Context: an optimization exercise on an open-source flow, tuned for small area and a short achievable clock period. The choices shown serve that exercise and are no tape-out recipe. Where RTL was checked, it was by simulation tests only, not by an equivalence proof against the original. Not every run is shown, and edits may drop behaviour that the tests do not exercise. Only the layout flow was run in runs 1 to 6; the RTL was not checked for function there.

**constraint.sdc**
```tcl
create_clock -name core_clock -period 14.0 [get_ports {clk}]
set_input_delay 2.8000 -clock core_clock [delete_from_list [all_inputs] [get_ports {clk}]]
set_output_delay 2.8000 -clock core_clock [all_outputs]
set_load 0.01 [all_outputs]
```
**design.v**
```verilog
module mu_square (
    input  wire [9:0] m,
    output wire [9:0] q
);
    wire w0 = m[0] & m[1];
    wire w1 = m[0] & m[2];
    wire w2 = m[0] & m[3];
    wire w3 = m[0] & m[4];
    wire w4 = m[0] & m[5];
    wire w5 = m[0] & m[6];
    wire w6 = m[0] & m[7];
    wire w7 = m[0] & m[8];
    wire w8 = ~(m[9] & m[0]);
    wire w9 = m[1] & m[2];
    wire w10 = m[1] & m[3];
    wire w11 = m[1] & m[4];
    wire w12 = m[1] & m[5];
    wire w13 = m[1] & m[6];
    wire w14 = m[1] & m[7];
    wire w15 = m[1] & m[8];
    wire w16 = ~(m[9] & m[1]);
    wire w17 = m[2] & m[3];
    wire w18 = m[2] & m[4];
    wire w19 = m[2] & m[5];
    wire w20 = m[2] & m[6];
    wire w21 = m[2] & m[7];
    wire w22 = m[2] & m[8];
    wire w23 = ~(m[9] & m[2]);
    wire w24 = m[3] & m[4];
    wire w25 = m[3] & m[5];
    wire w26 = m[3] & m[6];
    wire w27 = m[3] & m[7];
    wire w28 = m[3] & m[8];
    wire w29 = ~(m[9] & m[3]);
    wire w30 = m[4] & m[5];
    wire w31 = m[4] & m[6];
    wire w32 = m[4] & m[7];
    wire w33 = m[4] & m[8];
    wire w34 = ~(m[9] & m[4]);
    wire w35 = m[5] & m[6];
    wire w36 = m[5] & m[7];
    wire w37 = m[5] & m[8];
    wire w38 = ~(m[9] & m[5]);
    wire w39 = m[6] & m[7];
    wire w40 = m[6] & m[8];
    wire w41 = ~(m[9] & m[6]);
    wire w42 = m[7] & m[8];
    wire w43 = ~(m[9] & m[7]);
    wire w44 = ~(m[9] & m[8]);
    wire hs0 = w8 ^ w15;
    wire hk0 = w8 & w15;
    wire hs1 = w6 ^ w13;
    wire hk1 = w6 & w13;
    wire hs2 = w7 ^ w14;
    wire hk2 = w7 & w14;
    wire s0 = w21 ^ w26 ^ w30;
    wire k0 = (w21 & w26) | (w30 & (w21 ^ w26));
    wire hs3 = m[5] ^ 1'b1;
    wire hk3 = m[5] & 1'b1;
    wire s1 = w16 ^ w22 ^ w27;
    wire k1 = (w16 & w22) | (w27 & (w16 ^ w22));
    wire hs4 = w31 ^ hk0;
    wire hk4 = w31 & hk0;
    wire s2 = w23 ^ w28 ^ w32;
    wire k2 = (w23 & w28) | (w32 & (w23 ^ w28));
    wire hs5 = w35 ^ m[6];
    wire hk5 = w35 & m[6];
    wire hs6 = w29 ^ w33;
    wire hk6 = w29 & w33;
    wire hs7 = w34 ^ w37;
    wire hk7 = w34 & w37;
    wire hs8 = w4 ^ w11;
    wire hk8 = w4 & w11;
    wire hs9 = w5 ^ w12;
    wire hk9 = w5 & w12;
    wire s3 = w19 ^ w24 ^ m[4];
    wire k3 = (w19 & w24) | (m[4] & (w19 ^ w24));
    wire s4 = w20 ^ w25 ^ hk1;
    wire k4 = (w20 & w25) | (hk1 & (w20 ^ w25));
    wire s5 = hk2 ^ hs3 ^ hs0;
    wire k5 = (hk2 & hs3) | (hs0 & (hk2 ^ hs3));
    wire s6 = hk3 ^ k0 ^ s1;
    wire k6 = (hk3 & k0) | (s1 & (hk3 ^ k0));
    wire s7 = hs5 ^ k1 ^ hk4;
    wire k7 = (hs5 & k1) | (hk4 & (hs5 ^ k1));
    wire s8 = w36 ^ hk5 ^ hs6;
    wire k8 = (w36 & hk5) | (hs6 & (w36 ^ hk5));
    wire s9 = w39 ^ m[7] ^ hk6;
    wire k9 = (w39 & m[7]) | (hk6 & (w39 ^ m[7]));
    wire hs10 = w38 ^ w40;
    wire hk10 = w38 & w40;
    wire hs11 = w41 ^ w42;
    wire hk11 = w41 & w42;
    wire hs12 = w2 ^ w9;
    wire hk12 = w2 & w9;
    wire hs13 = w3 ^ w10;
    wire hk13 = w3 & w10;
    wire s10 = w17 ^ m[3] ^ hs8;
    wire k10 = (w17 & m[3]) | (hs8 & (w17 ^ m[3]));
    wire s11 = w18 ^ hk8 ^ hs9;
    wire k11 = (w18 & hk8) | (hs9 & (w18 ^ hk8));
    wire s12 = hk9 ^ hs1 ^ s3;
    wire k12 = (hk9 & hs1) | (s3 & (hk9 ^ hs1));
    wire s13 = hs2 ^ k3 ^ s4;
    wire k13 = (hs2 & k3) | (s4 & (hs2 ^ k3));
    wire s14 = s0 ^ k4 ^ s5;
    wire k14 = (s0 & k4) | (s5 & (s0 ^ k4));
    wire s15 = hs4 ^ k5 ^ s6;
    wire k15 = (hs4 & k5) | (s6 & (hs4 ^ k5));
    wire s16 = s2 ^ k6 ^ s7;
    wire k16 = (s2 & k6) | (s7 & (s2 ^ k6));
    wire s17 = k2 ^ s8 ^ k7;
    wire k17 = (k2 & s8) | (k7 & (k2 ^ s8));
    wire s18 = hs7 ^ k8 ^ s9;
    wire k18 = (hs7 & k8) | (s9 & (hs7 ^ k8));
    wire s19 = hk7 ^ hs10 ^ k9;
    wire k19 = (hk7 & hs10) | (k9 & (hk7 ^ hs10));
    wire s20 = m[8] ^ hk10 ^ hs11;
    wire k20 = (m[8] & hk10) | (hs11 & (m[8] ^ hk10));
    wire hs14 = w43 ^ hk11;
    wire hk14 = w43 & hk11;
    wire hs15 = w44 ^ m[9];
    wire hk15 = w44 & m[9];
    wire w45 = m[0] & 1'b0;
    wire w46 = 1'b0 & 1'b0;
    wire w47 = w0 & m[1];
    wire w48 = w1 & 1'b0;
    wire w49 = hs12 & m[2];
    wire w50 = hk12 & hs13;
    wire w51 = hk13 & s10;
    wire w52 = k10 & s11;
    wire w53 = k11 & s12;
    wire w54 = m[0] | 1'b0;
    wire w55 = 1'b0 | 1'b0;
    wire w56 = w0 | m[1];
    wire w57 = w1 | 1'b0;
    wire w58 = hs12 | m[2];
    wire w59 = hk12 | hs13;
    wire w60 = hk13 | s10;
    wire w61 = k10 | s11;
    wire w62 = k11 | s12;
    wire w63 = w46 | (w55 & w45);
    wire w64 = w55 & w54;
    wire w65 = w48 | (w57 & w47);
    wire w66 = w57 & w56;
    wire w67 = w50 | (w59 & w49);
    wire w68 = w59 & w58;
    wire w69 = w52 | (w61 & w51);
    wire w70 = w61 & w60;
    wire w71 = w65 | (w66 & w63);
    wire w72 = w66 & w64;
    wire w73 = w69 | (w70 & w67);
    wire w74 = w70 & w68;
    wire w75 = w73 | (w74 & w71);
    wire w76 = w74 & w72;
    wire w77 = w53 | (w62 & w75);
    wire w78 = w62 & w76;
    wire w79 = k12 & s13;
    wire w80 = k13 & s14;
    wire w81 = k14 & s15;
    wire w82 = k15 & s16;
    wire w83 = k16 & s17;
    wire w84 = k17 & s18;
    wire w85 = k18 & s19;
    wire w86 = k19 & s20;
    wire w87 = k20 & hs14;
    wire w88 = hk14 & hs15;
    wire w89 = k12 ^ s13;
    wire w90 = k13 ^ s14;
    wire w91 = k14 ^ s15;
    wire w92 = k15 ^ s16;
    wire w93 = k16 ^ s17;
    wire w94 = k17 ^ s18;
    wire w95 = k18 ^ s19;
    wire w96 = k19 ^ s20;
    wire w97 = k20 ^ hs14;
    wire w98 = hk14 ^ hs15;
    wire w99 = w79 | (w89 & w77);
    wire w100 = w80 | (w90 & w99);
    wire w101 = w90 & 1'b0;
    wire w102 = w82 | (w92 & w81);
    wire w103 = w92 & w91;
    wire w104 = w84 | (w94 & w83);
    wire w105 = w94 & w93;
    wire w106 = w86 | (w96 & w85);
    wire w107 = w96 & w95;
    wire w108 = w88 | (w98 & w87);
    wire w109 = w98 & w97;
    wire w110 = w81 | (w91 & w100);
    wire w111 = w91 & w101;
    wire w112 = w102 | (w103 & w100);
    wire w113 = w103 & w101;
    wire w114 = w85 | (w95 & w104);
    wire w115 = w95 & w105;
    wire w116 = w106 | (w107 & w104);
    wire w117 = w107 & w105;
    wire w118 = w83 | (w93 & w112);
    wire w119 = w93 & w113;
    wire w120 = w104 | (w105 & w112);
    wire w121 = w105 & w113;
    wire w122 = w114 | (w115 & w112);
    wire w123 = w115 & w113;
    wire w124 = w116 | (w117 & w112);
    wire w125 = w117 & w113;
    wire w126 = w87 | (w97 & w124);
    wire w127 = w97 & w125;
    wire w128 = w108 | (w109 & w124);
    wire w129 = w109 & w125;
    wire w130 = w89 ^ w77;
    wire w131 = w90 ^ w99;
    wire w132 = w91 ^ w100;
    wire w133 = w92 ^ w110;
    wire w134 = w93 ^ w112;
    wire w135 = w94 ^ w118;
    wire w136 = w95 ^ w120;
    wire w137 = w96 ^ w122;
    wire w138 = w97 ^ w124;
    wire w139 = w98 ^ w126;
    assign q = {w139, w138, w137, w136, w135, w134, w133, w132, w131, w130};
endmodule
`timescale 1ns / 1ps
module add_sk #(
    parameter N = 16
)(
    input  wire [N-1:0] a,
    input  wire [N-1:0] b,
    input  wire         ci,
    output wire [N-1:0] s,
    output wire         co
);
    localparam L = (N > 16) ? 5 : (N > 8) ? 4 : (N > 4) ? 3 : (N > 2) ? 2 : 1;
    wire [N-1:0] p  = a ^ b;
    wire [N-1:0] g  = a & b;
    wire [N-1:0] g0 = {g[N-1:1], g[0] | (p[0] & ci)};
    genvar l, i;
    generate
        for (l = 0; l < L; l = l + 1) begin : lv
            wire [N-1:0] gi, pi, go, po;
            if (l == 0) begin : first
                assign gi = g0;
                assign pi = p;
            end else begin : next
                assign gi = lv[l-1].go;
                assign pi = lv[l-1].po;
            end
            for (i = 0; i < N; i = i + 1) begin : bt
                if (i == 1 && l == 0) begin : one
                    assign go[i] = g[1] | (p[1] & g[0]) | (p[1] & p[0] & ci);
                    assign po[i] = 1'b0;
                end else if (i == (1 << l) && l > 0) begin : pow
                    assign go[i] = g[i] | (p[i] & g[i-1]) | (p[i] & p[i-1] & gi[i-2]);
                    assign po[i] = 1'b0;
                end else if ((i >> l) & 1) begin : cmb
                    assign go[i] = gi[i] | (pi[i] & gi[((i >> l) << l) - 1]);
                    assign po[i] = pi[i] & pi[((i >> l) << l) - 1];
                end else begin : pas
                    assign go[i] = gi[i];
                    assign po[i] = pi[i];
                end
            end
        end
    endgenerate
    wire [N-1:0] gl = lv[L-1].go;
    wire [N-1:0] c  = {gl[N-2:0], ci};
    assign s  = p ^ c;
    assign co = gl[N-1];
endmodule
module add_c3 (
    input  wire [15:0] x,
    input  wire [2:0]  c,
    output wire [15:0] s
);
    wire [2:0] lo  = {1'b0, x[1:0]} + {1'b0, c[1:0]};
    wire       inc = lo[2] & ~c[2];
    wire       dec = ~lo[2] & c[2];
    assign s[1:0] = lo[1:0];
    genvar i;
    generate for (i = 2; i < 16; i = i + 1) begin : up
        if (i == 2) begin : b0
            assign s[i] = x[i] ^ (inc | dec);
        end else begin : bn
            assign s[i] = x[i] ^ ((inc & (&x[i-1:2])) | (dec & ~(|x[i-1:2])));
        end
    end endgenerate
endmodule
module interp_core (
    input  wire [4:0]  aone, atwo, aneg,
    input  wire [4:0]  bone, btwo, bneg,
    input  wire [16:0] S,
    input  wire [16:0] D,
    output wire [2:0]  c
);
    wire w0 = ((aone[0] & S[0]) ^ aneg[0]);
    wire w1 = (((aone[0] & S[1]) | (atwo[0] & S[0])) ^ aneg[0]);
    wire w2 = (((aone[0] & S[2]) | (atwo[0] & S[1])) ^ aneg[0]);
    wire w3 = (((aone[0] & S[3]) | (atwo[0] & S[2])) ^ aneg[0]);
    wire w4 = (((aone[0] & S[4]) | (atwo[0] & S[3])) ^ aneg[0]);
    wire w5 = (((aone[0] & S[5]) | (atwo[0] & S[4])) ^ aneg[0]);
    wire w6 = (((aone[0] & S[6]) | (atwo[0] & S[5])) ^ aneg[0]);
    wire w7 = (((aone[0] & S[7]) | (atwo[0] & S[6])) ^ aneg[0]);
    wire w8 = (((aone[0] & S[8]) | (atwo[0] & S[7])) ^ aneg[0]);
    wire w9 = (((aone[0] & S[9]) | (atwo[0] & S[8])) ^ aneg[0]);
    wire w10 = (((aone[0] & S[10]) | (atwo[0] & S[9])) ^ aneg[0]);
    wire w11 = (((aone[0] & S[11]) | (atwo[0] & S[10])) ^ aneg[0]);
    wire w12 = (((aone[0] & S[12]) | (atwo[0] & S[11])) ^ aneg[0]);
    wire w13 = (((aone[0] & S[13]) | (atwo[0] & S[12])) ^ aneg[0]);
    wire w14 = (((aone[0] & S[14]) | (atwo[0] & S[13])) ^ aneg[0]);
    wire w15 = (((aone[0] & S[15]) | (atwo[0] & S[14])) ^ aneg[0]);
    wire w16 = (((aone[0] & S[16]) | (atwo[0] & S[15])) ^ aneg[0]);
    wire w17 = ~(((aone[0] & S[16]) | (atwo[0] & S[16])) ^ aneg[0]);
    wire w18 = ((aone[1] & S[0]) ^ aneg[1]);
    wire w19 = (((aone[1] & S[1]) | (atwo[1] & S[0])) ^ aneg[1]);
    wire w20 = (((aone[1] & S[2]) | (atwo[1] & S[1])) ^ aneg[1]);
    wire w21 = (((aone[1] & S[3]) | (atwo[1] & S[2])) ^ aneg[1]);
    wire w22 = (((aone[1] & S[4]) | (atwo[1] & S[3])) ^ aneg[1]);
    wire w23 = (((aone[1] & S[5]) | (atwo[1] & S[4])) ^ aneg[1]);
    wire w24 = (((aone[1] & S[6]) | (atwo[1] & S[5])) ^ aneg[1]);
    wire w25 = (((aone[1] & S[7]) | (atwo[1] & S[6])) ^ aneg[1]);
    wire w26 = (((aone[1] & S[8]) | (atwo[1] & S[7])) ^ aneg[1]);
    wire w27 = (((aone[1] & S[9]) | (atwo[1] & S[8])) ^ aneg[1]);
    wire w28 = (((aone[1] & S[10]) | (atwo[1] & S[9])) ^ aneg[1]);
    wire w29 = (((aone[1] & S[11]) | (atwo[1] & S[10])) ^ aneg[1]);
    wire w30 = (((aone[1] & S[12]) | (atwo[1] & S[11])) ^ aneg[1]);
    wire w31 = (((aone[1] & S[13]) | (atwo[1] & S[12])) ^ aneg[1]);
    wire w32 = (((aone[1] & S[14]) | (atwo[1] & S[13])) ^ aneg[1]);
    wire w33 = (((aone[1] & S[15]) | (atwo[1] & S[14])) ^ aneg[1]);
    wire w34 = (((aone[1] & S[16]) | (atwo[1] & S[15])) ^ aneg[1]);
    wire w35 = ~(((aone[1] & S[16]) | (atwo[1] & S[16])) ^ aneg[1]);
    wire w36 = ((aone[2] & S[0]) ^ aneg[2]);
    wire w37 = (((aone[2] & S[1]) | (atwo[2] & S[0])) ^ aneg[2]);
    wire w38 = (((aone[2] & S[2]) | (atwo[2] & S[1])) ^ aneg[2]);
    wire w39 = (((aone[2] & S[3]) | (atwo[2] & S[2])) ^ aneg[2]);
    wire w40 = (((aone[2] & S[4]) | (atwo[2] & S[3])) ^ aneg[2]);
    wire w41 = (((aone[2] & S[5]) | (atwo[2] & S[4])) ^ aneg[2]);
    wire w42 = (((aone[2] & S[6]) | (atwo[2] & S[5])) ^ aneg[2]);
    wire w43 = (((aone[2] & S[7]) | (atwo[2] & S[6])) ^ aneg[2]);
    wire w44 = (((aone[2] & S[8]) | (atwo[2] & S[7])) ^ aneg[2]);
    wire w45 = (((aone[2] & S[9]) | (atwo[2] & S[8])) ^ aneg[2]);
    wire w46 = (((aone[2] & S[10]) | (atwo[2] & S[9])) ^ aneg[2]);
    wire w47 = (((aone[2] & S[11]) | (atwo[2] & S[10])) ^ aneg[2]);
    wire w48 = (((aone[2] & S[12]) | (atwo[2] & S[11])) ^ aneg[2]);
    wire w49 = (((aone[2] & S[13]) | (atwo[2] & S[12])) ^ aneg[2]);
    wire w50 = (((aone[2] & S[14]) | (atwo[2] & S[13])) ^ aneg[2]);
    wire w51 = (((aone[2] & S[15]) | (atwo[2] & S[14])) ^ aneg[2]);
    wire w52 = (((aone[2] & S[16]) | (atwo[2] & S[15])) ^ aneg[2]);
    wire w53 = ~(((aone[2] & S[16]) | (atwo[2] & S[16])) ^ aneg[2]);
    wire w54 = ((aone[3] & S[0]) ^ aneg[3]);
    wire w55 = (((aone[3] & S[1]) | (atwo[3] & S[0])) ^ aneg[3]);
    wire w56 = (((aone[3] & S[2]) | (atwo[3] & S[1])) ^ aneg[3]);
    wire w57 = (((aone[3] & S[3]) | (atwo[3] & S[2])) ^ aneg[3]);
    wire w58 = (((aone[3] & S[4]) | (atwo[3] & S[3])) ^ aneg[3]);
    wire w59 = (((aone[3] & S[5]) | (atwo[3] & S[4])) ^ aneg[3]);
    wire w60 = (((aone[3] & S[6]) | (atwo[3] & S[5])) ^ aneg[3]);
    wire w61 = (((aone[3] & S[7]) | (atwo[3] & S[6])) ^ aneg[3]);
    wire w62 = (((aone[3] & S[8]) | (atwo[3] & S[7])) ^ aneg[3]);
    wire w63 = (((aone[3] & S[9]) | (atwo[3] & S[8])) ^ aneg[3]);
    wire w64 = (((aone[3] & S[10]) | (atwo[3] & S[9])) ^ aneg[3]);
    wire w65 = (((aone[3] & S[11]) | (atwo[3] & S[10])) ^ aneg[3]);
    wire w66 = (((aone[3] & S[12]) | (atwo[3] & S[11])) ^ aneg[3]);
    wire w67 = (((aone[3] & S[13]) | (atwo[3] & S[12])) ^ aneg[3]);
    wire w68 = (((aone[3] & S[14]) | (atwo[3] & S[13])) ^ aneg[3]);
    wire w69 = (((aone[3] & S[15]) | (atwo[3] & S[14])) ^ aneg[3]);
    wire w70 = (((aone[3] & S[16]) | (atwo[3] & S[15])) ^ aneg[3]);
    wire w71 = ~(((aone[3] & S[16]) | (atwo[3] & S[16])) ^ aneg[3]);
    wire w72 = (aone[4] & S[0]);
    wire w73 = ((aone[4] & S[1]) | (atwo[4] & S[0]));
    wire w74 = ((aone[4] & S[2]) | (atwo[4] & S[1]));
    wire w75 = ((aone[4] & S[3]) | (atwo[4] & S[2]));
    wire w76 = ((aone[4] & S[4]) | (atwo[4] & S[3]));
    wire w77 = ((aone[4] & S[5]) | (atwo[4] & S[4]));
    wire w78 = ((aone[4] & S[6]) | (atwo[4] & S[5]));
    wire w79 = ((aone[4] & S[7]) | (atwo[4] & S[6]));
    wire w80 = ((aone[4] & S[8]) | (atwo[4] & S[7]));
    wire w81 = ((aone[4] & S[9]) | (atwo[4] & S[8]));
    wire w82 = ((aone[4] & S[10]) | (atwo[4] & S[9]));
    wire w83 = ((aone[4] & S[11]) | (atwo[4] & S[10]));
    wire w84 = ((aone[4] & S[12]) | (atwo[4] & S[11]));
    wire w85 = ((aone[4] & S[13]) | (atwo[4] & S[12]));
    wire w86 = ((aone[4] & S[14]) | (atwo[4] & S[13]));
    wire w87 = ((aone[4] & S[15]) | (atwo[4] & S[14]));
    wire w88 = ((aone[4] & S[16]) | (atwo[4] & S[15]));
    wire w89 = ~((aone[4] & S[16]) | (atwo[4] & S[16]));
    wire w90 = ((bone[0] & D[0]) ^ bneg[0]);
    wire w91 = (((bone[0] & D[1]) | (btwo[0] & D[0])) ^ bneg[0]);
    wire w92 = (((bone[0] & D[2]) | (btwo[0] & D[1])) ^ bneg[0]);
    wire w93 = (((bone[0] & D[3]) | (btwo[0] & D[2])) ^ bneg[0]);
    wire w94 = (((bone[0] & D[4]) | (btwo[0] & D[3])) ^ bneg[0]);
    wire w95 = (((bone[0] & D[5]) | (btwo[0] & D[4])) ^ bneg[0]);
    wire w96 = (((bone[0] & D[6]) | (btwo[0] & D[5])) ^ bneg[0]);
    wire w97 = (((bone[0] & D[7]) | (btwo[0] & D[6])) ^ bneg[0]);
    wire w98 = (((bone[0] & D[8]) | (btwo[0] & D[7])) ^ bneg[0]);
    wire w99 = (((bone[0] & D[9]) | (btwo[0] & D[8])) ^ bneg[0]);
    wire w100 = (((bone[0] & D[10]) | (btwo[0] & D[9])) ^ bneg[0]);
    wire w101 = (((bone[0] & D[11]) | (btwo[0] & D[10])) ^ bneg[0]);
    wire w102 = (((bone[0] & D[12]) | (btwo[0] & D[11])) ^ bneg[0]);
    wire w103 = (((bone[0] & D[13]) | (btwo[0] & D[12])) ^ bneg[0]);
    wire w104 = (((bone[0] & D[14]) | (btwo[0] & D[13])) ^ bneg[0]);
    wire w105 = (((bone[0] & D[15]) | (btwo[0] & D[14])) ^ bneg[0]);
    wire w106 = (((bone[0] & D[16]) | (btwo[0] & D[15])) ^ bneg[0]);
    wire w107 = (((bone[0] & D[16]) | (btwo[0] & D[16])) ^ bneg[0]);
    wire w108 = ~w107;
    wire w109 = ((bone[1] & D[0]) ^ bneg[1]);
    wire w110 = (((bone[1] & D[1]) | (btwo[1] & D[0])) ^ bneg[1]);
    wire w111 = (((bone[1] & D[2]) | (btwo[1] & D[1])) ^ bneg[1]);
    wire w112 = (((bone[1] & D[3]) | (btwo[1] & D[2])) ^ bneg[1]);
    wire w113 = (((bone[1] & D[4]) | (btwo[1] & D[3])) ^ bneg[1]);
    wire w114 = (((bone[1] & D[5]) | (btwo[1] & D[4])) ^ bneg[1]);
    wire w115 = (((bone[1] & D[6]) | (btwo[1] & D[5])) ^ bneg[1]);
    wire w116 = (((bone[1] & D[7]) | (btwo[1] & D[6])) ^ bneg[1]);
    wire w117 = (((bone[1] & D[8]) | (btwo[1] & D[7])) ^ bneg[1]);
    wire w118 = (((bone[1] & D[9]) | (btwo[1] & D[8])) ^ bneg[1]);
    wire w119 = (((bone[1] & D[10]) | (btwo[1] & D[9])) ^ bneg[1]);
    wire w120 = (((bone[1] & D[11]) | (btwo[1] & D[10])) ^ bneg[1]);
    wire w121 = (((bone[1] & D[12]) | (btwo[1] & D[11])) ^ bneg[1]);
    wire w122 = (((bone[1] & D[13]) | (btwo[1] & D[12])) ^ bneg[1]);
    wire w123 = (((bone[1] & D[14]) | (btwo[1] & D[13])) ^ bneg[1]);
    wire w124 = (((bone[1] & D[15]) | (btwo[1] & D[14])) ^ bneg[1]);
    wire w125 = (((bone[1] & D[16]) | (btwo[1] & D[15])) ^ bneg[1]);
    wire w126 = ~(((bone[1] & D[16]) | (btwo[1] & D[16])) ^ bneg[1]);
    wire w127 = ((bone[2] & D[0]) ^ bneg[2]);
    wire w128 = (((bone[2] & D[1]) | (btwo[2] & D[0])) ^ bneg[2]);
    wire w129 = (((bone[2] & D[2]) | (btwo[2] & D[1])) ^ bneg[2]);
    wire w130 = (((bone[2] & D[3]) | (btwo[2] & D[2])) ^ bneg[2]);
    wire w131 = (((bone[2] & D[4]) | (btwo[2] & D[3])) ^ bneg[2]);
    wire w132 = (((bone[2] & D[5]) | (btwo[2] & D[4])) ^ bneg[2]);
    wire w133 = (((bone[2] & D[6]) | (btwo[2] & D[5])) ^ bneg[2]);
    wire w134 = (((bone[2] & D[7]) | (btwo[2] & D[6])) ^ bneg[2]);
    wire w135 = (((bone[2] & D[8]) | (btwo[2] & D[7])) ^ bneg[2]);
    wire w136 = (((bone[2] & D[9]) | (btwo[2] & D[8])) ^ bneg[2]);
    wire w137 = (((bone[2] & D[10]) | (btwo[2] & D[9])) ^ bneg[2]);
    wire w138 = (((bone[2] & D[11]) | (btwo[2] & D[10])) ^ bneg[2]);
    wire w139 = (((bone[2] & D[12]) | (btwo[2] & D[11])) ^ bneg[2]);
    wire w140 = (((bone[2] & D[13]) | (btwo[2] & D[12])) ^ bneg[2]);
    wire w141 = (((bone[2] & D[14]) | (btwo[2] & D[13])) ^ bneg[2]);
    wire w142 = (((bone[2] & D[15]) | (btwo[2] & D[14])) ^ bneg[2]);
    wire w143 = (((bone[2] & D[16]) | (btwo[2] & D[15])) ^ bneg[2]);
    wire w144 = ~(((bone[2] & D[16]) | (btwo[2] & D[16])) ^ bneg[2]);
    wire w145 = ((bone[3] & D[0]) ^ bneg[3]);
    wire w146 = (((bone[3] & D[1]) | (btwo[3] & D[0])) ^ bneg[3]);
    wire w147 = (((bone[3] & D[2]) | (btwo[3] & D[1])) ^ bneg[3]);
    wire w148 = (((bone[3] & D[3]) | (btwo[3] & D[2])) ^ bneg[3]);
    wire w149 = (((bone[3] & D[4]) | (btwo[3] & D[3])) ^ bneg[3]);
    wire w150 = (((bone[3] & D[5]) | (btwo[3] & D[4])) ^ bneg[3]);
    wire w151 = (((bone[3] & D[6]) | (btwo[3] & D[5])) ^ bneg[3]);
    wire w152 = (((bone[3] & D[7]) | (btwo[3] & D[6])) ^ bneg[3]);
    wire w153 = (((bone[3] & D[8]) | (btwo[3] & D[7])) ^ bneg[3]);
    wire w154 = (((bone[3] & D[9]) | (btwo[3] & D[8])) ^ bneg[3]);
    wire w155 = (((bone[3] & D[10]) | (btwo[3] & D[9])) ^ bneg[3]);
    wire w156 = (((bone[3] & D[11]) | (btwo[3] & D[10])) ^ bneg[3]);
    wire w157 = (((bone[3] & D[12]) | (btwo[3] & D[11])) ^ bneg[3]);
    wire w158 = (((bone[3] & D[13]) | (btwo[3] & D[12])) ^ bneg[3]);
    wire w159 = (((bone[3] & D[14]) | (btwo[3] & D[13])) ^ bneg[3]);
    wire w160 = (((bone[3] & D[15]) | (btwo[3] & D[14])) ^ bneg[3]);
    wire w161 = (((bone[3] & D[16]) | (btwo[3] & D[15])) ^ bneg[3]);
    wire w162 = ~(((bone[3] & D[16]) | (btwo[3] & D[16])) ^ bneg[3]);
    wire w163 = ((bone[4] & D[0]) ^ bneg[4]);
    wire w164 = (((bone[4] & D[1]) | (btwo[4] & D[0])) ^ bneg[4]);
    wire w165 = (((bone[4] & D[2]) | (btwo[4] & D[1])) ^ bneg[4]);
    wire w166 = (((bone[4] & D[3]) | (btwo[4] & D[2])) ^ bneg[4]);
    wire w167 = (((bone[4] & D[4]) | (btwo[4] & D[3])) ^ bneg[4]);
    wire w168 = (((bone[4] & D[5]) | (btwo[4] & D[4])) ^ bneg[4]);
    wire w169 = (((bone[4] & D[6]) | (btwo[4] & D[5])) ^ bneg[4]);
    wire w170 = (((bone[4] & D[7]) | (btwo[4] & D[6])) ^ bneg[4]);
    wire w171 = (((bone[4] & D[8]) | (btwo[4] & D[7])) ^ bneg[4]);
    wire w172 = (((bone[4] & D[9]) | (btwo[4] & D[8])) ^ bneg[4]);
    wire w173 = (((bone[4] & D[10]) | (btwo[4] & D[9])) ^ bneg[4]);
    wire w174 = (((bone[4] & D[11]) | (btwo[4] & D[10])) ^ bneg[4]);
    wire w175 = (((bone[4] & D[12]) | (btwo[4] & D[11])) ^ bneg[4]);
    wire w176 = (((bone[4] & D[13]) | (btwo[4] & D[12])) ^ bneg[4]);
    wire w177 = (((bone[4] & D[14]) | (btwo[4] & D[13])) ^ bneg[4]);
    wire w178 = (((bone[4] & D[15]) | (btwo[4] & D[14])) ^ bneg[4]);
    wire w179 = (((bone[4] & D[16]) | (btwo[4] & D[15])) ^ bneg[4]);
    wire w180 = ~(((bone[4] & D[16]) | (btwo[4] & D[16])) ^ bneg[4]);
    wire hs0 = w6 ^ w22;
    wire hk0 = w6 & w22;
    wire hs1 = w7 ^ w23;
    wire hk1 = w7 & w23;
    wire s0 = w8 ^ w24 ^ w40;
    wire k0 = (w8 & w24) | (w40 & (w8 ^ w24));
    wire hs2 = w4 ^ w20;
    wire hk2 = w4 & w20;
    wire hs3 = w5 ^ w21;
    wire hk3 = w5 & w21;
    wire s1 = w38 ^ w54 ^ aneg[3];
    wire k1 = (w38 & w54) | (aneg[3] & (w38 ^ w54));
    wire s2 = w39 ^ w55 ^ hk0;
    wire k2 = (w39 & w55) | (hk0 & (w39 ^ w55));
    wire s3 = w56 ^ w72 ^ hk1;
    wire k3 = (w56 & w72) | (hk1 & (w56 ^ w72));
    wire hs4 = w2 ^ w18;
    wire hk4 = w2 & w18;
    wire hs5 = w3 ^ w19;
    wire hk5 = w3 & w19;
    wire s4 = w36 ^ aneg[2] ^ hs2;
    wire k4 = (w36 & aneg[2]) | (hs2 & (w36 ^ aneg[2]));
    wire s5 = w37 ^ hk2 ^ hs3;
    wire k5 = (w37 & hk2) | (hs3 & (w37 ^ hk2));
    wire s6 = hk3 ^ hs0 ^ s1;
    wire k6 = (hk3 & hs0) | (s1 & (hk3 ^ hs0));
    wire s7 = hs1 ^ k1 ^ s2;
    wire k7 = (hs1 & k1) | (s2 & (hs1 ^ k1));
    wire s8 = s0 ^ k2 ^ s3;
    wire k8 = (s0 & k2) | (s3 & (s0 ^ k2));
    wire hs6 = k0 ^ k3;
    wire hk6 = k0 & k3;
    wire hs7 = w96 ^ w113;
    wire hk7 = w96 & w113;
    wire hs8 = w97 ^ w114;
    wire hk8 = w97 & w114;
    wire s9 = w98 ^ w115 ^ w131;
    wire k9 = (w98 & w115) | (w131 & (w98 ^ w115));
    wire hs9 = w147 ^ w163;
    wire hk9 = w147 & w163;
    wire s10 = w99 ^ w116 ^ w132;
    wire k10 = (w99 & w116) | (w132 & (w99 ^ w116));
    wire hs10 = w148 ^ w164;
    wire hk10 = w148 & w164;
    wire hs11 = w94 ^ w111;
    wire hk11 = w94 & w111;
    wire hs12 = w95 ^ w112;
    wire hk12 = w95 & w112;
    wire s11 = w129 ^ w145 ^ bneg[3];
    wire k11 = (w129 & w145) | (bneg[3] & (w129 ^ w145));
    wire s12 = w130 ^ w146 ^ hk7;
    wire k12 = (w130 & w146) | (hk7 & (w130 ^ w146));
    wire s13 = bneg[4] ^ hk8 ^ hs9;
    wire k13 = (bneg[4] & hk8) | (hs9 & (bneg[4] ^ hk8));
    wire s14 = hk9 ^ hs10 ^ k9;
    wire k14 = (hk9 & hs10) | (k9 & (hk9 ^ hs10));
    wire hs13 = w92 ^ w109;
    wire hk13 = w92 & w109;
    wire hs14 = w93 ^ w110;
    wire hk14 = w93 & w110;
    wire s15 = w127 ^ bneg[2] ^ hs11;
    wire k15 = (w127 & bneg[2]) | (hs11 & (w127 ^ bneg[2]));
    wire s16 = w128 ^ hk11 ^ hs12;
    wire k16 = (w128 & hk11) | (hs12 & (w128 ^ hk11));
    wire s17 = hk12 ^ hs7 ^ s11;
    wire k17 = (hk12 & hs7) | (s11 & (hk12 ^ hs7));
    wire s18 = hs8 ^ k11 ^ s12;
    wire k18 = (hs8 & k11) | (s12 & (hs8 ^ k11));
    wire s19 = s9 ^ k12 ^ s13;
    wire k19 = (s9 & k12) | (s13 & (s9 ^ k12));
    wire s20 = s10 ^ k13 ^ s14;
    wire k20 = (s10 & k13) | (s14 & (s10 ^ k13));
    wire s21 = hk10 ^ k10 ^ k14;
    wire k21 = (hk10 & k10) | (k14 & (hk10 ^ k10));
    wire w181 = 1'b0 & 1'b0;
    wire w182 = w0 & aneg[0];
    wire w183 = w1 & 1'b0;
    wire w184 = hs4 & aneg[1];
    wire w185 = hk4 & hs5;
    wire w186 = hk5 & s4;
    wire w187 = k4 & s5;
    wire w188 = k5 & s6;
    wire w189 = k6 & s7;
    wire w190 = k7 & s8;
    wire w191 = 1'b0 | 1'b0;
    wire w192 = w0 | aneg[0];
    wire w193 = w1 | 1'b0;
    wire w194 = hs4 | aneg[1];
    wire w195 = hk4 | hs5;
    wire w196 = hk5 | s4;
    wire w197 = k4 | s5;
    wire w198 = k5 | s6;
    wire w199 = k6 | s7;
    wire w200 = k7 | s8;
    wire w201 = w182 | (w192 & w181);
    wire w202 = w192 & w191;
    wire w203 = w184 | (w194 & w183);
    wire w204 = w194 & w193;
    wire w205 = w186 | (w196 & w185);
    wire w206 = w196 & w195;
    wire w207 = w188 | (w198 & w187);
    wire w208 = w198 & w197;
    wire w209 = w190 | (w200 & w189);
    wire w210 = w200 & w199;
    wire w211 = w203 | (w204 & w201);
    wire w212 = w204 & w202;
    wire w213 = w207 | (w208 & w205);
    wire w214 = w208 & w206;
    wire w215 = w213 | (w214 & w211);
    wire w216 = w214 & w212;
    wire w217 = w209 | (w210 & w215);
    wire w218 = w210 & w216;
    wire w219 = w90 & bneg[0];
    wire w220 = w91 & 1'b0;
    wire w221 = hs13 & bneg[1];
    wire w222 = hk13 & hs14;
    wire w223 = hk14 & s15;
    wire w224 = k15 & s16;
    wire w225 = k16 & s17;
    wire w226 = k17 & s18;
    wire w227 = k18 & s19;
    wire w228 = k19 & s20;
    wire w229 = w90 | bneg[0];
    wire w230 = w91 | 1'b0;
    wire w231 = hs13 | bneg[1];
    wire w232 = hk13 | hs14;
    wire w233 = hk14 | s15;
    wire w234 = k15 | s16;
    wire w235 = k16 | s17;
    wire w236 = k17 | s18;
    wire w237 = k18 | s19;
    wire w238 = k19 | s20;
    wire w239 = w220 | (w230 & w219);
    wire w240 = w230 & w229;
    wire w241 = w222 | (w232 & w221);
    wire w242 = w232 & w231;
    wire w243 = w224 | (w234 & w223);
    wire w244 = w234 & w233;
    wire w245 = w226 | (w236 & w225);
    wire w246 = w236 & w235;
    wire w247 = w228 | (w238 & w227);
    wire w248 = w238 & w237;
    wire w249 = w241 | (w242 & w239);
    wire w250 = w242 & w240;
    wire w251 = w245 | (w246 & w243);
    wire w252 = w246 & w244;
    wire w253 = w251 | (w252 & w249);
    wire w254 = w252 & w250;
    wire w255 = w247 | (w248 & w253);
    wire w256 = w248 & w254;
    wire s22 = w9 ^ w25 ^ w41;
    wire k22 = (w9 & w25) | (w41 & (w9 ^ w25));
    wire hs15 = w57 ^ w73;
    wire hk15 = w57 & w73;
    wire hs16 = w10 ^ w26;
    wire hk16 = w10 & w26;
    wire s23 = hs15 ^ w100 ^ w117;
    wire k23 = (hs15 & w100) | (w117 & (hs15 ^ w100));
    wire s24 = w133 ^ w149 ^ w165;
    wire k24 = (w133 & w149) | (w165 & (w133 ^ w149));
    wire s25 = w42 ^ w58 ^ w74;
    wire k25 = (w42 & w58) | (w74 & (w42 ^ w58));
    wire s26 = hk15 ^ hs16 ^ w101;
    wire k26 = (hk15 & hs16) | (w101 & (hk15 ^ hs16));
    wire s27 = w118 ^ w134 ^ w150;
    wire k27 = (w118 & w134) | (w150 & (w118 ^ w134));
    wire s28 = w11 ^ w27 ^ w43;
    wire k28 = (w11 & w27) | (w43 & (w11 ^ w27));
    wire s29 = w59 ^ w75 ^ hk16;
    wire k29 = (w59 & w75) | (hk16 & (w59 ^ w75));
    wire hs17 = w102 ^ w119;
    wire hk17 = w102 & w119;
    wire s30 = w12 ^ w28 ^ w44;
    wire k30 = (w12 & w28) | (w44 & (w12 ^ w28));
    wire s31 = w60 ^ w76 ^ w103;
    wire k31 = (w60 & w76) | (w103 & (w60 ^ w76));
    wire s32 = w13 ^ w29 ^ w45;
    wire k32 = (w13 & w29) | (w45 & (w13 ^ w29));
    wire hs18 = w61 ^ w77;
    wire hk18 = w61 & w77;
    wire s33 = w14 ^ w30 ^ w46;
    wire k33 = (w14 & w30) | (w46 & (w14 ^ w30));
    wire hs19 = w62 ^ w78;
    wire hk19 = w62 & w78;
    wire s34 = w15 ^ w31 ^ w47;
    wire k34 = (w15 & w31) | (w47 & (w15 ^ w31));
    wire hs20 = w63 ^ w79;
    wire hk20 = w63 & w79;
    wire s35 = w16 ^ w32 ^ w48;
    wire k35 = (w16 & w32) | (w48 & (w16 ^ w32));
    wire hs21 = w64 ^ w80;
    wire hk21 = w64 & w80;
    wire s36 = w17 ^ w33 ^ w49;
    wire k36 = (w17 & w33) | (w49 & (w17 ^ w33));
    wire hs22 = w65 ^ w81;
    wire hk22 = w65 & w81;
    wire hs23 = w34 ^ w50;
    wire hk23 = w34 & w50;
    wire s37 = s22 ^ s23 ^ s24;
    wire k37 = (s22 & s23) | (s24 & (s22 ^ s23));
    wire hs24 = hs6 ^ k8;
    wire hk24 = hs6 & k8;
    wire s38 = w166 ^ k22 ^ s25;
    wire k38 = (w166 & k22) | (s25 & (w166 ^ k22));
    wire s39 = k23 ^ k24 ^ s26;
    wire k39 = (k23 & k24) | (s26 & (k23 ^ k24));
    wire hs25 = s27 ^ hk6;
    wire hk25 = s27 & hk6;
    wire s40 = w135 ^ w151 ^ w167;
    wire k40 = (w135 & w151) | (w167 & (w135 ^ w151));
    wire s41 = k25 ^ s28 ^ hs17;
    wire k41 = (k25 & s28) | (hs17 & (k25 ^ s28));
    wire s42 = k26 ^ k27 ^ s29;
    wire k42 = (k26 & k27) | (s29 & (k26 ^ k27));
    wire s43 = w120 ^ w136 ^ w152;
    wire k43 = (w120 & w136) | (w152 & (w120 ^ w136));
    wire s44 = w168 ^ k28 ^ s30;
    wire k44 = (w168 & k28) | (s30 & (w168 ^ k28));
    wire s45 = hk17 ^ k29 ^ s31;
    wire k45 = (hk17 & k29) | (s31 & (hk17 ^ k29));
    wire s46 = hs18 ^ w104 ^ w121;
    wire k46 = (hs18 & w104) | (w121 & (hs18 ^ w104));
    wire s47 = w137 ^ w153 ^ w169;
    wire k47 = (w137 & w153) | (w169 & (w137 ^ w153));
    wire s48 = k30 ^ s32 ^ k31;
    wire k48 = (k30 & s32) | (k31 & (k30 ^ s32));
    wire s49 = hk18 ^ hs19 ^ w105;
    wire k49 = (hk18 & hs19) | (w105 & (hk18 ^ hs19));
    wire s50 = w122 ^ w138 ^ w154;
    wire k50 = (w122 & w138) | (w154 & (w122 ^ w138));
    wire s51 = w170 ^ k32 ^ s33;
    wire k51 = (w170 & k32) | (s33 & (w170 ^ k32));
    wire s52 = hk19 ^ hs20 ^ w106;
    wire k52 = (hk19 & hs20) | (w106 & (hk19 ^ hs20));
    wire s53 = w123 ^ w139 ^ w155;
    wire k53 = (w123 & w139) | (w155 & (w123 ^ w139));
    wire s54 = w171 ^ k33 ^ s34;
    wire k54 = (w171 & k33) | (s34 & (w171 ^ k33));
    wire s55 = hk20 ^ hs21 ^ w107;
    wire k55 = (hk20 & hs21) | (w107 & (hk20 ^ hs21));
    wire s56 = w124 ^ w140 ^ w156;
    wire k56 = (w124 & w140) | (w156 & (w124 ^ w140));
    wire s57 = w172 ^ k34 ^ s35;
    wire k57 = (w172 & k34) | (s35 & (w172 ^ k34));
    wire s58 = hk21 ^ hs22 ^ w108;
    wire k58 = (hk21 & hs22) | (w108 & (hk21 ^ hs22));
    wire s59 = w125 ^ w141 ^ w157;
    wire k59 = (w125 & w141) | (w157 & (w125 ^ w141));
    wire s60 = w173 ^ k35 ^ s36;
    wire k60 = (w173 & k35) | (s36 & (w173 ^ k35));
    wire s61 = w66 ^ w82 ^ hk22;
    wire k61 = (w66 & w82) | (hk22 & (w66 ^ w82));
    wire s62 = hs23 ^ w126 ^ w142;
    wire k62 = (hs23 & w126) | (w142 & (hs23 ^ w126));
    wire s63 = w158 ^ w174 ^ k36;
    wire k63 = (w158 & w174) | (k36 & (w158 ^ w174));
    wire s64 = w35 ^ w51 ^ w67;
    wire k64 = (w35 & w51) | (w67 & (w35 ^ w51));
    wire s65 = w83 ^ hk23 ^ w143;
    wire k65 = (w83 & hk23) | (w143 & (w83 ^ hk23));
    wire hs26 = w159 ^ w175;
    wire hk26 = w159 & w175;
    wire s66 = w52 ^ w68 ^ w84;
    wire k66 = (w52 & w68) | (w84 & (w52 ^ w68));
    wire hs27 = w144 ^ w160;
    wire hk27 = w144 & w160;
    wire hs28 = w53 ^ w69;
    wire hk28 = w53 & w69;
    wire s67 = s37 ^ hs24 ^ k20;
    wire k67 = (s37 & hs24) | (k20 & (s37 ^ hs24));
    wire s68 = s38 ^ hs25 ^ k37;
    wire k68 = (s38 & hs25) | (k37 & (s38 ^ hs25));
    wire hs29 = s39 ^ hk24;
    wire hk29 = s39 & hk24;
    wire s69 = s40 ^ k38 ^ hk25;
    wire k69 = (s40 & k38) | (hk25 & (s40 ^ k38));
    wire s70 = s41 ^ k39 ^ s42;
    wire k70 = (s41 & k39) | (s42 & (s41 ^ k39));
    wire s71 = k40 ^ s43 ^ k41;
    wire k71 = (k40 & s43) | (k41 & (k40 ^ s43));
    wire s72 = s44 ^ k42 ^ s45;
    wire k72 = (s44 & k42) | (s45 & (s44 ^ k42));
    wire s73 = k43 ^ s46 ^ s47;
    wire k73 = (k43 & s46) | (s47 & (k43 ^ s46));
    wire s74 = k44 ^ s48 ^ k45;
    wire k74 = (k44 & s48) | (k45 & (k44 ^ s48));
    wire s75 = k46 ^ k47 ^ s49;
    wire k75 = (k46 & k47) | (s49 & (k46 ^ k47));
    wire s76 = s50 ^ s51 ^ k48;
    wire k76 = (s50 & s51) | (k48 & (s50 ^ s51));
    wire s77 = k49 ^ k50 ^ s52;
    wire k77 = (k49 & k50) | (s52 & (k49 ^ k50));
    wire s78 = s53 ^ k51 ^ s54;
    wire k78 = (s53 & k51) | (s54 & (s53 ^ k51));
    wire s79 = k52 ^ k53 ^ s55;
    wire k79 = (k52 & k53) | (s55 & (k52 ^ k53));
    wire s80 = s56 ^ k54 ^ s57;
    wire k80 = (s56 & k54) | (s57 & (s56 ^ k54));
    wire s81 = k55 ^ k56 ^ s58;
    wire k81 = (k55 & k56) | (s58 & (k55 ^ k56));
    wire s82 = s59 ^ k57 ^ s60;
    wire k82 = (s59 & k57) | (s60 & (s59 ^ k57));
    wire s83 = k58 ^ k59 ^ s61;
    wire k83 = (k58 & k59) | (s61 & (k58 ^ k59));
    wire s84 = s62 ^ k60 ^ s63;
    wire k84 = (s62 & k60) | (s63 & (s62 ^ k60));
    wire s85 = s64 ^ hs26 ^ k61;
    wire k85 = (s64 & hs26) | (k61 & (s64 ^ hs26));
    wire s86 = k62 ^ k63 ^ s65;
    wire k86 = (k62 & k63) | (s65 & (k62 ^ k63));
    wire s87 = w176 ^ k64 ^ s66;
    wire k87 = (w176 & k64) | (s66 & (w176 ^ k64));
    wire s88 = hk26 ^ hs27 ^ k65;
    wire k88 = (hk26 & hs27) | (k65 & (hk26 ^ hs27));
    wire s89 = w85 ^ hs28 ^ w161;
    wire k89 = (w85 & hs28) | (w161 & (w85 ^ hs28));
    wire s90 = w177 ^ k66 ^ hk27;
    wire k90 = (w177 & k66) | (hk27 & (w177 ^ k66));
    wire s91 = w70 ^ w86 ^ hk28;
    wire k91 = (w70 & w86) | (hk28 & (w70 ^ w86));
    wire hs30 = w162 ^ w178;
    wire hk30 = w162 & w178;
    wire hs31 = w71 ^ w87;
    wire hk31 = w71 & w87;
    wire hs32 = s21 ^ w217;
    wire hk32 = s21 & w217;
    wire s92 = k21 ^ hs29 ^ s68;
    wire k92 = (k21 & hs29) | (s68 & (k21 ^ hs29));
    wire s93 = hk29 ^ s69 ^ k68;
    wire k93 = (hk29 & s69) | (k68 & (hk29 ^ s69));
    wire s94 = k69 ^ s71 ^ k70;
    wire k94 = (k69 & s71) | (k70 & (k69 ^ s71));
    wire s95 = s73 ^ k71 ^ k72;
    wire k95 = (s73 & k71) | (k72 & (s73 ^ k71));
    wire s96 = k73 ^ s75 ^ k74;
    wire k96 = (k73 & s75) | (k74 & (k73 ^ s75));
    wire s97 = k75 ^ s77 ^ k76;
    wire k97 = (k75 & s77) | (k76 & (k75 ^ s77));
    wire s98 = k77 ^ s79 ^ k78;
    wire k98 = (k77 & s79) | (k78 & (k77 ^ s79));
    wire s99 = k79 ^ s81 ^ k80;
    wire k99 = (k79 & s81) | (k80 & (k79 ^ s81));
    wire s100 = k81 ^ s83 ^ k82;
    wire k100 = (k81 & s83) | (k82 & (k81 ^ s83));
    wire s101 = k83 ^ s85 ^ k84;
    wire k101 = (k83 & s85) | (k84 & (k83 ^ s85));
    wire s102 = s87 ^ k85 ^ s88;
    wire k102 = (s87 & k85) | (s88 & (s87 ^ k85));
    wire s103 = s89 ^ k87 ^ s90;
    wire k103 = (s89 & k87) | (s90 & (s89 ^ k87));
    wire s104 = hs30 ^ k89 ^ s91;
    wire k104 = (hs30 & k89) | (s91 & (hs30 ^ k89));
    wire s105 = hs31 ^ w179 ^ hk30;
    wire k105 = (hs31 & w179) | (hk30 & (hs31 ^ w179));
    wire hs33 = w88 ^ hk31;
    wire hk33 = w88 & hk31;
    wire hs34 = s67 ^ hs32;
    wire hk34 = s67 & hs32;
    wire s106 = k67 ^ s92 ^ hk32;
    wire k106 = (k67 & s92) | (hk32 & (k67 ^ s92));
    wire s107 = s70 ^ k92 ^ s93;
    wire k107 = (s70 & k92) | (s93 & (s70 ^ k92));
    wire s108 = s72 ^ k93 ^ s94;
    wire k108 = (s72 & k93) | (s94 & (s72 ^ k93));
    wire s109 = s74 ^ k94 ^ s95;
    wire k109 = (s74 & k94) | (s95 & (s74 ^ k94));
    wire s110 = s76 ^ k95 ^ s96;
    wire k110 = (s76 & k95) | (s96 & (s76 ^ k95));
    wire s111 = s78 ^ k96 ^ s97;
    wire k111 = (s78 & k96) | (s97 & (s78 ^ k96));
    wire s112 = s80 ^ k97 ^ s98;
    wire k112 = (s80 & k97) | (s98 & (s80 ^ k97));
    wire s113 = s82 ^ k98 ^ s99;
    wire k113 = (s82 & k98) | (s99 & (s82 ^ k98));
    wire s114 = s84 ^ k99 ^ s100;
    wire k114 = (s84 & k99) | (s100 & (s84 ^ k99));
    wire s115 = s86 ^ k100 ^ s101;
    wire k115 = (s86 & k100) | (s101 & (s86 ^ k100));
    wire s116 = k86 ^ s102 ^ k101;
    wire k116 = (k86 & s102) | (k101 & (k86 ^ s102));
    wire s117 = k88 ^ s103 ^ k102;
    wire k117 = (k88 & s103) | (k102 & (k88 ^ s103));
    wire s118 = k90 ^ s104 ^ k103;
    wire k118 = (k90 & s104) | (k103 & (k90 ^ s104));
    wire s119 = k91 ^ s105 ^ k104;
    wire k119 = (k91 & s105) | (k104 & (k91 ^ s105));
    wire s120 = w180 ^ hs33 ^ k105;
    wire k120 = (w180 & hs33) | (k105 & (w180 ^ hs33));
    wire hs35 = w89 ^ hk33;
    wire hk35 = w89 & hk33;
    wire w257 = hs34 & w255;
    wire w258 = hk34 & s106;
    wire w259 = k106 & s107;
    wire w260 = k107 & s108;
    wire w261 = k108 & s109;
    wire w262 = k109 & s110;
    wire w263 = k110 & s111;
    wire w264 = k111 & s112;
    wire w265 = k112 & s113;
    wire w266 = k113 & s114;
    wire w267 = k114 & s115;
    wire w268 = k115 & s116;
    wire w269 = k116 & s117;
    wire w270 = k117 & s118;
    wire w271 = k118 & s119;
    wire w272 = hs34 | w255;
    wire w273 = hk34 | s106;
    wire w274 = k106 | s107;
    wire w275 = k107 | s108;
    wire w276 = k108 | s109;
    wire w277 = k109 | s110;
    wire w278 = k110 | s111;
    wire w279 = k111 | s112;
    wire w280 = k112 | s113;
    wire w281 = k113 | s114;
    wire w282 = k114 | s115;
    wire w283 = k115 | s116;
    wire w284 = k116 | s117;
    wire w285 = k117 | s118;
    wire w286 = k118 | s119;
    wire w287 = w258 | (w273 & w257);
    wire w288 = w273 & w272;
    wire w289 = w260 | (w275 & w259);
    wire w290 = w275 & w274;
    wire w291 = w262 | (w277 & w261);
    wire w292 = w277 & w276;
    wire w293 = w264 | (w279 & w263);
    wire w294 = w279 & w278;
    wire w295 = w266 | (w281 & w265);
    wire w296 = w281 & w280;
    wire w297 = w268 | (w283 & w267);
    wire w298 = w283 & w282;
    wire w299 = w270 | (w285 & w269);
    wire w300 = w285 & w284;
    wire w301 = w289 | (w290 & w287);
    wire w302 = w290 & w288;
    wire w303 = w293 | (w294 & w291);
    wire w304 = w294 & w292;
    wire w305 = w297 | (w298 & w295);
    wire w306 = w298 & w296;
    wire w307 = w271 | (w286 & w299);
    wire w308 = w286 & w300;
    wire w309 = w303 | (w304 & w301);
    wire w310 = w304 & w302;
    wire w311 = w307 | (w308 & w305);
    wire w312 = w308 & w306;
    wire w313 = w311 | (w312 & w309);
    wire w314 = w312 & w310;
    wire [2:0] ra = {hk35, k120, k119};
    wire [2:0] rb = {1'b0, hs35, s120};
    wire [2:0] c0 = ra + rb + 3'd4;
    wire [2:0] c1 = ra + rb + 3'd5;
    assign c = w313 ? c1 : c0;
endmodule
`timescale 1ns / 1ps
module interp_chan (
    input  wire               clk,
    input  wire               rst,
    input  wire signed [15:0] x_in,
    input  wire [4:0]         aone, atwo, aneg,    
    input  wire [4:0]         bone, btwo, bneg,    
    output wire signed [15:0] x_interp,
    output wire signed [15:0] x1_o,
    output wire        [2:0]  c_o
);
    reg signed [15:0] x3, x2, x1;    
    reg signed [16:0] S;             
    reg signed [16:0] D;             
    reg        [2:0]  c;
    always @(posedge clk or posedge rst) begin
        if (rst)
            x3 <= 16'sd0;
        else
            x3 <= x_in;
    end
    wire [15:0] inh = {x_in[15], x_in[15:1]};
    wire [16:0] x1h = {x1[15], x1[15], x1[15:1]};
    wire [16:0] x2h = {x2[15], x2[15], x2[15:1]};
    wire [16:0] x3h = {x3[15], x3[15], x3[15:1]};
    wire [16:0] za  = x3h ^ ~x1h ^ ~x2h;
    wire [16:0] zb  = (x3h & ~x1h) | (~x2h & (x3h ^ ~x1h));
    wire        hci = x_in[0] | ~x2[0];
    wire [16:0] zm, s_n, d_n;
    wire [2:0]  c_n;
    add_sk #(17) u_z (.a(za), .b({zb[15:0], 1'b0}), .ci(x3[0] | ~x1[0]), .s(zm), .co());
    add_sk #(17) u_s (.a(zm), .b({inh[15], inh}), .ci(hci), .s(s_n), .co());
    add_sk #(17) u_d (.a({x3[15], x3}), .b(~{x2[15], x2}), .ci(1'b1), .s(d_n), .co());
    interp_core u_core (.aone(aone), .atwo(atwo), .aneg(aneg),
                        .bone(bone), .btwo(btwo), .bneg(bneg),
                        .S(S), .D(D), .c(c_n));
    always @(posedge clk) begin
        x2 <= x3;
        x1 <= x2;
        S  <= s_n;
        D  <= d_n;
        c  <= c_n;
    end
    add_c3 u_i (.x(x1), .c(c), .s(x_interp));
    assign x1_o = x1;
    assign c_o  = c;
endmodule
`timescale 1ns / 1ps
module QPSK_Symbol_Timing_Sync_Top #(
    parameter DATA_WIDTH   = 16,
    parameter MU_WIDTH     = 10,
    parameter MU_FRAC      = 9,
    parameter COEFF_WIDTH  = 16,
    parameter ACC_WIDTH    = 32
)(
    input  wire                         clk,
    input  wire                         rst,
    input  wire signed [DATA_WIDTH-1:0] I_in,
    input  wire signed [DATA_WIDTH-1:0] Q_in,
    output wire signed [DATA_WIDTH-1:0] I_out,
    output wire signed [DATA_WIDTH-1:0] Q_out,
    output reg                          valid_out
);
    reg        [9:0]  mu;
    reg signed [10:0] mu_sum;
    reg               uf;
    reg signed [9:0]  vk;        
    wire [9:0]  mu_next = {mu_sum[10] & ~mu_sum[9], mu_sum[8:0]};
    integer j;
    wire [10:0] mu_half = {1'b0, mu} + 11'd256;
    wire [10:0] ms_n;
    add_sk #(11) u_ms (.a(mu_half), .b({vk[9], vk}), .ci(1'b0), .s(ms_n), .co());
    always @(posedge clk or posedge rst) begin
        if (rst) begin
            mu     <= 10'd154;
            mu_sum <= 11'sd0;
            uf     <= 1'b0;
        end else begin
            mu_sum <= ms_n;
            uf     <= mu_sum[10] | mu_sum[9];
            mu     <= mu_next;
        end
    end
    wire [10:0] mx = {mu_next, 1'b0};
    reg  [4:0]  bone, btwo, bneg;
    always @(posedge clk) begin
        for (j = 0; j < 5; j = j + 1) begin
            bneg[j] <= mx[2*j+2];
            bone[j] <= mx[2*j+1] ^ mx[2*j];
            btwo[j] <= (mx[2*j+2] & ~mx[2*j+1] & ~mx[2*j]) | (~mx[2*j+2] & mx[2*j+1] & mx[2*j]);
        end
    end
    wire        [9:0]  q;                            
    mu_square u_sq (.m(mu_next), .q(q));
    wire        [10:0] qx   = {q, 1'b0};
    reg  [4:0] aone, atwo, aneg;
    always @(posedge clk) begin
        for (j = 0; j < 4; j = j + 1) begin
            aneg[j] <= qx[2*j+2];
            aone[j] <= qx[2*j+1] ^ qx[2*j];
            atwo[j] <= (qx[2*j+2] & ~qx[2*j+1] & ~qx[2*j]) | (~qx[2*j+2] & qx[2*j+1] & qx[2*j]);
        end
        aneg[4] <= 1'b0;
        aone[4] <= q[8] ^ q[7];
        atwo[4] <= q[9] | (q[8] & q[7]);
    end
    wire signed [15:0] I_interp, Q_interp, xi1;
    wire        [2:0]  ci;
    interp_chan u_chi (.clk(clk), .rst(rst), .x_in(I_in),
                       .aone(aone), .atwo(atwo), .aneg(aneg),
                       .bone(bone), .btwo(btwo), .bneg(bneg), .x_interp(I_interp),
                       .x1_o(xi1), .c_o(ci));
    interp_chan u_chq (.clk(clk), .rst(rst), .x_in(Q_in),
                       .aone(aone), .atwo(atwo), .aneg(aneg),
                       .bone(bone), .btwo(btwo), .bneg(bneg), .x_interp(Q_interp),
                       .x1_o(), .c_o());
    reg signed [15:0] i_d1;      
    reg               s2p, s2n;  
    reg        [15:0] e_k;       
    reg               e_kn;
    reg signed [15:0] q_o;
    reg        [2:0]  cnt;       
    wire       x1_small = (xi1[15:3] == 13'd0) | (xi1[15:3] == 13'h1fff);
    wire [3:0] y4    = xi1[3:0] + {ci[2], ci};
    wire       now_z = x1_small & (y4 == 4'd0);
    wire [2:0] lo2   = {1'b0, xi1[1:0]} + {1'b0, ci[1:0]};
    wire       c15   = ci[2] ? ~((xi1[14:2] == 13'd0) & ~lo2[2]) : (lo2[2] & (&xi1[14:2]));
    wire       now_n = xi1[15] ^ ci[2] ^ c15;
    wire       now_p = ~now_n & ~now_z;
    wire d_two  = (now_p & s2n) | (now_n & s2p);
    wire d_one  = ((now_p | now_n) & ~s2p & ~s2n) | (~now_p & ~now_n & (s2p | s2n));
    wire d_neg  = (now_n & ~s2n) | (~now_p & ~now_n & s2p);
    wire [15:0] e_mag = d_two ? {i_d1[14:0], 1'b0} : (d_one ? i_d1 : 16'd0);
    wire e_min = d_two ? (i_d1[14:0] == 15'h4000) : (i_d1 == 16'h8000);
    wire e_neg = d_neg & ~e_min;
    always @(posedge clk) begin
        i_d1 <= I_interp;
        q_o  <= Q_interp;
        s2p  <= ~i_d1[15] & (|i_d1);
        s2n  <= i_d1[15];
        e_k  <= e_mag ^ {16{e_neg}};
        e_kn <= e_neg;
    end
    always @(posedge clk or posedge rst) begin
        if (rst)
            cnt <= 3'd0;
        else if (cnt != 3'd7)
            cnt <= cnt + 3'd1;
    end
    wire zcted_valid = (cnt == 3'd7);
    reg        [15:0] e_k_zs;    
    reg               zneg;
    reg               zs_valid;
    always @(posedge clk) begin
        e_k_zs <= (uf & zcted_valid) ? e_k : 16'd0;
        zneg   <= uf & zcted_valid & e_kn;
    end
    always @(posedge clk or posedge rst) begin
        if (rst)
            zs_valid <= 1'b0;
        else
            zs_valid <= uf | (e_k_zs[0] ^ zneg);
    end
    reg  [28:0] integ;           
    wire [28:0] integ_n;
    wire [25:0] vsum;
    add_sk #(29) u_int (.a(integ), .b({{13{e_k_zs[15]}}, e_k_zs}), .ci(zneg), .s(integ_n), .co());
    add_sk #(26) u_v   (.a(integ[28:3]), .b({{10{e_k_zs[15]}}, e_k_zs}), .ci(zneg), .s(vsum), .co());
    always @(posedge clk or posedge rst) begin
        if (rst) begin
            integ <= 29'd0;
            vk    <= 10'sd0;
        end else if (zs_valid) begin
            integ <= integ_n;
            vk    <= vsum[25:16];
        end
    end
    always @(posedge clk or posedge rst) begin
        if (rst)
            valid_out <= 1'b0;
        else
            valid_out <= uf;
    end
    assign I_out = i_d1;
    assign Q_out = q_o;
endmodule
```
**flow/run.sh**
```bash
#!/bin/bash
# Standard synthesis, then the standard layout with plain buffers on the
# ports and timing repair aimed at a shorter period than the clock (the
# constraints themselves are unchanged).
set -euo pipefail
bash standard.sh synth > synth.log 2>&1
export BUFFER_PORTS_ARGS="-buffer_cell sky130_fd_sc_hd__buf_2"
bash standard.sh SETUP_SLACK_MARGIN=9.8 finish > layout.log 2>&1
```
**config.mk**
```make
export PLATFORM = sky130hd
export DESIGN_NAME = QPSK_Symbol_Timing_Sync_Top
export DESIGN_NICKNAME = QPSK_Symbol_Timing_Sync_Top
export VERILOG_FILES = /design/flow/design.v
export SDC_FILE = /design/flow/constraint.sdc
export NUM_CORES = 4
export LEC_CHECK = 0
export ABC_AREA = 1
export CAP_MARGIN = 20
export CORE_MARGIN = 2
export CORE_UTILIZATION = 40
export SLEW_MARGIN = 20
```
**standard.sh**
```bash
#!/bin/bash
# synth_recipe.tcl (not shown) runs the flow's synth.tcl, then flattens the netlist and writes it again
# the make line also repeats each setting of config.mk as NAME=value (left out here)
make -C /OpenROAD-flow-scripts/flow DESIGN_CONFIG=/design/flow/config.mk WORK_HOME=/design/flow/orfs CLKGATE_MAP_FILE= SYNTH_SCRIPT=/design/flow/synth_recipe.tcl "${@:-finish}"
```
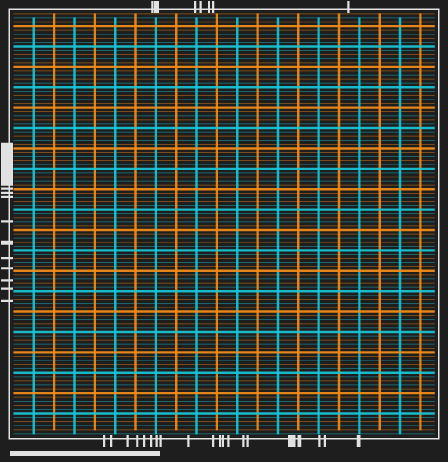
Figure 1: run 1, floorplan with the power grid.
Bar = 100 µm. Pins as bars on the die edge.
net	color
VDD	orange
VSS	cyan
signal pins	67
met1 rails	104
rows	103
core area: 0.0787 mm²
Chip Height: 285 µm
die width: 285 µm

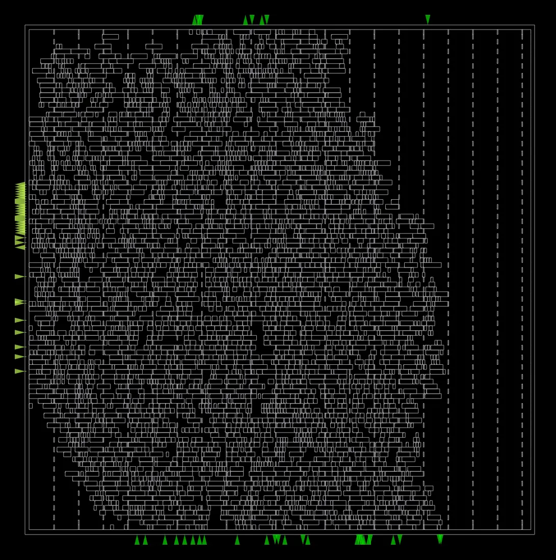
Figure 2: run 1, cell outlines without signal wires.
sequential cells: 333
Tapcells: 1050
Seq/total area: 0.200
total of fill cells in the finished design: 7651
Layout Cells excl Fill: 5031

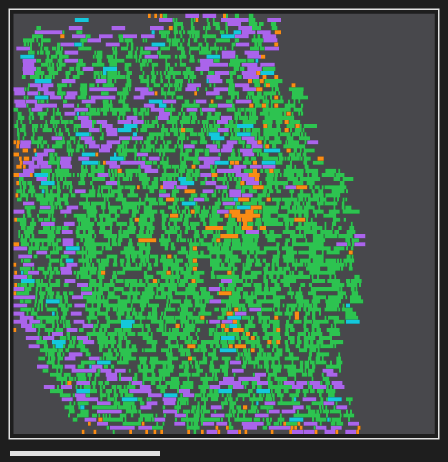
Figure 3: run 1, cell classes on the final placement.
Bar = 100 µm. Fill, decap, tap and diode cells in gray.
class	color	cells
all other logic	green	3408
flip-flops	purple	333
other buffers and delay cells	orange	167
clock drivers and dummy loads	cyan	72

==> flow_summary.json, run 1 <==
{
  "nets": 4544,
  "synth.ff_latch_count": 333,
  "wirelength_um": 90000,
  "cp_num_buf_inv": 5,
  "synth_compound_area_frac": 0.117,
  "synth_nets": 4451,
  "dp_hpwl_um": 65100,
  "hold_start": "u_chi.x2[6]",
  "rsz0062_at_grt": "yes",
  "status": "no timing/DRC/antenna violations",
  "root_buffer": "clkbuf_16",
  "holdPathEnd": "u_chi.x1[6]",
  "synth_cells": 3856,
  "yosysSeqAreaShare": 0.226,
  "hold_depth": 0,
  "first_pass_iters": 5,
  "clock-sinks": 333,
  "path_cells": "buf_12, clkinv_8, xor2_1, fa_1, inv_1, fa_1, inv_1, fa_1, fa_1, inv_1, fa_1, o211ai_1, a21oi_1, a211oi_2, nand2_4, nand2_4, nand2_2, nand2_1, nand2_1",
  "max_cap_violations": 0,
  "cp-start-kind": "register",
  "cpMaxStageDelayCell": "fa_1",
  "crit_required_ns": 14.47,
  "fin_crit_ns": 4.56,
  "final_cell_mix": "inv_1 (713), nand2_1 (550), xor2_1 (403), o22ai_1 (302), fa_1 (285)",
  "r2r-end": "u_chi.c[1]",
  "setup_viol": 0,
  "boundaryPins": 67,
  "fp-row-count": 103,
  "synth_top_cell_by_area": "fa_1",
  "r2r_slack_ns": 9.44,
  "clk_latency_ns": 0.58,
  "grt_max_degree": 61,
  "cts-hold-fix-buffers": 0,
  "synth-xor-area-share": 0.128,
  "fmax_mhz": 219,
  "gp_congestion": 0.933,
  "start_util": 0.402,
  "dr.first_iter.drc_count": 1840,
  "port_buffers": 66,
  "synth_cell_types": 53
}
[run 1: worst max path at each step]
stage,from,slack [ns],cells after the start,endpoint
final,aneg[1],9.44,19,u_chi.c[1]
after global routing,atwo[1],9.23,19,u_chq.c[1]
after CTS,aone[4],9.50,22,u_chi.c[1]
after detailed placement,atwo[0],8.76,23,u_chi.c[0]
after global placement,atwo[0],8.81,23,u_chi.c[0]
after floorplan,I_in[2],9.74,11,u_chi.S[14]
[run 1: cell usage after synthesis, drive strengths merged]
master   instances
inv            747
nand2          571
xor2           407
o22ai          323
fa             296
ha             265
dfxtp          235
nor2           157
nand3          147
a21oi          138
clkbuf         100
dfrtp           94
o21ai           91
clkinv          64
xnor2           55
buf             23
nor3            23
a31oi           16
or2             14
o21bai          12
nand4           10
a21o             9
nor4             9
a211oi           8
o211ai           7
mux2             5
nand3b           5
o21a             5
dfstp            4
a221oi           3
a2111oi          2
and2             2
mux2i            2
o221ai           2
a21boi           1
a32o             1
o2111ai          1
o2bb2ai          1
o31ai            1
[run 1: state kept, by name (all words and copies together), names as in the netlist, 17 cells and up]
name     count
u_chi.D     17
u_chi.S     17
u_chq.D     17
u_chq.S     17
integ       29
[run 1: final cells by class]
| type | count | area, µm² |
|---|---|---|
| clock inverter | 16 | 249 |
| fill | 7651 | 42500 |
| inverter | 811 | 3250 |
| sequential | 333 | 7240 |
| antenna | 1 | 2.50 |
| timing repair inverter | 8 | 55.1 |
| timing repair buffer | 167 | 1400 |
| multi-input combinational | 2589 | 21600 |
| tap | 1050 | 1310 |
| clock buffer | 56 | 1110 |
[run 1: layer usage]
layer / global-route usage / up-vias / share of wire
met5: 0 / - / 0.00042
met4: 0.105 / 6 / 0.053
met3: 0.0344 / 251 / 0.068
met2: 0.358 / 878 / 0.46
met1: 0.291 / 12100 / 0.42
li1: - / 12500 / -
[run 1: what timing repair did]
item                                    in CTS  in global routing
resized for setup                          189                 47
hold endpoints to repair                     0                  0
setup buffers                               59                 17
pin swaps                                   33                 31
endpoints found under the setup margin      18                 15
cloned                                      11                  1
[run 1: per-stage QoR]
| stage | cells | hold slack [ns] | worst slack [ns] | util | cell area, µm² |
|---|---|---|---|---|---|
| after detailed placement | 4870 | 0.385 | 8.76 | 0.423 | 33300 |
| after global placement | 4870 | 0.382 | 8.81 | 0.423 | 33300 |
| after floorplan | 3856 | 0.362 | 9.74 | - | 32200 |
| after CTS | 5012 | 0.393 | 9.50 | 0.455 | 35900 |
| final | 5031 | 0.386 | 9.44 | 0.460 | 36200 |
| after global routing | 5030 | 0.397 | 9.23 | 0.460 | 36200 |
[run 1: worst register-to-register path: cells and delay by family (launching register included)]
family | cells | cell delay (ns)
compound gates | 3 | 0.54
fa+ha+maj | 5 | 2.37
buf+inv | 5 | 0.59
flops | 1 | 0.36
xor+xnor | 1 | 0.22
simple gates | 5 | 0.40
[run 1: logic make-up after synthesis]
logic type | Yosys count
AOI/OAI and AO/OA | 621
xor gates and xnor gates | 462
adders and majority gates | 561
buffers and inverters | 934
DFF | 333
muxes | 7
and+or+nand+nor | 938
Figure 4. Pin map (run 1).
Bar = 100 µm. Pins as bars across the die edge, other pins in gray.
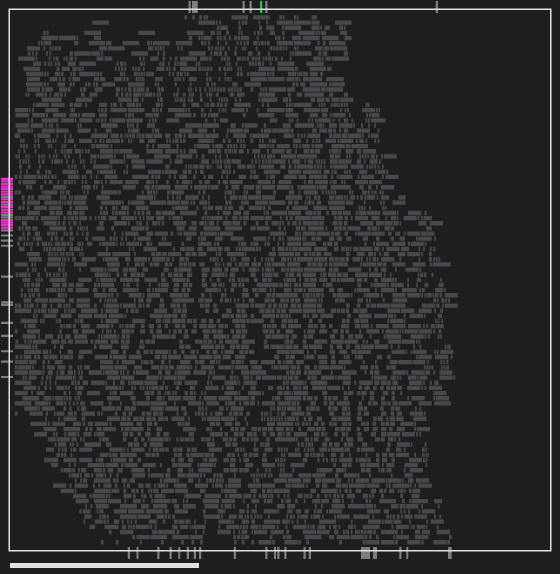

--- run 2 (diff from run 1) ---
--- a/config.mk
+++ b/config.mk
@@ -10,3 +10,4 @@
 export CORE_MARGIN = 2
 export CORE_UTILIZATION = 40
 export SLEW_MARGIN = 20
+export TNS_END_PERCENT = 20
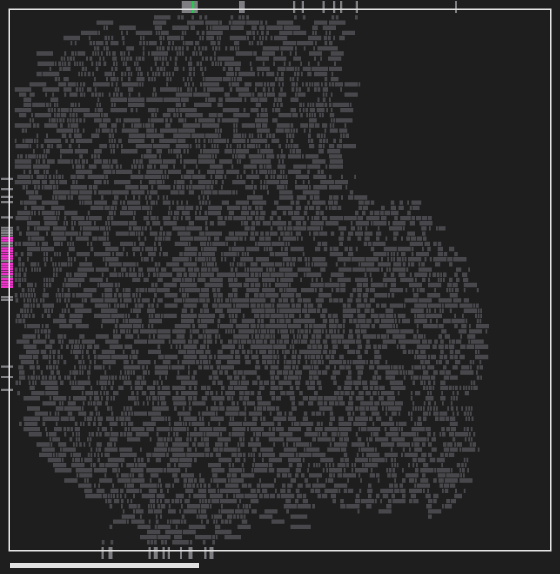
Figure 5: run 2, pin map.
Bar = 100 µm. Pins as bars across the die edge, other pins in gray.
port	color	pins	direction	edge
valid_out	green	1	output	top
I_out	magenta	16	output	left

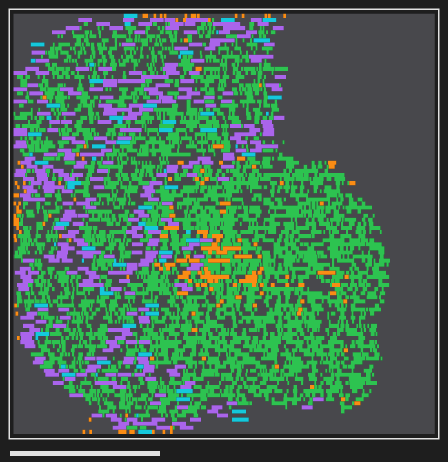
Figure 6: run 2, cell classes on the final placement.
Bar = 100 µm. Fill, decap, tap and diode cells in gray.
class	color	cells
clock drivers and dummy loads	cyan	68
other buffers and delay cells	orange	164
all other logic	green	3404
flip-flops	purple	333

==> run 2 against run 1 <==
  * Sequential cell count stayed put
  * Clock-buffer cell count decreased by 7
  * Clock skew decreased by 0.0045 ns
==> flow_summary.json, run 2 <==
{
  "status": "no timing/DRC/antenna violations",
  "crit_required_ns": 14.43,
  "max_cap_violations": 0,
  "fin_crit_ns": 4.65,
  "fmax_mhz": 215,
  "async_flop_share": 0.294,
  "nets": 4535,
  "clock-sinks": 333,
  "gp_congestion": 0.889,
  "clk_latency_ns": 0.54,
  "grt_max_degree": 64,
  "met3_usage": 0.0478,
  "dp_hpwl_um": 63200,
  "grtUsageMet1": 0.285,
  "final_cell_mix": "inv_1 (715), nand2_1 (556), xor2_1 (403), o22ai_1 (299), fa_1 (288)",
  "first_pass_iters": 5,
  "largest_reg_flops": 29,
  "die_h_um": 285,
  "start_util": 0.402,
  "r2r_slack_ns": 9.35,
  "synth_cells": 3856,
  "wirelength_um": 89400,
  "port_buffers": 66,
  "grt_use_met2": 0.359,
  "synth.ff_latch_count": 333,
  "root_buffer": "clkbuf_16",
  "top_register": "integ",
  "core_area_mm2": 0.0787,
  "synth_nets": 4451,
  "ys.flop_type": "dfxtp_1",
  "synth_cell_types": 53,
  "rsz0062_at_grt": "yes",
  "yosys-top-cells-count": "inv_1 (736), nand2_1 (566), xor2_1 (407)",
  "yosysMostFrequentCell": "inv_1",
  "setup_viol": 0,
  "cp-start-kind": "register",
  "holdWs_ns": 0.390,
  "dr.first_iter.drc_count": 1924
}
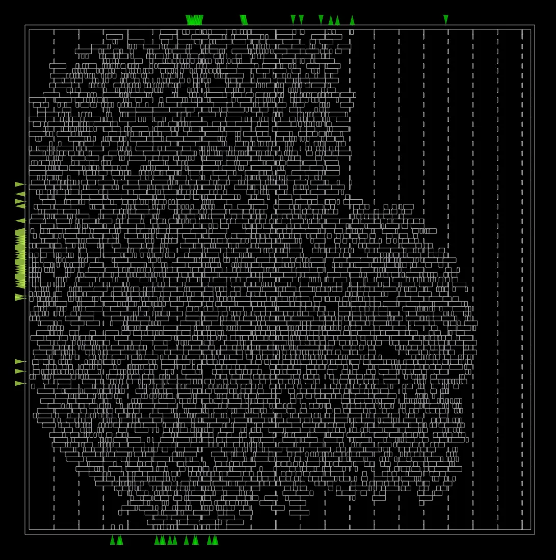
Figure 7: run 2, cell outlines without signal wires.
site row count: 103
Layout Cells excl Fill: 5021
Util after Layout: 0.455
total of fill cells in the finished design: 7721
Seq/total area: 0.201

==> run 2: cell count changes in the layout (fill, tap and decap cells not counted), sizes merged <==
cell / previous run / this run
bufbuf: 4 / 6
clkinvlp: 22 / 16
diode: 1 / 2
clkbuf: 56 / 49
clkinv: 64 / 70
buf: 163 / 158
inv: 745 / 744
==> run 2: logic make-up (layout without fill, tap and decap cells) <==
kind of cell / after synthesis / after routing / share of synthesized area
mux: 7 / 7 / 0.00241
other cells: 0 / 2 / 0
fa+ha+maj: 561 / 561 / 0.292
xor+xnor: 462 / 462 / 0.128
flops: 333 / 333 / 0.226
buf+inv: 934 / 1047 / 0.112
simple gates: 938 / 938 / 0.124
compound gates: 621 / 621 / 0.117
==> run 2: final timing paths <==
check / to / cells past startpoint / startpoint
setup / recovery: u_chi.c[2] / 19 / u_chi.S[16]
hold / removal: u_chq.x1[6] / 0 / u_chq.x2[6]
setup reg to reg: u_chi.c[2] / 19 / u_chi.S[16]
hold reg to reg: u_chq.x1[6] / 0 / u_chq.x2[6]
max in group asynchronous: u_chi.x3[8] / 3 / rst
min in group asynchronous: integ[27] / 2 / rst
==> run 2: repair_timing <==
| action | CTS | global route |
|---|---|---|
| gates resized for setup | 186 | 46 |
| pin swaps | 33 | 36 |
| hold endpoints to repair | 0 | 0 |
| setup endpoints to repair | 23 | 27 |
| setup buffers | 55 | 7 |
| cloned | 10 | 0 |
==> run 2: layer usage <==
metal	wire length [µm]	up-vias
li1	-	12400
met1	37700	12400
met2	40900	852
met3	7030	213
met4	3660	8
met5	46	-
==> run 2: metrics by stage <==
step,area [µm²],util,instances,worst slack [ns]
3_5_place_dp,33100,0.420,4879,8.24
5_1_grt,35900,0.455,5019,9.15
2_1_floorplan,31700,-,3856,9.01
6_report,35900,0.455,5021,9.35
3_3_place_gp,33100,0.420,4879,8.27
4_1_cts,35600,0.452,5012,9.43
==> run 2: worst max-delay path, stage by stage (launching register included) <==
cell	delay [ns]
dfxtp_1	0.49
inv_1	0.21
o22ai_1	0.20
xor2_1	0.18
ha_1	0.27
fa_1	0.55
inv_1	0.07
fa_1	0.44
fa_1	0.46
fa_1	0.49
inv_1	0.05
nand3_1	0.07
o21ai_0	0.16
a31oi_4	0.22
nor2_2	0.07
a2111oi_4	0.25
buf_4	0.19
nand2_4	0.06
nand2_1	0.06
nand2_1	0.05
==> run 2: layout make-up <==
cell class | count | area (µm²)
fill | 7721 | 42900
inverter | 811 | 3170
timing repair buffer | 164 | 1480
clock buffer | 49 | 1050
clock inverter | 19 | 230
antenna | 2 | 5.00
sequential | 333 | 7220
multi-input combinational | 2589 | 21400
timing repair inverter | 4 | 30.0
tap | 1050 | 1310
Figure 8. Nets reached from selected ports (run 2).
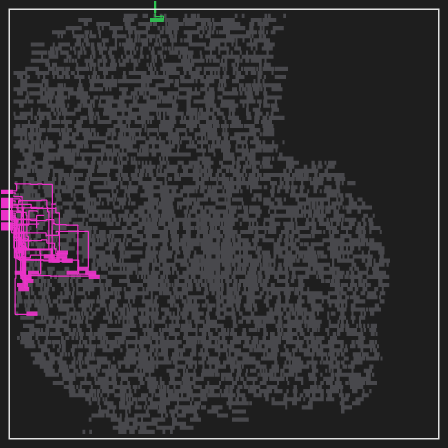

==> run 3: a larger rewrite; changed files in full <==
removed: flow/run.sh
removed: standard.sh
==> design.v <==
module mu_square (
    input  wire [9:0] m,
    output wire [9:0] q
);
    wire w0 = m[0] & m[1];
    wire w1 = m[0] & m[2];
    wire w2 = m[0] & m[3];
    wire w3 = m[0] & m[4];
    wire w4 = m[0] & m[5];
    wire w5 = m[0] & m[6];
    wire w6 = m[0] & m[7];
    wire w7 = m[0] & m[8];
    wire w8 = ~(m[9] & m[0]);
    wire w9 = m[1] & m[2];
    wire w10 = m[1] & m[3];
    wire w11 = m[1] & m[4];
    wire w12 = m[1] & m[5];
    wire w13 = m[1] & m[6];
    wire w14 = m[1] & m[7];
    wire w15 = m[1] & m[8];
    wire w16 = ~(m[9] & m[1]);
    wire w17 = m[2] & m[3];
    wire w18 = m[2] & m[4];
    wire w19 = m[2] & m[5];
    wire w20 = m[2] & m[6];
    wire w21 = m[2] & m[7];
    wire w22 = m[2] & m[8];
    wire w23 = ~(m[9] & m[2]);
    wire w24 = m[3] & m[4];
    wire w25 = m[3] & m[5];
    wire w26 = m[3] & m[6];
    wire w27 = m[3] & m[7];
    wire w28 = m[3] & m[8];
    wire w29 = ~(m[9] & m[3]);
    wire w30 = m[4] & m[5];
    wire w31 = m[4] & m[6];
    wire w32 = m[4] & m[7];
    wire w33 = m[4] & m[8];
    wire w34 = ~(m[9] & m[4]);
    wire w35 = m[5] & m[6];
    wire w36 = m[5] & m[7];
    wire w37 = m[5] & m[8];
    wire w38 = ~(m[9] & m[5]);
    wire w39 = m[6] & m[7];
    wire w40 = m[6] & m[8];
    wire w41 = ~(m[9] & m[6]);
    wire w42 = m[7] & m[8];
    wire w43 = ~(m[9] & m[7]);
    wire w44 = ~(m[9] & m[8]);
    wire hs0 = w8 ^ w15;
    wire hk0 = w8 & w15;
    wire hs1 = w6 ^ w13;
    wire hk1 = w6 & w13;
    wire hs2 = w7 ^ w14;
    wire hk2 = w7 & w14;
    wire s0 = w21 ^ w26 ^ w30;
    wire k0 = (w21 & w26) | (w30 & (w21 ^ w26));
    wire hs3 = m[5] ^ 1'b1;
    wire hk3 = m[5] & 1'b1;
    wire s1 = w16 ^ w22 ^ w27;
    wire k1 = (w16 & w22) | (w27 & (w16 ^ w22));
    wire hs4 = w31 ^ hk0;
    wire hk4 = w31 & hk0;
    wire s2 = w23 ^ w28 ^ w32;
    wire k2 = (w23 & w28) | (w32 & (w23 ^ w28));
    wire hs5 = w35 ^ m[6];
    wire hk5 = w35 & m[6];
    wire hs6 = w29 ^ w33;
    wire hk6 = w29 & w33;
    wire hs7 = w34 ^ w37;
    wire hk7 = w34 & w37;
    wire hs8 = w4 ^ w11;
    wire hk8 = w4 & w11;
    wire hs9 = w5 ^ w12;
    wire hk9 = w5 & w12;
    wire s3 = w19 ^ w24 ^ m[4];
    wire k3 = (w19 & w24) | (m[4] & (w19 ^ w24));
    wire s4 = w20 ^ w25 ^ hk1;
    wire k4 = (w20 & w25) | (hk1 & (w20 ^ w25));
    wire s5 = hk2 ^ hs3 ^ hs0;
    wire k5 = (hk2 & hs3) | (hs0 & (hk2 ^ hs3));
    wire s6 = hk3 ^ k0 ^ s1;
    wire k6 = (hk3 & k0) | (s1 & (hk3 ^ k0));
    wire s7 = hs5 ^ k1 ^ hk4;
    wire k7 = (hs5 & k1) | (hk4 & (hs5 ^ k1));
    wire s8 = w36 ^ hk5 ^ hs6;
    wire k8 = (w36 & hk5) | (hs6 & (w36 ^ hk5));
    wire s9 = w39 ^ m[7] ^ hk6;
    wire k9 = (w39 & m[7]) | (hk6 & (w39 ^ m[7]));
    wire hs10 = w38 ^ w40;
    wire hk10 = w38 & w40;
    wire hs11 = w41 ^ w42;
    wire hk11 = w41 & w42;
    wire hs12 = w2 ^ w9;
    wire hk12 = w2 & w9;
    wire hs13 = w3 ^ w10;
    wire hk13 = w3 & w10;
    wire s10 = w17 ^ m[3] ^ hs8;
    wire k10 = (w17 & m[3]) | (hs8 & (w17 ^ m[3]));
    wire s11 = w18 ^ hk8 ^ hs9;
    wire k11 = (w18 & hk8) | (hs9 & (w18 ^ hk8));
    wire s12 = hk9 ^ hs1 ^ s3;
    wire k12 = (hk9 & hs1) | (s3 & (hk9 ^ hs1));
    wire s13 = hs2 ^ k3 ^ s4;
    wire k13 = (hs2 & k3) | (s4 & (hs2 ^ k3));
    wire s14 = s0 ^ k4 ^ s5;
    wire k14 = (s0 & k4) | (s5 & (s0 ^ k4));
    wire s15 = hs4 ^ k5 ^ s6;
    wire k15 = (hs4 & k5) | (s6 & (hs4 ^ k5));
    wire s16 = s2 ^ k6 ^ s7;
    wire k16 = (s2 & k6) | (s7 & (s2 ^ k6));
    wire s17 = k2 ^ s8 ^ k7;
    wire k17 = (k2 & s8) | (k7 & (k2 ^ s8));
    wire s18 = hs7 ^ k8 ^ s9;
    wire k18 = (hs7 & k8) | (s9 & (hs7 ^ k8));
    wire s19 = hk7 ^ hs10 ^ k9;
    wire k19 = (hk7 & hs10) | (k9 & (hk7 ^ hs10));
    wire s20 = m[8] ^ hk10 ^ hs11;
    wire k20 = (m[8] & hk10) | (hs11 & (m[8] ^ hk10));
    wire hs14 = w43 ^ hk11;
    wire hk14 = w43 & hk11;
    wire hs15 = w44 ^ m[9];
    wire hk15 = w44 & m[9];
    wire w45 = m[0] & 1'b0;
    wire w46 = 1'b0 & 1'b0;
    wire w47 = w0 & m[1];
    wire w48 = w1 & 1'b0;
    wire w49 = hs12 & m[2];
    wire w50 = hk12 & hs13;
    wire w51 = hk13 & s10;
    wire w52 = k10 & s11;
    wire w53 = k11 & s12;
    wire w54 = m[0] | 1'b0;
    wire w55 = 1'b0 | 1'b0;
    wire w56 = w0 | m[1];
    wire w57 = w1 | 1'b0;
    wire w58 = hs12 | m[2];
    wire w59 = hk12 | hs13;
    wire w60 = hk13 | s10;
    wire w61 = k10 | s11;
    wire w62 = k11 | s12;
    wire w63 = w46 | (w55 & w45);
    wire w64 = w55 & w54;
    wire w65 = w48 | (w57 & w47);
    wire w66 = w57 & w56;
    wire w67 = w50 | (w59 & w49);
    wire w68 = w59 & w58;
    wire w69 = w52 | (w61 & w51);
    wire w70 = w61 & w60;
    wire w71 = w65 | (w66 & w63);
    wire w72 = w66 & w64;
    wire w73 = w69 | (w70 & w67);
    wire w74 = w70 & w68;
    wire w75 = w73 | (w74 & w71);
    wire w76 = w74 & w72;
    wire w77 = w53 | (w62 & w75);
    wire w78 = w62 & w76;
    wire w79 = k12 & s13;
    wire w80 = k13 & s14;
    wire w81 = k14 & s15;
    wire w82 = k15 & s16;
    wire w83 = k16 & s17;
    wire w84 = k17 & s18;
    wire w85 = k18 & s19;
    wire w86 = k19 & s20;
    wire w87 = k20 & hs14;
    wire w88 = hk14 & hs15;
    wire w89 = k12 ^ s13;
    wire w90 = k13 ^ s14;
    wire w91 = k14 ^ s15;
    wire w92 = k15 ^ s16;
    wire w93 = k16 ^ s17;
    wire w94 = k17 ^ s18;
    wire w95 = k18 ^ s19;
    wire w96 = k19 ^ s20;
    wire w97 = k20 ^ hs14;
    wire w98 = hk14 ^ hs15;
    wire w99 = w79 | (w89 & w77);
    wire w100 = w80 | (w90 & w99);
    wire w101 = w90 & 1'b0;
    wire w102 = w82 | (w92 & w81);
    wire w103 = w92 & w91;
    wire w104 = w84 | (w94 & w83);
    wire w105 = w94 & w93;
    wire w106 = w86 | (w96 & w85);
    wire w107 = w96 & w95;
    wire w108 = w88 | (w98 & w87);
    wire w109 = w98 & w97;
    wire w110 = w81 | (w91 & w100);
    wire w111 = w91 & w101;
    wire w112 = w102 | (w103 & w100);
    wire w113 = w103 & w101;
    wire w114 = w85 | (w95 & w104);
    wire w115 = w95 & w105;
    wire w116 = w106 | (w107 & w104);
    wire w117 = w107 & w105;
    wire w118 = w83 | (w93 & w112);
    wire w119 = w93 & w113;
    wire w120 = w104 | (w105 & w112);
    wire w121 = w105 & w113;
    wire w122 = w114 | (w115 & w112);
    wire w123 = w115 & w113;
    wire w124 = w116 | (w117 & w112);
    wire w125 = w117 & w113;
    wire w126 = w87 | (w97 & w124);
    wire w127 = w97 & w125;
    wire w128 = w108 | (w109 & w124);
    wire w129 = w109 & w125;
    wire w130 = w89 ^ w77;
    wire w131 = w90 ^ w99;
    wire w132 = w91 ^ w100;
    wire w133 = w92 ^ w110;
    wire w134 = w93 ^ w112;
    wire w135 = w94 ^ w118;
    wire w136 = w95 ^ w120;
    wire w137 = w96 ^ w122;
    wire w138 = w97 ^ w124;
    wire w139 = w98 ^ w126;
    assign q = {w139, w138, w137, w136, w135, w134, w133, w132, w131, w130};
endmodule
`timescale 1ns / 1ps
module add_sk #(
    parameter N = 16
)(
    input  wire [N-1:0] a,
    input  wire [N-1:0] b,
    input  wire         ci,
    output wire [N-1:0] s,
    output wire         co
);
    localparam L = (N > 1) ? $clog2(N) : 1;
    wire [N-1:0] p  = a ^ b;
    wire [N-1:0] g  = a & b;
    wire [N-1:0] g0 = {g[N-1:1], g[0] | (p[0] & ci)};
    wire [N-1:0] p0 = {p[N-1:1], 1'b0};
    genvar l, i;
    generate
        for (l = 0; l < L; l = l + 1) begin : lv
            wire [N-1:0] gi, pi, go, po;
            if (l == 0) begin : first
                assign gi = g0;
                assign pi = p0;
            end else begin : next
                assign gi = lv[l-1].go;
                assign pi = lv[l-1].po;
            end
            for (i = 0; i < N; i = i + 1) begin : bt
                if ((i >> l) & 1) begin : cmb
                    assign go[i] = gi[i] | (pi[i] & gi[((i >> l) << l) - 1]);
                    assign po[i] = pi[i] & pi[((i >> l) << l) - 1];
                end else begin : pas
                    assign go[i] = gi[i];
                    assign po[i] = pi[i];
                end
            end
        end
    endgenerate
    wire [N-1:0] gl = lv[L-1].go;
    wire [N-1:0] c  = {gl[N-2:0], ci};
    assign s  = p ^ c;
    assign co = gl[N-1];
endmodule
module interp_core (
    input  wire [4:0]  aone, atwo, aneg,
    input  wire [16:0] S,
    input  wire [17:0] hb0, hb1,
    input  wire        cb,
    output wire [2:0]  c
);
    wire w0 = ((aone[0] & S[0]) ^ aneg[0]);
    wire w1 = (((aone[0] & S[1]) | (atwo[0] & S[0])) ^ aneg[0]);
    wire w2 = (((aone[0] & S[2]) | (atwo[0] & S[1])) ^ aneg[0]);
    wire w3 = (((aone[0] & S[3]) | (atwo[0] & S[2])) ^ aneg[0]);
    wire w4 = (((aone[0] & S[4]) | (atwo[0] & S[3])) ^ aneg[0]);
    wire w5 = (((aone[0] & S[5]) | (atwo[0] & S[4])) ^ aneg[0]);
    wire w6 = (((aone[0] & S[6]) | (atwo[0] & S[5])) ^ aneg[0]);
    wire w7 = (((aone[0] & S[7]) | (atwo[0] & S[6])) ^ aneg[0]);
    wire w8 = (((aone[0] & S[8]) | (atwo[0] & S[7])) ^ aneg[0]);
    wire w9 = (((aone[0] & S[9]) | (atwo[0] & S[8])) ^ aneg[0]);
    wire w10 = (((aone[0] & S[10]) | (atwo[0] & S[9])) ^ aneg[0]);
    wire w11 = (((aone[0] & S[11]) | (atwo[0] & S[10])) ^ aneg[0]);
    wire w12 = (((aone[0] & S[12]) | (atwo[0] & S[11])) ^ aneg[0]);
    wire w13 = (((aone[0] & S[13]) | (atwo[0] & S[12])) ^ aneg[0]);
    wire w14 = (((aone[0] & S[14]) | (atwo[0] & S[13])) ^ aneg[0]);
    wire w15 = (((aone[0] & S[15]) | (atwo[0] & S[14])) ^ aneg[0]);
    wire w16 = (((aone[0] & S[16]) | (atwo[0] & S[15])) ^ aneg[0]);
    wire w17 = ~(((aone[0] & S[16]) | (atwo[0] & S[16])) ^ aneg[0]);
    wire w18 = ((aone[1] & S[0]) ^ aneg[1]);
    wire w19 = (((aone[1] & S[1]) | (atwo[1] & S[0])) ^ aneg[1]);
    wire w20 = (((aone[1] & S[2]) | (atwo[1] & S[1])) ^ aneg[1]);
    wire w21 = (((aone[1] & S[3]) | (atwo[1] & S[2])) ^ aneg[1]);
    wire w22 = (((aone[1] & S[4]) | (atwo[1] & S[3])) ^ aneg[1]);
    wire w23 = (((aone[1] & S[5]) | (atwo[1] & S[4])) ^ aneg[1]);
    wire w24 = (((aone[1] & S[6]) | (atwo[1] & S[5])) ^ aneg[1]);
    wire w25 = (((aone[1] & S[7]) | (atwo[1] & S[6])) ^ aneg[1]);
    wire w26 = (((aone[1] & S[8]) | (atwo[1] & S[7])) ^ aneg[1]);
    wire w27 = (((aone[1] & S[9]) | (atwo[1] & S[8])) ^ aneg[1]);
    wire w28 = (((aone[1] & S[10]) | (atwo[1] & S[9])) ^ aneg[1]);
    wire w29 = (((aone[1] & S[11]) | (atwo[1] & S[10])) ^ aneg[1]);
    wire w30 = (((aone[1] & S[12]) | (atwo[1] & S[11])) ^ aneg[1]);
    wire w31 = (((aone[1] & S[13]) | (atwo[1] & S[12])) ^ aneg[1]);
    wire w32 = (((aone[1] & S[14]) | (atwo[1] & S[13])) ^ aneg[1]);
    wire w33 = (((aone[1] & S[15]) | (atwo[1] & S[14])) ^ aneg[1]);
    wire w34 = (((aone[1] & S[16]) | (atwo[1] & S[15])) ^ aneg[1]);
    wire w35 = ~(((aone[1] & S[16]) | (atwo[1] & S[16])) ^ aneg[1]);
    wire w36 = ((aone[2] & S[0]) ^ aneg[2]);
    wire w37 = (((aone[2] & S[1]) | (atwo[2] & S[0])) ^ aneg[2]);
    wire w38 = (((aone[2] & S[2]) | (atwo[2] & S[1])) ^ aneg[2]);
    wire w39 = (((aone[2] & S[3]) | (atwo[2] & S[2])) ^ aneg[2]);
    wire w40 = (((aone[2] & S[4]) | (atwo[2] & S[3])) ^ aneg[2]);
    wire w41 = (((aone[2] & S[5]) | (atwo[2] & S[4])) ^ aneg[2]);
    wire w42 = (((aone[2] & S[6]) | (atwo[2] & S[5])) ^ aneg[2]);
    wire w43 = (((aone[2] & S[7]) | (atwo[2] & S[6])) ^ aneg[2]);
    wire w44 = (((aone[2] & S[8]) | (atwo[2] & S[7])) ^ aneg[2]);
    wire w45 = (((aone[2] & S[9]) | (atwo[2] & S[8])) ^ aneg[2]);
    wire w46 = (((aone[2] & S[10]) | (atwo[2] & S[9])) ^ aneg[2]);
    wire w47 = (((aone[2] & S[11]) | (atwo[2] & S[10])) ^ aneg[2]);
    wire w48 = (((aone[2] & S[12]) | (atwo[2] & S[11])) ^ aneg[2]);
    wire w49 = (((aone[2] & S[13]) | (atwo[2] & S[12])) ^ aneg[2]);
    wire w50 = (((aone[2] & S[14]) | (atwo[2] & S[13])) ^ aneg[2]);
    wire w51 = (((aone[2] & S[15]) | (atwo[2] & S[14])) ^ aneg[2]);
    wire w52 = (((aone[2] & S[16]) | (atwo[2] & S[15])) ^ aneg[2]);
    wire w53 = ~(((aone[2] & S[16]) | (atwo[2] & S[16])) ^ aneg[2]);
    wire w54 = ((aone[3] & S[0]) ^ aneg[3]);
    wire w55 = (((aone[3] & S[1]) | (atwo[3] & S[0])) ^ aneg[3]);
    wire w56 = (((aone[3] & S[2]) | (atwo[3] & S[1])) ^ aneg[3]);
    wire w57 = (((aone[3] & S[3]) | (atwo[3] & S[2])) ^ aneg[3]);
    wire w58 = (((aone[3] & S[4]) | (atwo[3] & S[3])) ^ aneg[3]);
    wire w59 = (((aone[3] & S[5]) | (atwo[3] & S[4])) ^ aneg[3]);
    wire w60 = (((aone[3] & S[6]) | (atwo[3] & S[5])) ^ aneg[3]);
    wire w61 = (((aone[3] & S[7]) | (atwo[3] & S[6])) ^ aneg[3]);
    wire w62 = (((aone[3] & S[8]) | (atwo[3] & S[7])) ^ aneg[3]);
    wire w63 = (((aone[3] & S[9]) | (atwo[3] & S[8])) ^ aneg[3]);
    wire w64 = (((aone[3] & S[10]) | (atwo[3] & S[9])) ^ aneg[3]);
    wire w65 = (((aone[3] & S[11]) | (atwo[3] & S[10])) ^ aneg[3]);
    wire w66 = (((aone[3] & S[12]) | (atwo[3] & S[11])) ^ aneg[3]);
    wire w67 = (((aone[3] & S[13]) | (atwo[3] & S[12])) ^ aneg[3]);
    wire w68 = (((aone[3] & S[14]) | (atwo[3] & S[13])) ^ aneg[3]);
    wire w69 = (((aone[3] & S[15]) | (atwo[3] & S[14])) ^ aneg[3]);
    wire w70 = (((aone[3] & S[16]) | (atwo[3] & S[15])) ^ aneg[3]);
    wire w71 = ~(((aone[3] & S[16]) | (atwo[3] & S[16])) ^ aneg[3]);
    wire w72 = (aone[4] & S[0]);
    wire w73 = ((aone[4] & S[1]) | (atwo[4] & S[0]));
    wire w74 = ((aone[4] & S[2]) | (atwo[4] & S[1]));
    wire w75 = ((aone[4] & S[3]) | (atwo[4] & S[2]));
    wire w76 = ((aone[4] & S[4]) | (atwo[4] & S[3]));
    wire w77 = ((aone[4] & S[5]) | (atwo[4] & S[4]));
    wire w78 = ((aone[4] & S[6]) | (atwo[4] & S[5]));
    wire w79 = ((aone[4] & S[7]) | (atwo[4] & S[6]));
    wire w80 = ((aone[4] & S[8]) | (atwo[4] & S[7]));
    wire w81 = ((aone[4] & S[9]) | (atwo[4] & S[8]));
    wire w82 = ((aone[4] & S[10]) | (atwo[4] & S[9]));
    wire w83 = ((aone[4] & S[11]) | (atwo[4] & S[10]));
    wire w84 = ((aone[4] & S[12]) | (atwo[4] & S[11]));
    wire w85 = ((aone[4] & S[13]) | (atwo[4] & S[12]));
    wire w86 = ((aone[4] & S[14]) | (atwo[4] & S[13]));
    wire w87 = ((aone[4] & S[15]) | (atwo[4] & S[14]));
    wire w88 = ((aone[4] & S[16]) | (atwo[4] & S[15]));
    wire w89 = ~((aone[4] & S[16]) | (atwo[4] & S[16]));
    wire hs0 = w6 ^ w22;
    wire hk0 = w6 & w22;
    wire hs1 = w7 ^ w23;
    wire hk1 = w7 & w23;
    wire s0 = w8 ^ w24 ^ w40;
    wire k0 = (w8 & w24) | (w40 & (w8 ^ w24));
    wire hs2 = w4 ^ w20;
    wire hk2 = w4 & w20;
    wire hs3 = w5 ^ w21;
    wire hk3 = w5 & w21;
    wire s1 = w38 ^ w54 ^ aneg[3];
    wire k1 = (w38 & w54) | (aneg[3] & (w38 ^ w54));
    wire s2 = w39 ^ w55 ^ hk0;
    wire k2 = (w39 & w55) | (hk0 & (w39 ^ w55));
    wire s3 = w56 ^ w72 ^ hk1;
    wire k3 = (w56 & w72) | (hk1 & (w56 ^ w72));
    wire hs4 = w2 ^ w18;
    wire hk4 = w2 & w18;
    wire hs5 = w3 ^ w19;
    wire hk5 = w3 & w19;
    wire s4 = w36 ^ aneg[2] ^ hs2;
    wire k4 = (w36 & aneg[2]) | (hs2 & (w36 ^ aneg[2]));
    wire s5 = w37 ^ hk2 ^ hs3;
    wire k5 = (w37 & hk2) | (hs3 & (w37 ^ hk2));
    wire s6 = hk3 ^ hs0 ^ s1;
    wire k6 = (hk3 & hs0) | (s1 & (hk3 ^ hs0));
    wire s7 = hs1 ^ k1 ^ s2;
    wire k7 = (hs1 & k1) | (s2 & (hs1 ^ k1));
    wire s8 = s0 ^ k2 ^ s3;
    wire k8 = (s0 & k2) | (s3 & (s0 ^ k2));
    wire hs6 = k0 ^ k3;
    wire hk6 = k0 & k3;
    wire w90 = 1'b0 & 1'b0;
    wire w91 = w0 & aneg[0];
    wire w92 = w1 & 1'b0;
    wire w93 = hs4 & aneg[1];
    wire w94 = hk4 & hs5;
    wire w95 = hk5 & s4;
    wire w96 = k4 & s5;
    wire w97 = k5 & s6;
    wire w98 = k6 & s7;
    wire w99 = k7 & s8;
    wire w100 = 1'b0 | 1'b0;
    wire w101 = w0 | aneg[0];
    wire w102 = w1 | 1'b0;
    wire w103 = hs4 | aneg[1];
    wire w104 = hk4 | hs5;
    wire w105 = hk5 | s4;
    wire w106 = k4 | s5;
    wire w107 = k5 | s6;
    wire w108 = k6 | s7;
    wire w109 = k7 | s8;
    wire w110 = w91 | (w101 & w90);
    wire w111 = w101 & w100;
    wire w112 = w93 | (w103 & w92);
    wire w113 = w103 & w102;
    wire w114 = w95 | (w105 & w94);
    wire w115 = w105 & w104;
    wire w116 = w97 | (w107 & w96);
    wire w117 = w107 & w106;
    wire w118 = w99 | (w109 & w98);
    wire w119 = w109 & w108;
    wire w120 = w112 | (w113 & w110);
    wire w121 = w113 & w111;
    wire w122 = w116 | (w117 & w114);
    wire w123 = w117 & w115;
    wire w124 = w122 | (w123 & w120);
    wire w125 = w123 & w121;
    wire w126 = w118 | (w119 & w124);
    wire w127 = w119 & w125;
    wire s9 = w9 ^ w25 ^ w41;
    wire k9 = (w9 & w25) | (w41 & (w9 ^ w25));
    wire s10 = w57 ^ w73 ^ hb0[0];
    wire k10 = (w57 & w73) | (hb0[0] & (w57 ^ w73));
    wire hs7 = hb1[0] ^ cb;
    wire hk7 = hb1[0] & cb;
    wire s11 = w10 ^ w26 ^ w42;
    wire k11 = (w10 & w26) | (w42 & (w10 ^ w26));
    wire s12 = w58 ^ w74 ^ hb0[1];
    wire k12 = (w58 & w74) | (hb0[1] & (w58 ^ w74));
    wire hs8 = hb1[1] ^ k9;
    wire hk8 = hb1[1] & k9;
    wire s13 = w11 ^ w27 ^ w43;
    wire k13 = (w11 & w27) | (w43 & (w11 ^ w27));
    wire s14 = w59 ^ w75 ^ hb0[2];
    wire k14 = (w59 & w75) | (hb0[2] & (w59 ^ w75));
    wire s15 = w12 ^ w28 ^ w44;
    wire k15 = (w12 & w28) | (w44 & (w12 ^ w28));
    wire hs9 = w60 ^ w76;
    wire hk9 = w60 & w76;
    wire s16 = w13 ^ w29 ^ w45;
    wire k16 = (w13 & w29) | (w45 & (w13 ^ w29));
    wire hs10 = w61 ^ w77;
    wire hk10 = w61 & w77;
    wire s17 = w14 ^ w30 ^ w46;
    wire k17 = (w14 & w30) | (w46 & (w14 ^ w30));
    wire hs11 = w62 ^ w78;
    wire hk11 = w62 & w78;
    wire s18 = w15 ^ w31 ^ w47;
    wire k18 = (w15 & w31) | (w47 & (w15 ^ w31));
    wire hs12 = w63 ^ w79;
    wire hk12 = w63 & w79;
    wire s19 = w16 ^ w32 ^ w48;
    wire k19 = (w16 & w32) | (w48 & (w16 ^ w32));
    wire hs13 = w64 ^ w80;
    wire hk13 = w64 & w80;
    wire s20 = w17 ^ w33 ^ w49;
    wire k20 = (w17 & w33) | (w49 & (w17 ^ w33));
    wire hs14 = w65 ^ w81;
    wire hk14 = w65 & w81;
    wire s21 = w34 ^ w50 ^ w66;
    wire k21 = (w34 & w50) | (w66 & (w34 ^ w50));
    wire hs15 = w35 ^ w51;
    wire hk15 = w35 & w51;
    wire s22 = hs7 ^ s10 ^ s9;
    wire k22 = (hs7 & s10) | (s9 & (hs7 ^ s10));
    wire s23 = hk7 ^ k10 ^ s11;
    wire k23 = (hk7 & k10) | (s11 & (hk7 ^ k10));
    wire hs16 = s12 ^ hs8;
    wire hk16 = s12 & hs8;
    wire s24 = hb1[2] ^ k11 ^ k12;
    wire k24 = (hb1[2] & k11) | (k12 & (hb1[2] ^ k11));
    wire s25 = s13 ^ s14 ^ hk8;
    wire k25 = (s13 & s14) | (hk8 & (s13 ^ s14));
    wire s26 = hb0[3] ^ hb1[3] ^ hs9;
    wire k26 = (hb0[3] & hb1[3]) | (hs9 & (hb0[3] ^ hb1[3]));
    wire s27 = k13 ^ k14 ^ s15;
    wire k27 = (k13 & k14) | (s15 & (k13 ^ k14));
    wire s28 = hb0[4] ^ hb1[4] ^ hk9;
    wire k28 = (hb0[4] & hb1[4]) | (hk9 & (hb0[4] ^ hb1[4]));
    wire s29 = hs10 ^ k15 ^ s16;
    wire k29 = (hs10 & k15) | (s16 & (hs10 ^ k15));
    wire s30 = hb0[5] ^ hb1[5] ^ hk10;
    wire k30 = (hb0[5] & hb1[5]) | (hk10 & (hb0[5] ^ hb1[5]));
    wire s31 = hs11 ^ k16 ^ s17;
    wire k31 = (hs11 & k16) | (s17 & (hs11 ^ k16));
    wire s32 = hb0[6] ^ hb1[6] ^ hk11;
    wire k32 = (hb0[6] & hb1[6]) | (hk11 & (hb0[6] ^ hb1[6]));
    wire s33 = hs12 ^ k17 ^ s18;
    wire k33 = (hs12 & k17) | (s18 & (hs12 ^ k17));
    wire s34 = hb0[7] ^ hb1[7] ^ hk12;
    wire k34 = (hb0[7] & hb1[7]) | (hk12 & (hb0[7] ^ hb1[7]));
    wire s35 = hs13 ^ k18 ^ s19;
    wire k35 = (hs13 & k18) | (s19 & (hs13 ^ k18));
    wire s36 = hb0[8] ^ hb1[8] ^ hk13;
    wire k36 = (hb0[8] & hb1[8]) | (hk13 & (hb0[8] ^ hb1[8]));
    wire s37 = hs14 ^ k19 ^ s20;
    wire k37 = (hs14 & k19) | (s20 & (hs14 ^ k19));
    wire s38 = w82 ^ hb0[9] ^ hb1[9];
    wire k38 = (w82 & hb0[9]) | (hb1[9] & (w82 ^ hb0[9]));
    wire s39 = hk14 ^ k20 ^ s21;
    wire k39 = (hk14 & k20) | (s21 & (hk14 ^ k20));
    wire s40 = w67 ^ w83 ^ hb0[10];
    wire k40 = (w67 & w83) | (hb0[10] & (w67 ^ w83));
    wire s41 = hb1[10] ^ hs15 ^ k21;
    wire k41 = (hb1[10] & hs15) | (k21 & (hb1[10] ^ hs15));
    wire s42 = w52 ^ w68 ^ w84;
    wire k42 = (w52 & w68) | (w84 & (w52 ^ w68));
    wire s43 = hb0[11] ^ hb1[11] ^ hk15;
    wire k43 = (hb0[11] & hb1[11]) | (hk15 & (hb0[11] ^ hb1[11]));
    wire s44 = w53 ^ w69 ^ w85;
    wire k44 = (w53 & w69) | (w85 & (w53 ^ w69));
    wire hs17 = hb0[12] ^ hb1[12];
    wire hk17 = hb0[12] & hb1[12];
    wire s45 = w70 ^ w86 ^ hb0[13];
    wire k45 = (w70 & w86) | (hb0[13] & (w70 ^ w86));
    wire hs18 = w71 ^ w87;
    wire hk18 = w71 & w87;
    wire hs19 = hs6 ^ s22;
    wire hk19 = hs6 & s22;
    wire s46 = hk6 ^ k22 ^ s23;
    wire k46 = (hk6 & k22) | (s23 & (hk6 ^ k22));
    wire s47 = k23 ^ s24 ^ hk16;
    wire k47 = (k23 & s24) | (hk16 & (k23 ^ s24));
    wire s48 = k24 ^ s26 ^ s27;
    wire k48 = (k24 & s26) | (s27 & (k24 ^ s26));
    wire s49 = k26 ^ s28 ^ k27;
    wire k49 = (k26 & s28) | (k27 & (k26 ^ s28));
    wire s50 = k28 ^ s30 ^ k29;
    wire k50 = (k28 & s30) | (k29 & (k28 ^ s30));
    wire s51 = k30 ^ s32 ^ k31;
    wire k51 = (k30 & s32) | (k31 & (k30 ^ s32));
    wire s52 = k32 ^ s34 ^ k33;
    wire k52 = (k32 & s34) | (k33 & (k32 ^ s34));
    wire s53 = k34 ^ s36 ^ k35;
    wire k53 = (k34 & s36) | (k35 & (k34 ^ s36));
    wire s54 = s38 ^ k36 ^ k37;
    wire k54 = (s38 & k36) | (k37 & (s38 ^ k36));
    wire s55 = k38 ^ s40 ^ k39;
    wire k55 = (k38 & s40) | (k39 & (k38 ^ s40));
    wire s56 = k40 ^ s42 ^ s43;
    wire k56 = (k40 & s42) | (s43 & (k40 ^ s42));
    wire s57 = hs17 ^ k42 ^ s44;
    wire k57 = (hs17 & k42) | (s44 & (hs17 ^ k42));
    wire s58 = hb1[13] ^ hk17 ^ k44;
    wire k58 = (hb1[13] & hk17) | (k44 & (hb1[13] ^ hk17));
    wire s59 = hb0[14] ^ hb1[14] ^ hs18;
    wire k59 = (hb0[14] & hb1[14]) | (hs18 & (hb0[14] ^ hb1[14]));
    wire s60 = w88 ^ hb0[15] ^ hb1[15];
    wire k60 = (w88 & hb0[15]) | (hb1[15] & (w88 ^ hb0[15]));
    wire hs20 = w89 ^ hb0[16];
    wire hk20 = w89 & hb0[16];
    wire hs21 = k8 ^ hs19;
    wire hk21 = k8 & hs19;
    wire s61 = hs16 ^ hk19 ^ s46;
    wire k61 = (hs16 & hk19) | (s46 & (hs16 ^ hk19));
    wire s62 = s25 ^ k46 ^ s47;
    wire k62 = (s25 & k46) | (s47 & (s25 ^ k46));
    wire s63 = k25 ^ k47 ^ s48;
    wire k63 = (k25 & k47) | (s48 & (k25 ^ k47));
    wire s64 = s29 ^ k48 ^ s49;
    wire k64 = (s29 & k48) | (s49 & (s29 ^ k48));
    wire s65 = s31 ^ k49 ^ s50;
    wire k65 = (s31 & k49) | (s50 & (s31 ^ k49));
    wire s66 = s33 ^ k50 ^ s51;
    wire k66 = (s33 & k50) | (s51 & (s33 ^ k50));
    wire s67 = s35 ^ k51 ^ s52;
    wire k67 = (s35 & k51) | (s52 & (s35 ^ k51));
    wire s68 = s37 ^ k52 ^ s53;
    wire k68 = (s37 & k52) | (s53 & (s37 ^ k52));
    wire s69 = s39 ^ k53 ^ s54;
    wire k69 = (s39 & k53) | (s54 & (s39 ^ k53));
    wire s70 = s41 ^ k54 ^ s55;
    wire k70 = (s41 & k54) | (s55 & (s41 ^ k54));
    wire s71 = k41 ^ s56 ^ k55;
    wire k71 = (k41 & s56) | (k55 & (k41 ^ s56));
    wire s72 = k43 ^ s57 ^ k56;
    wire k72 = (k43 & s57) | (k56 & (k43 ^ s57));
    wire s73 = s45 ^ k57 ^ s58;
    wire k73 = (s45 & k57) | (s58 & (s45 ^ k57));
    wire s74 = k45 ^ k58 ^ s59;
    wire k74 = (k45 & k58) | (s59 & (k45 ^ k58));
    wire s75 = hk18 ^ s60 ^ k59;
    wire k75 = (hk18 & s60) | (k59 & (hk18 ^ s60));
    wire s76 = hb1[16] ^ hs20 ^ k60;
    wire k76 = (hb1[16] & hs20) | (k60 & (hb1[16] ^ hs20));
    wire s77 = hb0[17] ^ hb1[17] ^ hk20;
    wire k77 = (hb0[17] & hb1[17]) | (hk20 & (hb0[17] ^ hb1[17]));
    wire w128 = hs21 & w126;
    wire w129 = hk21 & s61;
    wire w130 = k61 & s62;
    wire w131 = k62 & s63;
    wire w132 = k63 & s64;
    wire w133 = k64 & s65;
    wire w134 = k65 & s66;
    wire w135 = k66 & s67;
    wire w136 = k67 & s68;
    wire w137 = k68 & s69;
    wire w138 = k69 & s70;
    wire w139 = k70 & s71;
    wire w140 = k71 & s72;
    wire w141 = k72 & s73;
    wire w142 = k73 & s74;
    wire w143 = hs21 | w126;
    wire w144 = hk21 | s61;
    wire w145 = k61 | s62;
    wire w146 = k62 | s63;
    wire w147 = k63 | s64;
    wire w148 = k64 | s65;
    wire w149 = k65 | s66;
    wire w150 = k66 | s67;
    wire w151 = k67 | s68;
    wire w152 = k68 | s69;
    wire w153 = k69 | s70;
    wire w154 = k70 | s71;
    wire w155 = k71 | s72;
    wire w156 = k72 | s73;
    wire w157 = k73 | s74;
    wire w158 = w129 | (w144 & w128);
    wire w159 = w144 & w143;
    wire w160 = w131 | (w146 & w130);
    wire w161 = w146 & w145;
    wire w162 = w133 | (w148 & w132);
    wire w163 = w148 & w147;
    wire w164 = w135 | (w150 & w134);
    wire w165 = w150 & w149;
    wire w166 = w137 | (w152 & w136);
    wire w167 = w152 & w151;
    wire w168 = w139 | (w154 & w138);
    wire w169 = w154 & w153;
    wire w170 = w141 | (w156 & w140);
    wire w171 = w156 & w155;
    wire w172 = w160 | (w161 & w158);
    wire w173 = w161 & w159;
    wire w174 = w164 | (w165 & w162);
    wire w175 = w165 & w163;
    wire w176 = w168 | (w169 & w166);
    wire w177 = w169 & w167;
    wire w178 = w142 | (w157 & w170);
    wire w179 = w157 & w171;
    wire w180 = w174 | (w175 & w172);
    wire w181 = w175 & w173;
    wire w182 = w178 | (w179 & w176);
    wire w183 = w179 & w177;
    wire w184 = w182 | (w183 & w180);
    wire w185 = w183 & w181;
    wire [2:0] ra = {k76, k75, k74};
    wire [2:0] rb = {s77, s76, s75};
    wire [2:0] c0 = ra + rb + 3'd4;
    wire [2:0] c1 = ra + rb + 3'd5;
    assign c = w184 ? c1 : c0;
endmodule
module interp_btree (
    input  wire [4:0]  bone, btwo, bneg,
    input  wire [16:0] D,
    output wire [17:0] hb0, hb1,
    output wire        cb
);
    wire w0 = ((bone[0] & D[0]) ^ bneg[0]);
    wire w1 = (((bone[0] & D[1]) | (btwo[0] & D[0])) ^ bneg[0]);
    wire w2 = (((bone[0] & D[2]) | (btwo[0] & D[1])) ^ bneg[0]);
    wire w3 = (((bone[0] & D[3]) | (btwo[0] & D[2])) ^ bneg[0]);
    wire w4 = (((bone[0] & D[4]) | (btwo[0] & D[3])) ^ bneg[0]);
    wire w5 = (((bone[0] & D[5]) | (btwo[0] & D[4])) ^ bneg[0]);
    wire w6 = (((bone[0] & D[6]) | (btwo[0] & D[5])) ^ bneg[0]);
    wire w7 = (((bone[0] & D[7]) | (btwo[0] & D[6])) ^ bneg[0]);
    wire w8 = (((bone[0] & D[8]) | (btwo[0] & D[7])) ^ bneg[0]);
    wire w9 = (((bone[0] & D[9]) | (btwo[0] & D[8])) ^ bneg[0]);
    wire w10 = (((bone[0] & D[10]) | (btwo[0] & D[9])) ^ bneg[0]);
    wire w11 = (((bone[0] & D[11]) | (btwo[0] & D[10])) ^ bneg[0]);
    wire w12 = (((bone[0] & D[12]) | (btwo[0] & D[11])) ^ bneg[0]);
    wire w13 = (((bone[0] & D[13]) | (btwo[0] & D[12])) ^ bneg[0]);
    wire w14 = (((bone[0] & D[14]) | (btwo[0] & D[13])) ^ bneg[0]);
    wire w15 = (((bone[0] & D[15]) | (btwo[0] & D[14])) ^ bneg[0]);
    wire w16 = (((bone[0] & D[16]) | (btwo[0] & D[15])) ^ bneg[0]);
    wire w17 = (((bone[0] & D[16]) | (btwo[0] & D[16])) ^ bneg[0]);
    wire w18 = ~w17;
    wire w19 = ((bone[1] & D[0]) ^ bneg[1]);
    wire w20 = (((bone[1] & D[1]) | (btwo[1] & D[0])) ^ bneg[1]);
    wire w21 = (((bone[1] & D[2]) | (btwo[1] & D[1])) ^ bneg[1]);
    wire w22 = (((bone[1] & D[3]) | (btwo[1] & D[2])) ^ bneg[1]);
    wire w23 = (((bone[1] & D[4]) | (btwo[1] & D[3])) ^ bneg[1]);
    wire w24 = (((bone[1] & D[5]) | (btwo[1] & D[4])) ^ bneg[1]);
    wire w25 = (((bone[1] & D[6]) | (btwo[1] & D[5])) ^ bneg[1]);
    wire w26 = (((bone[1] & D[7]) | (btwo[1] & D[6])) ^ bneg[1]);
    wire w27 = (((bone[1] & D[8]) | (btwo[1] & D[7])) ^ bneg[1]);
    wire w28 = (((bone[1] & D[9]) | (btwo[1] & D[8])) ^ bneg[1]);
    wire w29 = (((bone[1] & D[10]) | (btwo[1] & D[9])) ^ bneg[1]);
    wire w30 = (((bone[1] & D[11]) | (btwo[1] & D[10])) ^ bneg[1]);
    wire w31 = (((bone[1] & D[12]) | (btwo[1] & D[11])) ^ bneg[1]);
    wire w32 = (((bone[1] & D[13]) | (btwo[1] & D[12])) ^ bneg[1]);
    wire w33 = (((bone[1] & D[14]) | (btwo[1] & D[13])) ^ bneg[1]);
    wire w34 = (((bone[1] & D[15]) | (btwo[1] & D[14])) ^ bneg[1]);
    wire w35 = (((bone[1] & D[16]) | (btwo[1] & D[15])) ^ bneg[1]);
    wire w36 = ~(((bone[1] & D[16]) | (btwo[1] & D[16])) ^ bneg[1]);
    wire w37 = ((bone[2] & D[0]) ^ bneg[2]);
    wire w38 = (((bone[2] & D[1]) | (btwo[2] & D[0])) ^ bneg[2]);
    wire w39 = (((bone[2] & D[2]) | (btwo[2] & D[1])) ^ bneg[2]);
    wire w40 = (((bone[2] & D[3]) | (btwo[2] & D[2])) ^ bneg[2]);
    wire w41 = (((bone[2] & D[4]) | (btwo[2] & D[3])) ^ bneg[2]);
    wire w42 = (((bone[2] & D[5]) | (btwo[2] & D[4])) ^ bneg[2]);
    wire w43 = (((bone[2] & D[6]) | (btwo[2] & D[5])) ^ bneg[2]);
    wire w44 = (((bone[2] & D[7]) | (btwo[2] & D[6])) ^ bneg[2]);
    wire w45 = (((bone[2] & D[8]) | (btwo[2] & D[7])) ^ bneg[2]);
    wire w46 = (((bone[2] & D[9]) | (btwo[2] & D[8])) ^ bneg[2]);
    wire w47 = (((bone[2] & D[10]) | (btwo[2] & D[9])) ^ bneg[2]);
    wire w48 = (((bone[2] & D[11]) | (btwo[2] & D[10])) ^ bneg[2]);
    wire w49 = (((bone[2] & D[12]) | (btwo[2] & D[11])) ^ bneg[2]);
    wire w50 = (((bone[2] & D[13]) | (btwo[2] & D[12])) ^ bneg[2]);
    wire w51 = (((bone[2] & D[14]) | (btwo[2] & D[13])) ^ bneg[2]);
    wire w52 = (((bone[2] & D[15]) | (btwo[2] & D[14])) ^ bneg[2]);
    wire w53 = (((bone[2] & D[16]) | (btwo[2] & D[15])) ^ bneg[2]);
    wire w54 = ~(((bone[2] & D[16]) | (btwo[2] & D[16])) ^ bneg[2]);
    wire w55 = ((bone[3] & D[0]) ^ bneg[3]);
    wire w56 = (((bone[3] & D[1]) | (btwo[3] & D[0])) ^ bneg[3]);
    wire w57 = (((bone[3] & D[2]) | (btwo[3] & D[1])) ^ bneg[3]);
    wire w58 = (((bone[3] & D[3]) | (btwo[3] & D[2])) ^ bneg[3]);
    wire w59 = (((bone[3] & D[4]) | (btwo[3] & D[3])) ^ bneg[3]);
    wire w60 = (((bone[3] & D[5]) | (btwo[3] & D[4])) ^ bneg[3]);
    wire w61 = (((bone[3] & D[6]) | (btwo[3] & D[5])) ^ bneg[3]);
    wire w62 = (((bone[3] & D[7]) | (btwo[3] & D[6])) ^ bneg[3]);
    wire w63 = (((bone[3] & D[8]) | (btwo[3] & D[7])) ^ bneg[3]);
    wire w64 = (((bone[3] & D[9]) | (btwo[3] & D[8])) ^ bneg[3]);
    wire w65 = (((bone[3] & D[10]) | (btwo[3] & D[9])) ^ bneg[3]);
    wire w66 = (((bone[3] & D[11]) | (btwo[3] & D[10])) ^ bneg[3]);
    wire w67 = (((bone[3] & D[12]) | (btwo[3] & D[11])) ^ bneg[3]);
    wire w68 = (((bone[3] & D[13]) | (btwo[3] & D[12])) ^ bneg[3]);
    wire w69 = (((bone[3] & D[14]) | (btwo[3] & D[13])) ^ bneg[3]);
    wire w70 = (((bone[3] & D[15]) | (btwo[3] & D[14])) ^ bneg[3]);
    wire w71 = (((bone[3] & D[16]) | (btwo[3] & D[15])) ^ bneg[3]);
    wire w72 = ~(((bone[3] & D[16]) | (btwo[3] & D[16])) ^ bneg[3]);
    wire w73 = ((bone[4] & D[0]) ^ bneg[4]);
    wire w74 = (((bone[4] & D[1]) | (btwo[4] & D[0])) ^ bneg[4]);
    wire w75 = (((bone[4] & D[2]) | (btwo[4] & D[1])) ^ bneg[4]);
    wire w76 = (((bone[4] & D[3]) | (btwo[4] & D[2])) ^ bneg[4]);
    wire w77 = (((bone[4] & D[4]) | (btwo[4] & D[3])) ^ bneg[4]);
    wire w78 = (((bone[4] & D[5]) | (btwo[4] & D[4])) ^ bneg[4]);
    wire w79 = (((bone[4] & D[6]) | (btwo[4] & D[5])) ^ bneg[4]);
    wire w80 = (((bone[4] & D[7]) | (btwo[4] & D[6])) ^ bneg[4]);
    wire w81 = (((bone[4] & D[8]) | (btwo[4] & D[7])) ^ bneg[4]);
    wire w82 = (((bone[4] & D[9]) | (btwo[4] & D[8])) ^ bneg[4]);
    wire w83 = (((bone[4] & D[10]) | (btwo[4] & D[9])) ^ bneg[4]);
    wire w84 = (((bone[4] & D[11]) | (btwo[4] & D[10])) ^ bneg[4]);
    wire w85 = (((bone[4] & D[12]) | (btwo[4] & D[11])) ^ bneg[4]);
    wire w86 = (((bone[4] & D[13]) | (btwo[4] & D[12])) ^ bneg[4]);
    wire w87 = (((bone[4] & D[14]) | (btwo[4] & D[13])) ^ bneg[4]);
    wire w88 = (((bone[4] & D[15]) | (btwo[4] & D[14])) ^ bneg[4]);
    wire w89 = (((bone[4] & D[16]) | (btwo[4] & D[15])) ^ bneg[4]);
    wire w90 = ~(((bone[4] & D[16]) | (btwo[4] & D[16])) ^ bneg[4]);
    wire hs0 = w6 ^ w23;
    wire hk0 = w6 & w23;
    wire hs1 = w7 ^ w24;
    wire hk1 = w7 & w24;
    wire s0 = w8 ^ w25 ^ w41;
    wire k0 = (w8 & w25) | (w41 & (w8 ^ w25));
    wire hs2 = w57 ^ w73;
    wire hk2 = w57 & w73;
    wire s1 = w9 ^ w26 ^ w42;
    wire k1 = (w9 & w26) | (w42 & (w9 ^ w26));
    wire hs3 = w58 ^ w74;
    wire hk3 = w58 & w74;
    wire hs4 = w4 ^ w21;
    wire hk4 = w4 & w21;
    wire hs5 = w5 ^ w22;
    wire hk5 = w5 & w22;
    wire s2 = w39 ^ w55 ^ bneg[3];
    wire k2 = (w39 & w55) | (bneg[3] & (w39 ^ w55));
    wire s3 = w40 ^ w56 ^ hk0;
    wire k3 = (w40 & w56) | (hk0 & (w40 ^ w56));
    wire s4 = bneg[4] ^ hk1 ^ hs2;
    wire k4 = (bneg[4] & hk1) | (hs2 & (bneg[4] ^ hk1));
    wire s5 = hk2 ^ hs3 ^ k0;
    wire k5 = (hk2 & hs3) | (k0 & (hk2 ^ hs3));
    wire hs6 = w2 ^ w19;
    wire hk6 = w2 & w19;
    wire hs7 = w3 ^ w20;
    wire hk7 = w3 & w20;
    wire s6 = w37 ^ bneg[2] ^ hs4;
    wire k6 = (w37 & bneg[2]) | (hs4 & (w37 ^ bneg[2]));
    wire s7 = w38 ^ hk4 ^ hs5;
    wire k7 = (w38 & hk4) | (hs5 & (w38 ^ hk4));
    wire s8 = hk5 ^ hs0 ^ s2;
    wire k8 = (hk5 & hs0) | (s2 & (hk5 ^ hs0));
    wire s9 = hs1 ^ k2 ^ s3;
    wire k9 = (hs1 & k2) | (s3 & (hs1 ^ k2));
    wire s10 = s0 ^ k3 ^ s4;
    wire k10 = (s0 & k3) | (s4 & (s0 ^ k3));
    wire s11 = s1 ^ k4 ^ s5;
    wire k11 = (s1 & k4) | (s5 & (s1 ^ k4));
    wire s12 = hk3 ^ k1 ^ k5;
    wire k12 = (hk3 & k1) | (k5 & (hk3 ^ k1));
    wire w91 = w0 & bneg[0];
    wire w92 = w1 & 1'b0;
    wire w93 = hs6 & bneg[1];
    wire w94 = hk6 & hs7;
    wire w95 = hk7 & s6;
    wire w96 = k6 & s7;
    wire w97 = k7 & s8;
    wire w98 = k8 & s9;
    wire w99 = k9 & s10;
    wire w100 = k10 & s11;
    wire w101 = w0 | bneg[0];
    wire w102 = w1 | 1'b0;
    wire w103 = hs6 | bneg[1];
    wire w104 = hk6 | hs7;
    wire w105 = hk7 | s6;
    wire w106 = k6 | s7;
    wire w107 = k7 | s8;
    wire w108 = k8 | s9;
    wire w109 = k9 | s10;
    wire w110 = k10 | s11;
    wire w111 = w92 | (w102 & w91);
    wire w112 = w102 & w101;
    wire w113 = w94 | (w104 & w93);
    wire w114 = w104 & w103;
    wire w115 = w96 | (w106 & w95);
    wire w116 = w106 & w105;
    wire w117 = w98 | (w108 & w97);
    wire w118 = w108 & w107;
    wire w119 = w100 | (w110 & w99);
    wire w120 = w110 & w109;
    wire w121 = w113 | (w114 & w111);
    wire w122 = w114 & w112;
    wire w123 = w117 | (w118 & w115);
    wire w124 = w118 & w116;
    wire w125 = w123 | (w124 & w121);
    wire w126 = w124 & w122;
    wire w127 = w119 | (w120 & w125);
    wire w128 = w120 & w126;
    wire hs8 = w10 ^ w27;
    wire hk8 = w10 & w27;
    wire hs9 = w11 ^ w28;
    wire hk9 = w11 & w28;
    wire s13 = w43 ^ w59 ^ w75;
    wire k13 = (w43 & w59) | (w75 & (w43 ^ w59));
    wire s14 = w44 ^ w60 ^ w76;
    wire k14 = (w44 & w60) | (w76 & (w44 ^ w60));
    wire hs10 = hk8 ^ hs9;
    wire hk10 = hk8 & hs9;
    wire s15 = w12 ^ w29 ^ w45;
    wire k15 = (w12 & w29) | (w45 & (w12 ^ w29));
    wire s16 = w61 ^ w77 ^ hk9;
    wire k16 = (w61 & w77) | (hk9 & (w61 ^ w77));
    wire s17 = w13 ^ w30 ^ w46;
    wire k17 = (w13 & w30) | (w46 & (w13 ^ w30));
    wire hs11 = w62 ^ w78;
    wire hk11 = w62 & w78;
    wire s18 = w14 ^ w31 ^ w47;
    wire k18 = (w14 & w31) | (w47 & (w14 ^ w31));
    wire hs12 = w63 ^ w79;
    wire hk12 = w63 & w79;
    wire s19 = w15 ^ w32 ^ w48;
    wire k19 = (w15 & w32) | (w48 & (w15 ^ w32));
    wire hs13 = w64 ^ w80;
    wire hk13 = w64 & w80;
    wire s20 = w16 ^ w33 ^ w49;
    wire k20 = (w16 & w33) | (w49 & (w16 ^ w33));
    wire hs14 = w65 ^ w81;
    wire hk14 = w65 & w81;
    wire s21 = w17 ^ w34 ^ w50;
    wire k21 = (w17 & w34) | (w50 & (w17 ^ w34));
    wire hs15 = w66 ^ w82;
    wire hk15 = w66 & w82;
    wire s22 = w18 ^ w35 ^ w51;
    wire k22 = (w18 & w35) | (w51 & (w18 ^ w35));
    wire hs16 = w67 ^ w83;
    wire hk16 = w67 & w83;
    wire s23 = w36 ^ w52 ^ w68;
    wire k23 = (w36 & w52) | (w68 & (w36 ^ w52));
    wire hs17 = hs8 ^ s13;
    wire hk17 = hs8 & s13;
    wire s24 = k13 ^ s14 ^ hs10;
    wire k24 = (k13 & s14) | (hs10 & (k13 ^ s14));
    wire s25 = k14 ^ s15 ^ hk10;
    wire k25 = (k14 & s15) | (hk10 & (k14 ^ s15));
    wire s26 = hs11 ^ k15 ^ s17;
    wire k26 = (hs11 & k15) | (s17 & (hs11 ^ k15));
    wire s27 = hk11 ^ hs12 ^ k17;
    wire k27 = (hk11 & hs12) | (k17 & (hk11 ^ hs12));
    wire s28 = hk12 ^ hs13 ^ k18;
    wire k28 = (hk12 & hs13) | (k18 & (hk12 ^ hs13));
    wire s29 = hk13 ^ hs14 ^ k19;
    wire k29 = (hk13 & hs14) | (k19 & (hk13 ^ hs14));
    wire s30 = hk14 ^ hs15 ^ k20;
    wire k30 = (hk14 & hs15) | (k20 & (hk14 ^ hs15));
    wire s31 = hk15 ^ hs16 ^ k21;
    wire k31 = (hk15 & hs16) | (k21 & (hk15 ^ hs16));
    wire s32 = w84 ^ hk16 ^ k22;
    wire k32 = (w84 & hk16) | (k22 & (w84 ^ hk16));
    wire s33 = w53 ^ w69 ^ w85;
    wire k33 = (w53 & w69) | (w85 & (w53 ^ w69));
    wire hs18 = w54 ^ w70;
    wire hk18 = w54 & w70;
    wire hs19 = hs17 ^ k11;
    wire hk19 = hs17 & k11;
    wire s34 = hk17 ^ s24 ^ k12;
    wire k34 = (hk17 & s24) | (k12 & (hk17 ^ s24));
    wire s35 = s16 ^ k24 ^ s25;
    wire k35 = (s16 & k24) | (s25 & (s16 ^ k24));
    wire s36 = k16 ^ k25 ^ s26;
    wire k36 = (k16 & k25) | (s26 & (k16 ^ k25));
    wire s37 = s18 ^ k26 ^ s27;
    wire k37 = (s18 & k26) | (s27 & (s18 ^ k26));
    wire s38 = s19 ^ k27 ^ s28;
    wire k38 = (s19 & k27) | (s28 & (s19 ^ k27));
    wire s39 = s20 ^ k28 ^ s29;
    wire k39 = (s20 & k28) | (s29 & (s20 ^ k28));
    wire s40 = s21 ^ k29 ^ s30;
    wire k40 = (s21 & k29) | (s30 & (s21 ^ k29));
    wire s41 = s22 ^ k30 ^ s31;
    wire k41 = (s22 & k30) | (s31 & (s22 ^ k30));
    wire s42 = s23 ^ k31 ^ s32;
    wire k42 = (s23 & k31) | (s32 & (s23 ^ k31));
    wire s43 = k23 ^ s33 ^ k32;
    wire k43 = (k23 & s33) | (k32 & (k23 ^ s33));
    wire s44 = w86 ^ hs18 ^ k33;
    wire k44 = (w86 & hs18) | (k33 & (w86 ^ hs18));
    wire s45 = w71 ^ w87 ^ hk18;
    wire k45 = (w71 & w87) | (hk18 & (w71 ^ w87));
    wire hs20 = w72 ^ w88;
    wire hk20 = w72 & w88;
    assign hb0 = {1'b0, 1'b0, w90, hk20, k45, k44, k43, k42, k41, k40, k39, k38, k37, k36, k35, k34, hk19, hs19};
    assign hb1 = {1'b0, 1'b0, 1'b0, w89, hs20, s45, s44, s43, s42, s41, s40, s39, s38, s37, s36, s35, s34, s12};
    assign cb = w127;
endmodule
`timescale 1ns / 1ps
module interp_chan (
    input  wire               clk,
    input  wire               rst,
    input  wire signed [15:0] x_in,
    input  wire [4:0]         aone, atwo, aneg,    
    input  wire [4:0]         bone, btwo, bneg,    
    output wire signed [15:0] x_interp,
    output wire signed [15:0] x1_o,
    output wire        [2:0]  c_o
);
    reg signed [15:0] x3, x2, x1;    
    reg signed [15:0] h;             
    reg signed [16:0] S;             
    reg signed [16:0] Dn;            
    reg        [17:0] hb0, hb1;      
    reg               cb;            
    reg        [2:0]  c;
    always @(posedge clk or posedge rst) begin
        if (rst)
            x3 <= 16'sd0;
        else
            x3 <= x_in;
    end
    wire [15:0] inh = {x_in[15], x_in[15:1]};
    wire [15:0] x2h = {x2[15], x2[15:1]};
    wire        hci = x_in[0] | ~x2[0];
    wire [15:0] h_n;
    wire [16:0] zm, s_n, d_n;
    wire [2:0]  c_n;
    add_sk #(16) u_h (.a(inh), .b(~x2h), .ci(hci), .s(h_n), .co());
    add_sk #(17) u_z (.a({h[15], h}), .b(~{x2h[15], x2h}), .ci(1'b0), .s(zm), .co());
    add_sk #(17) u_s (.a(zm), .b({inh[15], inh}), .ci(hci), .s(s_n), .co());
    add_sk #(17) u_d (.a({x_in[15], x_in}), .b(~{x3[15], x3}), .ci(1'b1), .s(d_n), .co());
    wire [17:0] hb0_n, hb1_n;
    wire        cb_n;
    interp_btree u_bt (.bone(bone), .btwo(btwo), .bneg(bneg), .D(Dn),
                       .hb0(hb0_n), .hb1(hb1_n), .cb(cb_n));
    interp_core u_core (.aone(aone), .atwo(atwo), .aneg(aneg), .S(S),
                        .hb0(hb0), .hb1(hb1), .cb(cb), .c(c_n));
    always @(posedge clk) begin
        x2 <= x3;
        x1 <= x2;
        h  <= h_n;
        S  <= s_n;
        Dn  <= d_n;
        hb0 <= hb0_n;
        hb1 <= hb1_n;
        cb  <= cb_n;
        c  <= c_n;
    end
    add_sk #(16) u_i (.a(x1), .b({{13{c[2]}}, c}), .ci(1'b0), .s(x_interp), .co());
    assign x1_o = x1;
    assign c_o  = c;
endmodule
`timescale 1ns / 1ps
module QPSK_Symbol_Timing_Sync_Top #(
    parameter DATA_WIDTH   = 16,
    parameter MU_WIDTH     = 10,
    parameter MU_FRAC      = 9,
    parameter COEFF_WIDTH  = 16,
    parameter ACC_WIDTH    = 32
)(
    input  wire                         clk,
    input  wire                         rst,
    input  wire signed [DATA_WIDTH-1:0] I_in,
    input  wire signed [DATA_WIDTH-1:0] Q_in,
    output wire signed [DATA_WIDTH-1:0] I_out,
    output wire signed [DATA_WIDTH-1:0] Q_out,
    output reg                          valid_out
);
    reg        [9:0]  mu;
    reg signed [10:0] mu_sum;
    reg               uf;
    reg signed [9:0]  vk;        
    wire [9:0]  mu_next = {mu_sum[10] & ~mu_sum[9], mu_sum[8:0]};
    integer j;
    wire [10:0] mu_half = {1'b0, mu} + 11'd256;
    wire [10:0] ms_n;
    add_sk #(11) u_ms (.a(mu_half), .b({vk[9], vk}), .ci(1'b0), .s(ms_n), .co());
    always @(posedge clk or posedge rst) begin
        if (rst) begin
            mu     <= 10'd154;
            mu_sum <= 11'sd0;
            uf     <= 1'b0;
        end else begin
            mu_sum <= ms_n;
            uf     <= mu_sum[10] | mu_sum[9];
            mu     <= mu_next;
        end
    end
    wire [10:0] mx = {ms_n[10] & ~ms_n[9], ms_n[8:0], 1'b0};
    reg  [4:0]  bone, btwo, bneg;
    always @(posedge clk) begin
        for (j = 0; j < 5; j = j + 1) begin
            bneg[j] <= mx[2*j+2];
            bone[j] <= mx[2*j+1] ^ mx[2*j];
            btwo[j] <= (mx[2*j+2] & ~mx[2*j+1] & ~mx[2*j]) | (~mx[2*j+2] & mx[2*j+1] & mx[2*j]);
        end
    end
    wire        [9:0]  q;                            
    mu_square u_sq (.m(mu_next), .q(q));
    wire        [10:0] qx   = {q, 1'b0};
    reg  [4:0] aone, atwo, aneg;
    always @(posedge clk) begin
        for (j = 0; j < 4; j = j + 1) begin
            aneg[j] <= qx[2*j+2];
            aone[j] <= qx[2*j+1] ^ qx[2*j];
            atwo[j] <= (qx[2*j+2] & ~qx[2*j+1] & ~qx[2*j]) | (~qx[2*j+2] & qx[2*j+1] & qx[2*j]);
        end
        aneg[4] <= 1'b0;
        aone[4] <= q[8] ^ q[7];
        atwo[4] <= q[9] | (q[8] & q[7]);
    end
    wire signed [15:0] I_interp, Q_interp, xi1;
    wire        [2:0]  ci;
    interp_chan u_chi (.clk(clk), .rst(rst), .x_in(I_in),
                       .aone(aone), .atwo(atwo), .aneg(aneg),
                       .bone(bone), .btwo(btwo), .bneg(bneg), .x_interp(I_interp),
                       .x1_o(xi1), .c_o(ci));
    interp_chan u_chq (.clk(clk), .rst(rst), .x_in(Q_in),
                       .aone(aone), .atwo(atwo), .aneg(aneg),
                       .bone(bone), .btwo(btwo), .bneg(bneg), .x_interp(Q_interp),
                       .x1_o(), .c_o());
    reg signed [15:0] i_d1;      
    reg               s2p, s2n;  
    reg        [15:0] e_k;       
    reg               e_kn;
    reg signed [15:0] q_o;
    reg        [2:0]  cnt;       
    wire       x1_small = (xi1[15:3] == 13'd0) | (xi1[15:3] == 13'h1fff);
    wire [3:0] y4    = xi1[3:0] + {ci[2], ci};
    wire       now_z = x1_small & (y4 == 4'd0);
    wire [2:0] lo2   = {1'b0, xi1[1:0]} + {1'b0, ci[1:0]};
    wire       c15   = ci[2] ? ~((xi1[14:2] == 13'd0) & ~lo2[2]) : (lo2[2] & (&xi1[14:2]));
    wire       now_n = xi1[15] ^ ci[2] ^ c15;
    wire       now_p = ~now_n & ~now_z;
    wire d_two  = (now_p & s2n) | (now_n & s2p);
    wire d_one  = ((now_p | now_n) & ~s2p & ~s2n) | (~now_p & ~now_n & (s2p | s2n));
    wire d_neg  = (now_n & ~s2n) | (~now_p & ~now_n & s2p);
    wire [15:0] e_mag = d_two ? {i_d1[14:0], 1'b0} : (d_one ? i_d1 : 16'd0);
    wire e_min = d_two ? (i_d1[14:0] == 15'h4000) : (i_d1 == 16'h8000);
    wire e_neg = d_neg & ~e_min;
    always @(posedge clk) begin
        i_d1 <= I_interp;
        q_o  <= Q_interp;
        s2p  <= ~i_d1[15] & (|i_d1);
        s2n  <= i_d1[15];
        e_k  <= e_mag ^ {16{e_neg}};
        e_kn <= e_neg;
    end
    always @(posedge clk or posedge rst) begin
        if (rst)
            cnt <= 3'd0;
        else if (cnt != 3'd7)
            cnt <= cnt + 3'd1;
    end
    wire zcted_valid = (cnt == 3'd7);
    reg        [15:0] e_k_zs;    
    reg               zneg;
    reg               zs_valid;
    always @(posedge clk) begin
        e_k_zs <= (uf & zcted_valid) ? e_k : 16'd0;
        zneg   <= uf & zcted_valid & e_kn;
    end
    always @(posedge clk or posedge rst) begin
        if (rst)
            zs_valid <= 1'b0;
        else
            zs_valid <= uf | (e_k_zs[0] ^ zneg);
    end
    reg  [28:0] integ;           
    wire [28:0] integ_n;
    wire [25:0] vsum;
    add_sk #(29) u_int (.a(integ), .b({{13{e_k_zs[15]}}, e_k_zs}), .ci(zneg), .s(integ_n), .co());
    add_sk #(26) u_v   (.a(integ[28:3]), .b({{10{e_k_zs[15]}}, e_k_zs}), .ci(zneg), .s(vsum), .co());
    always @(posedge clk or posedge rst) begin
        if (rst) begin
            integ <= 29'd0;
            vk    <= 10'sd0;
        end else if (zs_valid) begin
            integ <= integ_n;
            vk    <= vsum[25:16];
        end
    end
    always @(posedge clk or posedge rst) begin
        if (rst)
            valid_out <= 1'b0;
        else
            valid_out <= uf;
    end
    assign I_out = i_d1;
    assign Q_out = q_o;
endmodule
==> run.sh <==
#!/bin/bash
# synth_recipe.tcl (not shown) runs the flow's synth.tcl, then flattens the netlist and writes it again
# the make line also repeats each setting of config.mk as NAME=value (left out here)
make -C /OpenROAD-flow-scripts/flow DESIGN_CONFIG=/design/flow/config.mk WORK_HOME=/design/flow/orfs CLKGATE_MAP_FILE= SYNTH_SCRIPT=/design/flow/synth_recipe.tcl finish
==> config.mk <==
export PLATFORM = sky130hd
export DESIGN_NAME = QPSK_Symbol_Timing_Sync_Top
export DESIGN_NICKNAME = QPSK_Symbol_Timing_Sync_Top
export VERILOG_FILES = /design/flow/design.v
export SDC_FILE = /design/flow/constraint.sdc
export NUM_CORES = 4
export LEC_CHECK = 0
export ABC_AREA = 1
export CAP_MARGIN = 60
export CORE_MARGIN = 2
export CORE_UTILIZATION = 55
export SLEW_MARGIN = 60
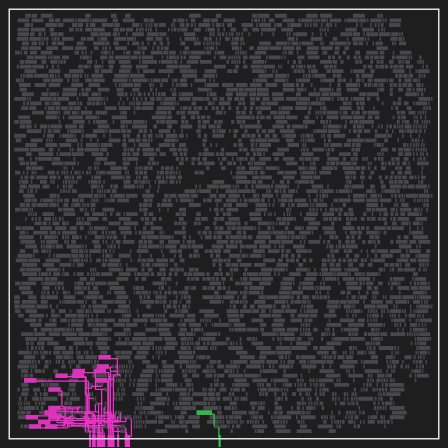
Figure 9: run 3, nets reached from selected ports.
port	color	bits	direction	end cells	buffers	wire
I_out	magenta	16	output	16	16	932 µm
valid_out	green	1	output	1	1	15.1 µm

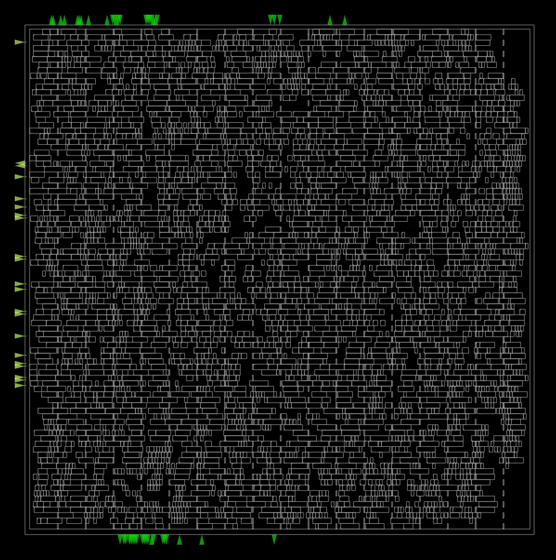
Figure 10: run 3, cell outlines without signal wires.
site row count: 91
Seq/total area: 0.245
sequential cells: 429
Layout Cells excl Fill: 4728
core area: 0.0614 mm²

==> run 3 against run 2 <==
  * Still clean
  * Worst hold slack worse by 0.038 ns
  * Maximum frequency is 18% lower
  * Worst setup slack worse by 1.0 ns
  * Global-route usage is 5.3 points higher
  * Cell count is 5.8% lower
  * Synthesized area is 7.0% higher
  * Die area is 22% lower
  * Wire length is 5.6% lower
  * Critical path depth is 7 lower
  * First-iteration DRC count is 1.4% higher
  * Non-clock buffer count is 63 lower
==> flow_summary.json, run 3 <==
{
  "nets": 4558,
  "clk_latency_ns": 0.61,
  "path_cells": "clkdlybuf4s50_1, nor2_1, fa_1, fa_1, nor2_1, a211oi_2, o21ai_0, a21oi_1, o21bai_1, inv_1, fa_1, inv_1",
  "fmax_mhz": 177,
  "cpMaxStageDelayCell": "fa_1",
  "grt_usage": 0.272,
  "fin_util": 0.604,
  "synth_nets": 4525,
  "wirelength_um": 84400,
  "async_flop_share": 0.228,
  "status": "no timing/DRC/antenna violations",
  "layout_setup_ws_ns": 8.35,
  "post_cts.repair.setup_buffers": 0,
  "start_util": 0.552,
  "synth.ff_latch_count": 429,
  "crit_family": "adder cells",
  "setup_viol": 0,
  "final_cell_mix": "inv_1 (681), nand2_1 (529), xor2_1 (388), dfxtp_1 (326), o22ai_1 (318)",
  "crit_required_ns": 14.49,
  "cp_num_buf_inv": 3,
  "yosys-top-cells-count": "inv_1 (688), nand2_1 (530), xor2_1 (388)",
  "synth_cell_types": 57,
  "yosysMostFrequentCell": "inv_1",
  "top_register": "integ",
  "dp_hpwl_um": 64600,
  "gp_congestion": 0.922,
  "cp-start-kind": "primary input",
  "wl_per_cell_um": 17.9,
  "grt_max_degree": 67,
  "place_ws_ns": 7.73,
  "clock-sinks": 429,
  "max_cap_violations": 0,
  "synth_top_cell_by_area": "dfxtp_1",
  "cts_resized": 0,
  "cts-hold-fix-buffers": 0,
  "dr.first_iter.drc_count": 1951,
  "first_pass_iters": 6,
  "boundaryPins": 67,
  "crit_start": "Q_in[0]",
  "r2r_start": "atwo[0]",
  "hold_start": "u_chq.x2[4]",
  "cp_common_cell": "fa_1",
  "root_buffer": "clkbuf_16",
  "slowest_delay_ns": 0.55,
  "ys.flop_type": "dfxtp_1",
  "dp_cells": 4638,
  "drc_errors": 0,
  "yosysSeqAreaShare": 0.268,
  "rsz0062_at_grt": "no"
}
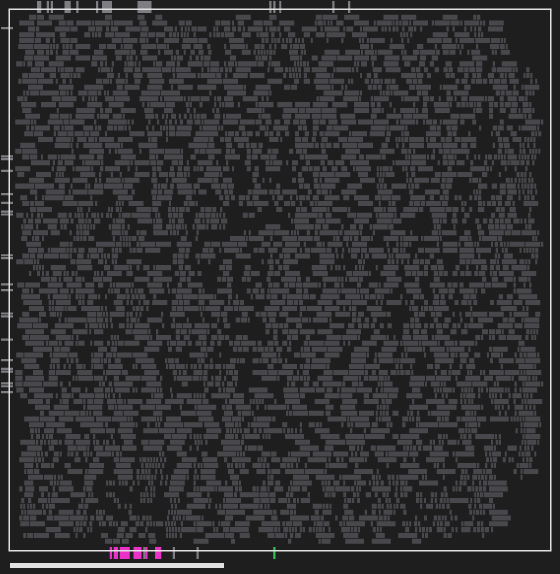
Figure 11: run 3, pin map.
Bar = 100 µm. Pins as bars across the die edge, other pins in gray.
port	color	pins	direction	edge
valid_out	green	1	output	bottom
I_out	magenta	16	output	bottom
Chip Height: 252 µm
die width: 252 µm
IO Port Bufs: 66

==> run 3: cell types whose count changed after synthesis, sizes merged, moves of 16 or more <==
cell | previous run | this run
nand2 | 571 | 532
inv | 747 | 697
ha | 265 | 310
dfxtp | 235 | 331
xor2 | 407 | 389
a211oi | 8 | 24
fa | 296 | 315
nand3 | 147 | 110
nor2 | 157 | 136
==> run 3: worst paths after layout <==
| kind | endpoint | slack, ns | depth (start not counted) |
|---|---|---|---|
| worst max-delay path | u_chq.h[8] | 8.35 | 12 |
| worst min-delay path | u_chq.x1[4] | 0.35 | 0 |
| worst max register to register | u_chi.c[2] | 8.99 | 20 |
| worst min register to register | u_chq.x1[4] | 0.35 | 0 |
| max in group asynchronous | mu[7] | 10.51 | 4 |
| min in group asynchronous | u_chi.x3[0] | 2.59 | 2 |
==> run 3: final cells by class <==
type / instances / area (µm²)
Clock buffer: 67 / 1390
Fill cell: 5394 / 24300
Sequential cell: 429 / 9090
Inverter: 760 / 2870
Tap cell: 790 / 988
Timing Repair Buffer: 101 / 958
Clock inverter: 22 / 251
Multi-Input combinational cell: 2559 / 21500
==> run 3: metal layers <==
metal	track usage	vias to the layer above	wire (µm)
met3	0.0400	113	5220
li1	-	12400	-
met5	0	-	0
met2	0.429	773	37700
met4	0.0708	0	1770
met1	0.393	12400	39700
==> run 3: kinds of logic (layout without fill, tap and decap cells) <==
kind of cell | Yosys count | after routing | synth area share
AOI/OAI and AO/OA | 624 | 624 | 0.110
xor gates and xnor gates | 457 | 457 | 0.118
adders and majority gates | 625 | 625 | 0.300
buffers and inverters | 878 | 950 | 0.0980
DFF | 429 | 429 | 0.268
muxes | 5 | 5 | 0.00162
and+or+nand+nor | 848 | 848 | 0.103
==> run 3: through the flow <==
step	area [µm²]	hold slack (ns)
after floorplan	33900	0.331
after global placement	35300	0.347
after detailed placement	35400	0.340
after CTS	37000	0.352
after global routing	37100	0.363
final	37100	0.352
Figure 12. Floorplan with the power grid (run 3).
Bar = 100 µm. Pins as bars on the die edge.
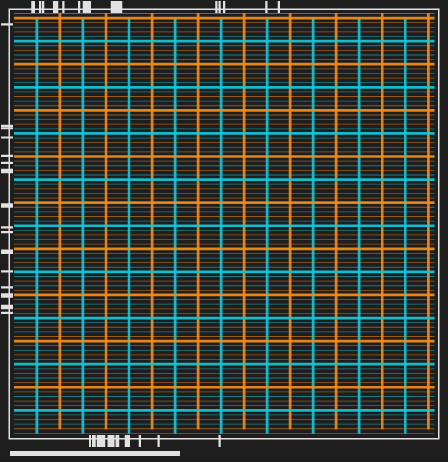

--- run 4 (diff from run 3) ---
--- a/config.mk
+++ b/config.mk
@@ -6,7 +6,7 @@
 export NUM_CORES = 4
 export LEC_CHECK = 0
 export ABC_AREA = 1
-export CAP_MARGIN = 60
+export CAP_MARGIN = 20
 export CORE_MARGIN = 2
-export CORE_UTILIZATION = 55
-export SLEW_MARGIN = 60
+export CORE_UTILIZATION = 40
+export SLEW_MARGIN = 20
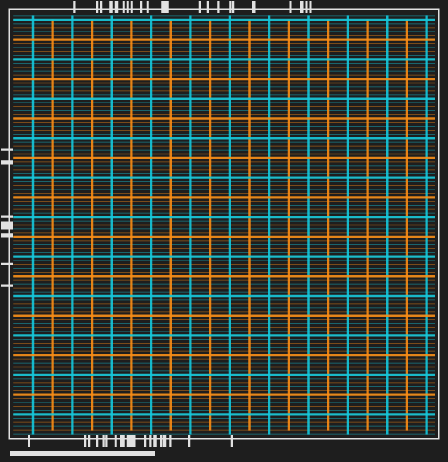
Figure 13: run 4, floorplan with the power grid.
Bar = 100 µm. Pins as bars on the die edge.
net	color
VSS	cyan
VDD	orange
signal pins	67
rows	106
Chip Height: 295 µm
die width: 295 µm

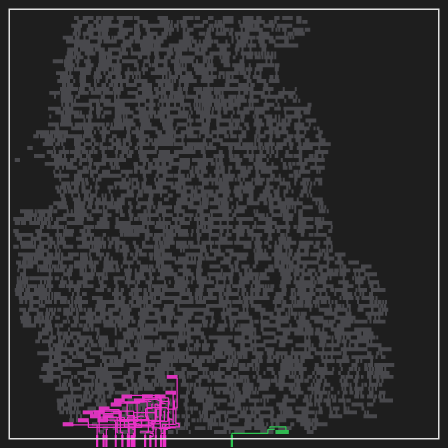
Figure 14: run 4, nets reached from selected ports.
port	color	bits	direction	end cells	buffers	wire
I_out	magenta	16	output	16	16	996 µm
valid_out	green	1	output	1	1	51.3 µm

==> run 4 against run 3 <==
  * Wire length down 3.9%
  * Critical endpoint is now u_chq.h[9]
  * Critical path type unchanged
  * Synthesized cell count unchanged
  * Clock skew up 0.027 ns
  * Cell count increased by 7.1%
==> flow_summary.json, run 4 <==
{
  "grt_usage": 0.191,
  "muxShareOfSynthArea": 0.00162,
  "max_cap_violations": 0,
  "topRoutingLayerUsed": "met4",
  "final_cell_mix": "inv_1 (687), nand2_1 (530), xor2_1 (388), dfxtp_1 (328), o22ai_1 (318)",
  "synth_nets": 4525,
  "boundaryPins": 67,
  "yosysMostFrequentCell": "inv_1",
  "drc_errors": 0,
  "synth_cell_types": 57,
  "synth_cells": 3866,
  "holdWs_ns": 0.349,
  "met1_length_um": 39000,
  "hold_start": "u_chi.x2[6]",
  "r2r_slack_ns": 9.04,
  "synth.ff_latch_count": 429,
  "clk_latency_ns": 0.61,
  "crit_required_ns": 14.44,
  "place_ws_ns": 7.64,
  "top_register": "integ",
  "clock-sinks": 429,
  "async_flop_share": 0.228,
  "yosys-top-cells-count": "inv_1 (688), nand2_1 (530), xor2_1 (388)",
  "yosysSeqAreaShare": 0.268,
  "met2_length_um": 35800,
  "dr.first_iter.drc_count": 1691,
  "synth-simple-area-share": 0.103,
  "dp_cells": 4977,
  "first_pass_iters": 5,
  "status": "no timing/DRC/antenna violations",
  "synth_top_family_by_area": "adder cells",
  "crit_start": "Q_in[0]",
  "root_buffer": "clkbuf_16",
  "cp-start-kind": "primary input",
  "r2r-end": "atwo[4]",
  "rsz0062_at_grt": "no",
  "fmax_mhz": 173,
  "diodes": 0
}
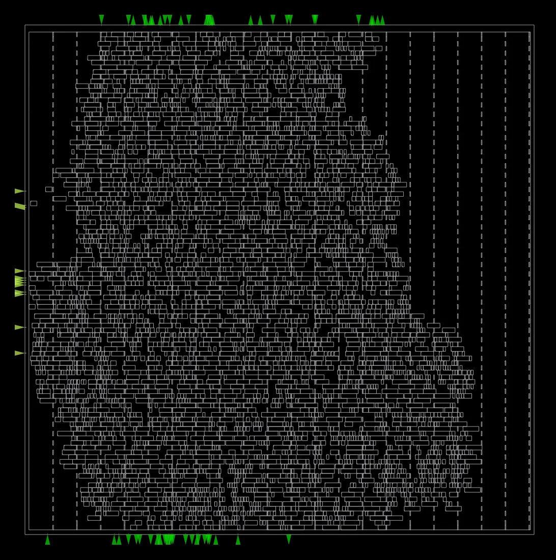
Figure 15: run 4, cell outlines without signal wires.
total of fill cells in the finished design: 8268
Layout Cells excl Fill: 5066
Tapcells: 1134
core area: 0.0838 mm²
Util after Layout: 0.446

==> run 4: logic make-up (layout without fill, tap and decap cells) <==
family / after synthesis / after routing
compound gates: 624 / 624
xor+xnor: 457 / 457
fa+ha+maj: 625 / 625
buf+inv: 878 / 944
flops: 429 / 429
mux: 5 / 5
simple gates: 848 / 848
==> run 4: how the worst max path moves through the flow <==
stage                 end  cells past startpoint
6_report       u_chq.h[9]                     12
2_1_floorplan      cnt[0]                      1
5_1_grt        u_chq.h[9]                     12
3_3_place_gp   u_chq.h[8]                     12
4_1_cts        u_chq.h[9]                     12
3_5_place_dp   u_chq.h[9]                     12
==> run 4: cell type report <==
| class | count | area, µm² | area share |
|---|---|---|---|
| clock buffers | 58 | 1300 | 0.0348 |
| well taps | 1134 | 1420 | 0.0379 |
| repair buffers | 95 | 878 | 0.0235 |
| inverters | 760 | 2860 | 0.0764 |
| flip-flops and latches | 429 | 9090 | 0.243 |
| clock inverters | 31 | 355 | 0.00950 |
| multi-input cells | 2559 | 21500 | 0.575 |
==> run 4: critical path: stages <==
cell and delay (ns):
clkdlybuf4s50_1 0.51, nor2_1 0.11, fa_1 0.47, fa_1 0.49
nor2_1 0.13, a211oi_1 0.08, o21ai_0 0.34, a21oi_1 0.18
o21bai_1 0.40, inv_1 0.12, fa_1 0.45, xnor2_1 0.14
==> run 4: metal layers <==
metal / vias to the layer above / track usage
met1: 12000 / 0.275
li1: 12400 / -
met2: 648 / 0.299
met3: 122 / 0.0234
met5: - / 0
met4: 0 / 0.0561
Figure 16. Pin map (run 4).
Bar = 100 µm. Pins as bars across the die edge, other pins in gray.
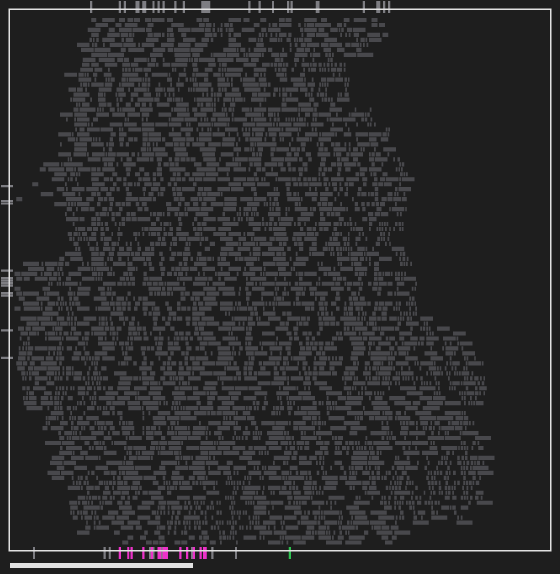

--- run 5 (diff from run 4) ---
--- a/design.v
+++ b/design.v
@@ -228,24 +228,29 @@
     output wire [N-1:0] s,
     output wire         co
 );
-    localparam L = (N > 1) ? $clog2(N) : 1;
+    localparam L = (N > 16) ? 5 : (N > 8) ? 4 : (N > 4) ? 3 : (N > 2) ? 2 : 1;
     wire [N-1:0] p  = a ^ b;
     wire [N-1:0] g  = a & b;
     wire [N-1:0] g0 = {g[N-1:1], g[0] | (p[0] & ci)};
-    wire [N-1:0] p0 = {p[N-1:1], 1'b0};
     genvar l, i;
     generate
         for (l = 0; l < L; l = l + 1) begin : lv
             wire [N-1:0] gi, pi, go, po;
             if (l == 0) begin : first
                 assign gi = g0;
-                assign pi = p0;
+                assign pi = p;
             end else begin : next
                 assign gi = lv[l-1].go;
                 assign pi = lv[l-1].po;
             end
             for (i = 0; i < N; i = i + 1) begin : bt
-                if ((i >> l) & 1) begin : cmb
+                if (i == 1 && l == 0) begin : one
+                    assign go[i] = g[1] | (p[1] & g[0]) | (p[1] & p[0] & ci);
+                    assign po[i] = 1'b0;
+                end else if (i == (1 << l) && l > 0) begin : pow
+                    assign go[i] = g[i] | (p[i] & g[i-1]) | (p[i] & p[i-1] & gi[i-2]);
+                    assign po[i] = 1'b0;
+                end else if ((i >> l) & 1) begin : cmb
                     assign go[i] = gi[i] | (pi[i] & gi[((i >> l) << l) - 1]);
                     assign po[i] = pi[i] & pi[((i >> l) << l) - 1];
                 end else begin : pas
@@ -260,6 +265,24 @@
     assign s  = p ^ c;
     assign co = gl[N-1];
 endmodule
+module add_c3 (
+    input  wire [15:0] x,
+    input  wire [2:0]  c,
+    output wire [15:0] s
+);
+    wire [2:0] lo  = {1'b0, x[1:0]} + {1'b0, c[1:0]};
+    wire       inc = lo[2] & ~c[2];
+    wire       dec = ~lo[2] & c[2];
+    assign s[1:0] = lo[1:0];
+    genvar i;
+    generate for (i = 2; i < 16; i = i + 1) begin : up
+        if (i == 2) begin : b0
+            assign s[i] = x[i] ^ (inc | dec);
+        end else begin : bn
+            assign s[i] = x[i] ^ ((inc & (&x[i-1:2])) | (dec & ~(|x[i-1:2])));
+        end
+    end endgenerate
+endmodule
 module interp_core (
     input  wire [4:0]  aone, atwo, aneg,
     input  wire [16:0] S,
@@ -937,8 +960,8 @@
     input  wire               clk,
     input  wire               rst,
     input  wire signed [15:0] x_in,
-    input  wire [4:0]         aone, atwo, aneg,    
-    input  wire [4:0]         bone, btwo, bneg,    
+    input  wire [4:0]         aone_n, atwo_n, aneg_n,  
+    input  wire [4:0]         bone_n, btwo_n, bneg_n,  
     output wire signed [15:0] x_interp,
     output wire signed [15:0] x1_o,
     output wire        [2:0]  c_o
@@ -950,6 +973,8 @@
     reg        [17:0] hb0, hb1;      
     reg               cb;            
     reg        [2:0]  c;
+    reg        [4:0]  aone, atwo, aneg;    
+    reg        [4:0]  bone, btwo, bneg;
     always @(posedge clk or posedge rst) begin
         if (rst)
             x3 <= 16'sd0;
@@ -973,6 +998,8 @@
     interp_core u_core (.aone(aone), .atwo(atwo), .aneg(aneg), .S(S),
                         .hb0(hb0), .hb1(hb1), .cb(cb), .c(c_n));
     always @(posedge clk) begin
+        aone <= aone_n;  atwo <= atwo_n;  aneg <= aneg_n;
+        bone <= bone_n;  btwo <= btwo_n;  bneg <= bneg_n;
         x2 <= x3;
         x1 <= x2;
         h  <= h_n;
@@ -983,7 +1010,7 @@
         cb  <= cb_n;
         c  <= c_n;
     end
-    add_sk #(16) u_i (.a(x1), .b({{13{c[2]}}, c}), .ci(1'b0), .s(x_interp), .co());
+    add_c3 u_i (.x(x1), .c(c), .s(x_interp));
     assign x1_o = x1;
     assign c_o  = c;
 endmodule
@@ -1008,7 +1035,6 @@
     reg               uf;
     reg signed [9:0]  vk;        
     wire [9:0]  mu_next = {mu_sum[10] & ~mu_sum[9], mu_sum[8:0]};
-    integer j;
     wire [10:0] mu_half = {1'b0, mu} + 11'd256;
     wire [10:0] ms_n;
     add_sk #(11) u_ms (.a(mu_half), .b({vk[9], vk}), .ci(1'b0), .s(ms_n), .co());
@@ -1024,37 +1050,35 @@
         end
     end
     wire [10:0] mx = {ms_n[10] & ~ms_n[9], ms_n[8:0], 1'b0};
-    reg  [4:0]  bone, btwo, bneg;
-    always @(posedge clk) begin
-        for (j = 0; j < 5; j = j + 1) begin
-            bneg[j] <= mx[2*j+2];
-            bone[j] <= mx[2*j+1] ^ mx[2*j];
-            btwo[j] <= (mx[2*j+2] & ~mx[2*j+1] & ~mx[2*j]) | (~mx[2*j+2] & mx[2*j+1] & mx[2*j]);
-        end
-    end
-    wire        [9:0]  q;                            
+    wire [4:0]  bone_n, btwo_n, bneg_n;
+    wire [9:0]  q;                                   
     mu_square u_sq (.m(mu_next), .q(q));
-    wire        [10:0] qx   = {q, 1'b0};
-    reg  [4:0] aone, atwo, aneg;
-    always @(posedge clk) begin
-        for (j = 0; j < 4; j = j + 1) begin
-            aneg[j] <= qx[2*j+2];
-            aone[j] <= qx[2*j+1] ^ qx[2*j];
-            atwo[j] <= (qx[2*j+2] & ~qx[2*j+1] & ~qx[2*j]) | (~qx[2*j+2] & qx[2*j+1] & qx[2*j]);
+    wire [10:0] qx = {q, 1'b0};
+    wire [4:0]  aone_n, atwo_n, aneg_n;
+    genvar k;
+    generate for (k = 0; k < 5; k = k + 1) begin : enc
+        assign bneg_n[k] = mx[2*k+2];
+        assign bone_n[k] = mx[2*k+1] ^ mx[2*k];
+        assign btwo_n[k] = (mx[2*k+2] & ~mx[2*k+1] & ~mx[2*k]) | (~mx[2*k+2] & mx[2*k+1] & mx[2*k]);
+        if (k < 4) begin : lo
+            assign aneg_n[k] = qx[2*k+2];
+            assign aone_n[k] = qx[2*k+1] ^ qx[2*k];
+            assign atwo_n[k] = (qx[2*k+2] & ~qx[2*k+1] & ~qx[2*k]) | (~qx[2*k+2] & qx[2*k+1] & qx[2*k]);
+        end else begin : hi
+            assign aneg_n[k] = 1'b0;
+            assign aone_n[k] = q[8] ^ q[7];
+            assign atwo_n[k] = q[9] | (q[8] & q[7]);
         end
-        aneg[4] <= 1'b0;
-        aone[4] <= q[8] ^ q[7];
-        atwo[4] <= q[9] | (q[8] & q[7]);
-    end
+    end endgenerate
     wire signed [15:0] I_interp, Q_interp, xi1;
     wire        [2:0]  ci;
     interp_chan u_chi (.clk(clk), .rst(rst), .x_in(I_in),
-                       .aone(aone), .atwo(atwo), .aneg(aneg),
-                       .bone(bone), .btwo(btwo), .bneg(bneg), .x_interp(I_interp),
+                       .aone_n(aone_n), .atwo_n(atwo_n), .aneg_n(aneg_n),
+                       .bone_n(bone_n), .btwo_n(btwo_n), .bneg_n(bneg_n), .x_interp(I_interp),
                        .x1_o(xi1), .c_o(ci));
     interp_chan u_chq (.clk(clk), .rst(rst), .x_in(Q_in),
-                       .aone(aone), .atwo(atwo), .aneg(aneg),
-                       .bone(bone), .btwo(btwo), .bneg(bneg), .x_interp(Q_interp),
+                       .aone_n(aone_n), .atwo_n(atwo_n), .aneg_n(aneg_n),
+                       .bone_n(bone_n), .btwo_n(btwo_n), .bneg_n(bneg_n), .x_interp(Q_interp),
                        .x1_o(), .c_o());
     reg signed [15:0] i_d1;      
     reg               s2p, s2n;  
==> flow/run.sh (new file) <==
#!/bin/bash
# Standard synthesis and layout, with timing repair aimed at a shorter
# period than the clock (the constraints themselves are unchanged).
set -euo pipefail
bash standard.sh synth > synth.log 2>&1
bash standard.sh SETUP_SLACK_MARGIN=9.5 finish > layout.log 2>&1
==> standard.sh (new file) <==
#!/bin/bash
# synth_recipe.tcl (not shown) runs the flow's synth.tcl, then flattens the netlist and writes it again
# the make line also repeats each setting of config.mk as NAME=value (left out here)
make -C /OpenROAD-flow-scripts/flow DESIGN_CONFIG=/design/flow/config.mk WORK_HOME=/design/flow/orfs CLKGATE_MAP_FILE= SYNTH_SCRIPT=/design/flow/synth_recipe.tcl "${@:-finish}"
removed: run.sh
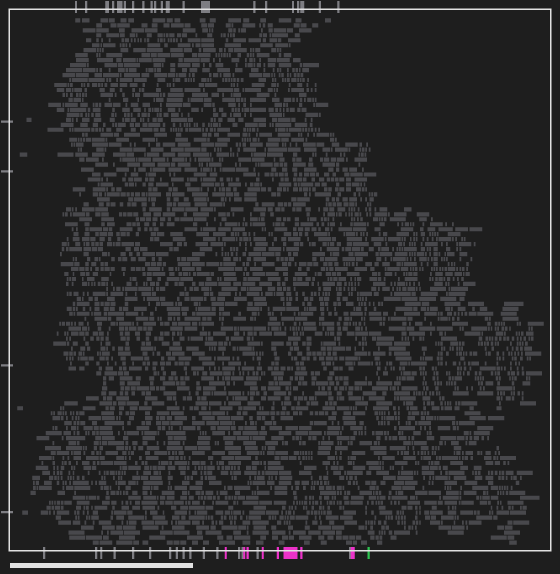
Figure 17: run 5, pin map.
Bar = 100 µm. Pins as bars across the die edge, other pins in gray.
port	color	pins	direction	edge
valid_out	green	1	output	bottom
I_out	magenta	16	output	bottom
all pins by edge	33 bottom, 30 top, 4 left

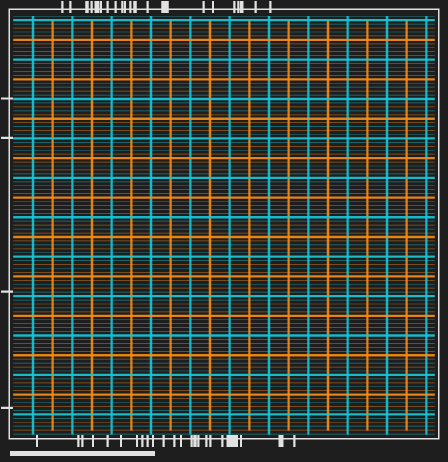
Figure 18: run 5, floorplan with the power grid.
Bar = 100 µm. Pins as bars on the die edge.
net	color
VDD	orange
VSS	cyan
signal pins	67
met4 straps	21
rows	106

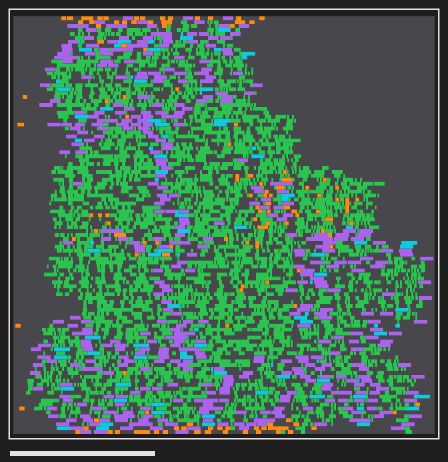
Figure 19: run 5, cell classes on the final placement.
Bar = 100 µm. Fill, decap, tap and diode cells in gray.
class	color	cells
clock drivers and dummy loads	cyan	94
all other logic	green	3428
other buffers and delay cells	orange	141
flip-flops	purple	429

==> run 5 against run 4 <==
  * Synthesized area grew 0.14%
  * Clock skew down 0.016 ns
  * Register-to-register slack gained 0.64 ns
  * Worst hold slack worse by 0.0013 ns
  * Sequential share of layout area fell by 0.55 points
  * Via count grew 4.1%
  * First-iteration DRC count is 11% higher
  * Cell count grew 3.2%
==> flow_summary.json, run 5 <==
{
  "cp_num_buf_inv": 1,
  "clock-sinks": 429,
  "hold_start": "u_chq.x2[5]",
  "dp_hpwl_um": 62200,
  "cpMaxStageDelayCell": "clkdlybuf4s50_1",
  "yosysSeqAreaShare": 0.268,
  "dieWidth_um": 295,
  "die_h_um": 295,
  "clk_latency_ns": 0.61,
  "nets": 4660,
  "yosysMostFrequentCell": "inv_1",
  "layout_setup_ws_ns": 9.54,
  "fill_cells": 8192,
  "place_ws_ns": 8.65,
  "root_buffer": "clkbuf_16",
  "gp_congestion": 0.858,
  "core_area_mm2": 0.0838,
  "rsz0062_at_grt": "no",
  "boundaryPins": 67,
  "drc_errors": 0,
  "ys.flop_type": "dfxtp_1",
  "cp_num_cells": 1,
  "crit_path_end": "I_out[14]",
  "diodes": 0,
  "max_cap_violations": 0,
  "status": "no timing/DRC/antenna violations",
  "crit_start": "i_d1[14]",
  "crit_family": "buffers and inverters",
  "fin_crit_ns": 4.46,
  "port_buffers": 66,
  "cp-start-kind": "register",
  "fp-row-count": 106,
  "final_cell_mix": "inv_1 (662), nand2_1 (536), xor2_1 (427), dfxtp_1 (320), o22ai_1 (317)",
  "path_cells": "clkdlybuf4s50_1",
  "r2r-end": "u_chq.c[1]",
  "dr.first_iter.drc_count": 1876,
  "yosys-top-cells-count": "inv_1 (672), nand2_1 (540), xor2_1 (427)",
  "wl_per_cell_um": 16.1,
  "fmax_mhz": 224,
  "synth_edf_count": 0
}
[run 5: cell count changes after synthesis, moves of 6 or more]
cell | previous run | this run
a211oi_1 | 24 | 11
a21oi_1 | 122 | 153
a31oi_1 | 9 | 18
fa_1 | 315 | 270
inv_1 | 688 | 672
nand2_1 | 530 | 540
nand3_1 | 109 | 163
nor2_1 | 136 | 152
o21bai_1 | 14 | 4
or2_2 | 10 | 24
xnor2_1 | 68 | 74
xor2_1 | 388 | 427
[run 5: stage by stage]
| step | instance area, µm² | util | instances | hold WS (ns) |
|---|---|---|---|---|
| 4_1_cts | 37900 | 0.452 | 5193 | 0.350 |
| 2_1_floorplan | 34000 | - | 3974 | 0.331 |
| 6_report | 38400 | 0.458 | 5226 | 0.347 |
| 5_1_grt | 38400 | 0.458 | 5226 | 0.362 |
| 3_3_place_gp | 35800 | 0.427 | 5084 | 0.336 |
| 3_5_place_dp | 35800 | 0.427 | 5084 | 0.337 |
[run 5: layer usage]
layer / wire length, µm / track usage
met5: 0 / 0
met4: 1600 / 0.0489
met3: 5290 / 0.0357
met2: 38200 / 0.310
met1: 39300 / 0.273
[run 5: repair_timing]
| action | CTS | global route |
|---|---|---|
| hold buffers | 0 | 0 |
| gates resized for setup | 34 | 62 |
| pin swaps | 1 | 14 |
| endpoints found under the setup margin | 43 | 48 |
| gates cloned | 2 | 1 |
| setup buffers | 13 | 31 |
[run 5: final cells by class]
cell class,count,area [µm²],share of cell area
multi-input combinational,2684,21800,0.569
timing repair inverter,3,20.0,0.000522
clock buffer,67,1480,0.0386
timing repair buffer,141,1300,0.0338
inverter,741,2840,0.0740
sequential,429,9110,0.237
clock inverter,27,377,0.00982
tap,1134,1420,0.0370
[run 5: worst register-to-register path, cell delays in order (launching register included)]
cell and delay (ns):
dfxtp_1 0.41, clkinvlp_4 0.19, buf_4 0.22, o22ai_1 0.17, xor2_1 0.21, fa_1 0.49
fa_1 0.40, fa_1 0.51, fa_1 0.47, nor2_2 0.15, a21oi_1 0.05, inv_1 0.05
nor2_1 0.04, a221oi_1 0.24, nand2_1 0.14, nand2_1 0.14, nand2_1 0.11, nand2_1 0.07
nand2_1 0.13
[run 5: worst min-delay path by stage]
stage	slack (ns)	to
5_1_grt	0.36	u_chi.x1[8]
2_1_floorplan	0.33	u_chi.x1[10]
4_1_cts	0.35	u_chq.x1[15]
3_3_place_gp	0.34	u_chq.x1[15]
6_report	0.35	u_chq.x1[5]
3_5_place_dp	0.34	u_chq.x1[9]
[run 5: kinds of logic (layout without fill, tap and decap cells)]
family	Yosys count	count (layout)	synth area share
compound gates	656	656	0.115
xor+xnor	504	504	0.131
fa+ha+maj	576	576	0.272
buf+inv	861	979	0.0967
flops	429	429	0.268
mux	4	4	0.00129
simple gates	944	944	0.117
Figure 20. Cell outlines without signal wires (run 5).
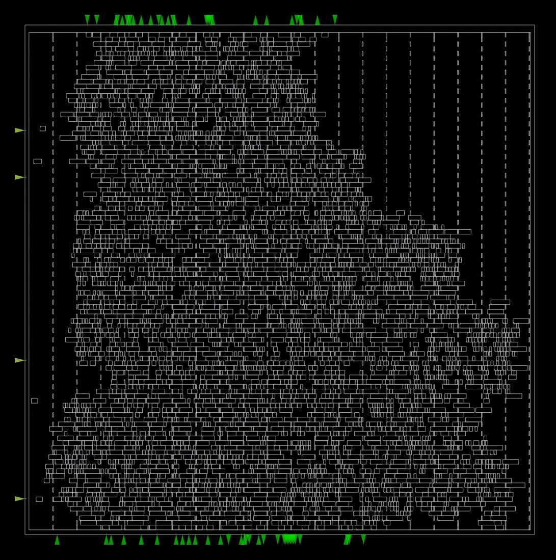

--- run 6 (diff from run 5) ---
==> flow/run.sh (replaced) <==
#!/bin/bash
# Standard synthesis and layout, with timing repair aimed at a shorter
# period than the clock (the constraints themselves are unchanged).
set -euo pipefail
bash standard.sh synth > synth.log 2>&1
bash standard.sh SETUP_SLACK_MARGIN=10.5 finish > layout.log 2>&1
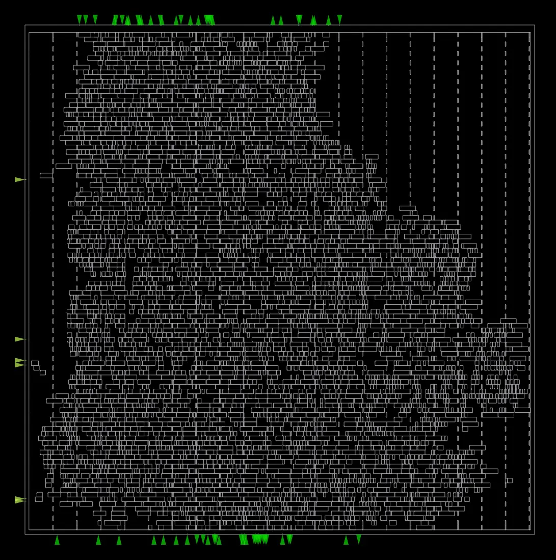
Figure 21: run 6, cell outlines without signal wires.
Seq/total area: 0.223
Layout Cells excl Fill: 5337

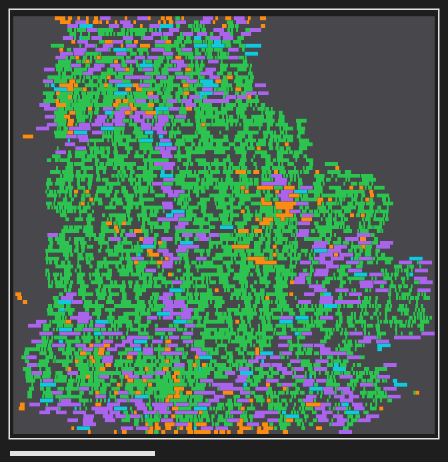
Figure 22: run 6, cell classes on the final placement.
Bar = 100 µm. Fill, decap, tap and diode cells in gray.
class	color	cells
flip-flops	purple	429
other buffers and delay cells	orange	255
all other logic	green	3429
clock drivers and dummy loads	cyan	90

==> run 6 against run 5 <==
  * Clock skew is 0.0014 ns higher
  * Cell count rose by 2.1%
  * Critical endpoint is now u_chq.atwo[4]
  * Via count rose by 3.4%
  * Synthesized cell count unchanged
  * Maximum frequency is 6.7% higher
  * Highest routed layer unchanged
  * Critical path type is now reg -> reg
  * Core utilization is 3.6 points higher
  * Sequential cell count did not move
==> flow_summary.json, run 6 <==
{
  "async_flop_share": 0.228,
  "grt_usage": 0.207,
  "crit_family": "adder cells",
  "slowest_delay_ns": 0.54,
  "synth_cells": 3974,
  "top_register": "integ",
  "ys.flop_type": "dfxtp_1",
  "root_buffer": "clkbuf_16",
  "boundaryPins": 67,
  "synth_nets": 4584,
  "wl_per_cell_um": 16.9,
  "cp_common_cell": "inv_2",
  "drc_errors": 0,
  "first_pass_iters": 6,
  "fin_crit_ns": 4.18,
  "multi_input_area_mm2": 0.0235,
  "yosysMostFrequentCell": "inv_1",
  "dp_cells": 5082,
  "fmax_mhz": 239,
  "rsz0062_at_grt": "yes",
  "holdPathEnd": "u_chq.x1[7]",
  "synth_top_cell_by_area": "dfxtp_1",
  "holdCritPathClass": "reg -> reg",
  "hold_depth": 0,
  "clock-sinks": 429,
  "yosys-top-cells-count": "inv_1 (672), nand2_1 (540), xor2_1 (427)",
  "grt_max_degree": 64,
  "dr.first_iter.drc_count": 1661,
  "nets": 4774,
  "port_buffers": 66,
  "status": "no timing/DRC/antenna violations",
  "cpMaxStageDelayCell": "fa_2",
  "crit_required_ns": 14.50,
  "area_growth_pct": 21.9,
  "dp_hpwl_um": 62500,
  "core_area_mm2": 0.0838,
  "setup_viol": 0,
  "path_cells": "buf_6, nand2_1, inv_1, fa_1, inv_2, fa_2, inv_2, fa_2, ha_4, nand2_2, o21ai_2, nand3_1, nand2_2, a21o_1, a21oi_2, fa_1, inv_2, ha_4, or2_4",
  "fill_cells": 7821,
  "r2r_start": "mu_sum[2]",
  "tns_ns": 0,
  "yosysSeqAreaShare": 0.268,
  "largest_reg_flops": 29,
  "r2r_cells": 19,
  "r2r_slack_ns": 9.82,
  "synth_cell_types": 59,
  "synth.ff_latch_count": 429,
  "clk_latency_ns": 0.61,
  "route.antenna.remaining_nets": 0,
  "cp_num_buf_inv": 5,
  "cp-start-kind": "register",
  "r2r-end": "u_chq.atwo[4]",
  "diodes": 0,
  "final_cell_mix": "inv_1 (643), nand2_1 (490), xor2_1 (418), o22ai_1 (295), dfxtp_1 (287)"
}
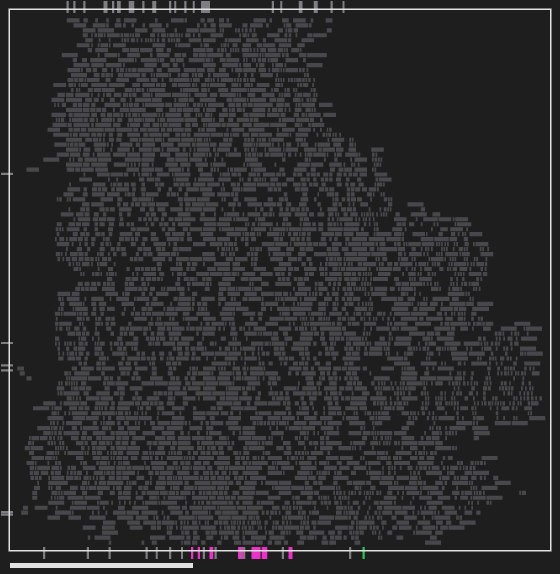
Figure 23: run 6, pin map.
Bar = 100 µm. Pins as bars across the die edge, other pins in gray.
port	color	pins	direction	edge
I_out	magenta	16	output	bottom
valid_out	green	1	output	bottom
all pins by edge	31 top, 30 bottom, 6 left
die width: 295 µm
Chip Height: 295 µm

[run 6: layout make-up]
cell class | instances | area share
clock buffers | 62 | 0.0327
clock inverters | 28 | 0.00701
inverters | 741 | 0.0721
multi-input cells | 2684 | 0.568
flip-flops and latches | 429 | 0.223
well taps | 1134 | 0.0343
repair buffers | 255 | 0.0623
repair inverters | 4 | 0.000786
[run 6: worst register-to-register path, cell delays in order (launching register included)]
cell	delay, ns
dfrtp_2	0.44
buf_6	0.14
nand2_1	0.05
inv_1	0.05
fa_1	0.51
inv_2	0.04
fa_2	0.54
inv_2	0.04
fa_2	0.45
ha_4	0.29
nand2_2	0.04
o21ai_2	0.15
nand3_1	0.10
nand2_2	0.08
a21o_1	0.16
a21oi_2	0.07
fa_1	0.50
inv_2	0.05
ha_4	0.14
or2_4	0.23
[run 6: routing by layer]
layer  up-vias  share of wire  GRT usage
li1      13200              -          -
met2       690           0.46      0.331
met1     13100           0.46      0.288
met4         0          0.026     0.0574
met3       155          0.059     0.0344
met5         -              0          0
[run 6: what timing repair did]
item | 4_1_cts | 5_1_grt
cloned | 9 | 0
pin swaps | 117 | 105
resized for setup | 612 | 139
endpoints found under the setup margin | 211 | 151
setup buffers | 110 | 46
[run 6: worst max-delay path by stage]
stage               endpoint  slack [ns]       from  depth (start not counted)
2_1_floorplan    u_chi.h[14]        9.74    I_in[2]                         11
3_3_place_gp     u_chq.h[14]        8.82    Q_in[2]                         12
3_5_place_dp     u_chq.h[14]        8.77    Q_in[2]                         12
4_1_cts        u_chq.atwo[4]        9.82  mu_sum[9]                         18
5_1_grt        u_chq.atwo[4]        9.69  mu_sum[9]                         18
6_report       u_chq.atwo[4]        9.82  mu_sum[2]                         19
[run 6: kinds of logic after synthesis]
group | count (synthesis) | synth area share
xor+xnor | 504 | 0.131
buf+inv | 861 | 0.0967
flops | 429 | 0.268
fa+ha+maj | 576 | 0.272
simple gates | 944 | 0.117
compound gates | 656 | 0.115
mux | 4 | 0.00129
[run 6: metrics by stage]
step	hold WS [ns]	instance area [µm²]	setup slack, ns	utilization
finish	0.350	41400	9.82	0.494
global route	0.355	41400	9.69	0.494
CTS	0.353	40500	9.82	0.483
detailed placement	0.340	36600	8.77	0.436
global placement	0.337	36600	8.82	0.436
floorplan	0.331	35000	9.74	-
Figure 24. Floorplan with the power grid (run 6).
Bar = 100 µm. Pins as bars on the die edge.
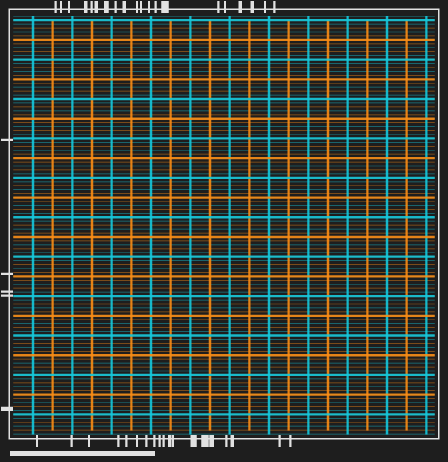

--- run 7 (diff from run 6) ---
--- a/design.v
+++ b/design.v
@@ -967,7 +967,6 @@
     output wire        [2:0]  c_o
 );
     reg signed [15:0] x3, x2, x1;    
-    reg signed [15:0] h;             
     reg signed [16:0] S;             
     reg signed [16:0] Dn;            
     reg        [17:0] hb0, hb1;      
@@ -982,13 +981,15 @@
             x3 <= x_in;
     end
     wire [15:0] inh = {x_in[15], x_in[15:1]};
-    wire [15:0] x2h = {x2[15], x2[15:1]};
+    wire [16:0] x1h = {x1[15], x1[15], x1[15:1]};
+    wire [16:0] x2h = {x2[15], x2[15], x2[15:1]};
+    wire [16:0] x3h = {x3[15], x3[15], x3[15:1]};
+    wire [16:0] za  = x3h ^ ~x1h ^ ~x2h;
+    wire [16:0] zb  = (x3h & ~x1h) | (~x2h & (x3h ^ ~x1h));
     wire        hci = x_in[0] | ~x2[0];
-    wire [15:0] h_n;
     wire [16:0] zm, s_n, d_n;
     wire [2:0]  c_n;
-    add_sk #(16) u_h (.a(inh), .b(~x2h), .ci(hci), .s(h_n), .co());
-    add_sk #(17) u_z (.a({h[15], h}), .b(~{x2h[15], x2h}), .ci(1'b0), .s(zm), .co());
+    add_sk #(17) u_z (.a(za), .b({zb[15:0], 1'b0}), .ci(x3[0] | ~x1[0]), .s(zm), .co());
     add_sk #(17) u_s (.a(zm), .b({inh[15], inh}), .ci(hci), .s(s_n), .co());
     add_sk #(17) u_d (.a({x_in[15], x_in}), .b(~{x3[15], x3}), .ci(1'b1), .s(d_n), .co());
     wire [17:0] hb0_n, hb1_n;
@@ -1002,7 +1003,6 @@
         bone <= bone_n;  btwo <= btwo_n;  bneg <= bneg_n;
         x2 <= x3;
         x1 <= x2;
-        h  <= h_n;
         S  <= s_n;
         Dn  <= d_n;
         hb0 <= hb0_n;
==> flow/run.sh (replaced) <==
#!/bin/bash
# Standard synthesis, then the standard layout with plain buffers on the
# ports and timing repair aimed at a shorter period than the clock (the
# constraints themselves are unchanged).
set -euo pipefail
bash standard.sh synth > synth.log 2>&1
export BUFFER_PORTS_ARGS="-buffer_cell sky130_fd_sc_hd__buf_2"
bash standard.sh SETUP_SLACK_MARGIN=9.8 finish > layout.log 2>&1
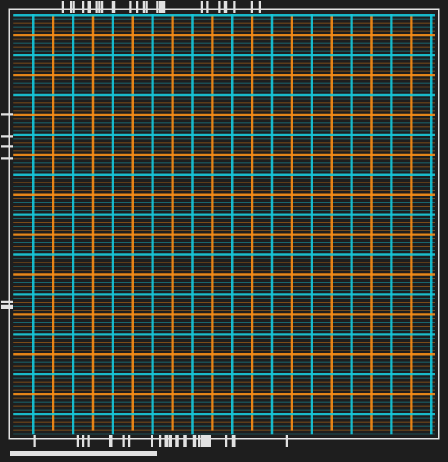
Figure 25: run 7, floorplan with the power grid.
Bar = 100 µm. Pins as bars on the die edge.
net	color
VSS	cyan
VDD	orange
met5 straps	21
met1 rails	106
Chip Height: 292 µm
die width: 292 µm

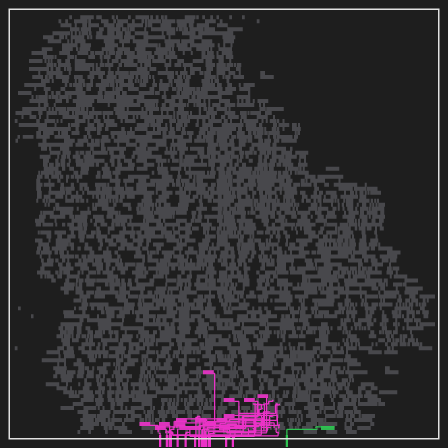
Figure 26: run 7, nets reached from selected ports.
port	color	bits	direction	end cells	buffers	wire
valid_out	green	1	output	1	1	39.4 µm
I_out	magenta	16	output	16	16	1280 µm
num ports: 67

==> run 7 against run 6 <==
  * Synthesized cell count decreased by 1.9%
  * Die area fell by 2.3%
  * Largest cell class unchanged
==> flow_summary.json, run 7 <==
{
  "core_area_mm2": 0.0821,
  "fp-row-count": 105,
  "drc_errors": 0,
  "r2r_slack_ns": 9.80,
  "yosysSeqAreaShare": 0.255,
  "r2r_start": "u_chq.aone[3]",
  "crit_required_ns": 14.49,
  "port_buffers": 66,
  "synth_cell_types": 60,
  "slowest_delay_ns": 0.54,
  "rsz0062_at_grt": "yes",
  "cpMaxStageDelayCell": "fa_1",
  "r2r_cells": 21,
  "dp_hpwl_um": 61000,
  "yosys-top-cells-count": "inv_1 (724), nand2_1 (518), xor2_1 (410)",
  "synth_cells": 3899,
  "synth.ff_latch_count": 397,
  "async_flop_share": 0.247,
  "gp_congestion": 0.860,
  "root_buffer": "clkbuf_16",
  "synth_nets": 4505,
  "yosysMostFrequentCell": "inv_1",
  "top_register": "integ",
  "setup_viol": 0,
  "fin_crit_ns": 4.20,
  "hold_depth": 0,
  "first_pass_iters": 5,
  "wirelength_um": 84400,
  "grt_max_degree": 68,
  "route.antenna.remaining_nets": 0,
  "r2r-end": "u_chi.c[2]",
  "cp-start-kind": "register",
  "status": "no timing/DRC/antenna violations",
  "path_cells": "clkinvlp_4, buf_12, buf_4, o22ai_1, xor2_1, ha_1, inv_1, fa_1, inv_1, fa_1, fa_1, nor2_2, a21oi_1, inv_1, nor2_2, a221oi_2, nand2_1, nand2_1, nand2_1, nand2_1, nand2_1",
  "max_cap_violations": 0,
  "hold_start": "u_chi.x2[0]",
  "synth_edf_count": 0,
  "final_cell_mix": "inv_1 (704), nand2_1 (504), xor2_1 (407), o22ai_1 (310), fa_1 (292)",
  "ys.flop_type": "dfxtp_1"
}
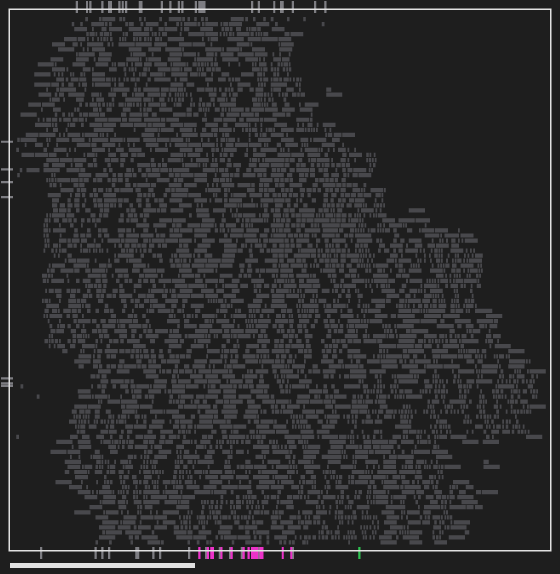
Figure 27: run 7, pin map.
Bar = 100 µm. Pins as bars across the die edge, other pins in gray.
port	color	pins	direction	edge
I_out	magenta	16	output	bottom
valid_out	green	1	output	bottom
all pins by edge	32 bottom, 28 top, 7 left

-- run 7: changes by cell type in the layout (fill, tap and decap cells not counted), moves of 22 or more --
cell / delta
buf_6: -71
inv_1: +61
buf_2: +43
ha_4: -43
fa_1: +40
a21oi_2: -33
clkinvlp_4: +31
a21oi_1: +22
-- run 7: area by class of cell --
class	count	area [µm²]	share of cell area
multi-input combinational	2586	21700	0.573
sequential	397	8490	0.225
inverter	797	3120	0.0826
clock buffer	62	1430	0.0379
tap	1070	1340	0.0354
timing repair buffer	176	1330	0.0352
clock inverter	31	365	0.00966
timing repair inverter	6	42.5	0.00113
-- run 7: metal layers --
| metal | global-route usage | vias to the layer above | wire length [µm] |
|---|---|---|---|
| met2 | 0.311 | 691 | 37700 |
| met3 | 0.0359 | 129 | 5780 |
| li1 | - | 12700 | - |
| met4 | 0.0507 | 0 | 1830 |
| met5 | 0 | - | 0 |
| met1 | 0.280 | 12300 | 39100 |
-- run 7: worst max-delay path by stage --
| stage | startpoint | to | slack (ns) | cells after the start |
|---|---|---|---|---|
| after detailed placement | u_chq.aneg[1] | u_chi.c[0] | 9.08 | 15 |
| after floorplan | I_in[1] | u_chi.Dn[15] | 9.73 | 11 |
| after CTS | mu_sum[10] | u_chq.atwo[4] | 9.78 | 19 |
| after global routing | u_chq.aone[3] | u_chq.c[0] | 9.68 | 18 |
| after global placement | u_chq.aneg[1] | u_chi.c[0] | 9.18 | 15 |
| final | u_chq.aone[3] | u_chi.c[2] | 9.80 | 21 |
-- run 7: kinds of logic (layout without fill, tap and decap cells) --
| kind of cell | count (synthesis) | in the layout | synth area share |
|---|---|---|---|
| AND/OR/NAND/NOR | 896 | 896 | 0.115 |
| flip-flops | 397 | 397 | 0.255 |
| XOR/XNOR | 463 | 463 | 0.122 |
| multiplexers | 7 | 7 | 0.00230 |
| adder cells (fa/ha/maj) | 573 | 573 | 0.283 |
| AO/OA/AOI/OAI | 647 | 647 | 0.117 |
| buffers and inverters | 916 | 1072 | 0.105 |
-- run 7: timing repair --
item,4_1_cts,5_1_grt
pin swaps,13,30
setup endpoints to repair,8,21
resized for setup,52,98
hold buffers,0,0
buffers inserted,37,44
hold endpoints to repair,0,0
cloned,5,3
-- run 7: through the flow --
stage	std cells	worst slack, ns	utilization	area (µm²)
floorplan	3899	9.73	-	33400
global placement	4942	9.18	0.423	34800
detailed placement	4943	9.08	0.424	34800
CTS	5078	9.78	0.451	37000
global route	5125	9.68	0.460	37800
finish	5125	9.80	0.460	37800
Figure 28. Cell outlines without signal wires (run 7).
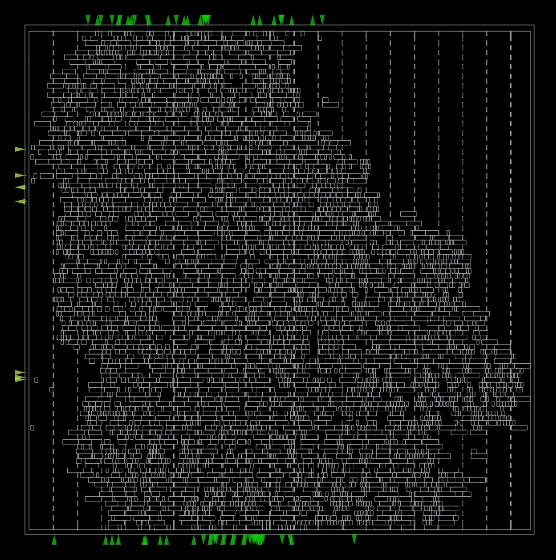

--- run 8 (diff from run 7) ---
--- a/design.v
+++ b/design.v
@@ -1,6 +1,6 @@
 module mu_square (
     input  wire [9:0] m,
-    output wire [9:0] q
+    output wire [4:0] aone, atwo, aneg
 );
     wire w0 = m[0] & m[1];
     wire w1 = m[0] & m[2];
@@ -175,7 +175,7 @@
     wire w96 = k19 ^ s20;
     wire w97 = k20 ^ hs14;
     wire w98 = hk14 ^ hs15;
-    wire w99 = w79 | (w89 & w77);
+    wire w99 = w79 | (w89 & 1'b0);
     wire w100 = w80 | (w90 & w99);
     wire w101 = w90 & 1'b0;
     wire w102 = w82 | (w92 & w81);
@@ -206,7 +206,7 @@
     wire w127 = w97 & w125;
     wire w128 = w108 | (w109 & w124);
     wire w129 = w109 & w125;
-    wire w130 = w89 ^ w77;
+    wire w130 = w89 ^ 1'b0;
     wire w131 = w90 ^ w99;
     wire w132 = w91 ^ w100;
     wire w133 = w92 ^ w110;
@@ -216,7 +216,102 @@
     wire w137 = w96 ^ w122;
     wire w138 = w97 ^ w124;
     wire w139 = w98 ^ w126;
-    assign q = {w139, w138, w137, w136, w135, w134, w133, w132, w131, w130};
+    wire w140 = w130 ^ 1'b0;
+    wire w141 = (w131 & ~w130 & ~1'b0) | (~w131 & w130 & 1'b0);
+    wire w142 = w132 ^ w131;
+    wire w143 = (w133 & ~w132 & ~w131) | (~w133 & w132 & w131);
+    wire w144 = w134 ^ w133;
+    wire w145 = (w135 & ~w134 & ~w133) | (~w135 & w134 & w133);
+    wire w146 = w136 ^ w135;
+    wire w147 = (w137 & ~w136 & ~w135) | (~w137 & w136 & w135);
+    wire w148 = w138 ^ w137;
+    wire w149 = w139 | (w138 & w137);
+    wire w150 = k12 & s13;
+    wire w151 = k13 & s14;
+    wire w152 = k14 & s15;
+    wire w153 = k15 & s16;
+    wire w154 = k16 & s17;
+    wire w155 = k17 & s18;
+    wire w156 = k18 & s19;
+    wire w157 = k19 & s20;
+    wire w158 = k20 & hs14;
+    wire w159 = hk14 & hs15;
+    wire w160 = k12 ^ s13;
+    wire w161 = k13 ^ s14;
+    wire w162 = k14 ^ s15;
+    wire w163 = k15 ^ s16;
+    wire w164 = k16 ^ s17;
+    wire w165 = k17 ^ s18;
+    wire w166 = k18 ^ s19;
+    wire w167 = k19 ^ s20;
+    wire w168 = k20 ^ hs14;
+    wire w169 = hk14 ^ hs15;
+    wire w170 = w150 | (w160 & 1'b1);
+    wire w171 = w151 | (w161 & w170);
+    wire w172 = w161 & 1'b0;
+    wire w173 = w153 | (w163 & w152);
+    wire w174 = w163 & w162;
+    wire w175 = w155 | (w165 & w154);
+    wire w176 = w165 & w164;
+    wire w177 = w157 | (w167 & w156);
+    wire w178 = w167 & w166;
+    wire w179 = w159 | (w169 & w158);
+    wire w180 = w169 & w168;
+    wire w181 = w152 | (w162 & w171);
+    wire w182 = w162 & w172;
+    wire w183 = w173 | (w174 & w171);
+    wire w184 = w174 & w172;
+    wire w185 = w156 | (w166 & w175);
+    wire w186 = w166 & w176;
+    wire w187 = w177 | (w178 & w175);
+    wire w188 = w178 & w176;
+    wire w189 = w154 | (w164 & w183);
+    wire w190 = w164 & w184;
+    wire w191 = w175 | (w176 & w183);
+    wire w192 = w176 & w184;
+    wire w193 = w185 | (w186 & w183);
+    wire w194 = w186 & w184;
+    wire w195 = w187 | (w188 & w183);
+    wire w196 = w188 & w184;
+    wire w197 = w158 | (w168 & w195);
+    wire w198 = w168 & w196;
+    wire w199 = w179 | (w180 & w195);
+    wire w200 = w180 & w196;
+    wire w201 = w160 ^ 1'b1;
+    wire w202 = w161 ^ w170;
+    wire w203 = w162 ^ w171;
+    wire w204 = w163 ^ w181;
+    wire w205 = w164 ^ w183;
+    wire w206 = w165 ^ w189;
+    wire w207 = w166 ^ w191;
+    wire w208 = w167 ^ w193;
+    wire w209 = w168 ^ w195;
+    wire w210 = w169 ^ w197;
+    wire w211 = w201 ^ 1'b0;
+    wire w212 = (w202 & ~w201 & ~1'b0) | (~w202 & w201 & 1'b0);
+    wire w213 = w203 ^ w202;
+    wire w214 = (w204 & ~w203 & ~w202) | (~w204 & w203 & w202);
+    wire w215 = w205 ^ w204;
+    wire w216 = (w206 & ~w205 & ~w204) | (~w206 & w205 & w204);
+    wire w217 = w207 ^ w206;
+    wire w218 = (w208 & ~w207 & ~w206) | (~w208 & w207 & w206);
+    wire w219 = w209 ^ w208;
+    wire w220 = w210 | (w209 & w208);
+    assign aone[0] = w77 ? w211 : w140;
+    assign atwo[0] = w77 ? w212 : w141;
+    assign aneg[0] = w77 ? w202 : w131;
+    assign aone[1] = w77 ? w213 : w142;
+    assign atwo[1] = w77 ? w214 : w143;
+    assign aneg[1] = w77 ? w204 : w133;
+    assign aone[2] = w77 ? w215 : w144;
+    assign atwo[2] = w77 ? w216 : w145;
+    assign aneg[2] = w77 ? w206 : w135;
+    assign aone[3] = w77 ? w217 : w146;
+    assign atwo[3] = w77 ? w218 : w147;
+    assign aneg[3] = w77 ? w208 : w137;
+    assign aone[4] = w77 ? w219 : w148;
+    assign atwo[4] = w77 ? w220 : w149;
+    assign aneg[4] = 1'b0;
 endmodule
 `timescale 1ns / 1ps
 module add_sk #(
@@ -1033,6 +1128,7 @@
     reg        [9:0]  mu;
     reg signed [10:0] mu_sum;
     reg               uf;
+    reg               mu_nx9;    
     reg signed [9:0]  vk;        
     wire [9:0]  mu_next = {mu_sum[10] & ~mu_sum[9], mu_sum[8:0]};
     wire [10:0] mu_half = {1'b0, mu} + 11'd256;
@@ -1042,33 +1138,24 @@
         if (rst) begin
             mu     <= 10'd154;
             mu_sum <= 11'sd0;
+            mu_nx9 <= 1'b0;
             uf     <= 1'b0;
         end else begin
             mu_sum <= ms_n;
+            mu_nx9 <= ms_n[10] & ~ms_n[9];
             uf     <= mu_sum[10] | mu_sum[9];
             mu     <= mu_next;
         end
     end
     wire [10:0] mx = {ms_n[10] & ~ms_n[9], ms_n[8:0], 1'b0};
-    wire [4:0]  bone_n, btwo_n, bneg_n;
-    wire [9:0]  q;                                   
-    mu_square u_sq (.m(mu_next), .q(q));
-    wire [10:0] qx = {q, 1'b0};
     wire [4:0]  aone_n, atwo_n, aneg_n;
+    mu_square u_sq (.m({mu_nx9, mu_sum[8:0]}), .aone(aone_n), .atwo(atwo_n), .aneg(aneg_n));
+    wire [4:0]  bone_n, btwo_n, bneg_n;
     genvar k;
     generate for (k = 0; k < 5; k = k + 1) begin : enc
         assign bneg_n[k] = mx[2*k+2];
         assign bone_n[k] = mx[2*k+1] ^ mx[2*k];
         assign btwo_n[k] = (mx[2*k+2] & ~mx[2*k+1] & ~mx[2*k]) | (~mx[2*k+2] & mx[2*k+1] & mx[2*k]);
-        if (k < 4) begin : lo
-            assign aneg_n[k] = qx[2*k+2];
-            assign aone_n[k] = qx[2*k+1] ^ qx[2*k];
-            assign atwo_n[k] = (qx[2*k+2] & ~qx[2*k+1] & ~qx[2*k]) | (~qx[2*k+2] & qx[2*k+1] & qx[2*k]);
-        end else begin : hi
-            assign aneg_n[k] = 1'b0;
-            assign aone_n[k] = q[8] ^ q[7];
-            assign atwo_n[k] = q[9] | (q[8] & q[7]);
-        end
     end endgenerate
     wire signed [15:0] I_interp, Q_interp, xi1;
     wire        [2:0]  ci;
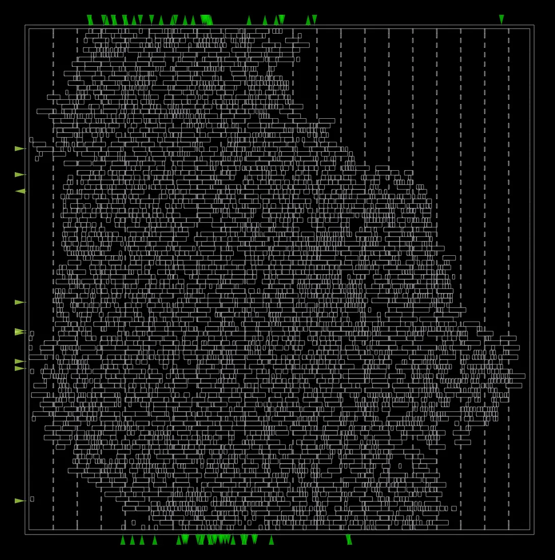
Figure 29: run 8, cell outlines without signal wires.
Seq/total area: 0.224
Util after Layout: 0.457
sequential cells: 398

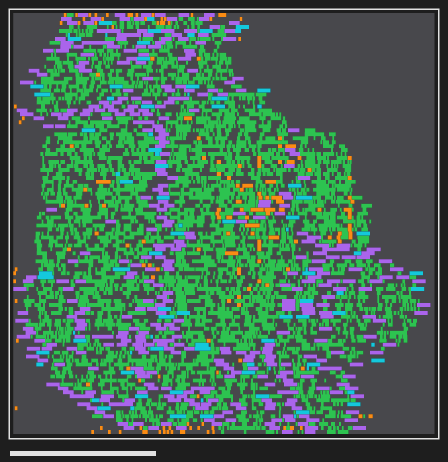
Figure 30: run 8, cell classes on the final placement.
Bar = 100 µm. Fill, decap, tap and diode cells in gray.
class	color	cells
all other logic	green	3430
other buffers and delay cells	orange	167
flip-flops	purple	398
clock drivers and dummy loads	cyan	88
core area: 0.0832 mm²
cell area after layout: 0.0380 mm²
site row count: 106

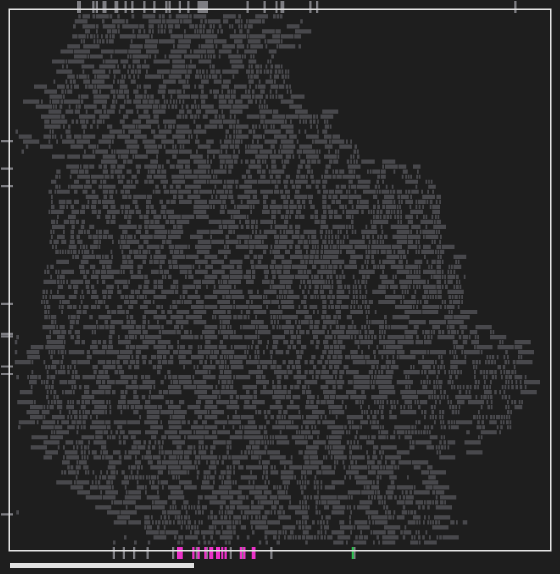
Figure 31: run 8, pin map.
Bar = 100 µm. Pins as bars across the die edge, other pins in gray.
port	color	pins	direction	edge
valid_out	green	1	output	bottom
I_out	magenta	16	output	bottom
all pins by edge	30 top, 28 bottom, 9 left
Chip Height: 293 µm
die width: 293 µm

==> run 8 against run 7 <==
  * Clock skew increased by 0.015 ns
  * Clock-buffer cell count increased by 7
  * Sequential share of layout area shrank 0.082 points
  * Synthesized area is 0.89% higher
  * Non-clock buffer count is 9 lower
  * Critical path depth fell by 4
  * Maximum frequency rose by 2.7%
  * First-iteration DRC count fell by 21%
==> flow_summary.json, run 8 <==
{
  "async_flop_share": 0.249,
  "yosys-top-cells-count": "inv_1 (710), nand2_1 (553), xor2_1 (415)",
  "gp_congestion": 0.865,
  "area_growth_pct": 13.7,
  "synth_nets": 4558,
  "clockBufferDepth": 3,
  "final_cell_mix": "inv_1 (694), nand2_1 (542), xor2_1 (409), o22ai_1 (311), fa_1 (292)",
  "fmax_mhz": 245,
  "drc_errors": 0,
  "drive_gt1_frac": 0.114,
  "dp_hpwl_um": 62500,
  "holdCritPathClass": "reg -> reg",
  "first_pass_iters": 5,
  "tns_ns": 0,
  "crit_required_ns": 14.51,
  "synth_top_cell_by_area": "dfxtp_1",
  "synth_cell_types": 58,
  "setup_viol": 0,
  "holdWs_ns": 0.355,
  "start_util": 0.402,
  "clk_latency_ns": 0.62,
  "largest_reg_flops": 29,
  "nets": 4658,
  "wl_per_cell_um": 16.5,
  "fin_crit_ns": 4.09,
  "grt_usage": 0.198,
  "root_buffer": "clkbuf_16",
  "boundaryPins": 67,
  "multi_input_area_mm2": 0.0221,
  "grt_max_degree": 69,
  "fill_cells": 8007,
  "cts-hold-fix-buffers": 0,
  "yosysMostFrequentCell": "inv_1",
  "dr.first_iter.drc_count": 1524,
  "synth.ff_latch_count": 398,
  "rsz0062_at_grt": "yes",
  "synth_edf_count": 0,
  "top_register": "integ",
  "status": "no timing/DRC/antenna violations",
  "wirelength_um": 85200,
  "port_buffers": 66,
  "route.antenna.remaining_nets": 0,
  "ys.flop_type": "dfxtp_1",
  "synth_cells": 3945,
  "seq_area_mm2": 0.00852
}
## run 8: worst max-delay path, stage by stage, from the launching register on
cell        delay (ns)
dfxtp_4           0.37
clkinvlp_4        0.15
buf_6             0.15
o22ai_2           0.17
xor2_1            0.20
fa_1              0.45
fa_2              0.35
inv_2             0.06
fa_1              0.41
fa_1              0.50
inv_1             0.05
o21a_1            0.17
a31oi_1           0.20
o211ai_1          0.11
a41oi_2           0.30
buf_4             0.18
nand3_2           0.08
nand2_2           0.08
## run 8: final timing paths
kind | cells past startpoint | startpoint | slack, ns | to
max | 17 | u_chq.aone[1] | 9.91 | u_chq.c[1]
min reg2reg | 0 | u_chq.x2[0] | 0.35 | u_chq.x1[0]
min in group asynchronous | 3 | rst | 2.47 | integ[4]
max reg2reg | 17 | u_chq.aone[1] | 9.91 | u_chq.c[1]
min | 0 | u_chq.x2[0] | 0.35 | u_chq.x1[0]
max in group asynchronous | 4 | rst | 10.33 | u_chq.x3[15]
## run 8: stage by stage
| stage | util | std cells | cell area, µm² | setup slack (ns) |
|---|---|---|---|---|
| floorplan | - | 3945 | 33700 | 9.73 |
| global placement | 0.422 | 4999 | 35100 | 9.20 |
| detailed placement | 0.422 | 4999 | 35100 | 9.15 |
| CTS | 0.446 | 5108 | 37100 | 9.80 |
| global route | 0.457 | 5163 | 38000 | 9.73 |
| finish | 0.457 | 5164 | 38000 | 9.91 |
## run 8: layout make-up
class / count / area share
diodes: 1 / 0.0000658
flip-flops and latches: 398 / 0.224
well taps: 1080 / 0.0355
repair inverters: 5 / 0.000987
multi-input cells: 2644 / 0.581
repair buffers: 167 / 0.0331
clock buffers: 69 / 0.0377
inverters: 781 / 0.0802
clock inverters: 19 / 0.00789
## run 8: layer usage
layer | vias up | track usage | wire, µm
li1 | 12800 | - | -
met1 | 12300 | 0.275 | 38400
met2 | 742 | 0.314 | 38400
met3 | 140 | 0.0359 | 5850
met4 | 0 | 0.0609 | 2480
met5 | - | 0 | 0
## run 8: logic make-up after synthesis
group,count (synthesis),synth area share
xor gates and xnor gates,483,0.128
muxes,5,0.00161
buffers and inverters,903,0.103
DFF,398,0.253
adders and majority gates,579,0.284
and+or+nand+nor,936,0.117
AOI/OAI and AO/OA,641,0.114
## run 8: timing repair
item / 4_1_cts / 5_1_grt
pin swaps: 1 / 31
gates resized for setup: 34 / 140
cloned: 4 / 3
endpoints found under the setup margin: 12 / 23
setup buffers: 17 / 51
Figure 32. Nets reached from selected ports (run 8).
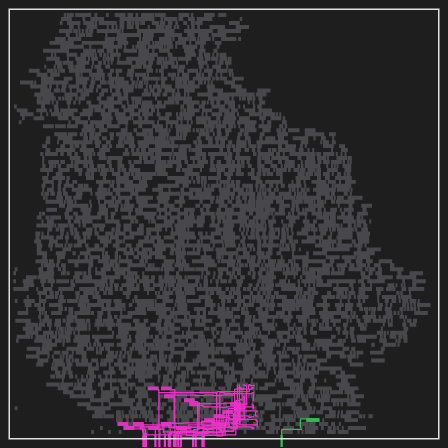

--- run 9 (diff from run 8) ---
--- a/config.mk
+++ b/config.mk
@@ -5,7 +5,7 @@
 export SDC_FILE = /design/flow/constraint.sdc
 export NUM_CORES = 4
 export LEC_CHECK = 0
-export ABC_AREA = 1
+export ABC_AREA = 0
 export CAP_MARGIN = 20
 export CORE_MARGIN = 2
 export CORE_UTILIZATION = 40
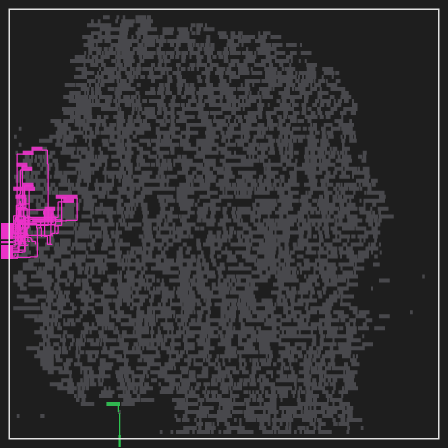
Figure 33: run 9, nets reached from selected ports.
port	color	bits	direction	end cells	buffers	wire
I_out	magenta	16	output	16	16	1180 µm
valid_out	green	1	output	1	1	21.8 µm

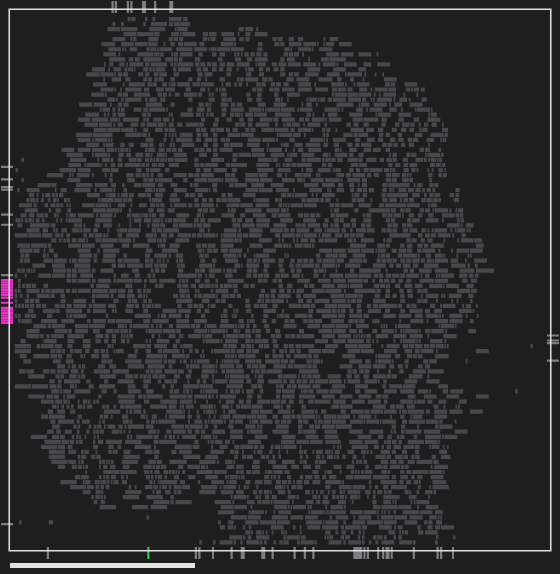
Figure 34: run 9, pin map.
Bar = 100 µm. Pins as bars across the die edge, other pins in gray.
port	color	pins	direction	edge
valid_out	green	1	output	bottom
I_out	magenta	16	output	left
Chip Height: 292 µm
die width: 292 µm

==> run 9 against run 8 <==
  * Still clean on timing, DRC and antenna
  * Maximum frequency is 13% lower
  * Synthesized area shrank 0.91%
  * Clock-buffer cell count is 7 lower
  * Critical path depth unchanged
  * Global-route usage is 1.2 points lower
  * Worst hold slack got worse by 0.013 ns
  * First-iteration DRC count is 7.9% lower
  * Core utilization increased by 0.60 points
  * Clock skew down 0.027 ns
  * Die area decreased by 0.89%
  * Worst setup slack worse by 0.59 ns
  * Largest cell class unchanged
==> flow_summary.json, run 9 <==
{
  "holdCritPathClass": "reg -> reg",
  "fin_crit_ns": 4.68,
  "synth_nets": 4024,
  "cts-hold-fix-buffers": 0,
  "clockBufferDepth": 3,
  "start_util": 0.404,
  "synth_cells": 3411,
  "synth_top_cell_by_area": "dfxtp_1",
  "wirelength_um": 79600,
  "status": "no timing/DRC/antenna violations",
  "synth_cell_types": 85,
  "grt_max_degree": 64,
  "yosysSeqAreaShare": 0.256,
  "fmax_mhz": 214,
  "dp_hpwl_um": 56400,
  "drive_gt1_frac": 0.162,
  "area_growth_pct": 14.8,
  "route.antenna.remaining_nets": 0,
  "max_cap_violations": 0,
  "dr.first_iter.drc_count": 1403,
  "nets": 4032,
  "fp-row-count": 105
}
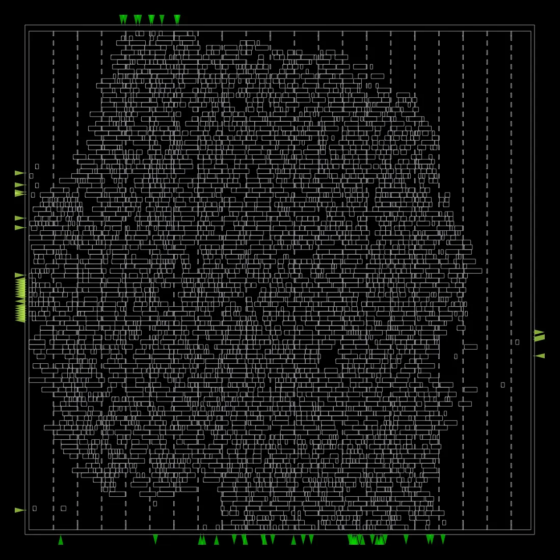
Figure 35: run 9, cell outlines without signal wires.
Util after Layout: 0.463
Layout Cells excl Fill: 4524

## run 9: cell count changes after synthesis, moves of 33 or more
| cell | previous run | this run |
|---|---|---|
| nor2b_1 | 0 | 43 |
| a21o_1 | 8 | 48 |
| xnor2_1 | 63 | 353 |
| a22oi_1 | 1 | 308 |
| clkinv_1 | 61 | 1 |
| nor2_1 | 149 | 116 |
| o22ai_1 | 322 | 8 |
| nand2_1 | 553 | 108 |
| nand3_1 | 153 | 35 |
| xor2_1 | 415 | 144 |
| clkbuf_1 | 98 | 179 |
| inv_1 | 710 | 426 |
## run 9: final cells by class
| class | instances | area (µm²) | area share |
|---|---|---|---|
| clock buffer | 62 | 1290 | 0.0340 |
| timing repair buffer | 178 | 1630 | 0.0428 |
| sequential | 398 | 8560 | 0.225 |
| clock inverter | 20 | 234 | 0.00615 |
| inverter | 427 | 1630 | 0.0429 |
| tap | 1070 | 1340 | 0.0352 |
| multi-input combinational | 2369 | 23400 | 0.614 |
## run 9: worst max-delay path: stages (launching register included)
cell and delay [ns]:
dfxtp_4 0.35, buf_12 0.15, a22oi_2 0.22, xnor2_2 0.11, fa_1 0.55, inv_1 0.05
fa_1 0.47, inv_1 0.05, fa_1 0.45, fa_1 0.49, inv_1 0.06, maj3_2 0.33
o221ai_4 0.20, o221ai_2 0.13, o21a_1 0.20, a311oi_2 0.26, a211o_1 0.20, mux2_4 0.30
## run 9: layer usage
metal | track usage | share of wire | wire length, µm
met1 | 0.256 | 0.46 | 36700
met4 | 0.0512 | 0.023 | 1810
met2 | 0.309 | 0.47 | 37300
met5 | 0 | 0.000088 | 7
met3 | 0.0249 | 0.047 | 3730
## run 9: worst paths after layout
path	start	endpoint	slack, ns	cells past startpoint
setup / recovery	u_chq.aone[0]	u_chi.c[1]	9.32	17
hold / removal	u_chq.x3[12]	u_chq.x2[12]	0.34	0
setup reg to reg	u_chq.aone[0]	u_chi.c[1]	9.32	17
hold reg to reg	u_chq.x3[12]	u_chq.x2[12]	0.34	0
max in group asynchronous	rst	mu_sum[1]	10.21	3
min in group asynchronous	rst	u_chq.x3[6]	2.40	2
## run 9: logic make-up after synthesis
logic type,Yosys count,synth area share
AND/OR/NAND/NOR,486,0.0740
adder cells (fa/ha/maj),593,0.291
AO/OA/AOI/OAI,747,0.159
buffers and inverters,644,0.0740
multiplexers,43,0.0142
flip-flops,398,0.256
XOR/XNOR,500,0.133
## run 9: what timing repair did
| item | CTS | global route |
|---|---|---|
| pin swaps | 69 | 54 |
| resized for setup | 177 | 107 |
| buffers inserted | 53 | 20 |
| endpoints found under the setup margin | 34 | 36 |
| gates cloned | 8 | 0 |
Figure 36. Cell classes on the final placement (run 9).
Bar = 100 µm. Fill, decap, tap and diode cells in gray.
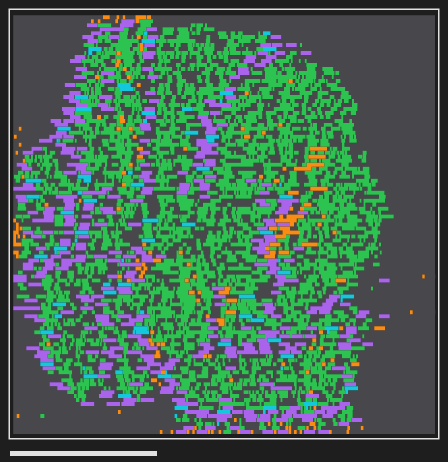

--- run 10 (diff from run 9) ---
--- a/flow/run.sh
+++ b/flow/run.sh
@@ -5,4 +5,4 @@
 set -euo pipefail
 bash standard.sh synth > synth.log 2>&1
 export BUFFER_PORTS_ARGS="-buffer_cell sky130_fd_sc_hd__buf_2"
-bash standard.sh SETUP_SLACK_MARGIN=9.8 finish > layout.log 2>&1
+bash standard.sh SETUP_SLACK_MARGIN=10.0 finish > layout.log 2>&1
--- a/config.mk
+++ b/config.mk
@@ -5,8 +5,8 @@
 export SDC_FILE = /design/flow/constraint.sdc
 export NUM_CORES = 4
 export LEC_CHECK = 0
-export ABC_AREA = 0
+export ABC_AREA = 1
 export CAP_MARGIN = 20
 export CORE_MARGIN = 2
-export CORE_UTILIZATION = 40
+export CORE_UTILIZATION = 55
 export SLEW_MARGIN = 20
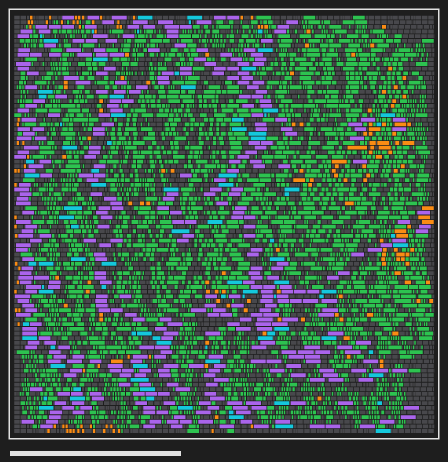
Figure 37: run 10, cell classes on the final placement.
Bar = 100 µm. Fill, decap, tap and diode cells in gray.
class	color	cells
flip-flops	purple	398
other buffers and delay cells	orange	188
all other logic	green	3431
clock drivers and dummy loads	cyan	92
core area: 0.0602 mm²
Util after Layout: 0.637
site row count: 90

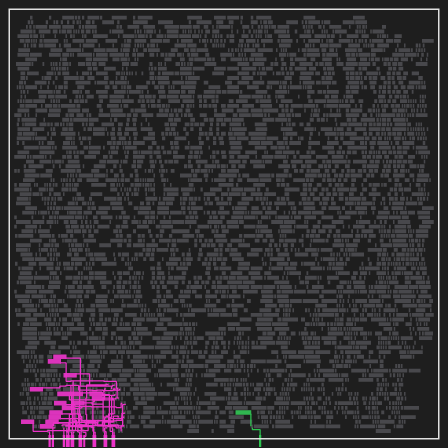
Figure 38: run 10, nets reached from selected ports.
port	color	bits	direction	end cells	buffers	wire
valid_out	green	1	output	1	1	17.4 µm
I_out	magenta	16	output	16	16	974 µm

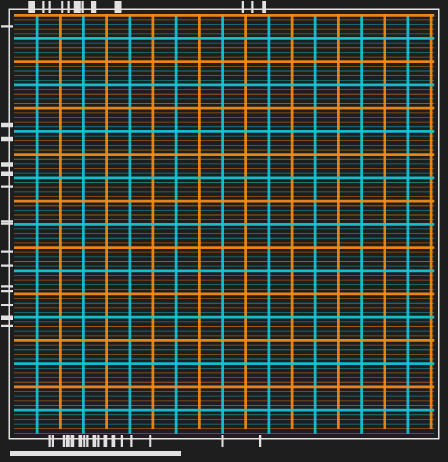
Figure 39: run 10, floorplan with the power grid.
Bar = 100 µm. Pins as bars on the die edge.
net	color
VDD	orange
VSS	cyan
rows	90
met1 rails	91

==> run 10 against run 9 <==
  * Worst hold slack better by 0.020 ns
  * Cell count up 8.1%
  * Critical path depth rose by 1
  * Sequential share of layout area is 0.26 points lower
  * Synthesized cell count increased by 16%
  * Final area increased by 0.91%
  * First-iteration DRC count up 42%
  * Register-to-register slack better by 0.63 ns
  * Global-route usage grew 9.7 points
  * Highest routed layer is now met4
==> flow_summary.json, run 10 <==
{
  "wirelength_um": 89300,
  "synth_edf_count": 0,
  "ys.flop_type": "dfxtp_1",
  "crit_required_ns": 14.49,
  "cp_num_buf_inv": 3,
  "top_register": "integ",
  "wl_per_cell_um": 18.2,
  "fin_crit_ns": 4.05,
  "synth_top_cell_by_area": "dfxtp_1",
  "dieWidth_um": 251,
  "cp-start-kind": "register",
  "grt_usage": 0.284,
  "largest_reg_flops": 29,
  "synth_cell_types": 58,
  "port_buffers": 66,
  "root_buffer": "clkbuf_16",
  "place_ws_ns": 9.29,
  "path_cells": "clkinvlp_4, buf_12, o22ai_2, xor2_1, fa_2, fa_2, fa_1, fa_1, nor2_1, a21oi_1, inv_1, nor2_2, a221oi_2, nand2_4, nand2_4, nand2_4, nand2_2, nand2_2",
  "start_util": 0.555,
  "synth_cells": 3945,
  "drive_gt1_frac": 0.146,
  "layout_setup_ws_ns": 9.95,
  "clock-sinks": 398,
  "grt_max_degree": 61,
  "cpMaxStageDelayCell": "fa_1",
  "status": "no timing/DRC/antenna violations",
  "nets": 4681,
  "final_cell_mix": "inv_1 (688), nand2_1 (523), xor2_1 (407), o22ai_1 (303), fa_1 (285)",
  "setup_viol": 0,
  "synth_nets": 4558,
  "drc_errors": 0,
  "area_growth_pct": 14.8,
  "met2_length_um": 39600,
  "fill_cells": 5159,
  "tns_ns": 0,
  "met1_length_um": 41000,
  "clockBufferDepth": 3,
  "holdCritPathClass": "reg -> reg",
  "clk_latency_ns": 0.61,
  "boundaryPins": 67,
  "fmax_mhz": 247,
  "seq_area_mm2": 0.00854,
  "gp_congestion": 0.926,
  "met3WireLength_um": 5990,
  "yosysMostFrequentCell": "inv_1",
  "crit_family": "adder cells",
  "topRoutingLayerUsed": "met4",
  "yosys-top-cells-count": "inv_1 (710), nand2_1 (553), xor2_1 (415)",
  "cts-hold-fix-buffers": 0,
  "multi_input_area_mm2": 0.0225,
  "cp_common_cell": "nand2_4",
  "first_pass_iters": 6
}
[run 10: cell count changes after synthesis, sizes merged, moves of 61 or more]
cell,previous run,this run
clkbuf,179,98
clkinv,1,62
nand3,35,155
a22oi,308,1
inv,426,719
xnor2,354,67
o22ai,8,322
nand2,108,556
xor2,145,416
[run 10: worst paths after layout]
kind                                from      endpoint  slack, ns  depth (start not counted)
max                        u_chq.aone[2]    u_chq.c[2]       9.95                         18
min                         u_chi.x2[12]  u_chi.x1[12]       0.36                          0
max reg2reg                u_chq.aone[2]    u_chq.c[2]       9.95                         18
min reg2reg                 u_chi.x2[12]  u_chi.x1[12]       0.36                          0
max in group asynchronous            rst        mu_nx9      10.72                          3
min in group asynchronous            rst      integ[2]       2.17                          2
[run 10: cell type report]
class / instances / area share
Multi-Input combinational cell: 2644 / 0.587
Sequential cell: 398 / 0.222
Inverter: 781 / 0.0796
Timing Repair Buffer: 188 / 0.0385
Clock buffer: 61 / 0.0355
Tap cell: 782 / 0.0255
Clock inverter: 31 / 0.0100
Timing Repair inverter: 6 / 0.00117
Antenna cell: 1 / 0.0000652
[run 10: cells by family after synthesis]
kind of cell | Yosys count | synth area share
adders and majority gates | 579 | 0.284
and+or+nand+nor | 936 | 0.117
AOI/OAI and AO/OA | 641 | 0.114
DFF | 398 | 0.253
buffers and inverters | 903 | 0.103
muxes | 5 | 0.00161
xor gates and xnor gates | 483 | 0.128
[run 10: metrics by stage]
stage          hold slack, ns  area [µm²]  instances   util
5_1_grt                 0.366       38400       4891  0.637
4_1_cts                 0.362       37300       4837  0.619
2_1_floorplan           0.331       33800       3945      -
3_5_place_dp            0.351       34800       4698  0.577
6_report                0.362       38400       4892  0.637
3_3_place_gp            0.346       34800       4698  0.577
[run 10: layer usage]
layer  track usage  vias to the layer above
met3        0.0452                      204
li1              -                    12900
met1         0.405                    13100
met2         0.444                      862
met5             0                        -
met4        0.0857                        0
[run 10: worst register-to-register path: cells and delay by family (launching register included)]
family / cells / cell delay (ns)
buffers and inverters: 3 / 0.35
and+or+nand+nor: 7 / 0.62
adders and majority gates: 4 / 1.78
xor gates and xnor gates: 1 / 0.23
DFF: 1 / 0.40
AOI/OAI and AO/OA: 3 / 0.57
[run 10: what timing repair did]
item | 4_1_cts | 5_1_grt
gates cloned | 7 | 1
buffers inserted | 40 | 52
endpoints found under the setup margin | 23 | 46
pin swaps | 11 | 68
gates resized for setup | 133 | 161
Figure 40. Cell outlines without signal wires (run 10).
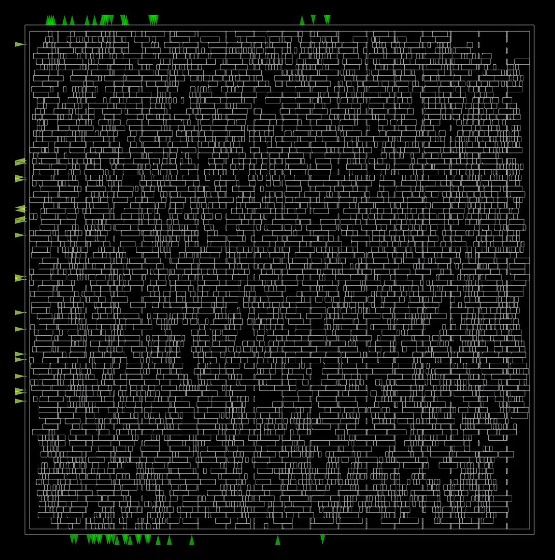

--- run 11 (diff from run 10) ---
--- a/flow/run.sh
+++ b/flow/run.sh
@@ -5,4 +5,4 @@
 set -euo pipefail
 bash standard.sh synth > synth.log 2>&1
 export BUFFER_PORTS_ARGS="-buffer_cell sky130_fd_sc_hd__buf_2"
-bash standard.sh SETUP_SLACK_MARGIN=10.0 finish > layout.log 2>&1
+bash standard.sh SETUP_SLACK_MARGIN=9.8 finish > layout.log 2>&1
--- a/config.mk
+++ b/config.mk
@@ -6,7 +6,7 @@
 export NUM_CORES = 4
 export LEC_CHECK = 0
 export ABC_AREA = 1
-export CAP_MARGIN = 20
+export CAP_MARGIN = 0
 export CORE_MARGIN = 2
 export CORE_UTILIZATION = 55
-export SLEW_MARGIN = 20
+export SLEW_MARGIN = 0
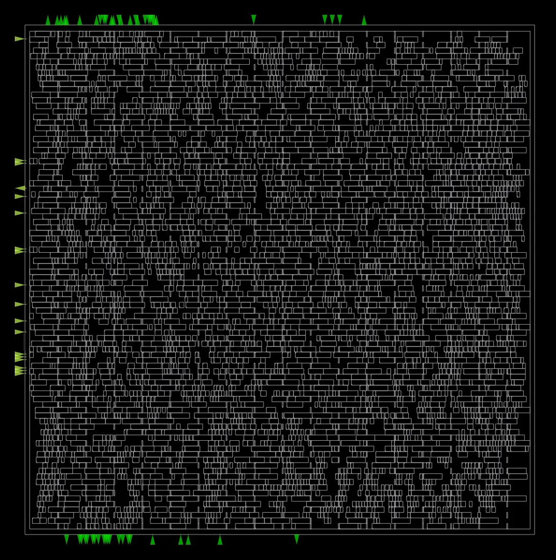
Figure 41: run 11, cell outlines without signal wires.
total of fill cells in the finished design: 5212
Seq/total area: 0.226
Tapcells: 782
Layout Cells excl Fill: 4887

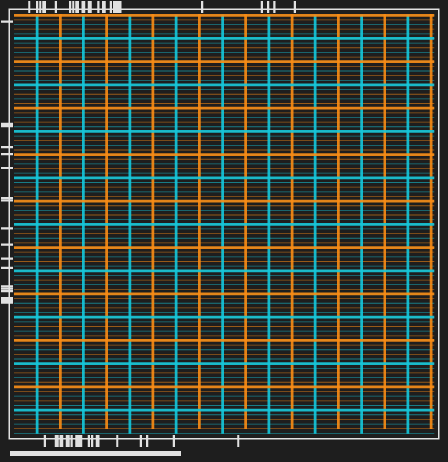
Figure 42: run 11, floorplan with the power grid.
Bar = 100 µm. Pins as bars on the die edge.
net	color
VDD	orange
VSS	cyan
met1 rails	91
met5 straps	18
rows	90

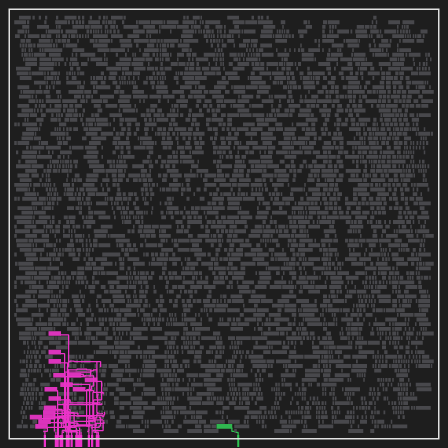
Figure 43: run 11, nets reached from selected ports.
port	color	bits	direction	end cells	buffers	wire
I_out	magenta	16	output	16	16	932 µm
valid_out	green	1	output	1	1	7.70 µm

==> run 11 against run 10 <==
  * Maximum frequency decreased by 1.6%
  * Critical path depth unchanged
  * Worst hold slack got worse by 0.0014 ns
  * Wire length about the same
  * Synthesized cell count unchanged
  * Critical path type unchanged
  * Largest cell class unchanged
==> flow_summary.json, run 11 <==
{
  "drc_errors": 0,
  "first_pass_iters": 8,
  "r2r_slack_ns": 9.88,
  "core_area_mm2": 0.0602,
  "top_register": "integ",
  "clock-sinks": 398,
  "wl_per_cell_um": 18.3,
  "port_buffers": 66,
  "dieWidth_um": 251,
  "cp-start-kind": "register",
  "largest_reg_flops": 29,
  "synth_nets": 4558,
  "synth_cell_types": 58,
  "r2r_cells": 18,
  "gp_congestion": 0.928,
  "grt_max_degree": 68,
  "final_cell_mix": "inv_1 (694), nand2_1 (541), xor2_1 (408), o22ai_1 (307), fa_1 (294)",
  "synth.ff_latch_count": 398,
  "area_growth_pct": 13.1,
  "crit_required_ns": 14.53,
  "async_flop_share": 0.249,
  "start_util": 0.555,
  "r2r_start": "u_chq.aone[1]",
  "crit_family": "adder cells",
  "cp_num_buf_inv": 5,
  "boundaryPins": 67,
  "tns_ns": 0,
  "cp_common_cell": "fa_1",
  "fp-row-count": 90,
  "synth_edf_count": 0,
  "ys.flop_type": "dfxtp_1",
  "synth_cells": 3945,
  "cp_num_cells": 18,
  "crit_start": "u_chq.aone[1]",
  "path_cells": "clkinvlp_4, buf_12, o22ai_2, xor2_1, fa_1, fa_2, inv_2, fa_1, fa_1, inv_2, o21ai_2, a211oi_2, a311oi_2, nor2_1, nor2_2, buf_4, nand3_2, nand2_1",
  "route.antenna.remaining_nets": 0,
  "drive_gt1_frac": 0.124,
  "r2r-end": "u_chi.c[0]",
  "fmax_mhz": 243,
  "status": "no timing/DRC/antenna violations",
  "max_cap_violations": 0,
  "clk_latency_ns": 0.58,
  "yosysMostFrequentCell": "inv_1",
  "grt_usage": 0.280,
  "setup_viol": 0,
  "placed_area_mm2": 0.0347
}
run 11: cell counts after synthesis:
No cell type changed its count.
run 11: per-layer routing:
metal,GRT usage,part of all wire
met1,0.403,0.46
met3,0.0481,0.078
met4,0.0879,0.033
met5,0,0
met2,0.430,0.43
run 11: logic make-up (layout without fill, tap and decap cells):
family | after synthesis | after routing | synth area share
flip-flops | 398 | 398 | 0.253
buffers and inverters | 903 | 1062 | 0.103
other | 0 | 1 | 0
adder cells (fa/ha/maj) | 579 | 579 | 0.284
XOR/XNOR | 483 | 483 | 0.128
multiplexers | 5 | 5 | 0.00161
AND/OR/NAND/NOR | 936 | 936 | 0.117
AO/OA/AOI/OAI | 641 | 641 | 0.114
run 11: final cells by class:
cell class	instances	area [µm²]
fill	5212	22400
multi-input combinational	2644	22100
sequential	398	8540
inverter	781	3080
timing repair buffer	187	1420
clock buffer	57	1290
tap	782	978
clock inverter	26	318
timing repair inverter	11	70.1
antenna	1	2.50
run 11: stage by stage:
step                std cells  hold WS (ns)   util  setup slack (ns)
floorplan                3945         0.331      -              9.73
global placement         4698         0.346  0.576              9.37
detailed placement       4698         0.352  0.576              9.35
CTS                      4810         0.364  0.608              9.80
global route             4886         0.366  0.628              9.70
finish                   4887         0.360  0.628              9.88
run 11: repair_timing:
action	4_1_cts	5_1_grt
setup endpoints to repair	12	20
resized for setup	49	154
pin swaps	0	42
buffers inserted	23	69
hold endpoints to repair	0	0
cloned	6	7
run 11: how the worst min path moves through the flow:
| stage | depth (start not counted) | start | end |
|---|---|---|---|
| finish | 0 | u_chq.x2[0] | u_chq.x1[0] |
| global route | 0 | u_chq.x2[0] | u_chq.x1[0] |
| CTS | 0 | u_chq.x2[0] | u_chq.x1[0] |
| detailed placement | 0 | u_chq.x3[14] | u_chq.x2[14] |
| global placement | 0 | u_chq.x2[0] | u_chq.x1[0] |
| floorplan | 0 | u_chi.x2[0] | u_chi.x1[0] |
run 11: worst register-to-register path, cell delays in order, from the launching register on:
cell	delay, ns
dfxtp_4	0.40
clkinvlp_4	0.11
buf_12	0.17
o22ai_2	0.17
xor2_1	0.21
fa_1	0.47
fa_2	0.37
inv_2	0.07
fa_1	0.43
fa_1	0.54
inv_2	0.05
o21ai_2	0.16
a211oi_2	0.07
a311oi_2	0.26
nor2_1	0.09
nor2_2	0.23
buf_4	0.16
nand3_2	0.06
nand2_1	0.06
Figure 44. Cell classes on the final placement (run 11).
Bar = 100 µm. Fill, decap, tap and diode cells in gray.
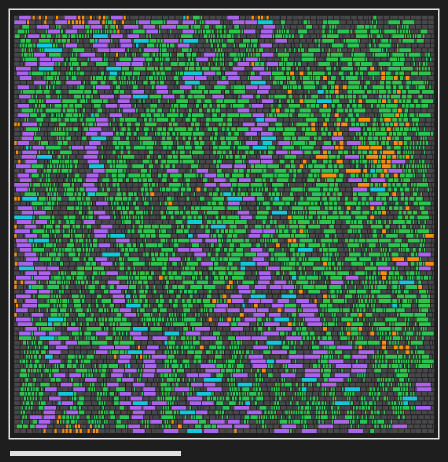

--- run 12 (diff from run 11) ---
--- a/config.mk
+++ b/config.mk
@@ -8,5 +8,5 @@
 export ABC_AREA = 1
 export CAP_MARGIN = 0
 export CORE_MARGIN = 2
-export CORE_UTILIZATION = 55
+export CORE_UTILIZATION = 40
 export SLEW_MARGIN = 0
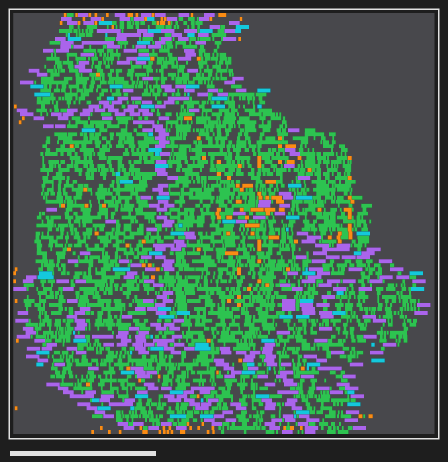
Figure 45: run 12, cell classes on the final placement.
Bar = 100 µm. Fill, decap, tap and diode cells in gray.
class	color	cells
clock drivers and dummy loads	cyan	88
other buffers and delay cells	orange	166
flip-flops	purple	398
all other logic	green	3430
core area: 0.0832 mm²
Seq/total area: 0.224
cell area after layout: 0.0380 mm²
Util after Layout: 0.457
site row count: 106

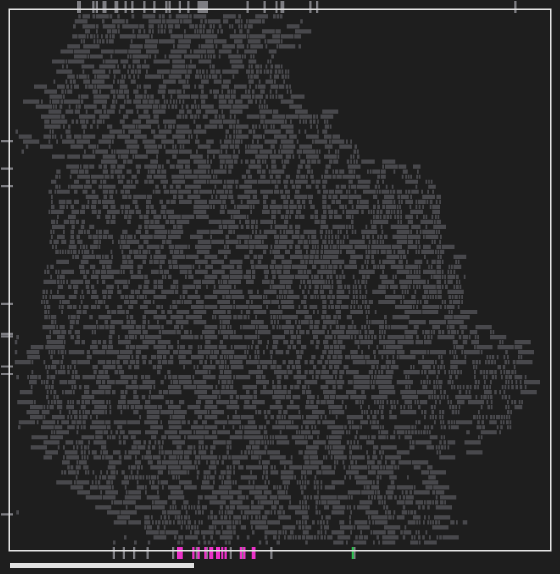
Figure 46: run 12, pin map.
Bar = 100 µm. Pins as bars across the die edge, other pins in gray.
port	color	pins	direction	edge
I_out	magenta	16	output	bottom
valid_out	green	1	output	bottom
all pins by edge	30 top, 28 bottom, 9 left

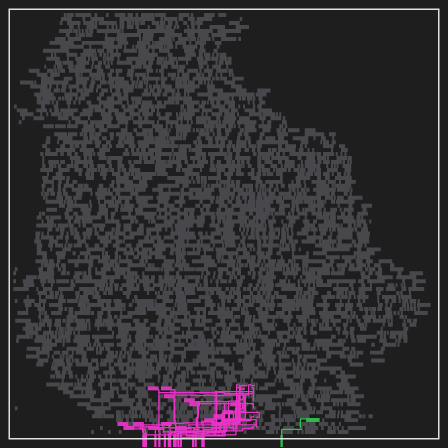
Figure 47: run 12, nets reached from selected ports.
port	color	bits	direction	end cells	buffers	wire
valid_out	green	1	output	1	1	38.4 µm
I_out	magenta	16	output	16	16	1530 µm

==> run 12 against run 11 <==
  * Still clean
  * Worst setup slack better by 0.025 ns
  * Clock skew is 0.036 ns higher
  * Critical path type is now reg -> out
  * Largest cell class unchanged
  * Highest routed layer unchanged
==> flow_summary.json, run 12 <==
{
  "status": "no timing/DRC/antenna violations",
  "cp-start-kind": "register",
  "dp_cells": 4999,
  "ys.flop_type": "dfxtp_1",
  "port_buffers": 66,
  "synth_edf_count": 0,
  "cp_num_buf_inv": 1,
  "holdWs_ns": 0.355,
  "yosysMostFrequentCell": "inv_1",
  "clock-sinks": 398,
  "synth.ff_latch_count": 398,
  "largest_reg_flops": 29,
  "synth_nets": 4558,
  "placed_area_mm2": 0.0351,
  "dp_hpwl_um": 62500,
  "top_register": "integ",
  "grt_max_degree": 69,
  "fmax_mhz": 244,
  "fin_cells": 5164,
  "crit_start": "i_d1[6]",
  "tns_ns": 0,
  "yosys-top-cells-count": "inv_1 (710), nand2_1 (553), xor2_1 (415)",
  "drive_gt1_frac": 0.114,
  "path_cells": "buf_2",
  "rsz0062_at_grt": "yes",
  "dieWidth_um": 293,
  "r2r_start": "u_chq.aone[1]",
  "hold_start": "u_chq.x2[0]",
  "max_cap_violations": 0,
  "crit_family": "flip-flops",
  "clk_latency_ns": 0.61,
  "fill_cells": 8009,
  "root_buffer": "clkbuf_16",
  "cts-hold-fix-buffers": 0,
  "route.antenna.remaining_nets": 0,
  "holdCritPathClass": "reg -> reg",
  "first_pass_iters": 5,
  "dr.first_iter.drc_count": 1562,
  "yosysSeqAreaShare": 0.253,
  "drc_errors": 0,
  "final_cell_mix": "inv_1 (694), nand2_1 (542), xor2_1 (409), o22ai_1 (311), fa_1 (292)",
  "fin_crit_ns": 4.09,
  "cpMaxStageDelayCell": "dfxtp_1",
  "seq_area_mm2": 0.00852,
  "start_util": 0.402,
  "gp_congestion": 0.865,
  "multi_input_area_mm2": 0.0221,
  "grt_usage": 0.198,
  "crit_required_ns": 11.20,
  "synth_top_cell_by_area": "dfxtp_1",
  "boundaryPins": 67
}
==> run 12: cell counts after synthesis <==
No cell type changed its count.
==> run 12: final timing paths <==
kind	depth (start not counted)	slack [ns]	end
worst max-delay path	1	9.91	I_out[6]
worst min-delay path	0	0.35	u_chq.x1[0]
worst max register to register	17	9.91	u_chq.c[1]
worst min register to register	0	0.35	u_chq.x1[0]
max in group asynchronous	4	10.32	u_chq.x3[15]
min in group asynchronous	3	2.47	integ[4]
==> run 12: cell families after synthesis <==
group	Yosys count	share of synthesized area
fa+ha+maj	579	0.284
simple gates	936	0.117
flops	398	0.253
xor+xnor	483	0.128
compound gates	641	0.114
buf+inv	903	0.103
mux	5	0.00161
==> run 12: cell type report <==
class | instances | area share
Tap cell | 1080 | 0.0355
Inverter | 781 | 0.0803
Multi-Input combinational cell | 2644 | 0.581
Clock inverter | 19 | 0.00790
Clock buffer | 69 | 0.0377
Timing Repair Buffer | 166 | 0.0324
Sequential cell | 398 | 0.224
Timing Repair inverter | 5 | 0.000987
Antenna cell | 2 | 0.000132
==> run 12: layer usage <==
layer	share of wire	track usage	vias up	wire [µm]
met5	0	0	-	0
met4	0.029	0.0609	0	2460
met3	0.068	0.0359	138	5810
met2	0.45	0.314	713	38500
met1	0.45	0.275	12300	38500
li1	-	-	12800	-
==> run 12: per-stage QoR <==
step / worst slack (ns)
after floorplan: 9.73
after global placement: 9.20
after detailed placement: 9.15
after CTS: 9.80
after global routing: 9.73
final: 9.91
==> run 12: worst reg2reg max path, cell delays in order (launching register included) <==
cell,delay (ns)
dfxtp_4,0.37
clkinvlp_4,0.15
buf_6,0.15
o22ai_2,0.17
xor2_1,0.20
fa_1,0.45
fa_2,0.35
inv_2,0.06
fa_1,0.41
fa_1,0.50
inv_1,0.05
o21a_1,0.17
a31oi_1,0.20
o211ai_1,0.11
a41oi_2,0.31
buf_4,0.18
nand3_2,0.08
nand2_2,0.07
==> run 12: what timing repair did <==
action                     in CTS  in global routing
buffers inserted               17                 51
setup endpoints to repair      12                 23
pin swaps                       1                 31
gates resized for setup        34                140
cloned                          4                  3
Figure 48. Cell outlines without signal wires (run 12).
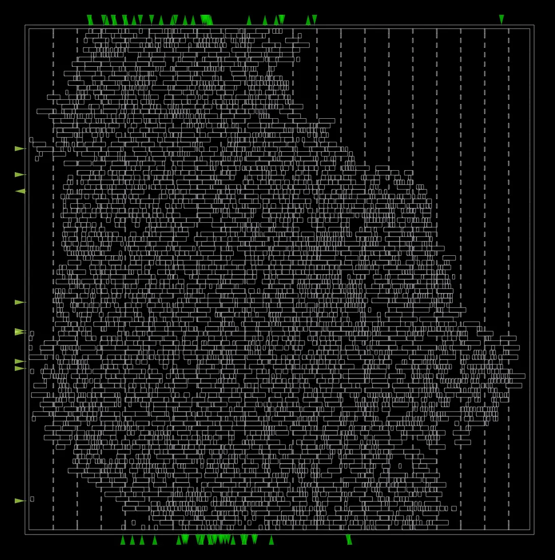

--- run 13 (diff from run 12) ---
--- a/config.mk
+++ b/config.mk
@@ -9,4 +9,6 @@
 export CAP_MARGIN = 0
 export CORE_MARGIN = 2
 export CORE_UTILIZATION = 40
+export CTS_BUF_LIST = sky130_fd_sc_hd__clkbuf_8
+export CTS_CLUSTER_SIZE = 20
 export SLEW_MARGIN = 0
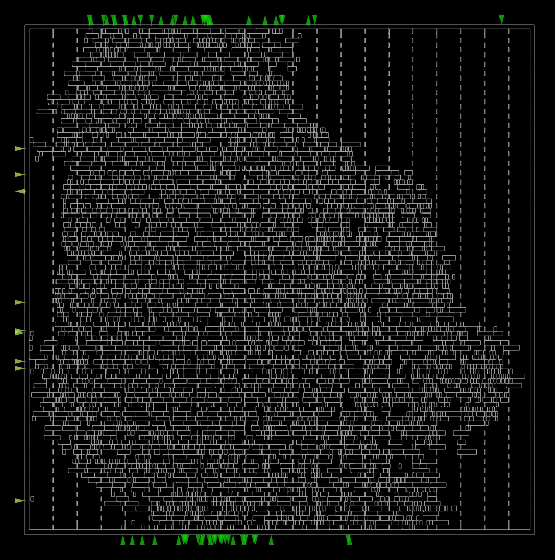
Figure 49: run 13, cell outlines without signal wires.
total of fill cells in the finished design: 8035
Tapcells: 1080
Seq/total area: 0.225

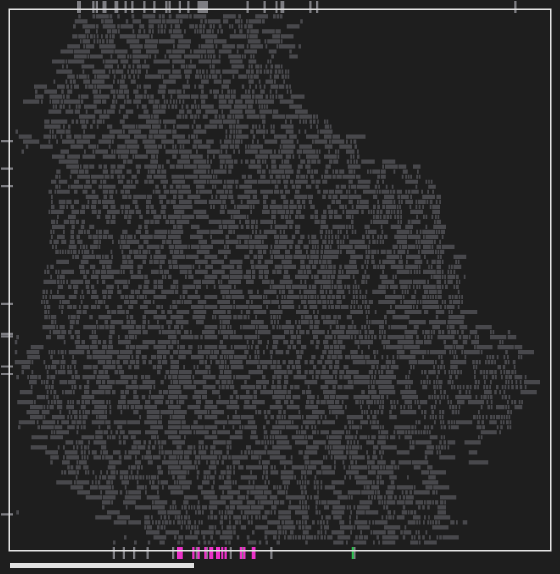
Figure 50: run 13, pin map.
Bar = 100 µm. Pins as bars across the die edge, other pins in gray.
port	color	pins	direction	edge
valid_out	green	1	output	bottom
I_out	magenta	16	output	bottom
Chip Height: 293 µm
die width: 293 µm

==> run 13 against run 12 <==
  * Still clean on timing, DRC and antenna
  * Synthesized cell count stayed put
  * Clock-buffer cell count is 17 higher
  * Cell count is 0.91% higher
  * Clock skew is 0.0066 ns higher
  * Worst hold slack worse by 0.031 ns
  * Wire length is 0.13% higher
  * Synthesized area stayed put
  * Via count is 1.2% higher
  * Global-route usage is 0.23 points higher
  * Largest cell class unchanged
  * Highest routed layer unchanged
==> flow_summary.json, run 13 <==
{
  "fmax_mhz": 240,
  "synth_cell_types": 58,
  "slowest_delay_ns": 0.48,
  "gp_congestion": 0.865,
  "place_ws_ns": 9.15,
  "core_area_mm2": 0.0832,
  "path_cells": "buf_2",
  "first_pass_iters": 7,
  "tns_ns": 0,
  "setup_viol": 0,
  "r2r_slack_ns": 9.90,
  "status": "no timing/DRC/antenna violations",
  "crit_path_end": "I_out[12]",
  "clock-sinks": 398,
  "start_util": 0.402,
  "placed_area_mm2": 0.0351,
  "r2r_start": "u_chq.aone[1]",
  "synth.ff_latch_count": 398,
  "cpMaxStageDelayCell": "dfxtp_1",
  "clockBufferDepth": 3,
  "route.antenna.remaining_nets": 0,
  "fp-row-count": 106,
  "yosysMostFrequentCell": "inv_1",
  "drc_errors": 0,
  "max_cap_violations": 0,
  "crit_family": "flip-flops",
  "post-route-cell-area_mm2": 0.0379,
  "area_growth_pct": 13.3,
  "yosys-top-cells-count": "inv_1 (710), nand2_1 (553), xor2_1 (415)",
  "r2r_cells": 18,
  "synth_cells": 3945,
  "r2r-end": "u_chi.c[2]",
  "clk_latency_ns": 0.70,
  "final_cell_mix": "inv_1 (710), nand2_1 (544), xor2_1 (410), o22ai_1 (309), fa_1 (293)",
  "rsz0062_at_grt": "yes",
  "cp_num_cells": 1,
  "top_register": "integ",
  "crit_required_ns": 11.20,
  "dp_hpwl_um": 62500,
  "root_buffer": "clkbuf_8",
  "wirelength_um": 85400,
  "boundaryPins": 67,
  "largest_reg_flops": 29,
  "cp-start-kind": "register",
  "synth_top_cell_by_area": "dfxtp_1",
  "holdCritPathClass": "reg -> reg",
  "synth_nets": 4558,
  "synth_edf_count": 0,
  "dr.first_iter.drc_count": 1657,
  "async_flop_share": 0.249
}
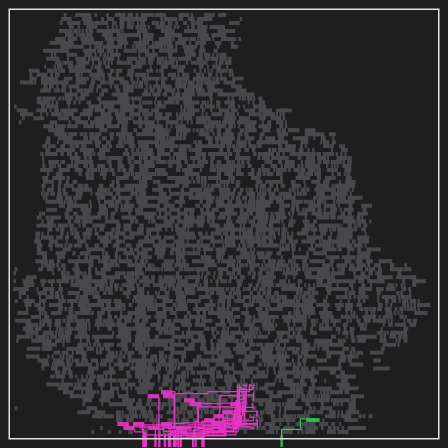
Figure 51: run 13, nets reached from selected ports.
port	color	bits	direction	end cells	buffers	wire
valid_out	green	1	output	1	1	38.4 µm
I_out	magenta	16	output	16	16	1530 µm

[run 13: cell count changes in the layout (fill, tap and decap cells not counted), sizes merged]
cell / previous run / this run
clkbuf: 71 / 87
clkinv: 42 / 58
inv: 720 / 730
clkinvlp: 37 / 43
buf: 164 / 162
bufinv: 6 / 7
[run 13: per-stage QoR]
step                      utilization  cells
after global placement          0.422   4999
after global routing            0.456   5210
after detailed placement        0.422   4999
after floorplan                     -   3945
final                           0.456   5211
after CTS                       0.445   5157
[run 13: cells by family after synthesis]
kind of cell | after synthesis | synth area share
flip-flops | 398 | 0.253
multiplexers | 5 | 0.00161
AND/OR/NAND/NOR | 936 | 0.117
AO/OA/AOI/OAI | 641 | 0.114
adder cells (fa/ha/maj) | 579 | 0.284
XOR/XNOR | 483 | 0.128
buffers and inverters | 903 | 0.103
[run 13: worst min-delay path by stage]
stage	from	endpoint	cells after the start
6_report	u_chi.x2[14]	u_chi.x1[14]	0
3_3_place_gp	u_chq.x2[0]	u_chq.x1[0]	0
4_1_cts	u_chi.x2[14]	u_chi.x1[14]	0
2_1_floorplan	u_chi.x2[0]	u_chi.x1[0]	0
3_5_place_dp	u_chq.x2[0]	u_chq.x1[0]	0
5_1_grt	u_chi.x2[14]	u_chi.x1[14]	0
[run 13: metal layers]
metal,part of all wire,GRT usage
met3,0.069,0.0337
met5,0,0
met1,0.45,0.281
met2,0.46,0.318
met4,0.023,0.0594
[run 13: cell type report]
| type | count | area [µm²] |
|---|---|---|
| Antenna cell | 2 | 5.00 |
| Clock buffer | 86 | 1180 |
| Clock inverter | 50 | 464 |
| Fill cell | 8035 | 45300 |
| Inverter | 781 | 3070 |
| Multi-Input combinational cell | 2644 | 22100 |
| Sequential cell | 398 | 8520 |
| Tap cell | 1080 | 1350 |
| Timing Repair Buffer | 163 | 1180 |
| Timing Repair inverter | 7 | 45.0 |
[run 13: timing repair]
action,4_1_cts,5_1_grt
hold buffers,0,0
resized for setup,37,138
setup buffers,18,48
gates cloned,4,4
pin swaps,0,25
setup endpoints to repair,16,25
Figure 52. Cell classes on the final placement (run 13).
Bar = 100 µm. Fill, decap, tap and diode cells in gray.
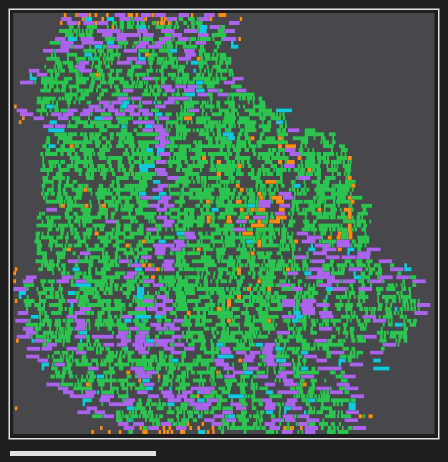

--- run 14 (diff from run 13) ---
--- a/config.mk
+++ b/config.mk
@@ -9,6 +9,5 @@
 export CAP_MARGIN = 0
 export CORE_MARGIN = 2
 export CORE_UTILIZATION = 40
-export CTS_BUF_LIST = sky130_fd_sc_hd__clkbuf_8
-export CTS_CLUSTER_SIZE = 20
+export CTS_BUF_LIST = sky130_fd_sc_hd__clkbuf_4 sky130_fd_sc_hd__clkbuf_8
 export SLEW_MARGIN = 0
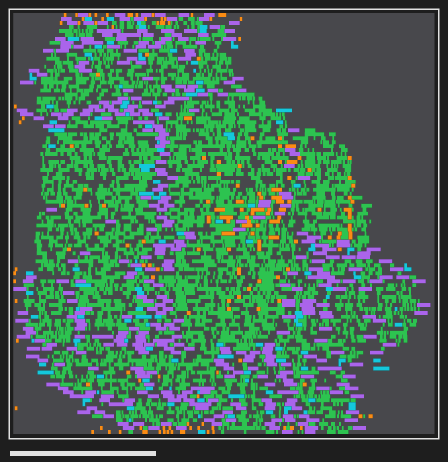
Figure 53: run 14, cell classes on the final placement.
Bar = 100 µm. Fill, decap, tap and diode cells in gray.
class	color	cells
flip-flops	purple	398
all other logic	green	3432
clock drivers and dummy loads	cyan	136
other buffers and delay cells	orange	170

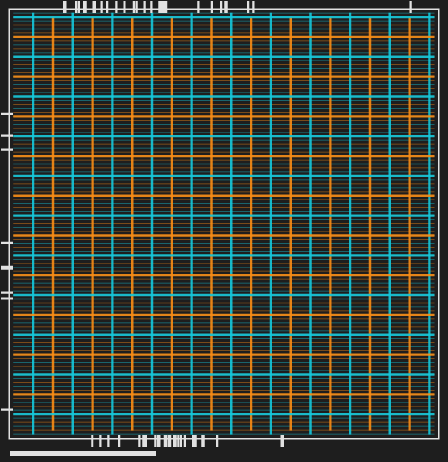
Figure 54: run 14, floorplan with the power grid.
Bar = 100 µm. Pins as bars on the die edge.
net	color
VSS	cyan
VDD	orange
rows	106
signal pins	67
met1 rails	107
met5 straps	21
met4 straps	21

==> run 14 against run 13 <==
  * Synthesized cell count did not move
  * Clock skew fell by 0.0096 ns
  * Worst hold slack improved by 0.023 ns
  * Global-route usage barely moved
  * Die area did not move
  * Sequential share of layout area fell by 0.12 points
  * Worst setup slack improved by 0.045 ns
  * Critical path depth did not move
  * Critical path type unchanged
  * Critical endpoint is now I_out[15]
  * Largest cell class unchanged
==> flow_summary.json, run 14 <==
{
  "status": "no timing/DRC/antenna violations",
  "post-route-cell-area_mm2": 0.0381,
  "clock-sinks": 398,
  "busiest_layer": "met2",
  "grt_usage": 0.201,
  "cp_num_buf_inv": 1,
  "grtUsageMet1": 0.281,
  "top_register": "integ",
  "start_util": 0.402,
  "drive_gt1_frac": 0.131,
  "dp_cells": 4999,
  "synth_edf_count": 0,
  "final_cell_mix": "inv_1 (693), nand2_1 (545), xor2_1 (408), o22ai_1 (310), fa_1 (292)",
  "largest_reg_flops": 29,
  "ys.flop_type": "dfxtp_1",
  "first_pass_iters": 5,
  "boundaryPins": 67,
  "fin_crit_ns": 4.13,
  "die_h_um": 293,
  "dp_hpwl_um": 62500,
  "synth_cells": 3945,
  "r2r_slack_ns": 9.91,
  "muxShareOfSynthArea": 0.00161,
  "port_buffers": 66,
  "drc_errors": 0,
  "seq_area_mm2": 0.00853,
  "slowest_delay_ns": 0.44,
  "multi_input_area_mm2": 0.0221,
  "async_flop_share": 0.249,
  "setup_viol": 0,
  "grt_use_met2": 0.318,
  "area_growth_pct": 14.0,
  "synth_top_family_by_area": "adder cells",
  "route.antenna.remaining_nets": 0,
  "synth_top_cell_by_area": "dfxtp_1",
  "root_buffer": "clkbuf_8",
  "yosysSeqAreaShare": 0.253,
  "yosysMostFrequentCell": "inv_1",
  "synth_fa_ha_area_frac": 0.284,
  "nets": 4690,
  "fp-row-count": 106,
  "synth-xor-area-share": 0.128,
  "cp-start-kind": "register",
  "dieWidth_um": 293,
  "fmax_mhz": 242,
  "wl_per_cell_um": 16.5,
  "tns_ns": 0,
  "clockBufferDepth": 3,
  "synth.ff_latch_count": 398,
  "rsz0062_at_grt": "yes",
  "synth_nets": 4558,
  "wirelength_um": 86100,
  "synth-simple-area-share": 0.117,
  "holdCritPathClass": "reg -> reg",
  "clk_latency_ns": 0.70
}
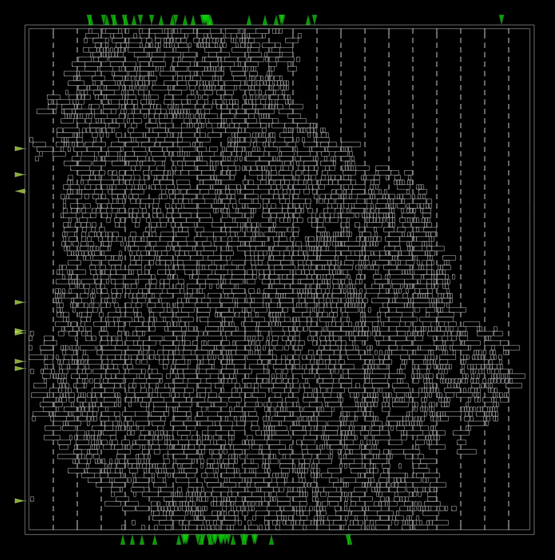
Figure 55: run 14, cell outlines without signal wires.
total of fill cells in the finished design: 7989
Layout Cells excl Fill: 5219
Util after Layout: 0.458

run 14: cell counts after synthesis:
No cell type changed its count.
run 14: final timing paths:
path | from | end | cells after the start
max reg2reg | u_chi.S[15] | u_chi.c[2] | 17
min reg2reg | u_chi.x2[14] | u_chi.x1[14] | 0
max | i_d1[15] | I_out[15] | 1
max in group asynchronous | rst | u_chq.x3[13] | 4
min in group asynchronous | rst | integ[4] | 3
min | u_chi.x2[14] | u_chi.x1[14] | 0
run 14: layout make-up:
class                           count  share of cell area
Antenna cell                        3            0.000197
Clock inverter                     34              0.0112
Multi-Input combinational cell   2644               0.580
Sequential cell                   398               0.224
Timing Repair inverter              7             0.00118
Tap cell                         1080              0.0354
Timing Repair Buffer              170              0.0335
Clock buffer                      102              0.0344
Inverter                          781              0.0804
run 14: kinds of logic after synthesis:
group | Yosys count
and+or+nand+nor | 936
buffers and inverters | 903
AOI/OAI and AO/OA | 641
adders and majority gates | 579
xor gates and xnor gates | 483
DFF | 398
muxes | 5
run 14: through the flow:
stage	hold slack [ns]	setup WS, ns
after floorplan	0.331	9.73
after global placement	0.341	9.20
after detailed placement	0.343	9.15
after CTS	0.335	9.80
after global routing	0.343	9.75
final	0.346	9.87
run 14: layer usage:
| metal | routed length, µm | vias up |
|---|---|---|
| li1 | - | 12900 |
| met1 | 39100 | 12500 |
| met2 | 39500 | 743 |
| met3 | 5570 | 130 |
| met4 | 1890 | 0 |
| met5 | 0 | - |
run 14: repair_timing:
action | CTS | global route
cloned | 4 | 6
gates resized for setup | 42 | 144
pin swaps | 0 | 27
setup endpoints to repair | 20 | 24
setup buffers | 18 | 53
Figure 56. Nets reached from selected ports (run 14).
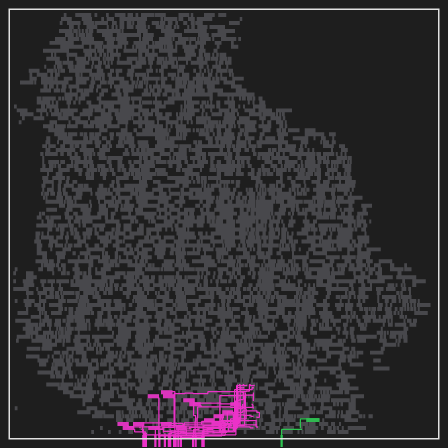

--- run 15 (diff from run 14) ---
--- a/flow/run.sh
+++ b/flow/run.sh
@@ -5,4 +5,4 @@
 set -euo pipefail
 bash standard.sh synth > synth.log 2>&1
 export BUFFER_PORTS_ARGS="-buffer_cell sky130_fd_sc_hd__buf_2"
-bash standard.sh SETUP_SLACK_MARGIN=9.8 finish > layout.log 2>&1
+bash standard.sh SETUP_SLACK_MARGIN=9.9 finish > layout.log 2>&1
--- a/config.mk
+++ b/config.mk
@@ -9,5 +9,4 @@
 export CAP_MARGIN = 0
 export CORE_MARGIN = 2
 export CORE_UTILIZATION = 40
-export CTS_BUF_LIST = sky130_fd_sc_hd__clkbuf_4 sky130_fd_sc_hd__clkbuf_8
 export SLEW_MARGIN = 0
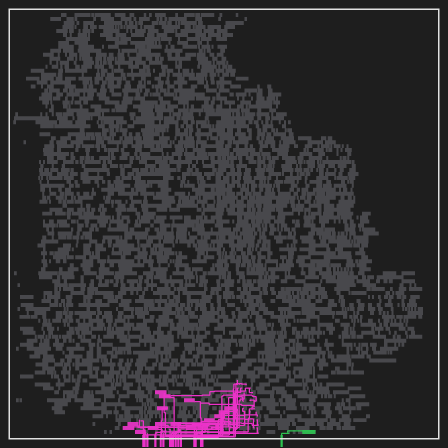
Figure 57: run 15, nets reached from selected ports.
port	color	bits	direction	end cells	buffers	wire
valid_out	green	1	output	1	1	27.8 µm
I_out	magenta	16	output	16	16	1530 µm

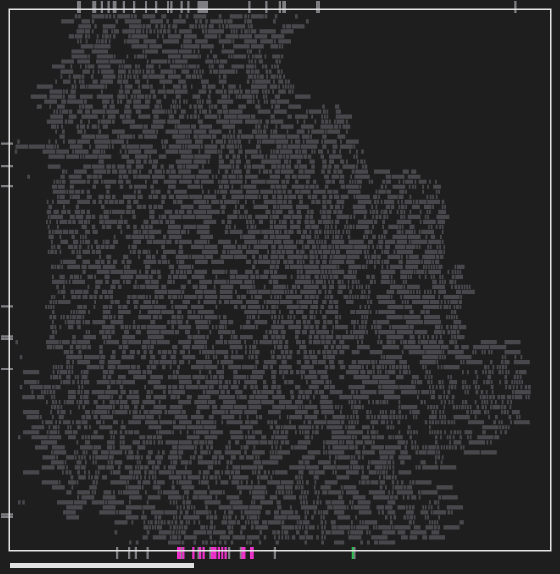
Figure 58: run 15, pin map.
Bar = 100 µm. Pins as bars across the die edge, other pins in gray.
port	color	pins	direction	edge
valid_out	green	1	output	bottom
I_out	magenta	16	output	bottom
all pins by edge	30 top, 28 bottom, 9 left

==> run 15 against run 14 <==
  * Still clean on timing, DRC and antenna
  * Core utilization is 0.35 points higher
  * Sequential cell count stayed put
  * Wire length is 0.38% higher
  * Worst hold slack better by 0.0083 ns
  * Clock-buffer cell count is 37 lower
==> flow_summary.json, run 15 <==
{
  "status": "no timing/DRC/antenna violations",
  "cpMaxStageDelayCell": "dfxtp_1",
  "synth_cell_types": 58,
  "crit_required_ns": 11.20,
  "dr.first_iter.drc_count": 1728,
  "placed_area_mm2": 0.0351,
  "route.antenna.remaining_nets": 0,
  "dp_hpwl_um": 62200,
  "wl_per_cell_um": 16.6,
  "fp-row-count": 106,
  "clockBufferDepth": 3,
  "yosys-top-cells-count": "inv_1 (710), nand2_1 (553), xor2_1 (415)",
  "synth_cells": 3945,
  "dieWidth_um": 293,
  "holdPathEnd": "u_chq.x1[0]",
  "tns_ns": 0,
  "grt_max_degree": 61,
  "holdCritPathClass": "reg -> reg",
  "cts-hold-fix-buffers": 0,
  "final_cell_mix": "inv_1 (693), nand2_1 (533), xor2_1 (405), o22ai_1 (306), fa_1 (291)",
  "crit_family": "flip-flops",
  "r2r_start": "u_chq.aone[1]",
  "largest_reg_flops": 29,
  "start_util": 0.402,
  "die_h_um": 293,
  "r2r_cells": 18,
  "max_cap_violations": 0
}
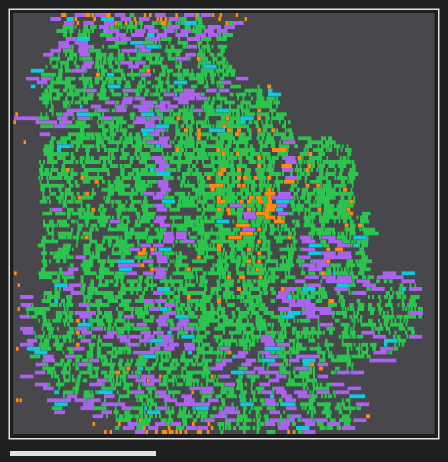
Figure 59: run 15, cell classes on the final placement.
Bar = 100 µm. Fill, decap, tap and diode cells in gray.
class	color	cells
clock drivers and dummy loads	cyan	93
other buffers and delay cells	orange	192
flip-flops	purple	398
all other logic	green	3432

run 15: cell families (layout without fill, tap and decap cells):
| kind of cell | Yosys count | after routing | synth area share |
|---|---|---|---|
| buf+inv | 903 | 1073 | 0.103 |
| flops | 398 | 398 | 0.253 |
| simple gates | 936 | 936 | 0.117 |
| mux | 5 | 5 | 0.00161 |
| fa+ha+maj | 579 | 579 | 0.284 |
| other cells | 0 | 2 | 0 |
| xor+xnor | 483 | 483 | 0.128 |
| compound gates | 641 | 641 | 0.114 |
run 15: layout make-up:
type	instances	area (µm²)
diodes	2	5.00
clock buffers	65	1410
clock inverters	28	270
fillers	7937	44700
inverters	781	3060
multi-input cells	2644	22300
flip-flops and latches	398	8530
well taps	1080	1350
repair buffers	192	1480
repair inverters	7	45.0
run 15: per-layer routing:
metal  track usage  part of all wire
met5             0                 0
met4        0.0555             0.029
met3        0.0309             0.064
met2         0.323              0.46
met1         0.272              0.45
run 15: how the worst max path moves through the flow:
stage                        startpoint            to  slack, ns
after global placement    u_chq.aone[1]    u_chq.c[1]       9.37
final                          i_d1[14]     I_out[14]       9.92
after floorplan                 Q_in[1]  u_chq.Dn[15]       9.73
after global routing         u_chi.S[1]    u_chi.c[0]       9.76
after CTS                   u_chq.S[11]    u_chq.c[2]       9.89
after detailed placement  u_chq.aone[1]    u_chq.c[2]       9.32
run 15: through the flow:
step                setup slack [ns]  hold slack (ns)  cells
finish                          9.92            0.355   5197
global route                    9.76            0.362   5195
CTS                             9.89            0.354   5125
detailed placement              9.32            0.341   4999
global placement                9.37            0.339   4999
floorplan                       9.73            0.331   3945
run 15: timing repair:
item / CTS / global route
gates resized for setup: 58 / 175
buffers inserted: 29 / 63
pin swaps: 1 / 59
endpoints found under the setup margin: 17 / 75
hold endpoints to repair: 0 / 0
cloned: 4 / 7

[static timing again, ports no longer ideal]
The results above use ideal ports. As a check the final layouts listed here were re-extracted and re-timed, cells and wires unchanged. Step 1 assumes that a clkbuf_16 drives the clock port and a buf_2 every other input. Step 2 also shifts input and output timing later by t, the mid clock arrival at the registers, as if the neighbouring blocks saw the same clock. Slacks: ideal / step 1 / step 2; pairs: ideal / step 1.
| run | t (ns) | setup slack, ns | clock arrival spread, ns | cell pins on the clock port's net |
|---|---|---|---|---|
| run 1 | 0.629 | 9.438 / 9.438 / 9.363 | 0.036 / 0.036 | 1 |
| run 2 | 0.603 | 9.352 / 9.352 / 8.969 | 0.024 / 0.024 | 1 |
| run 3 | 0.654 | 8.354 / 8.392 / 7.738 | 0.032 / 0.032 | 1 |
| run 4 | 0.639 | 8.215 / 8.237 / 7.598 | 0.059 / 0.059 | 1 |
| run 5 | 0.649 | 9.544 / 9.482 / 9.053 | 0.041 / 0.041 | 1 |
| run 6 | 0.653 | 9.824 / 9.824 / 9.363 | 0.041 / 0.041 | 1 |
| run 7 | 0.645 | 9.802 / 9.802 / 9.356 | 0.044 / 0.044 | 1 |
| run 8 | 0.649 | 9.914 / 9.858 / 9.367 | 0.061 / 0.061 | 1 |
| run 9 | 0.640 | 9.319 / 9.319 / 8.850 | 0.028 / 0.028 | 1 |
| run 10 | 0.655 | 9.947 / 9.947 / 9.460 | 0.031 / 0.032 | 1 |
| run 11 | 0.640 | 9.881 / 9.881 / 9.348 | 0.017 / 0.018 | 1 |
| run 12 | 0.647 | 9.907 / 9.843 / 9.380 | 0.058 / 0.057 | 1 |
| run 13 | 0.732 | 9.828 / 9.768 / 9.350 | 0.059 / 0.058 | 1 |
| run 14 | 0.736 | 9.873 / 9.812 / 9.350 | 0.052 / 0.053 | 1 |
| run 15 | 0.659 | 9.915 / 9.850 / 9.408 | 0.050 / 0.050 | 1 |
After both steps every run listed still meets setup and hold. For run 4, which loses most, drivers alone change the setup slack by +0.022 ns; drivers and shift together by -0.617 ns.
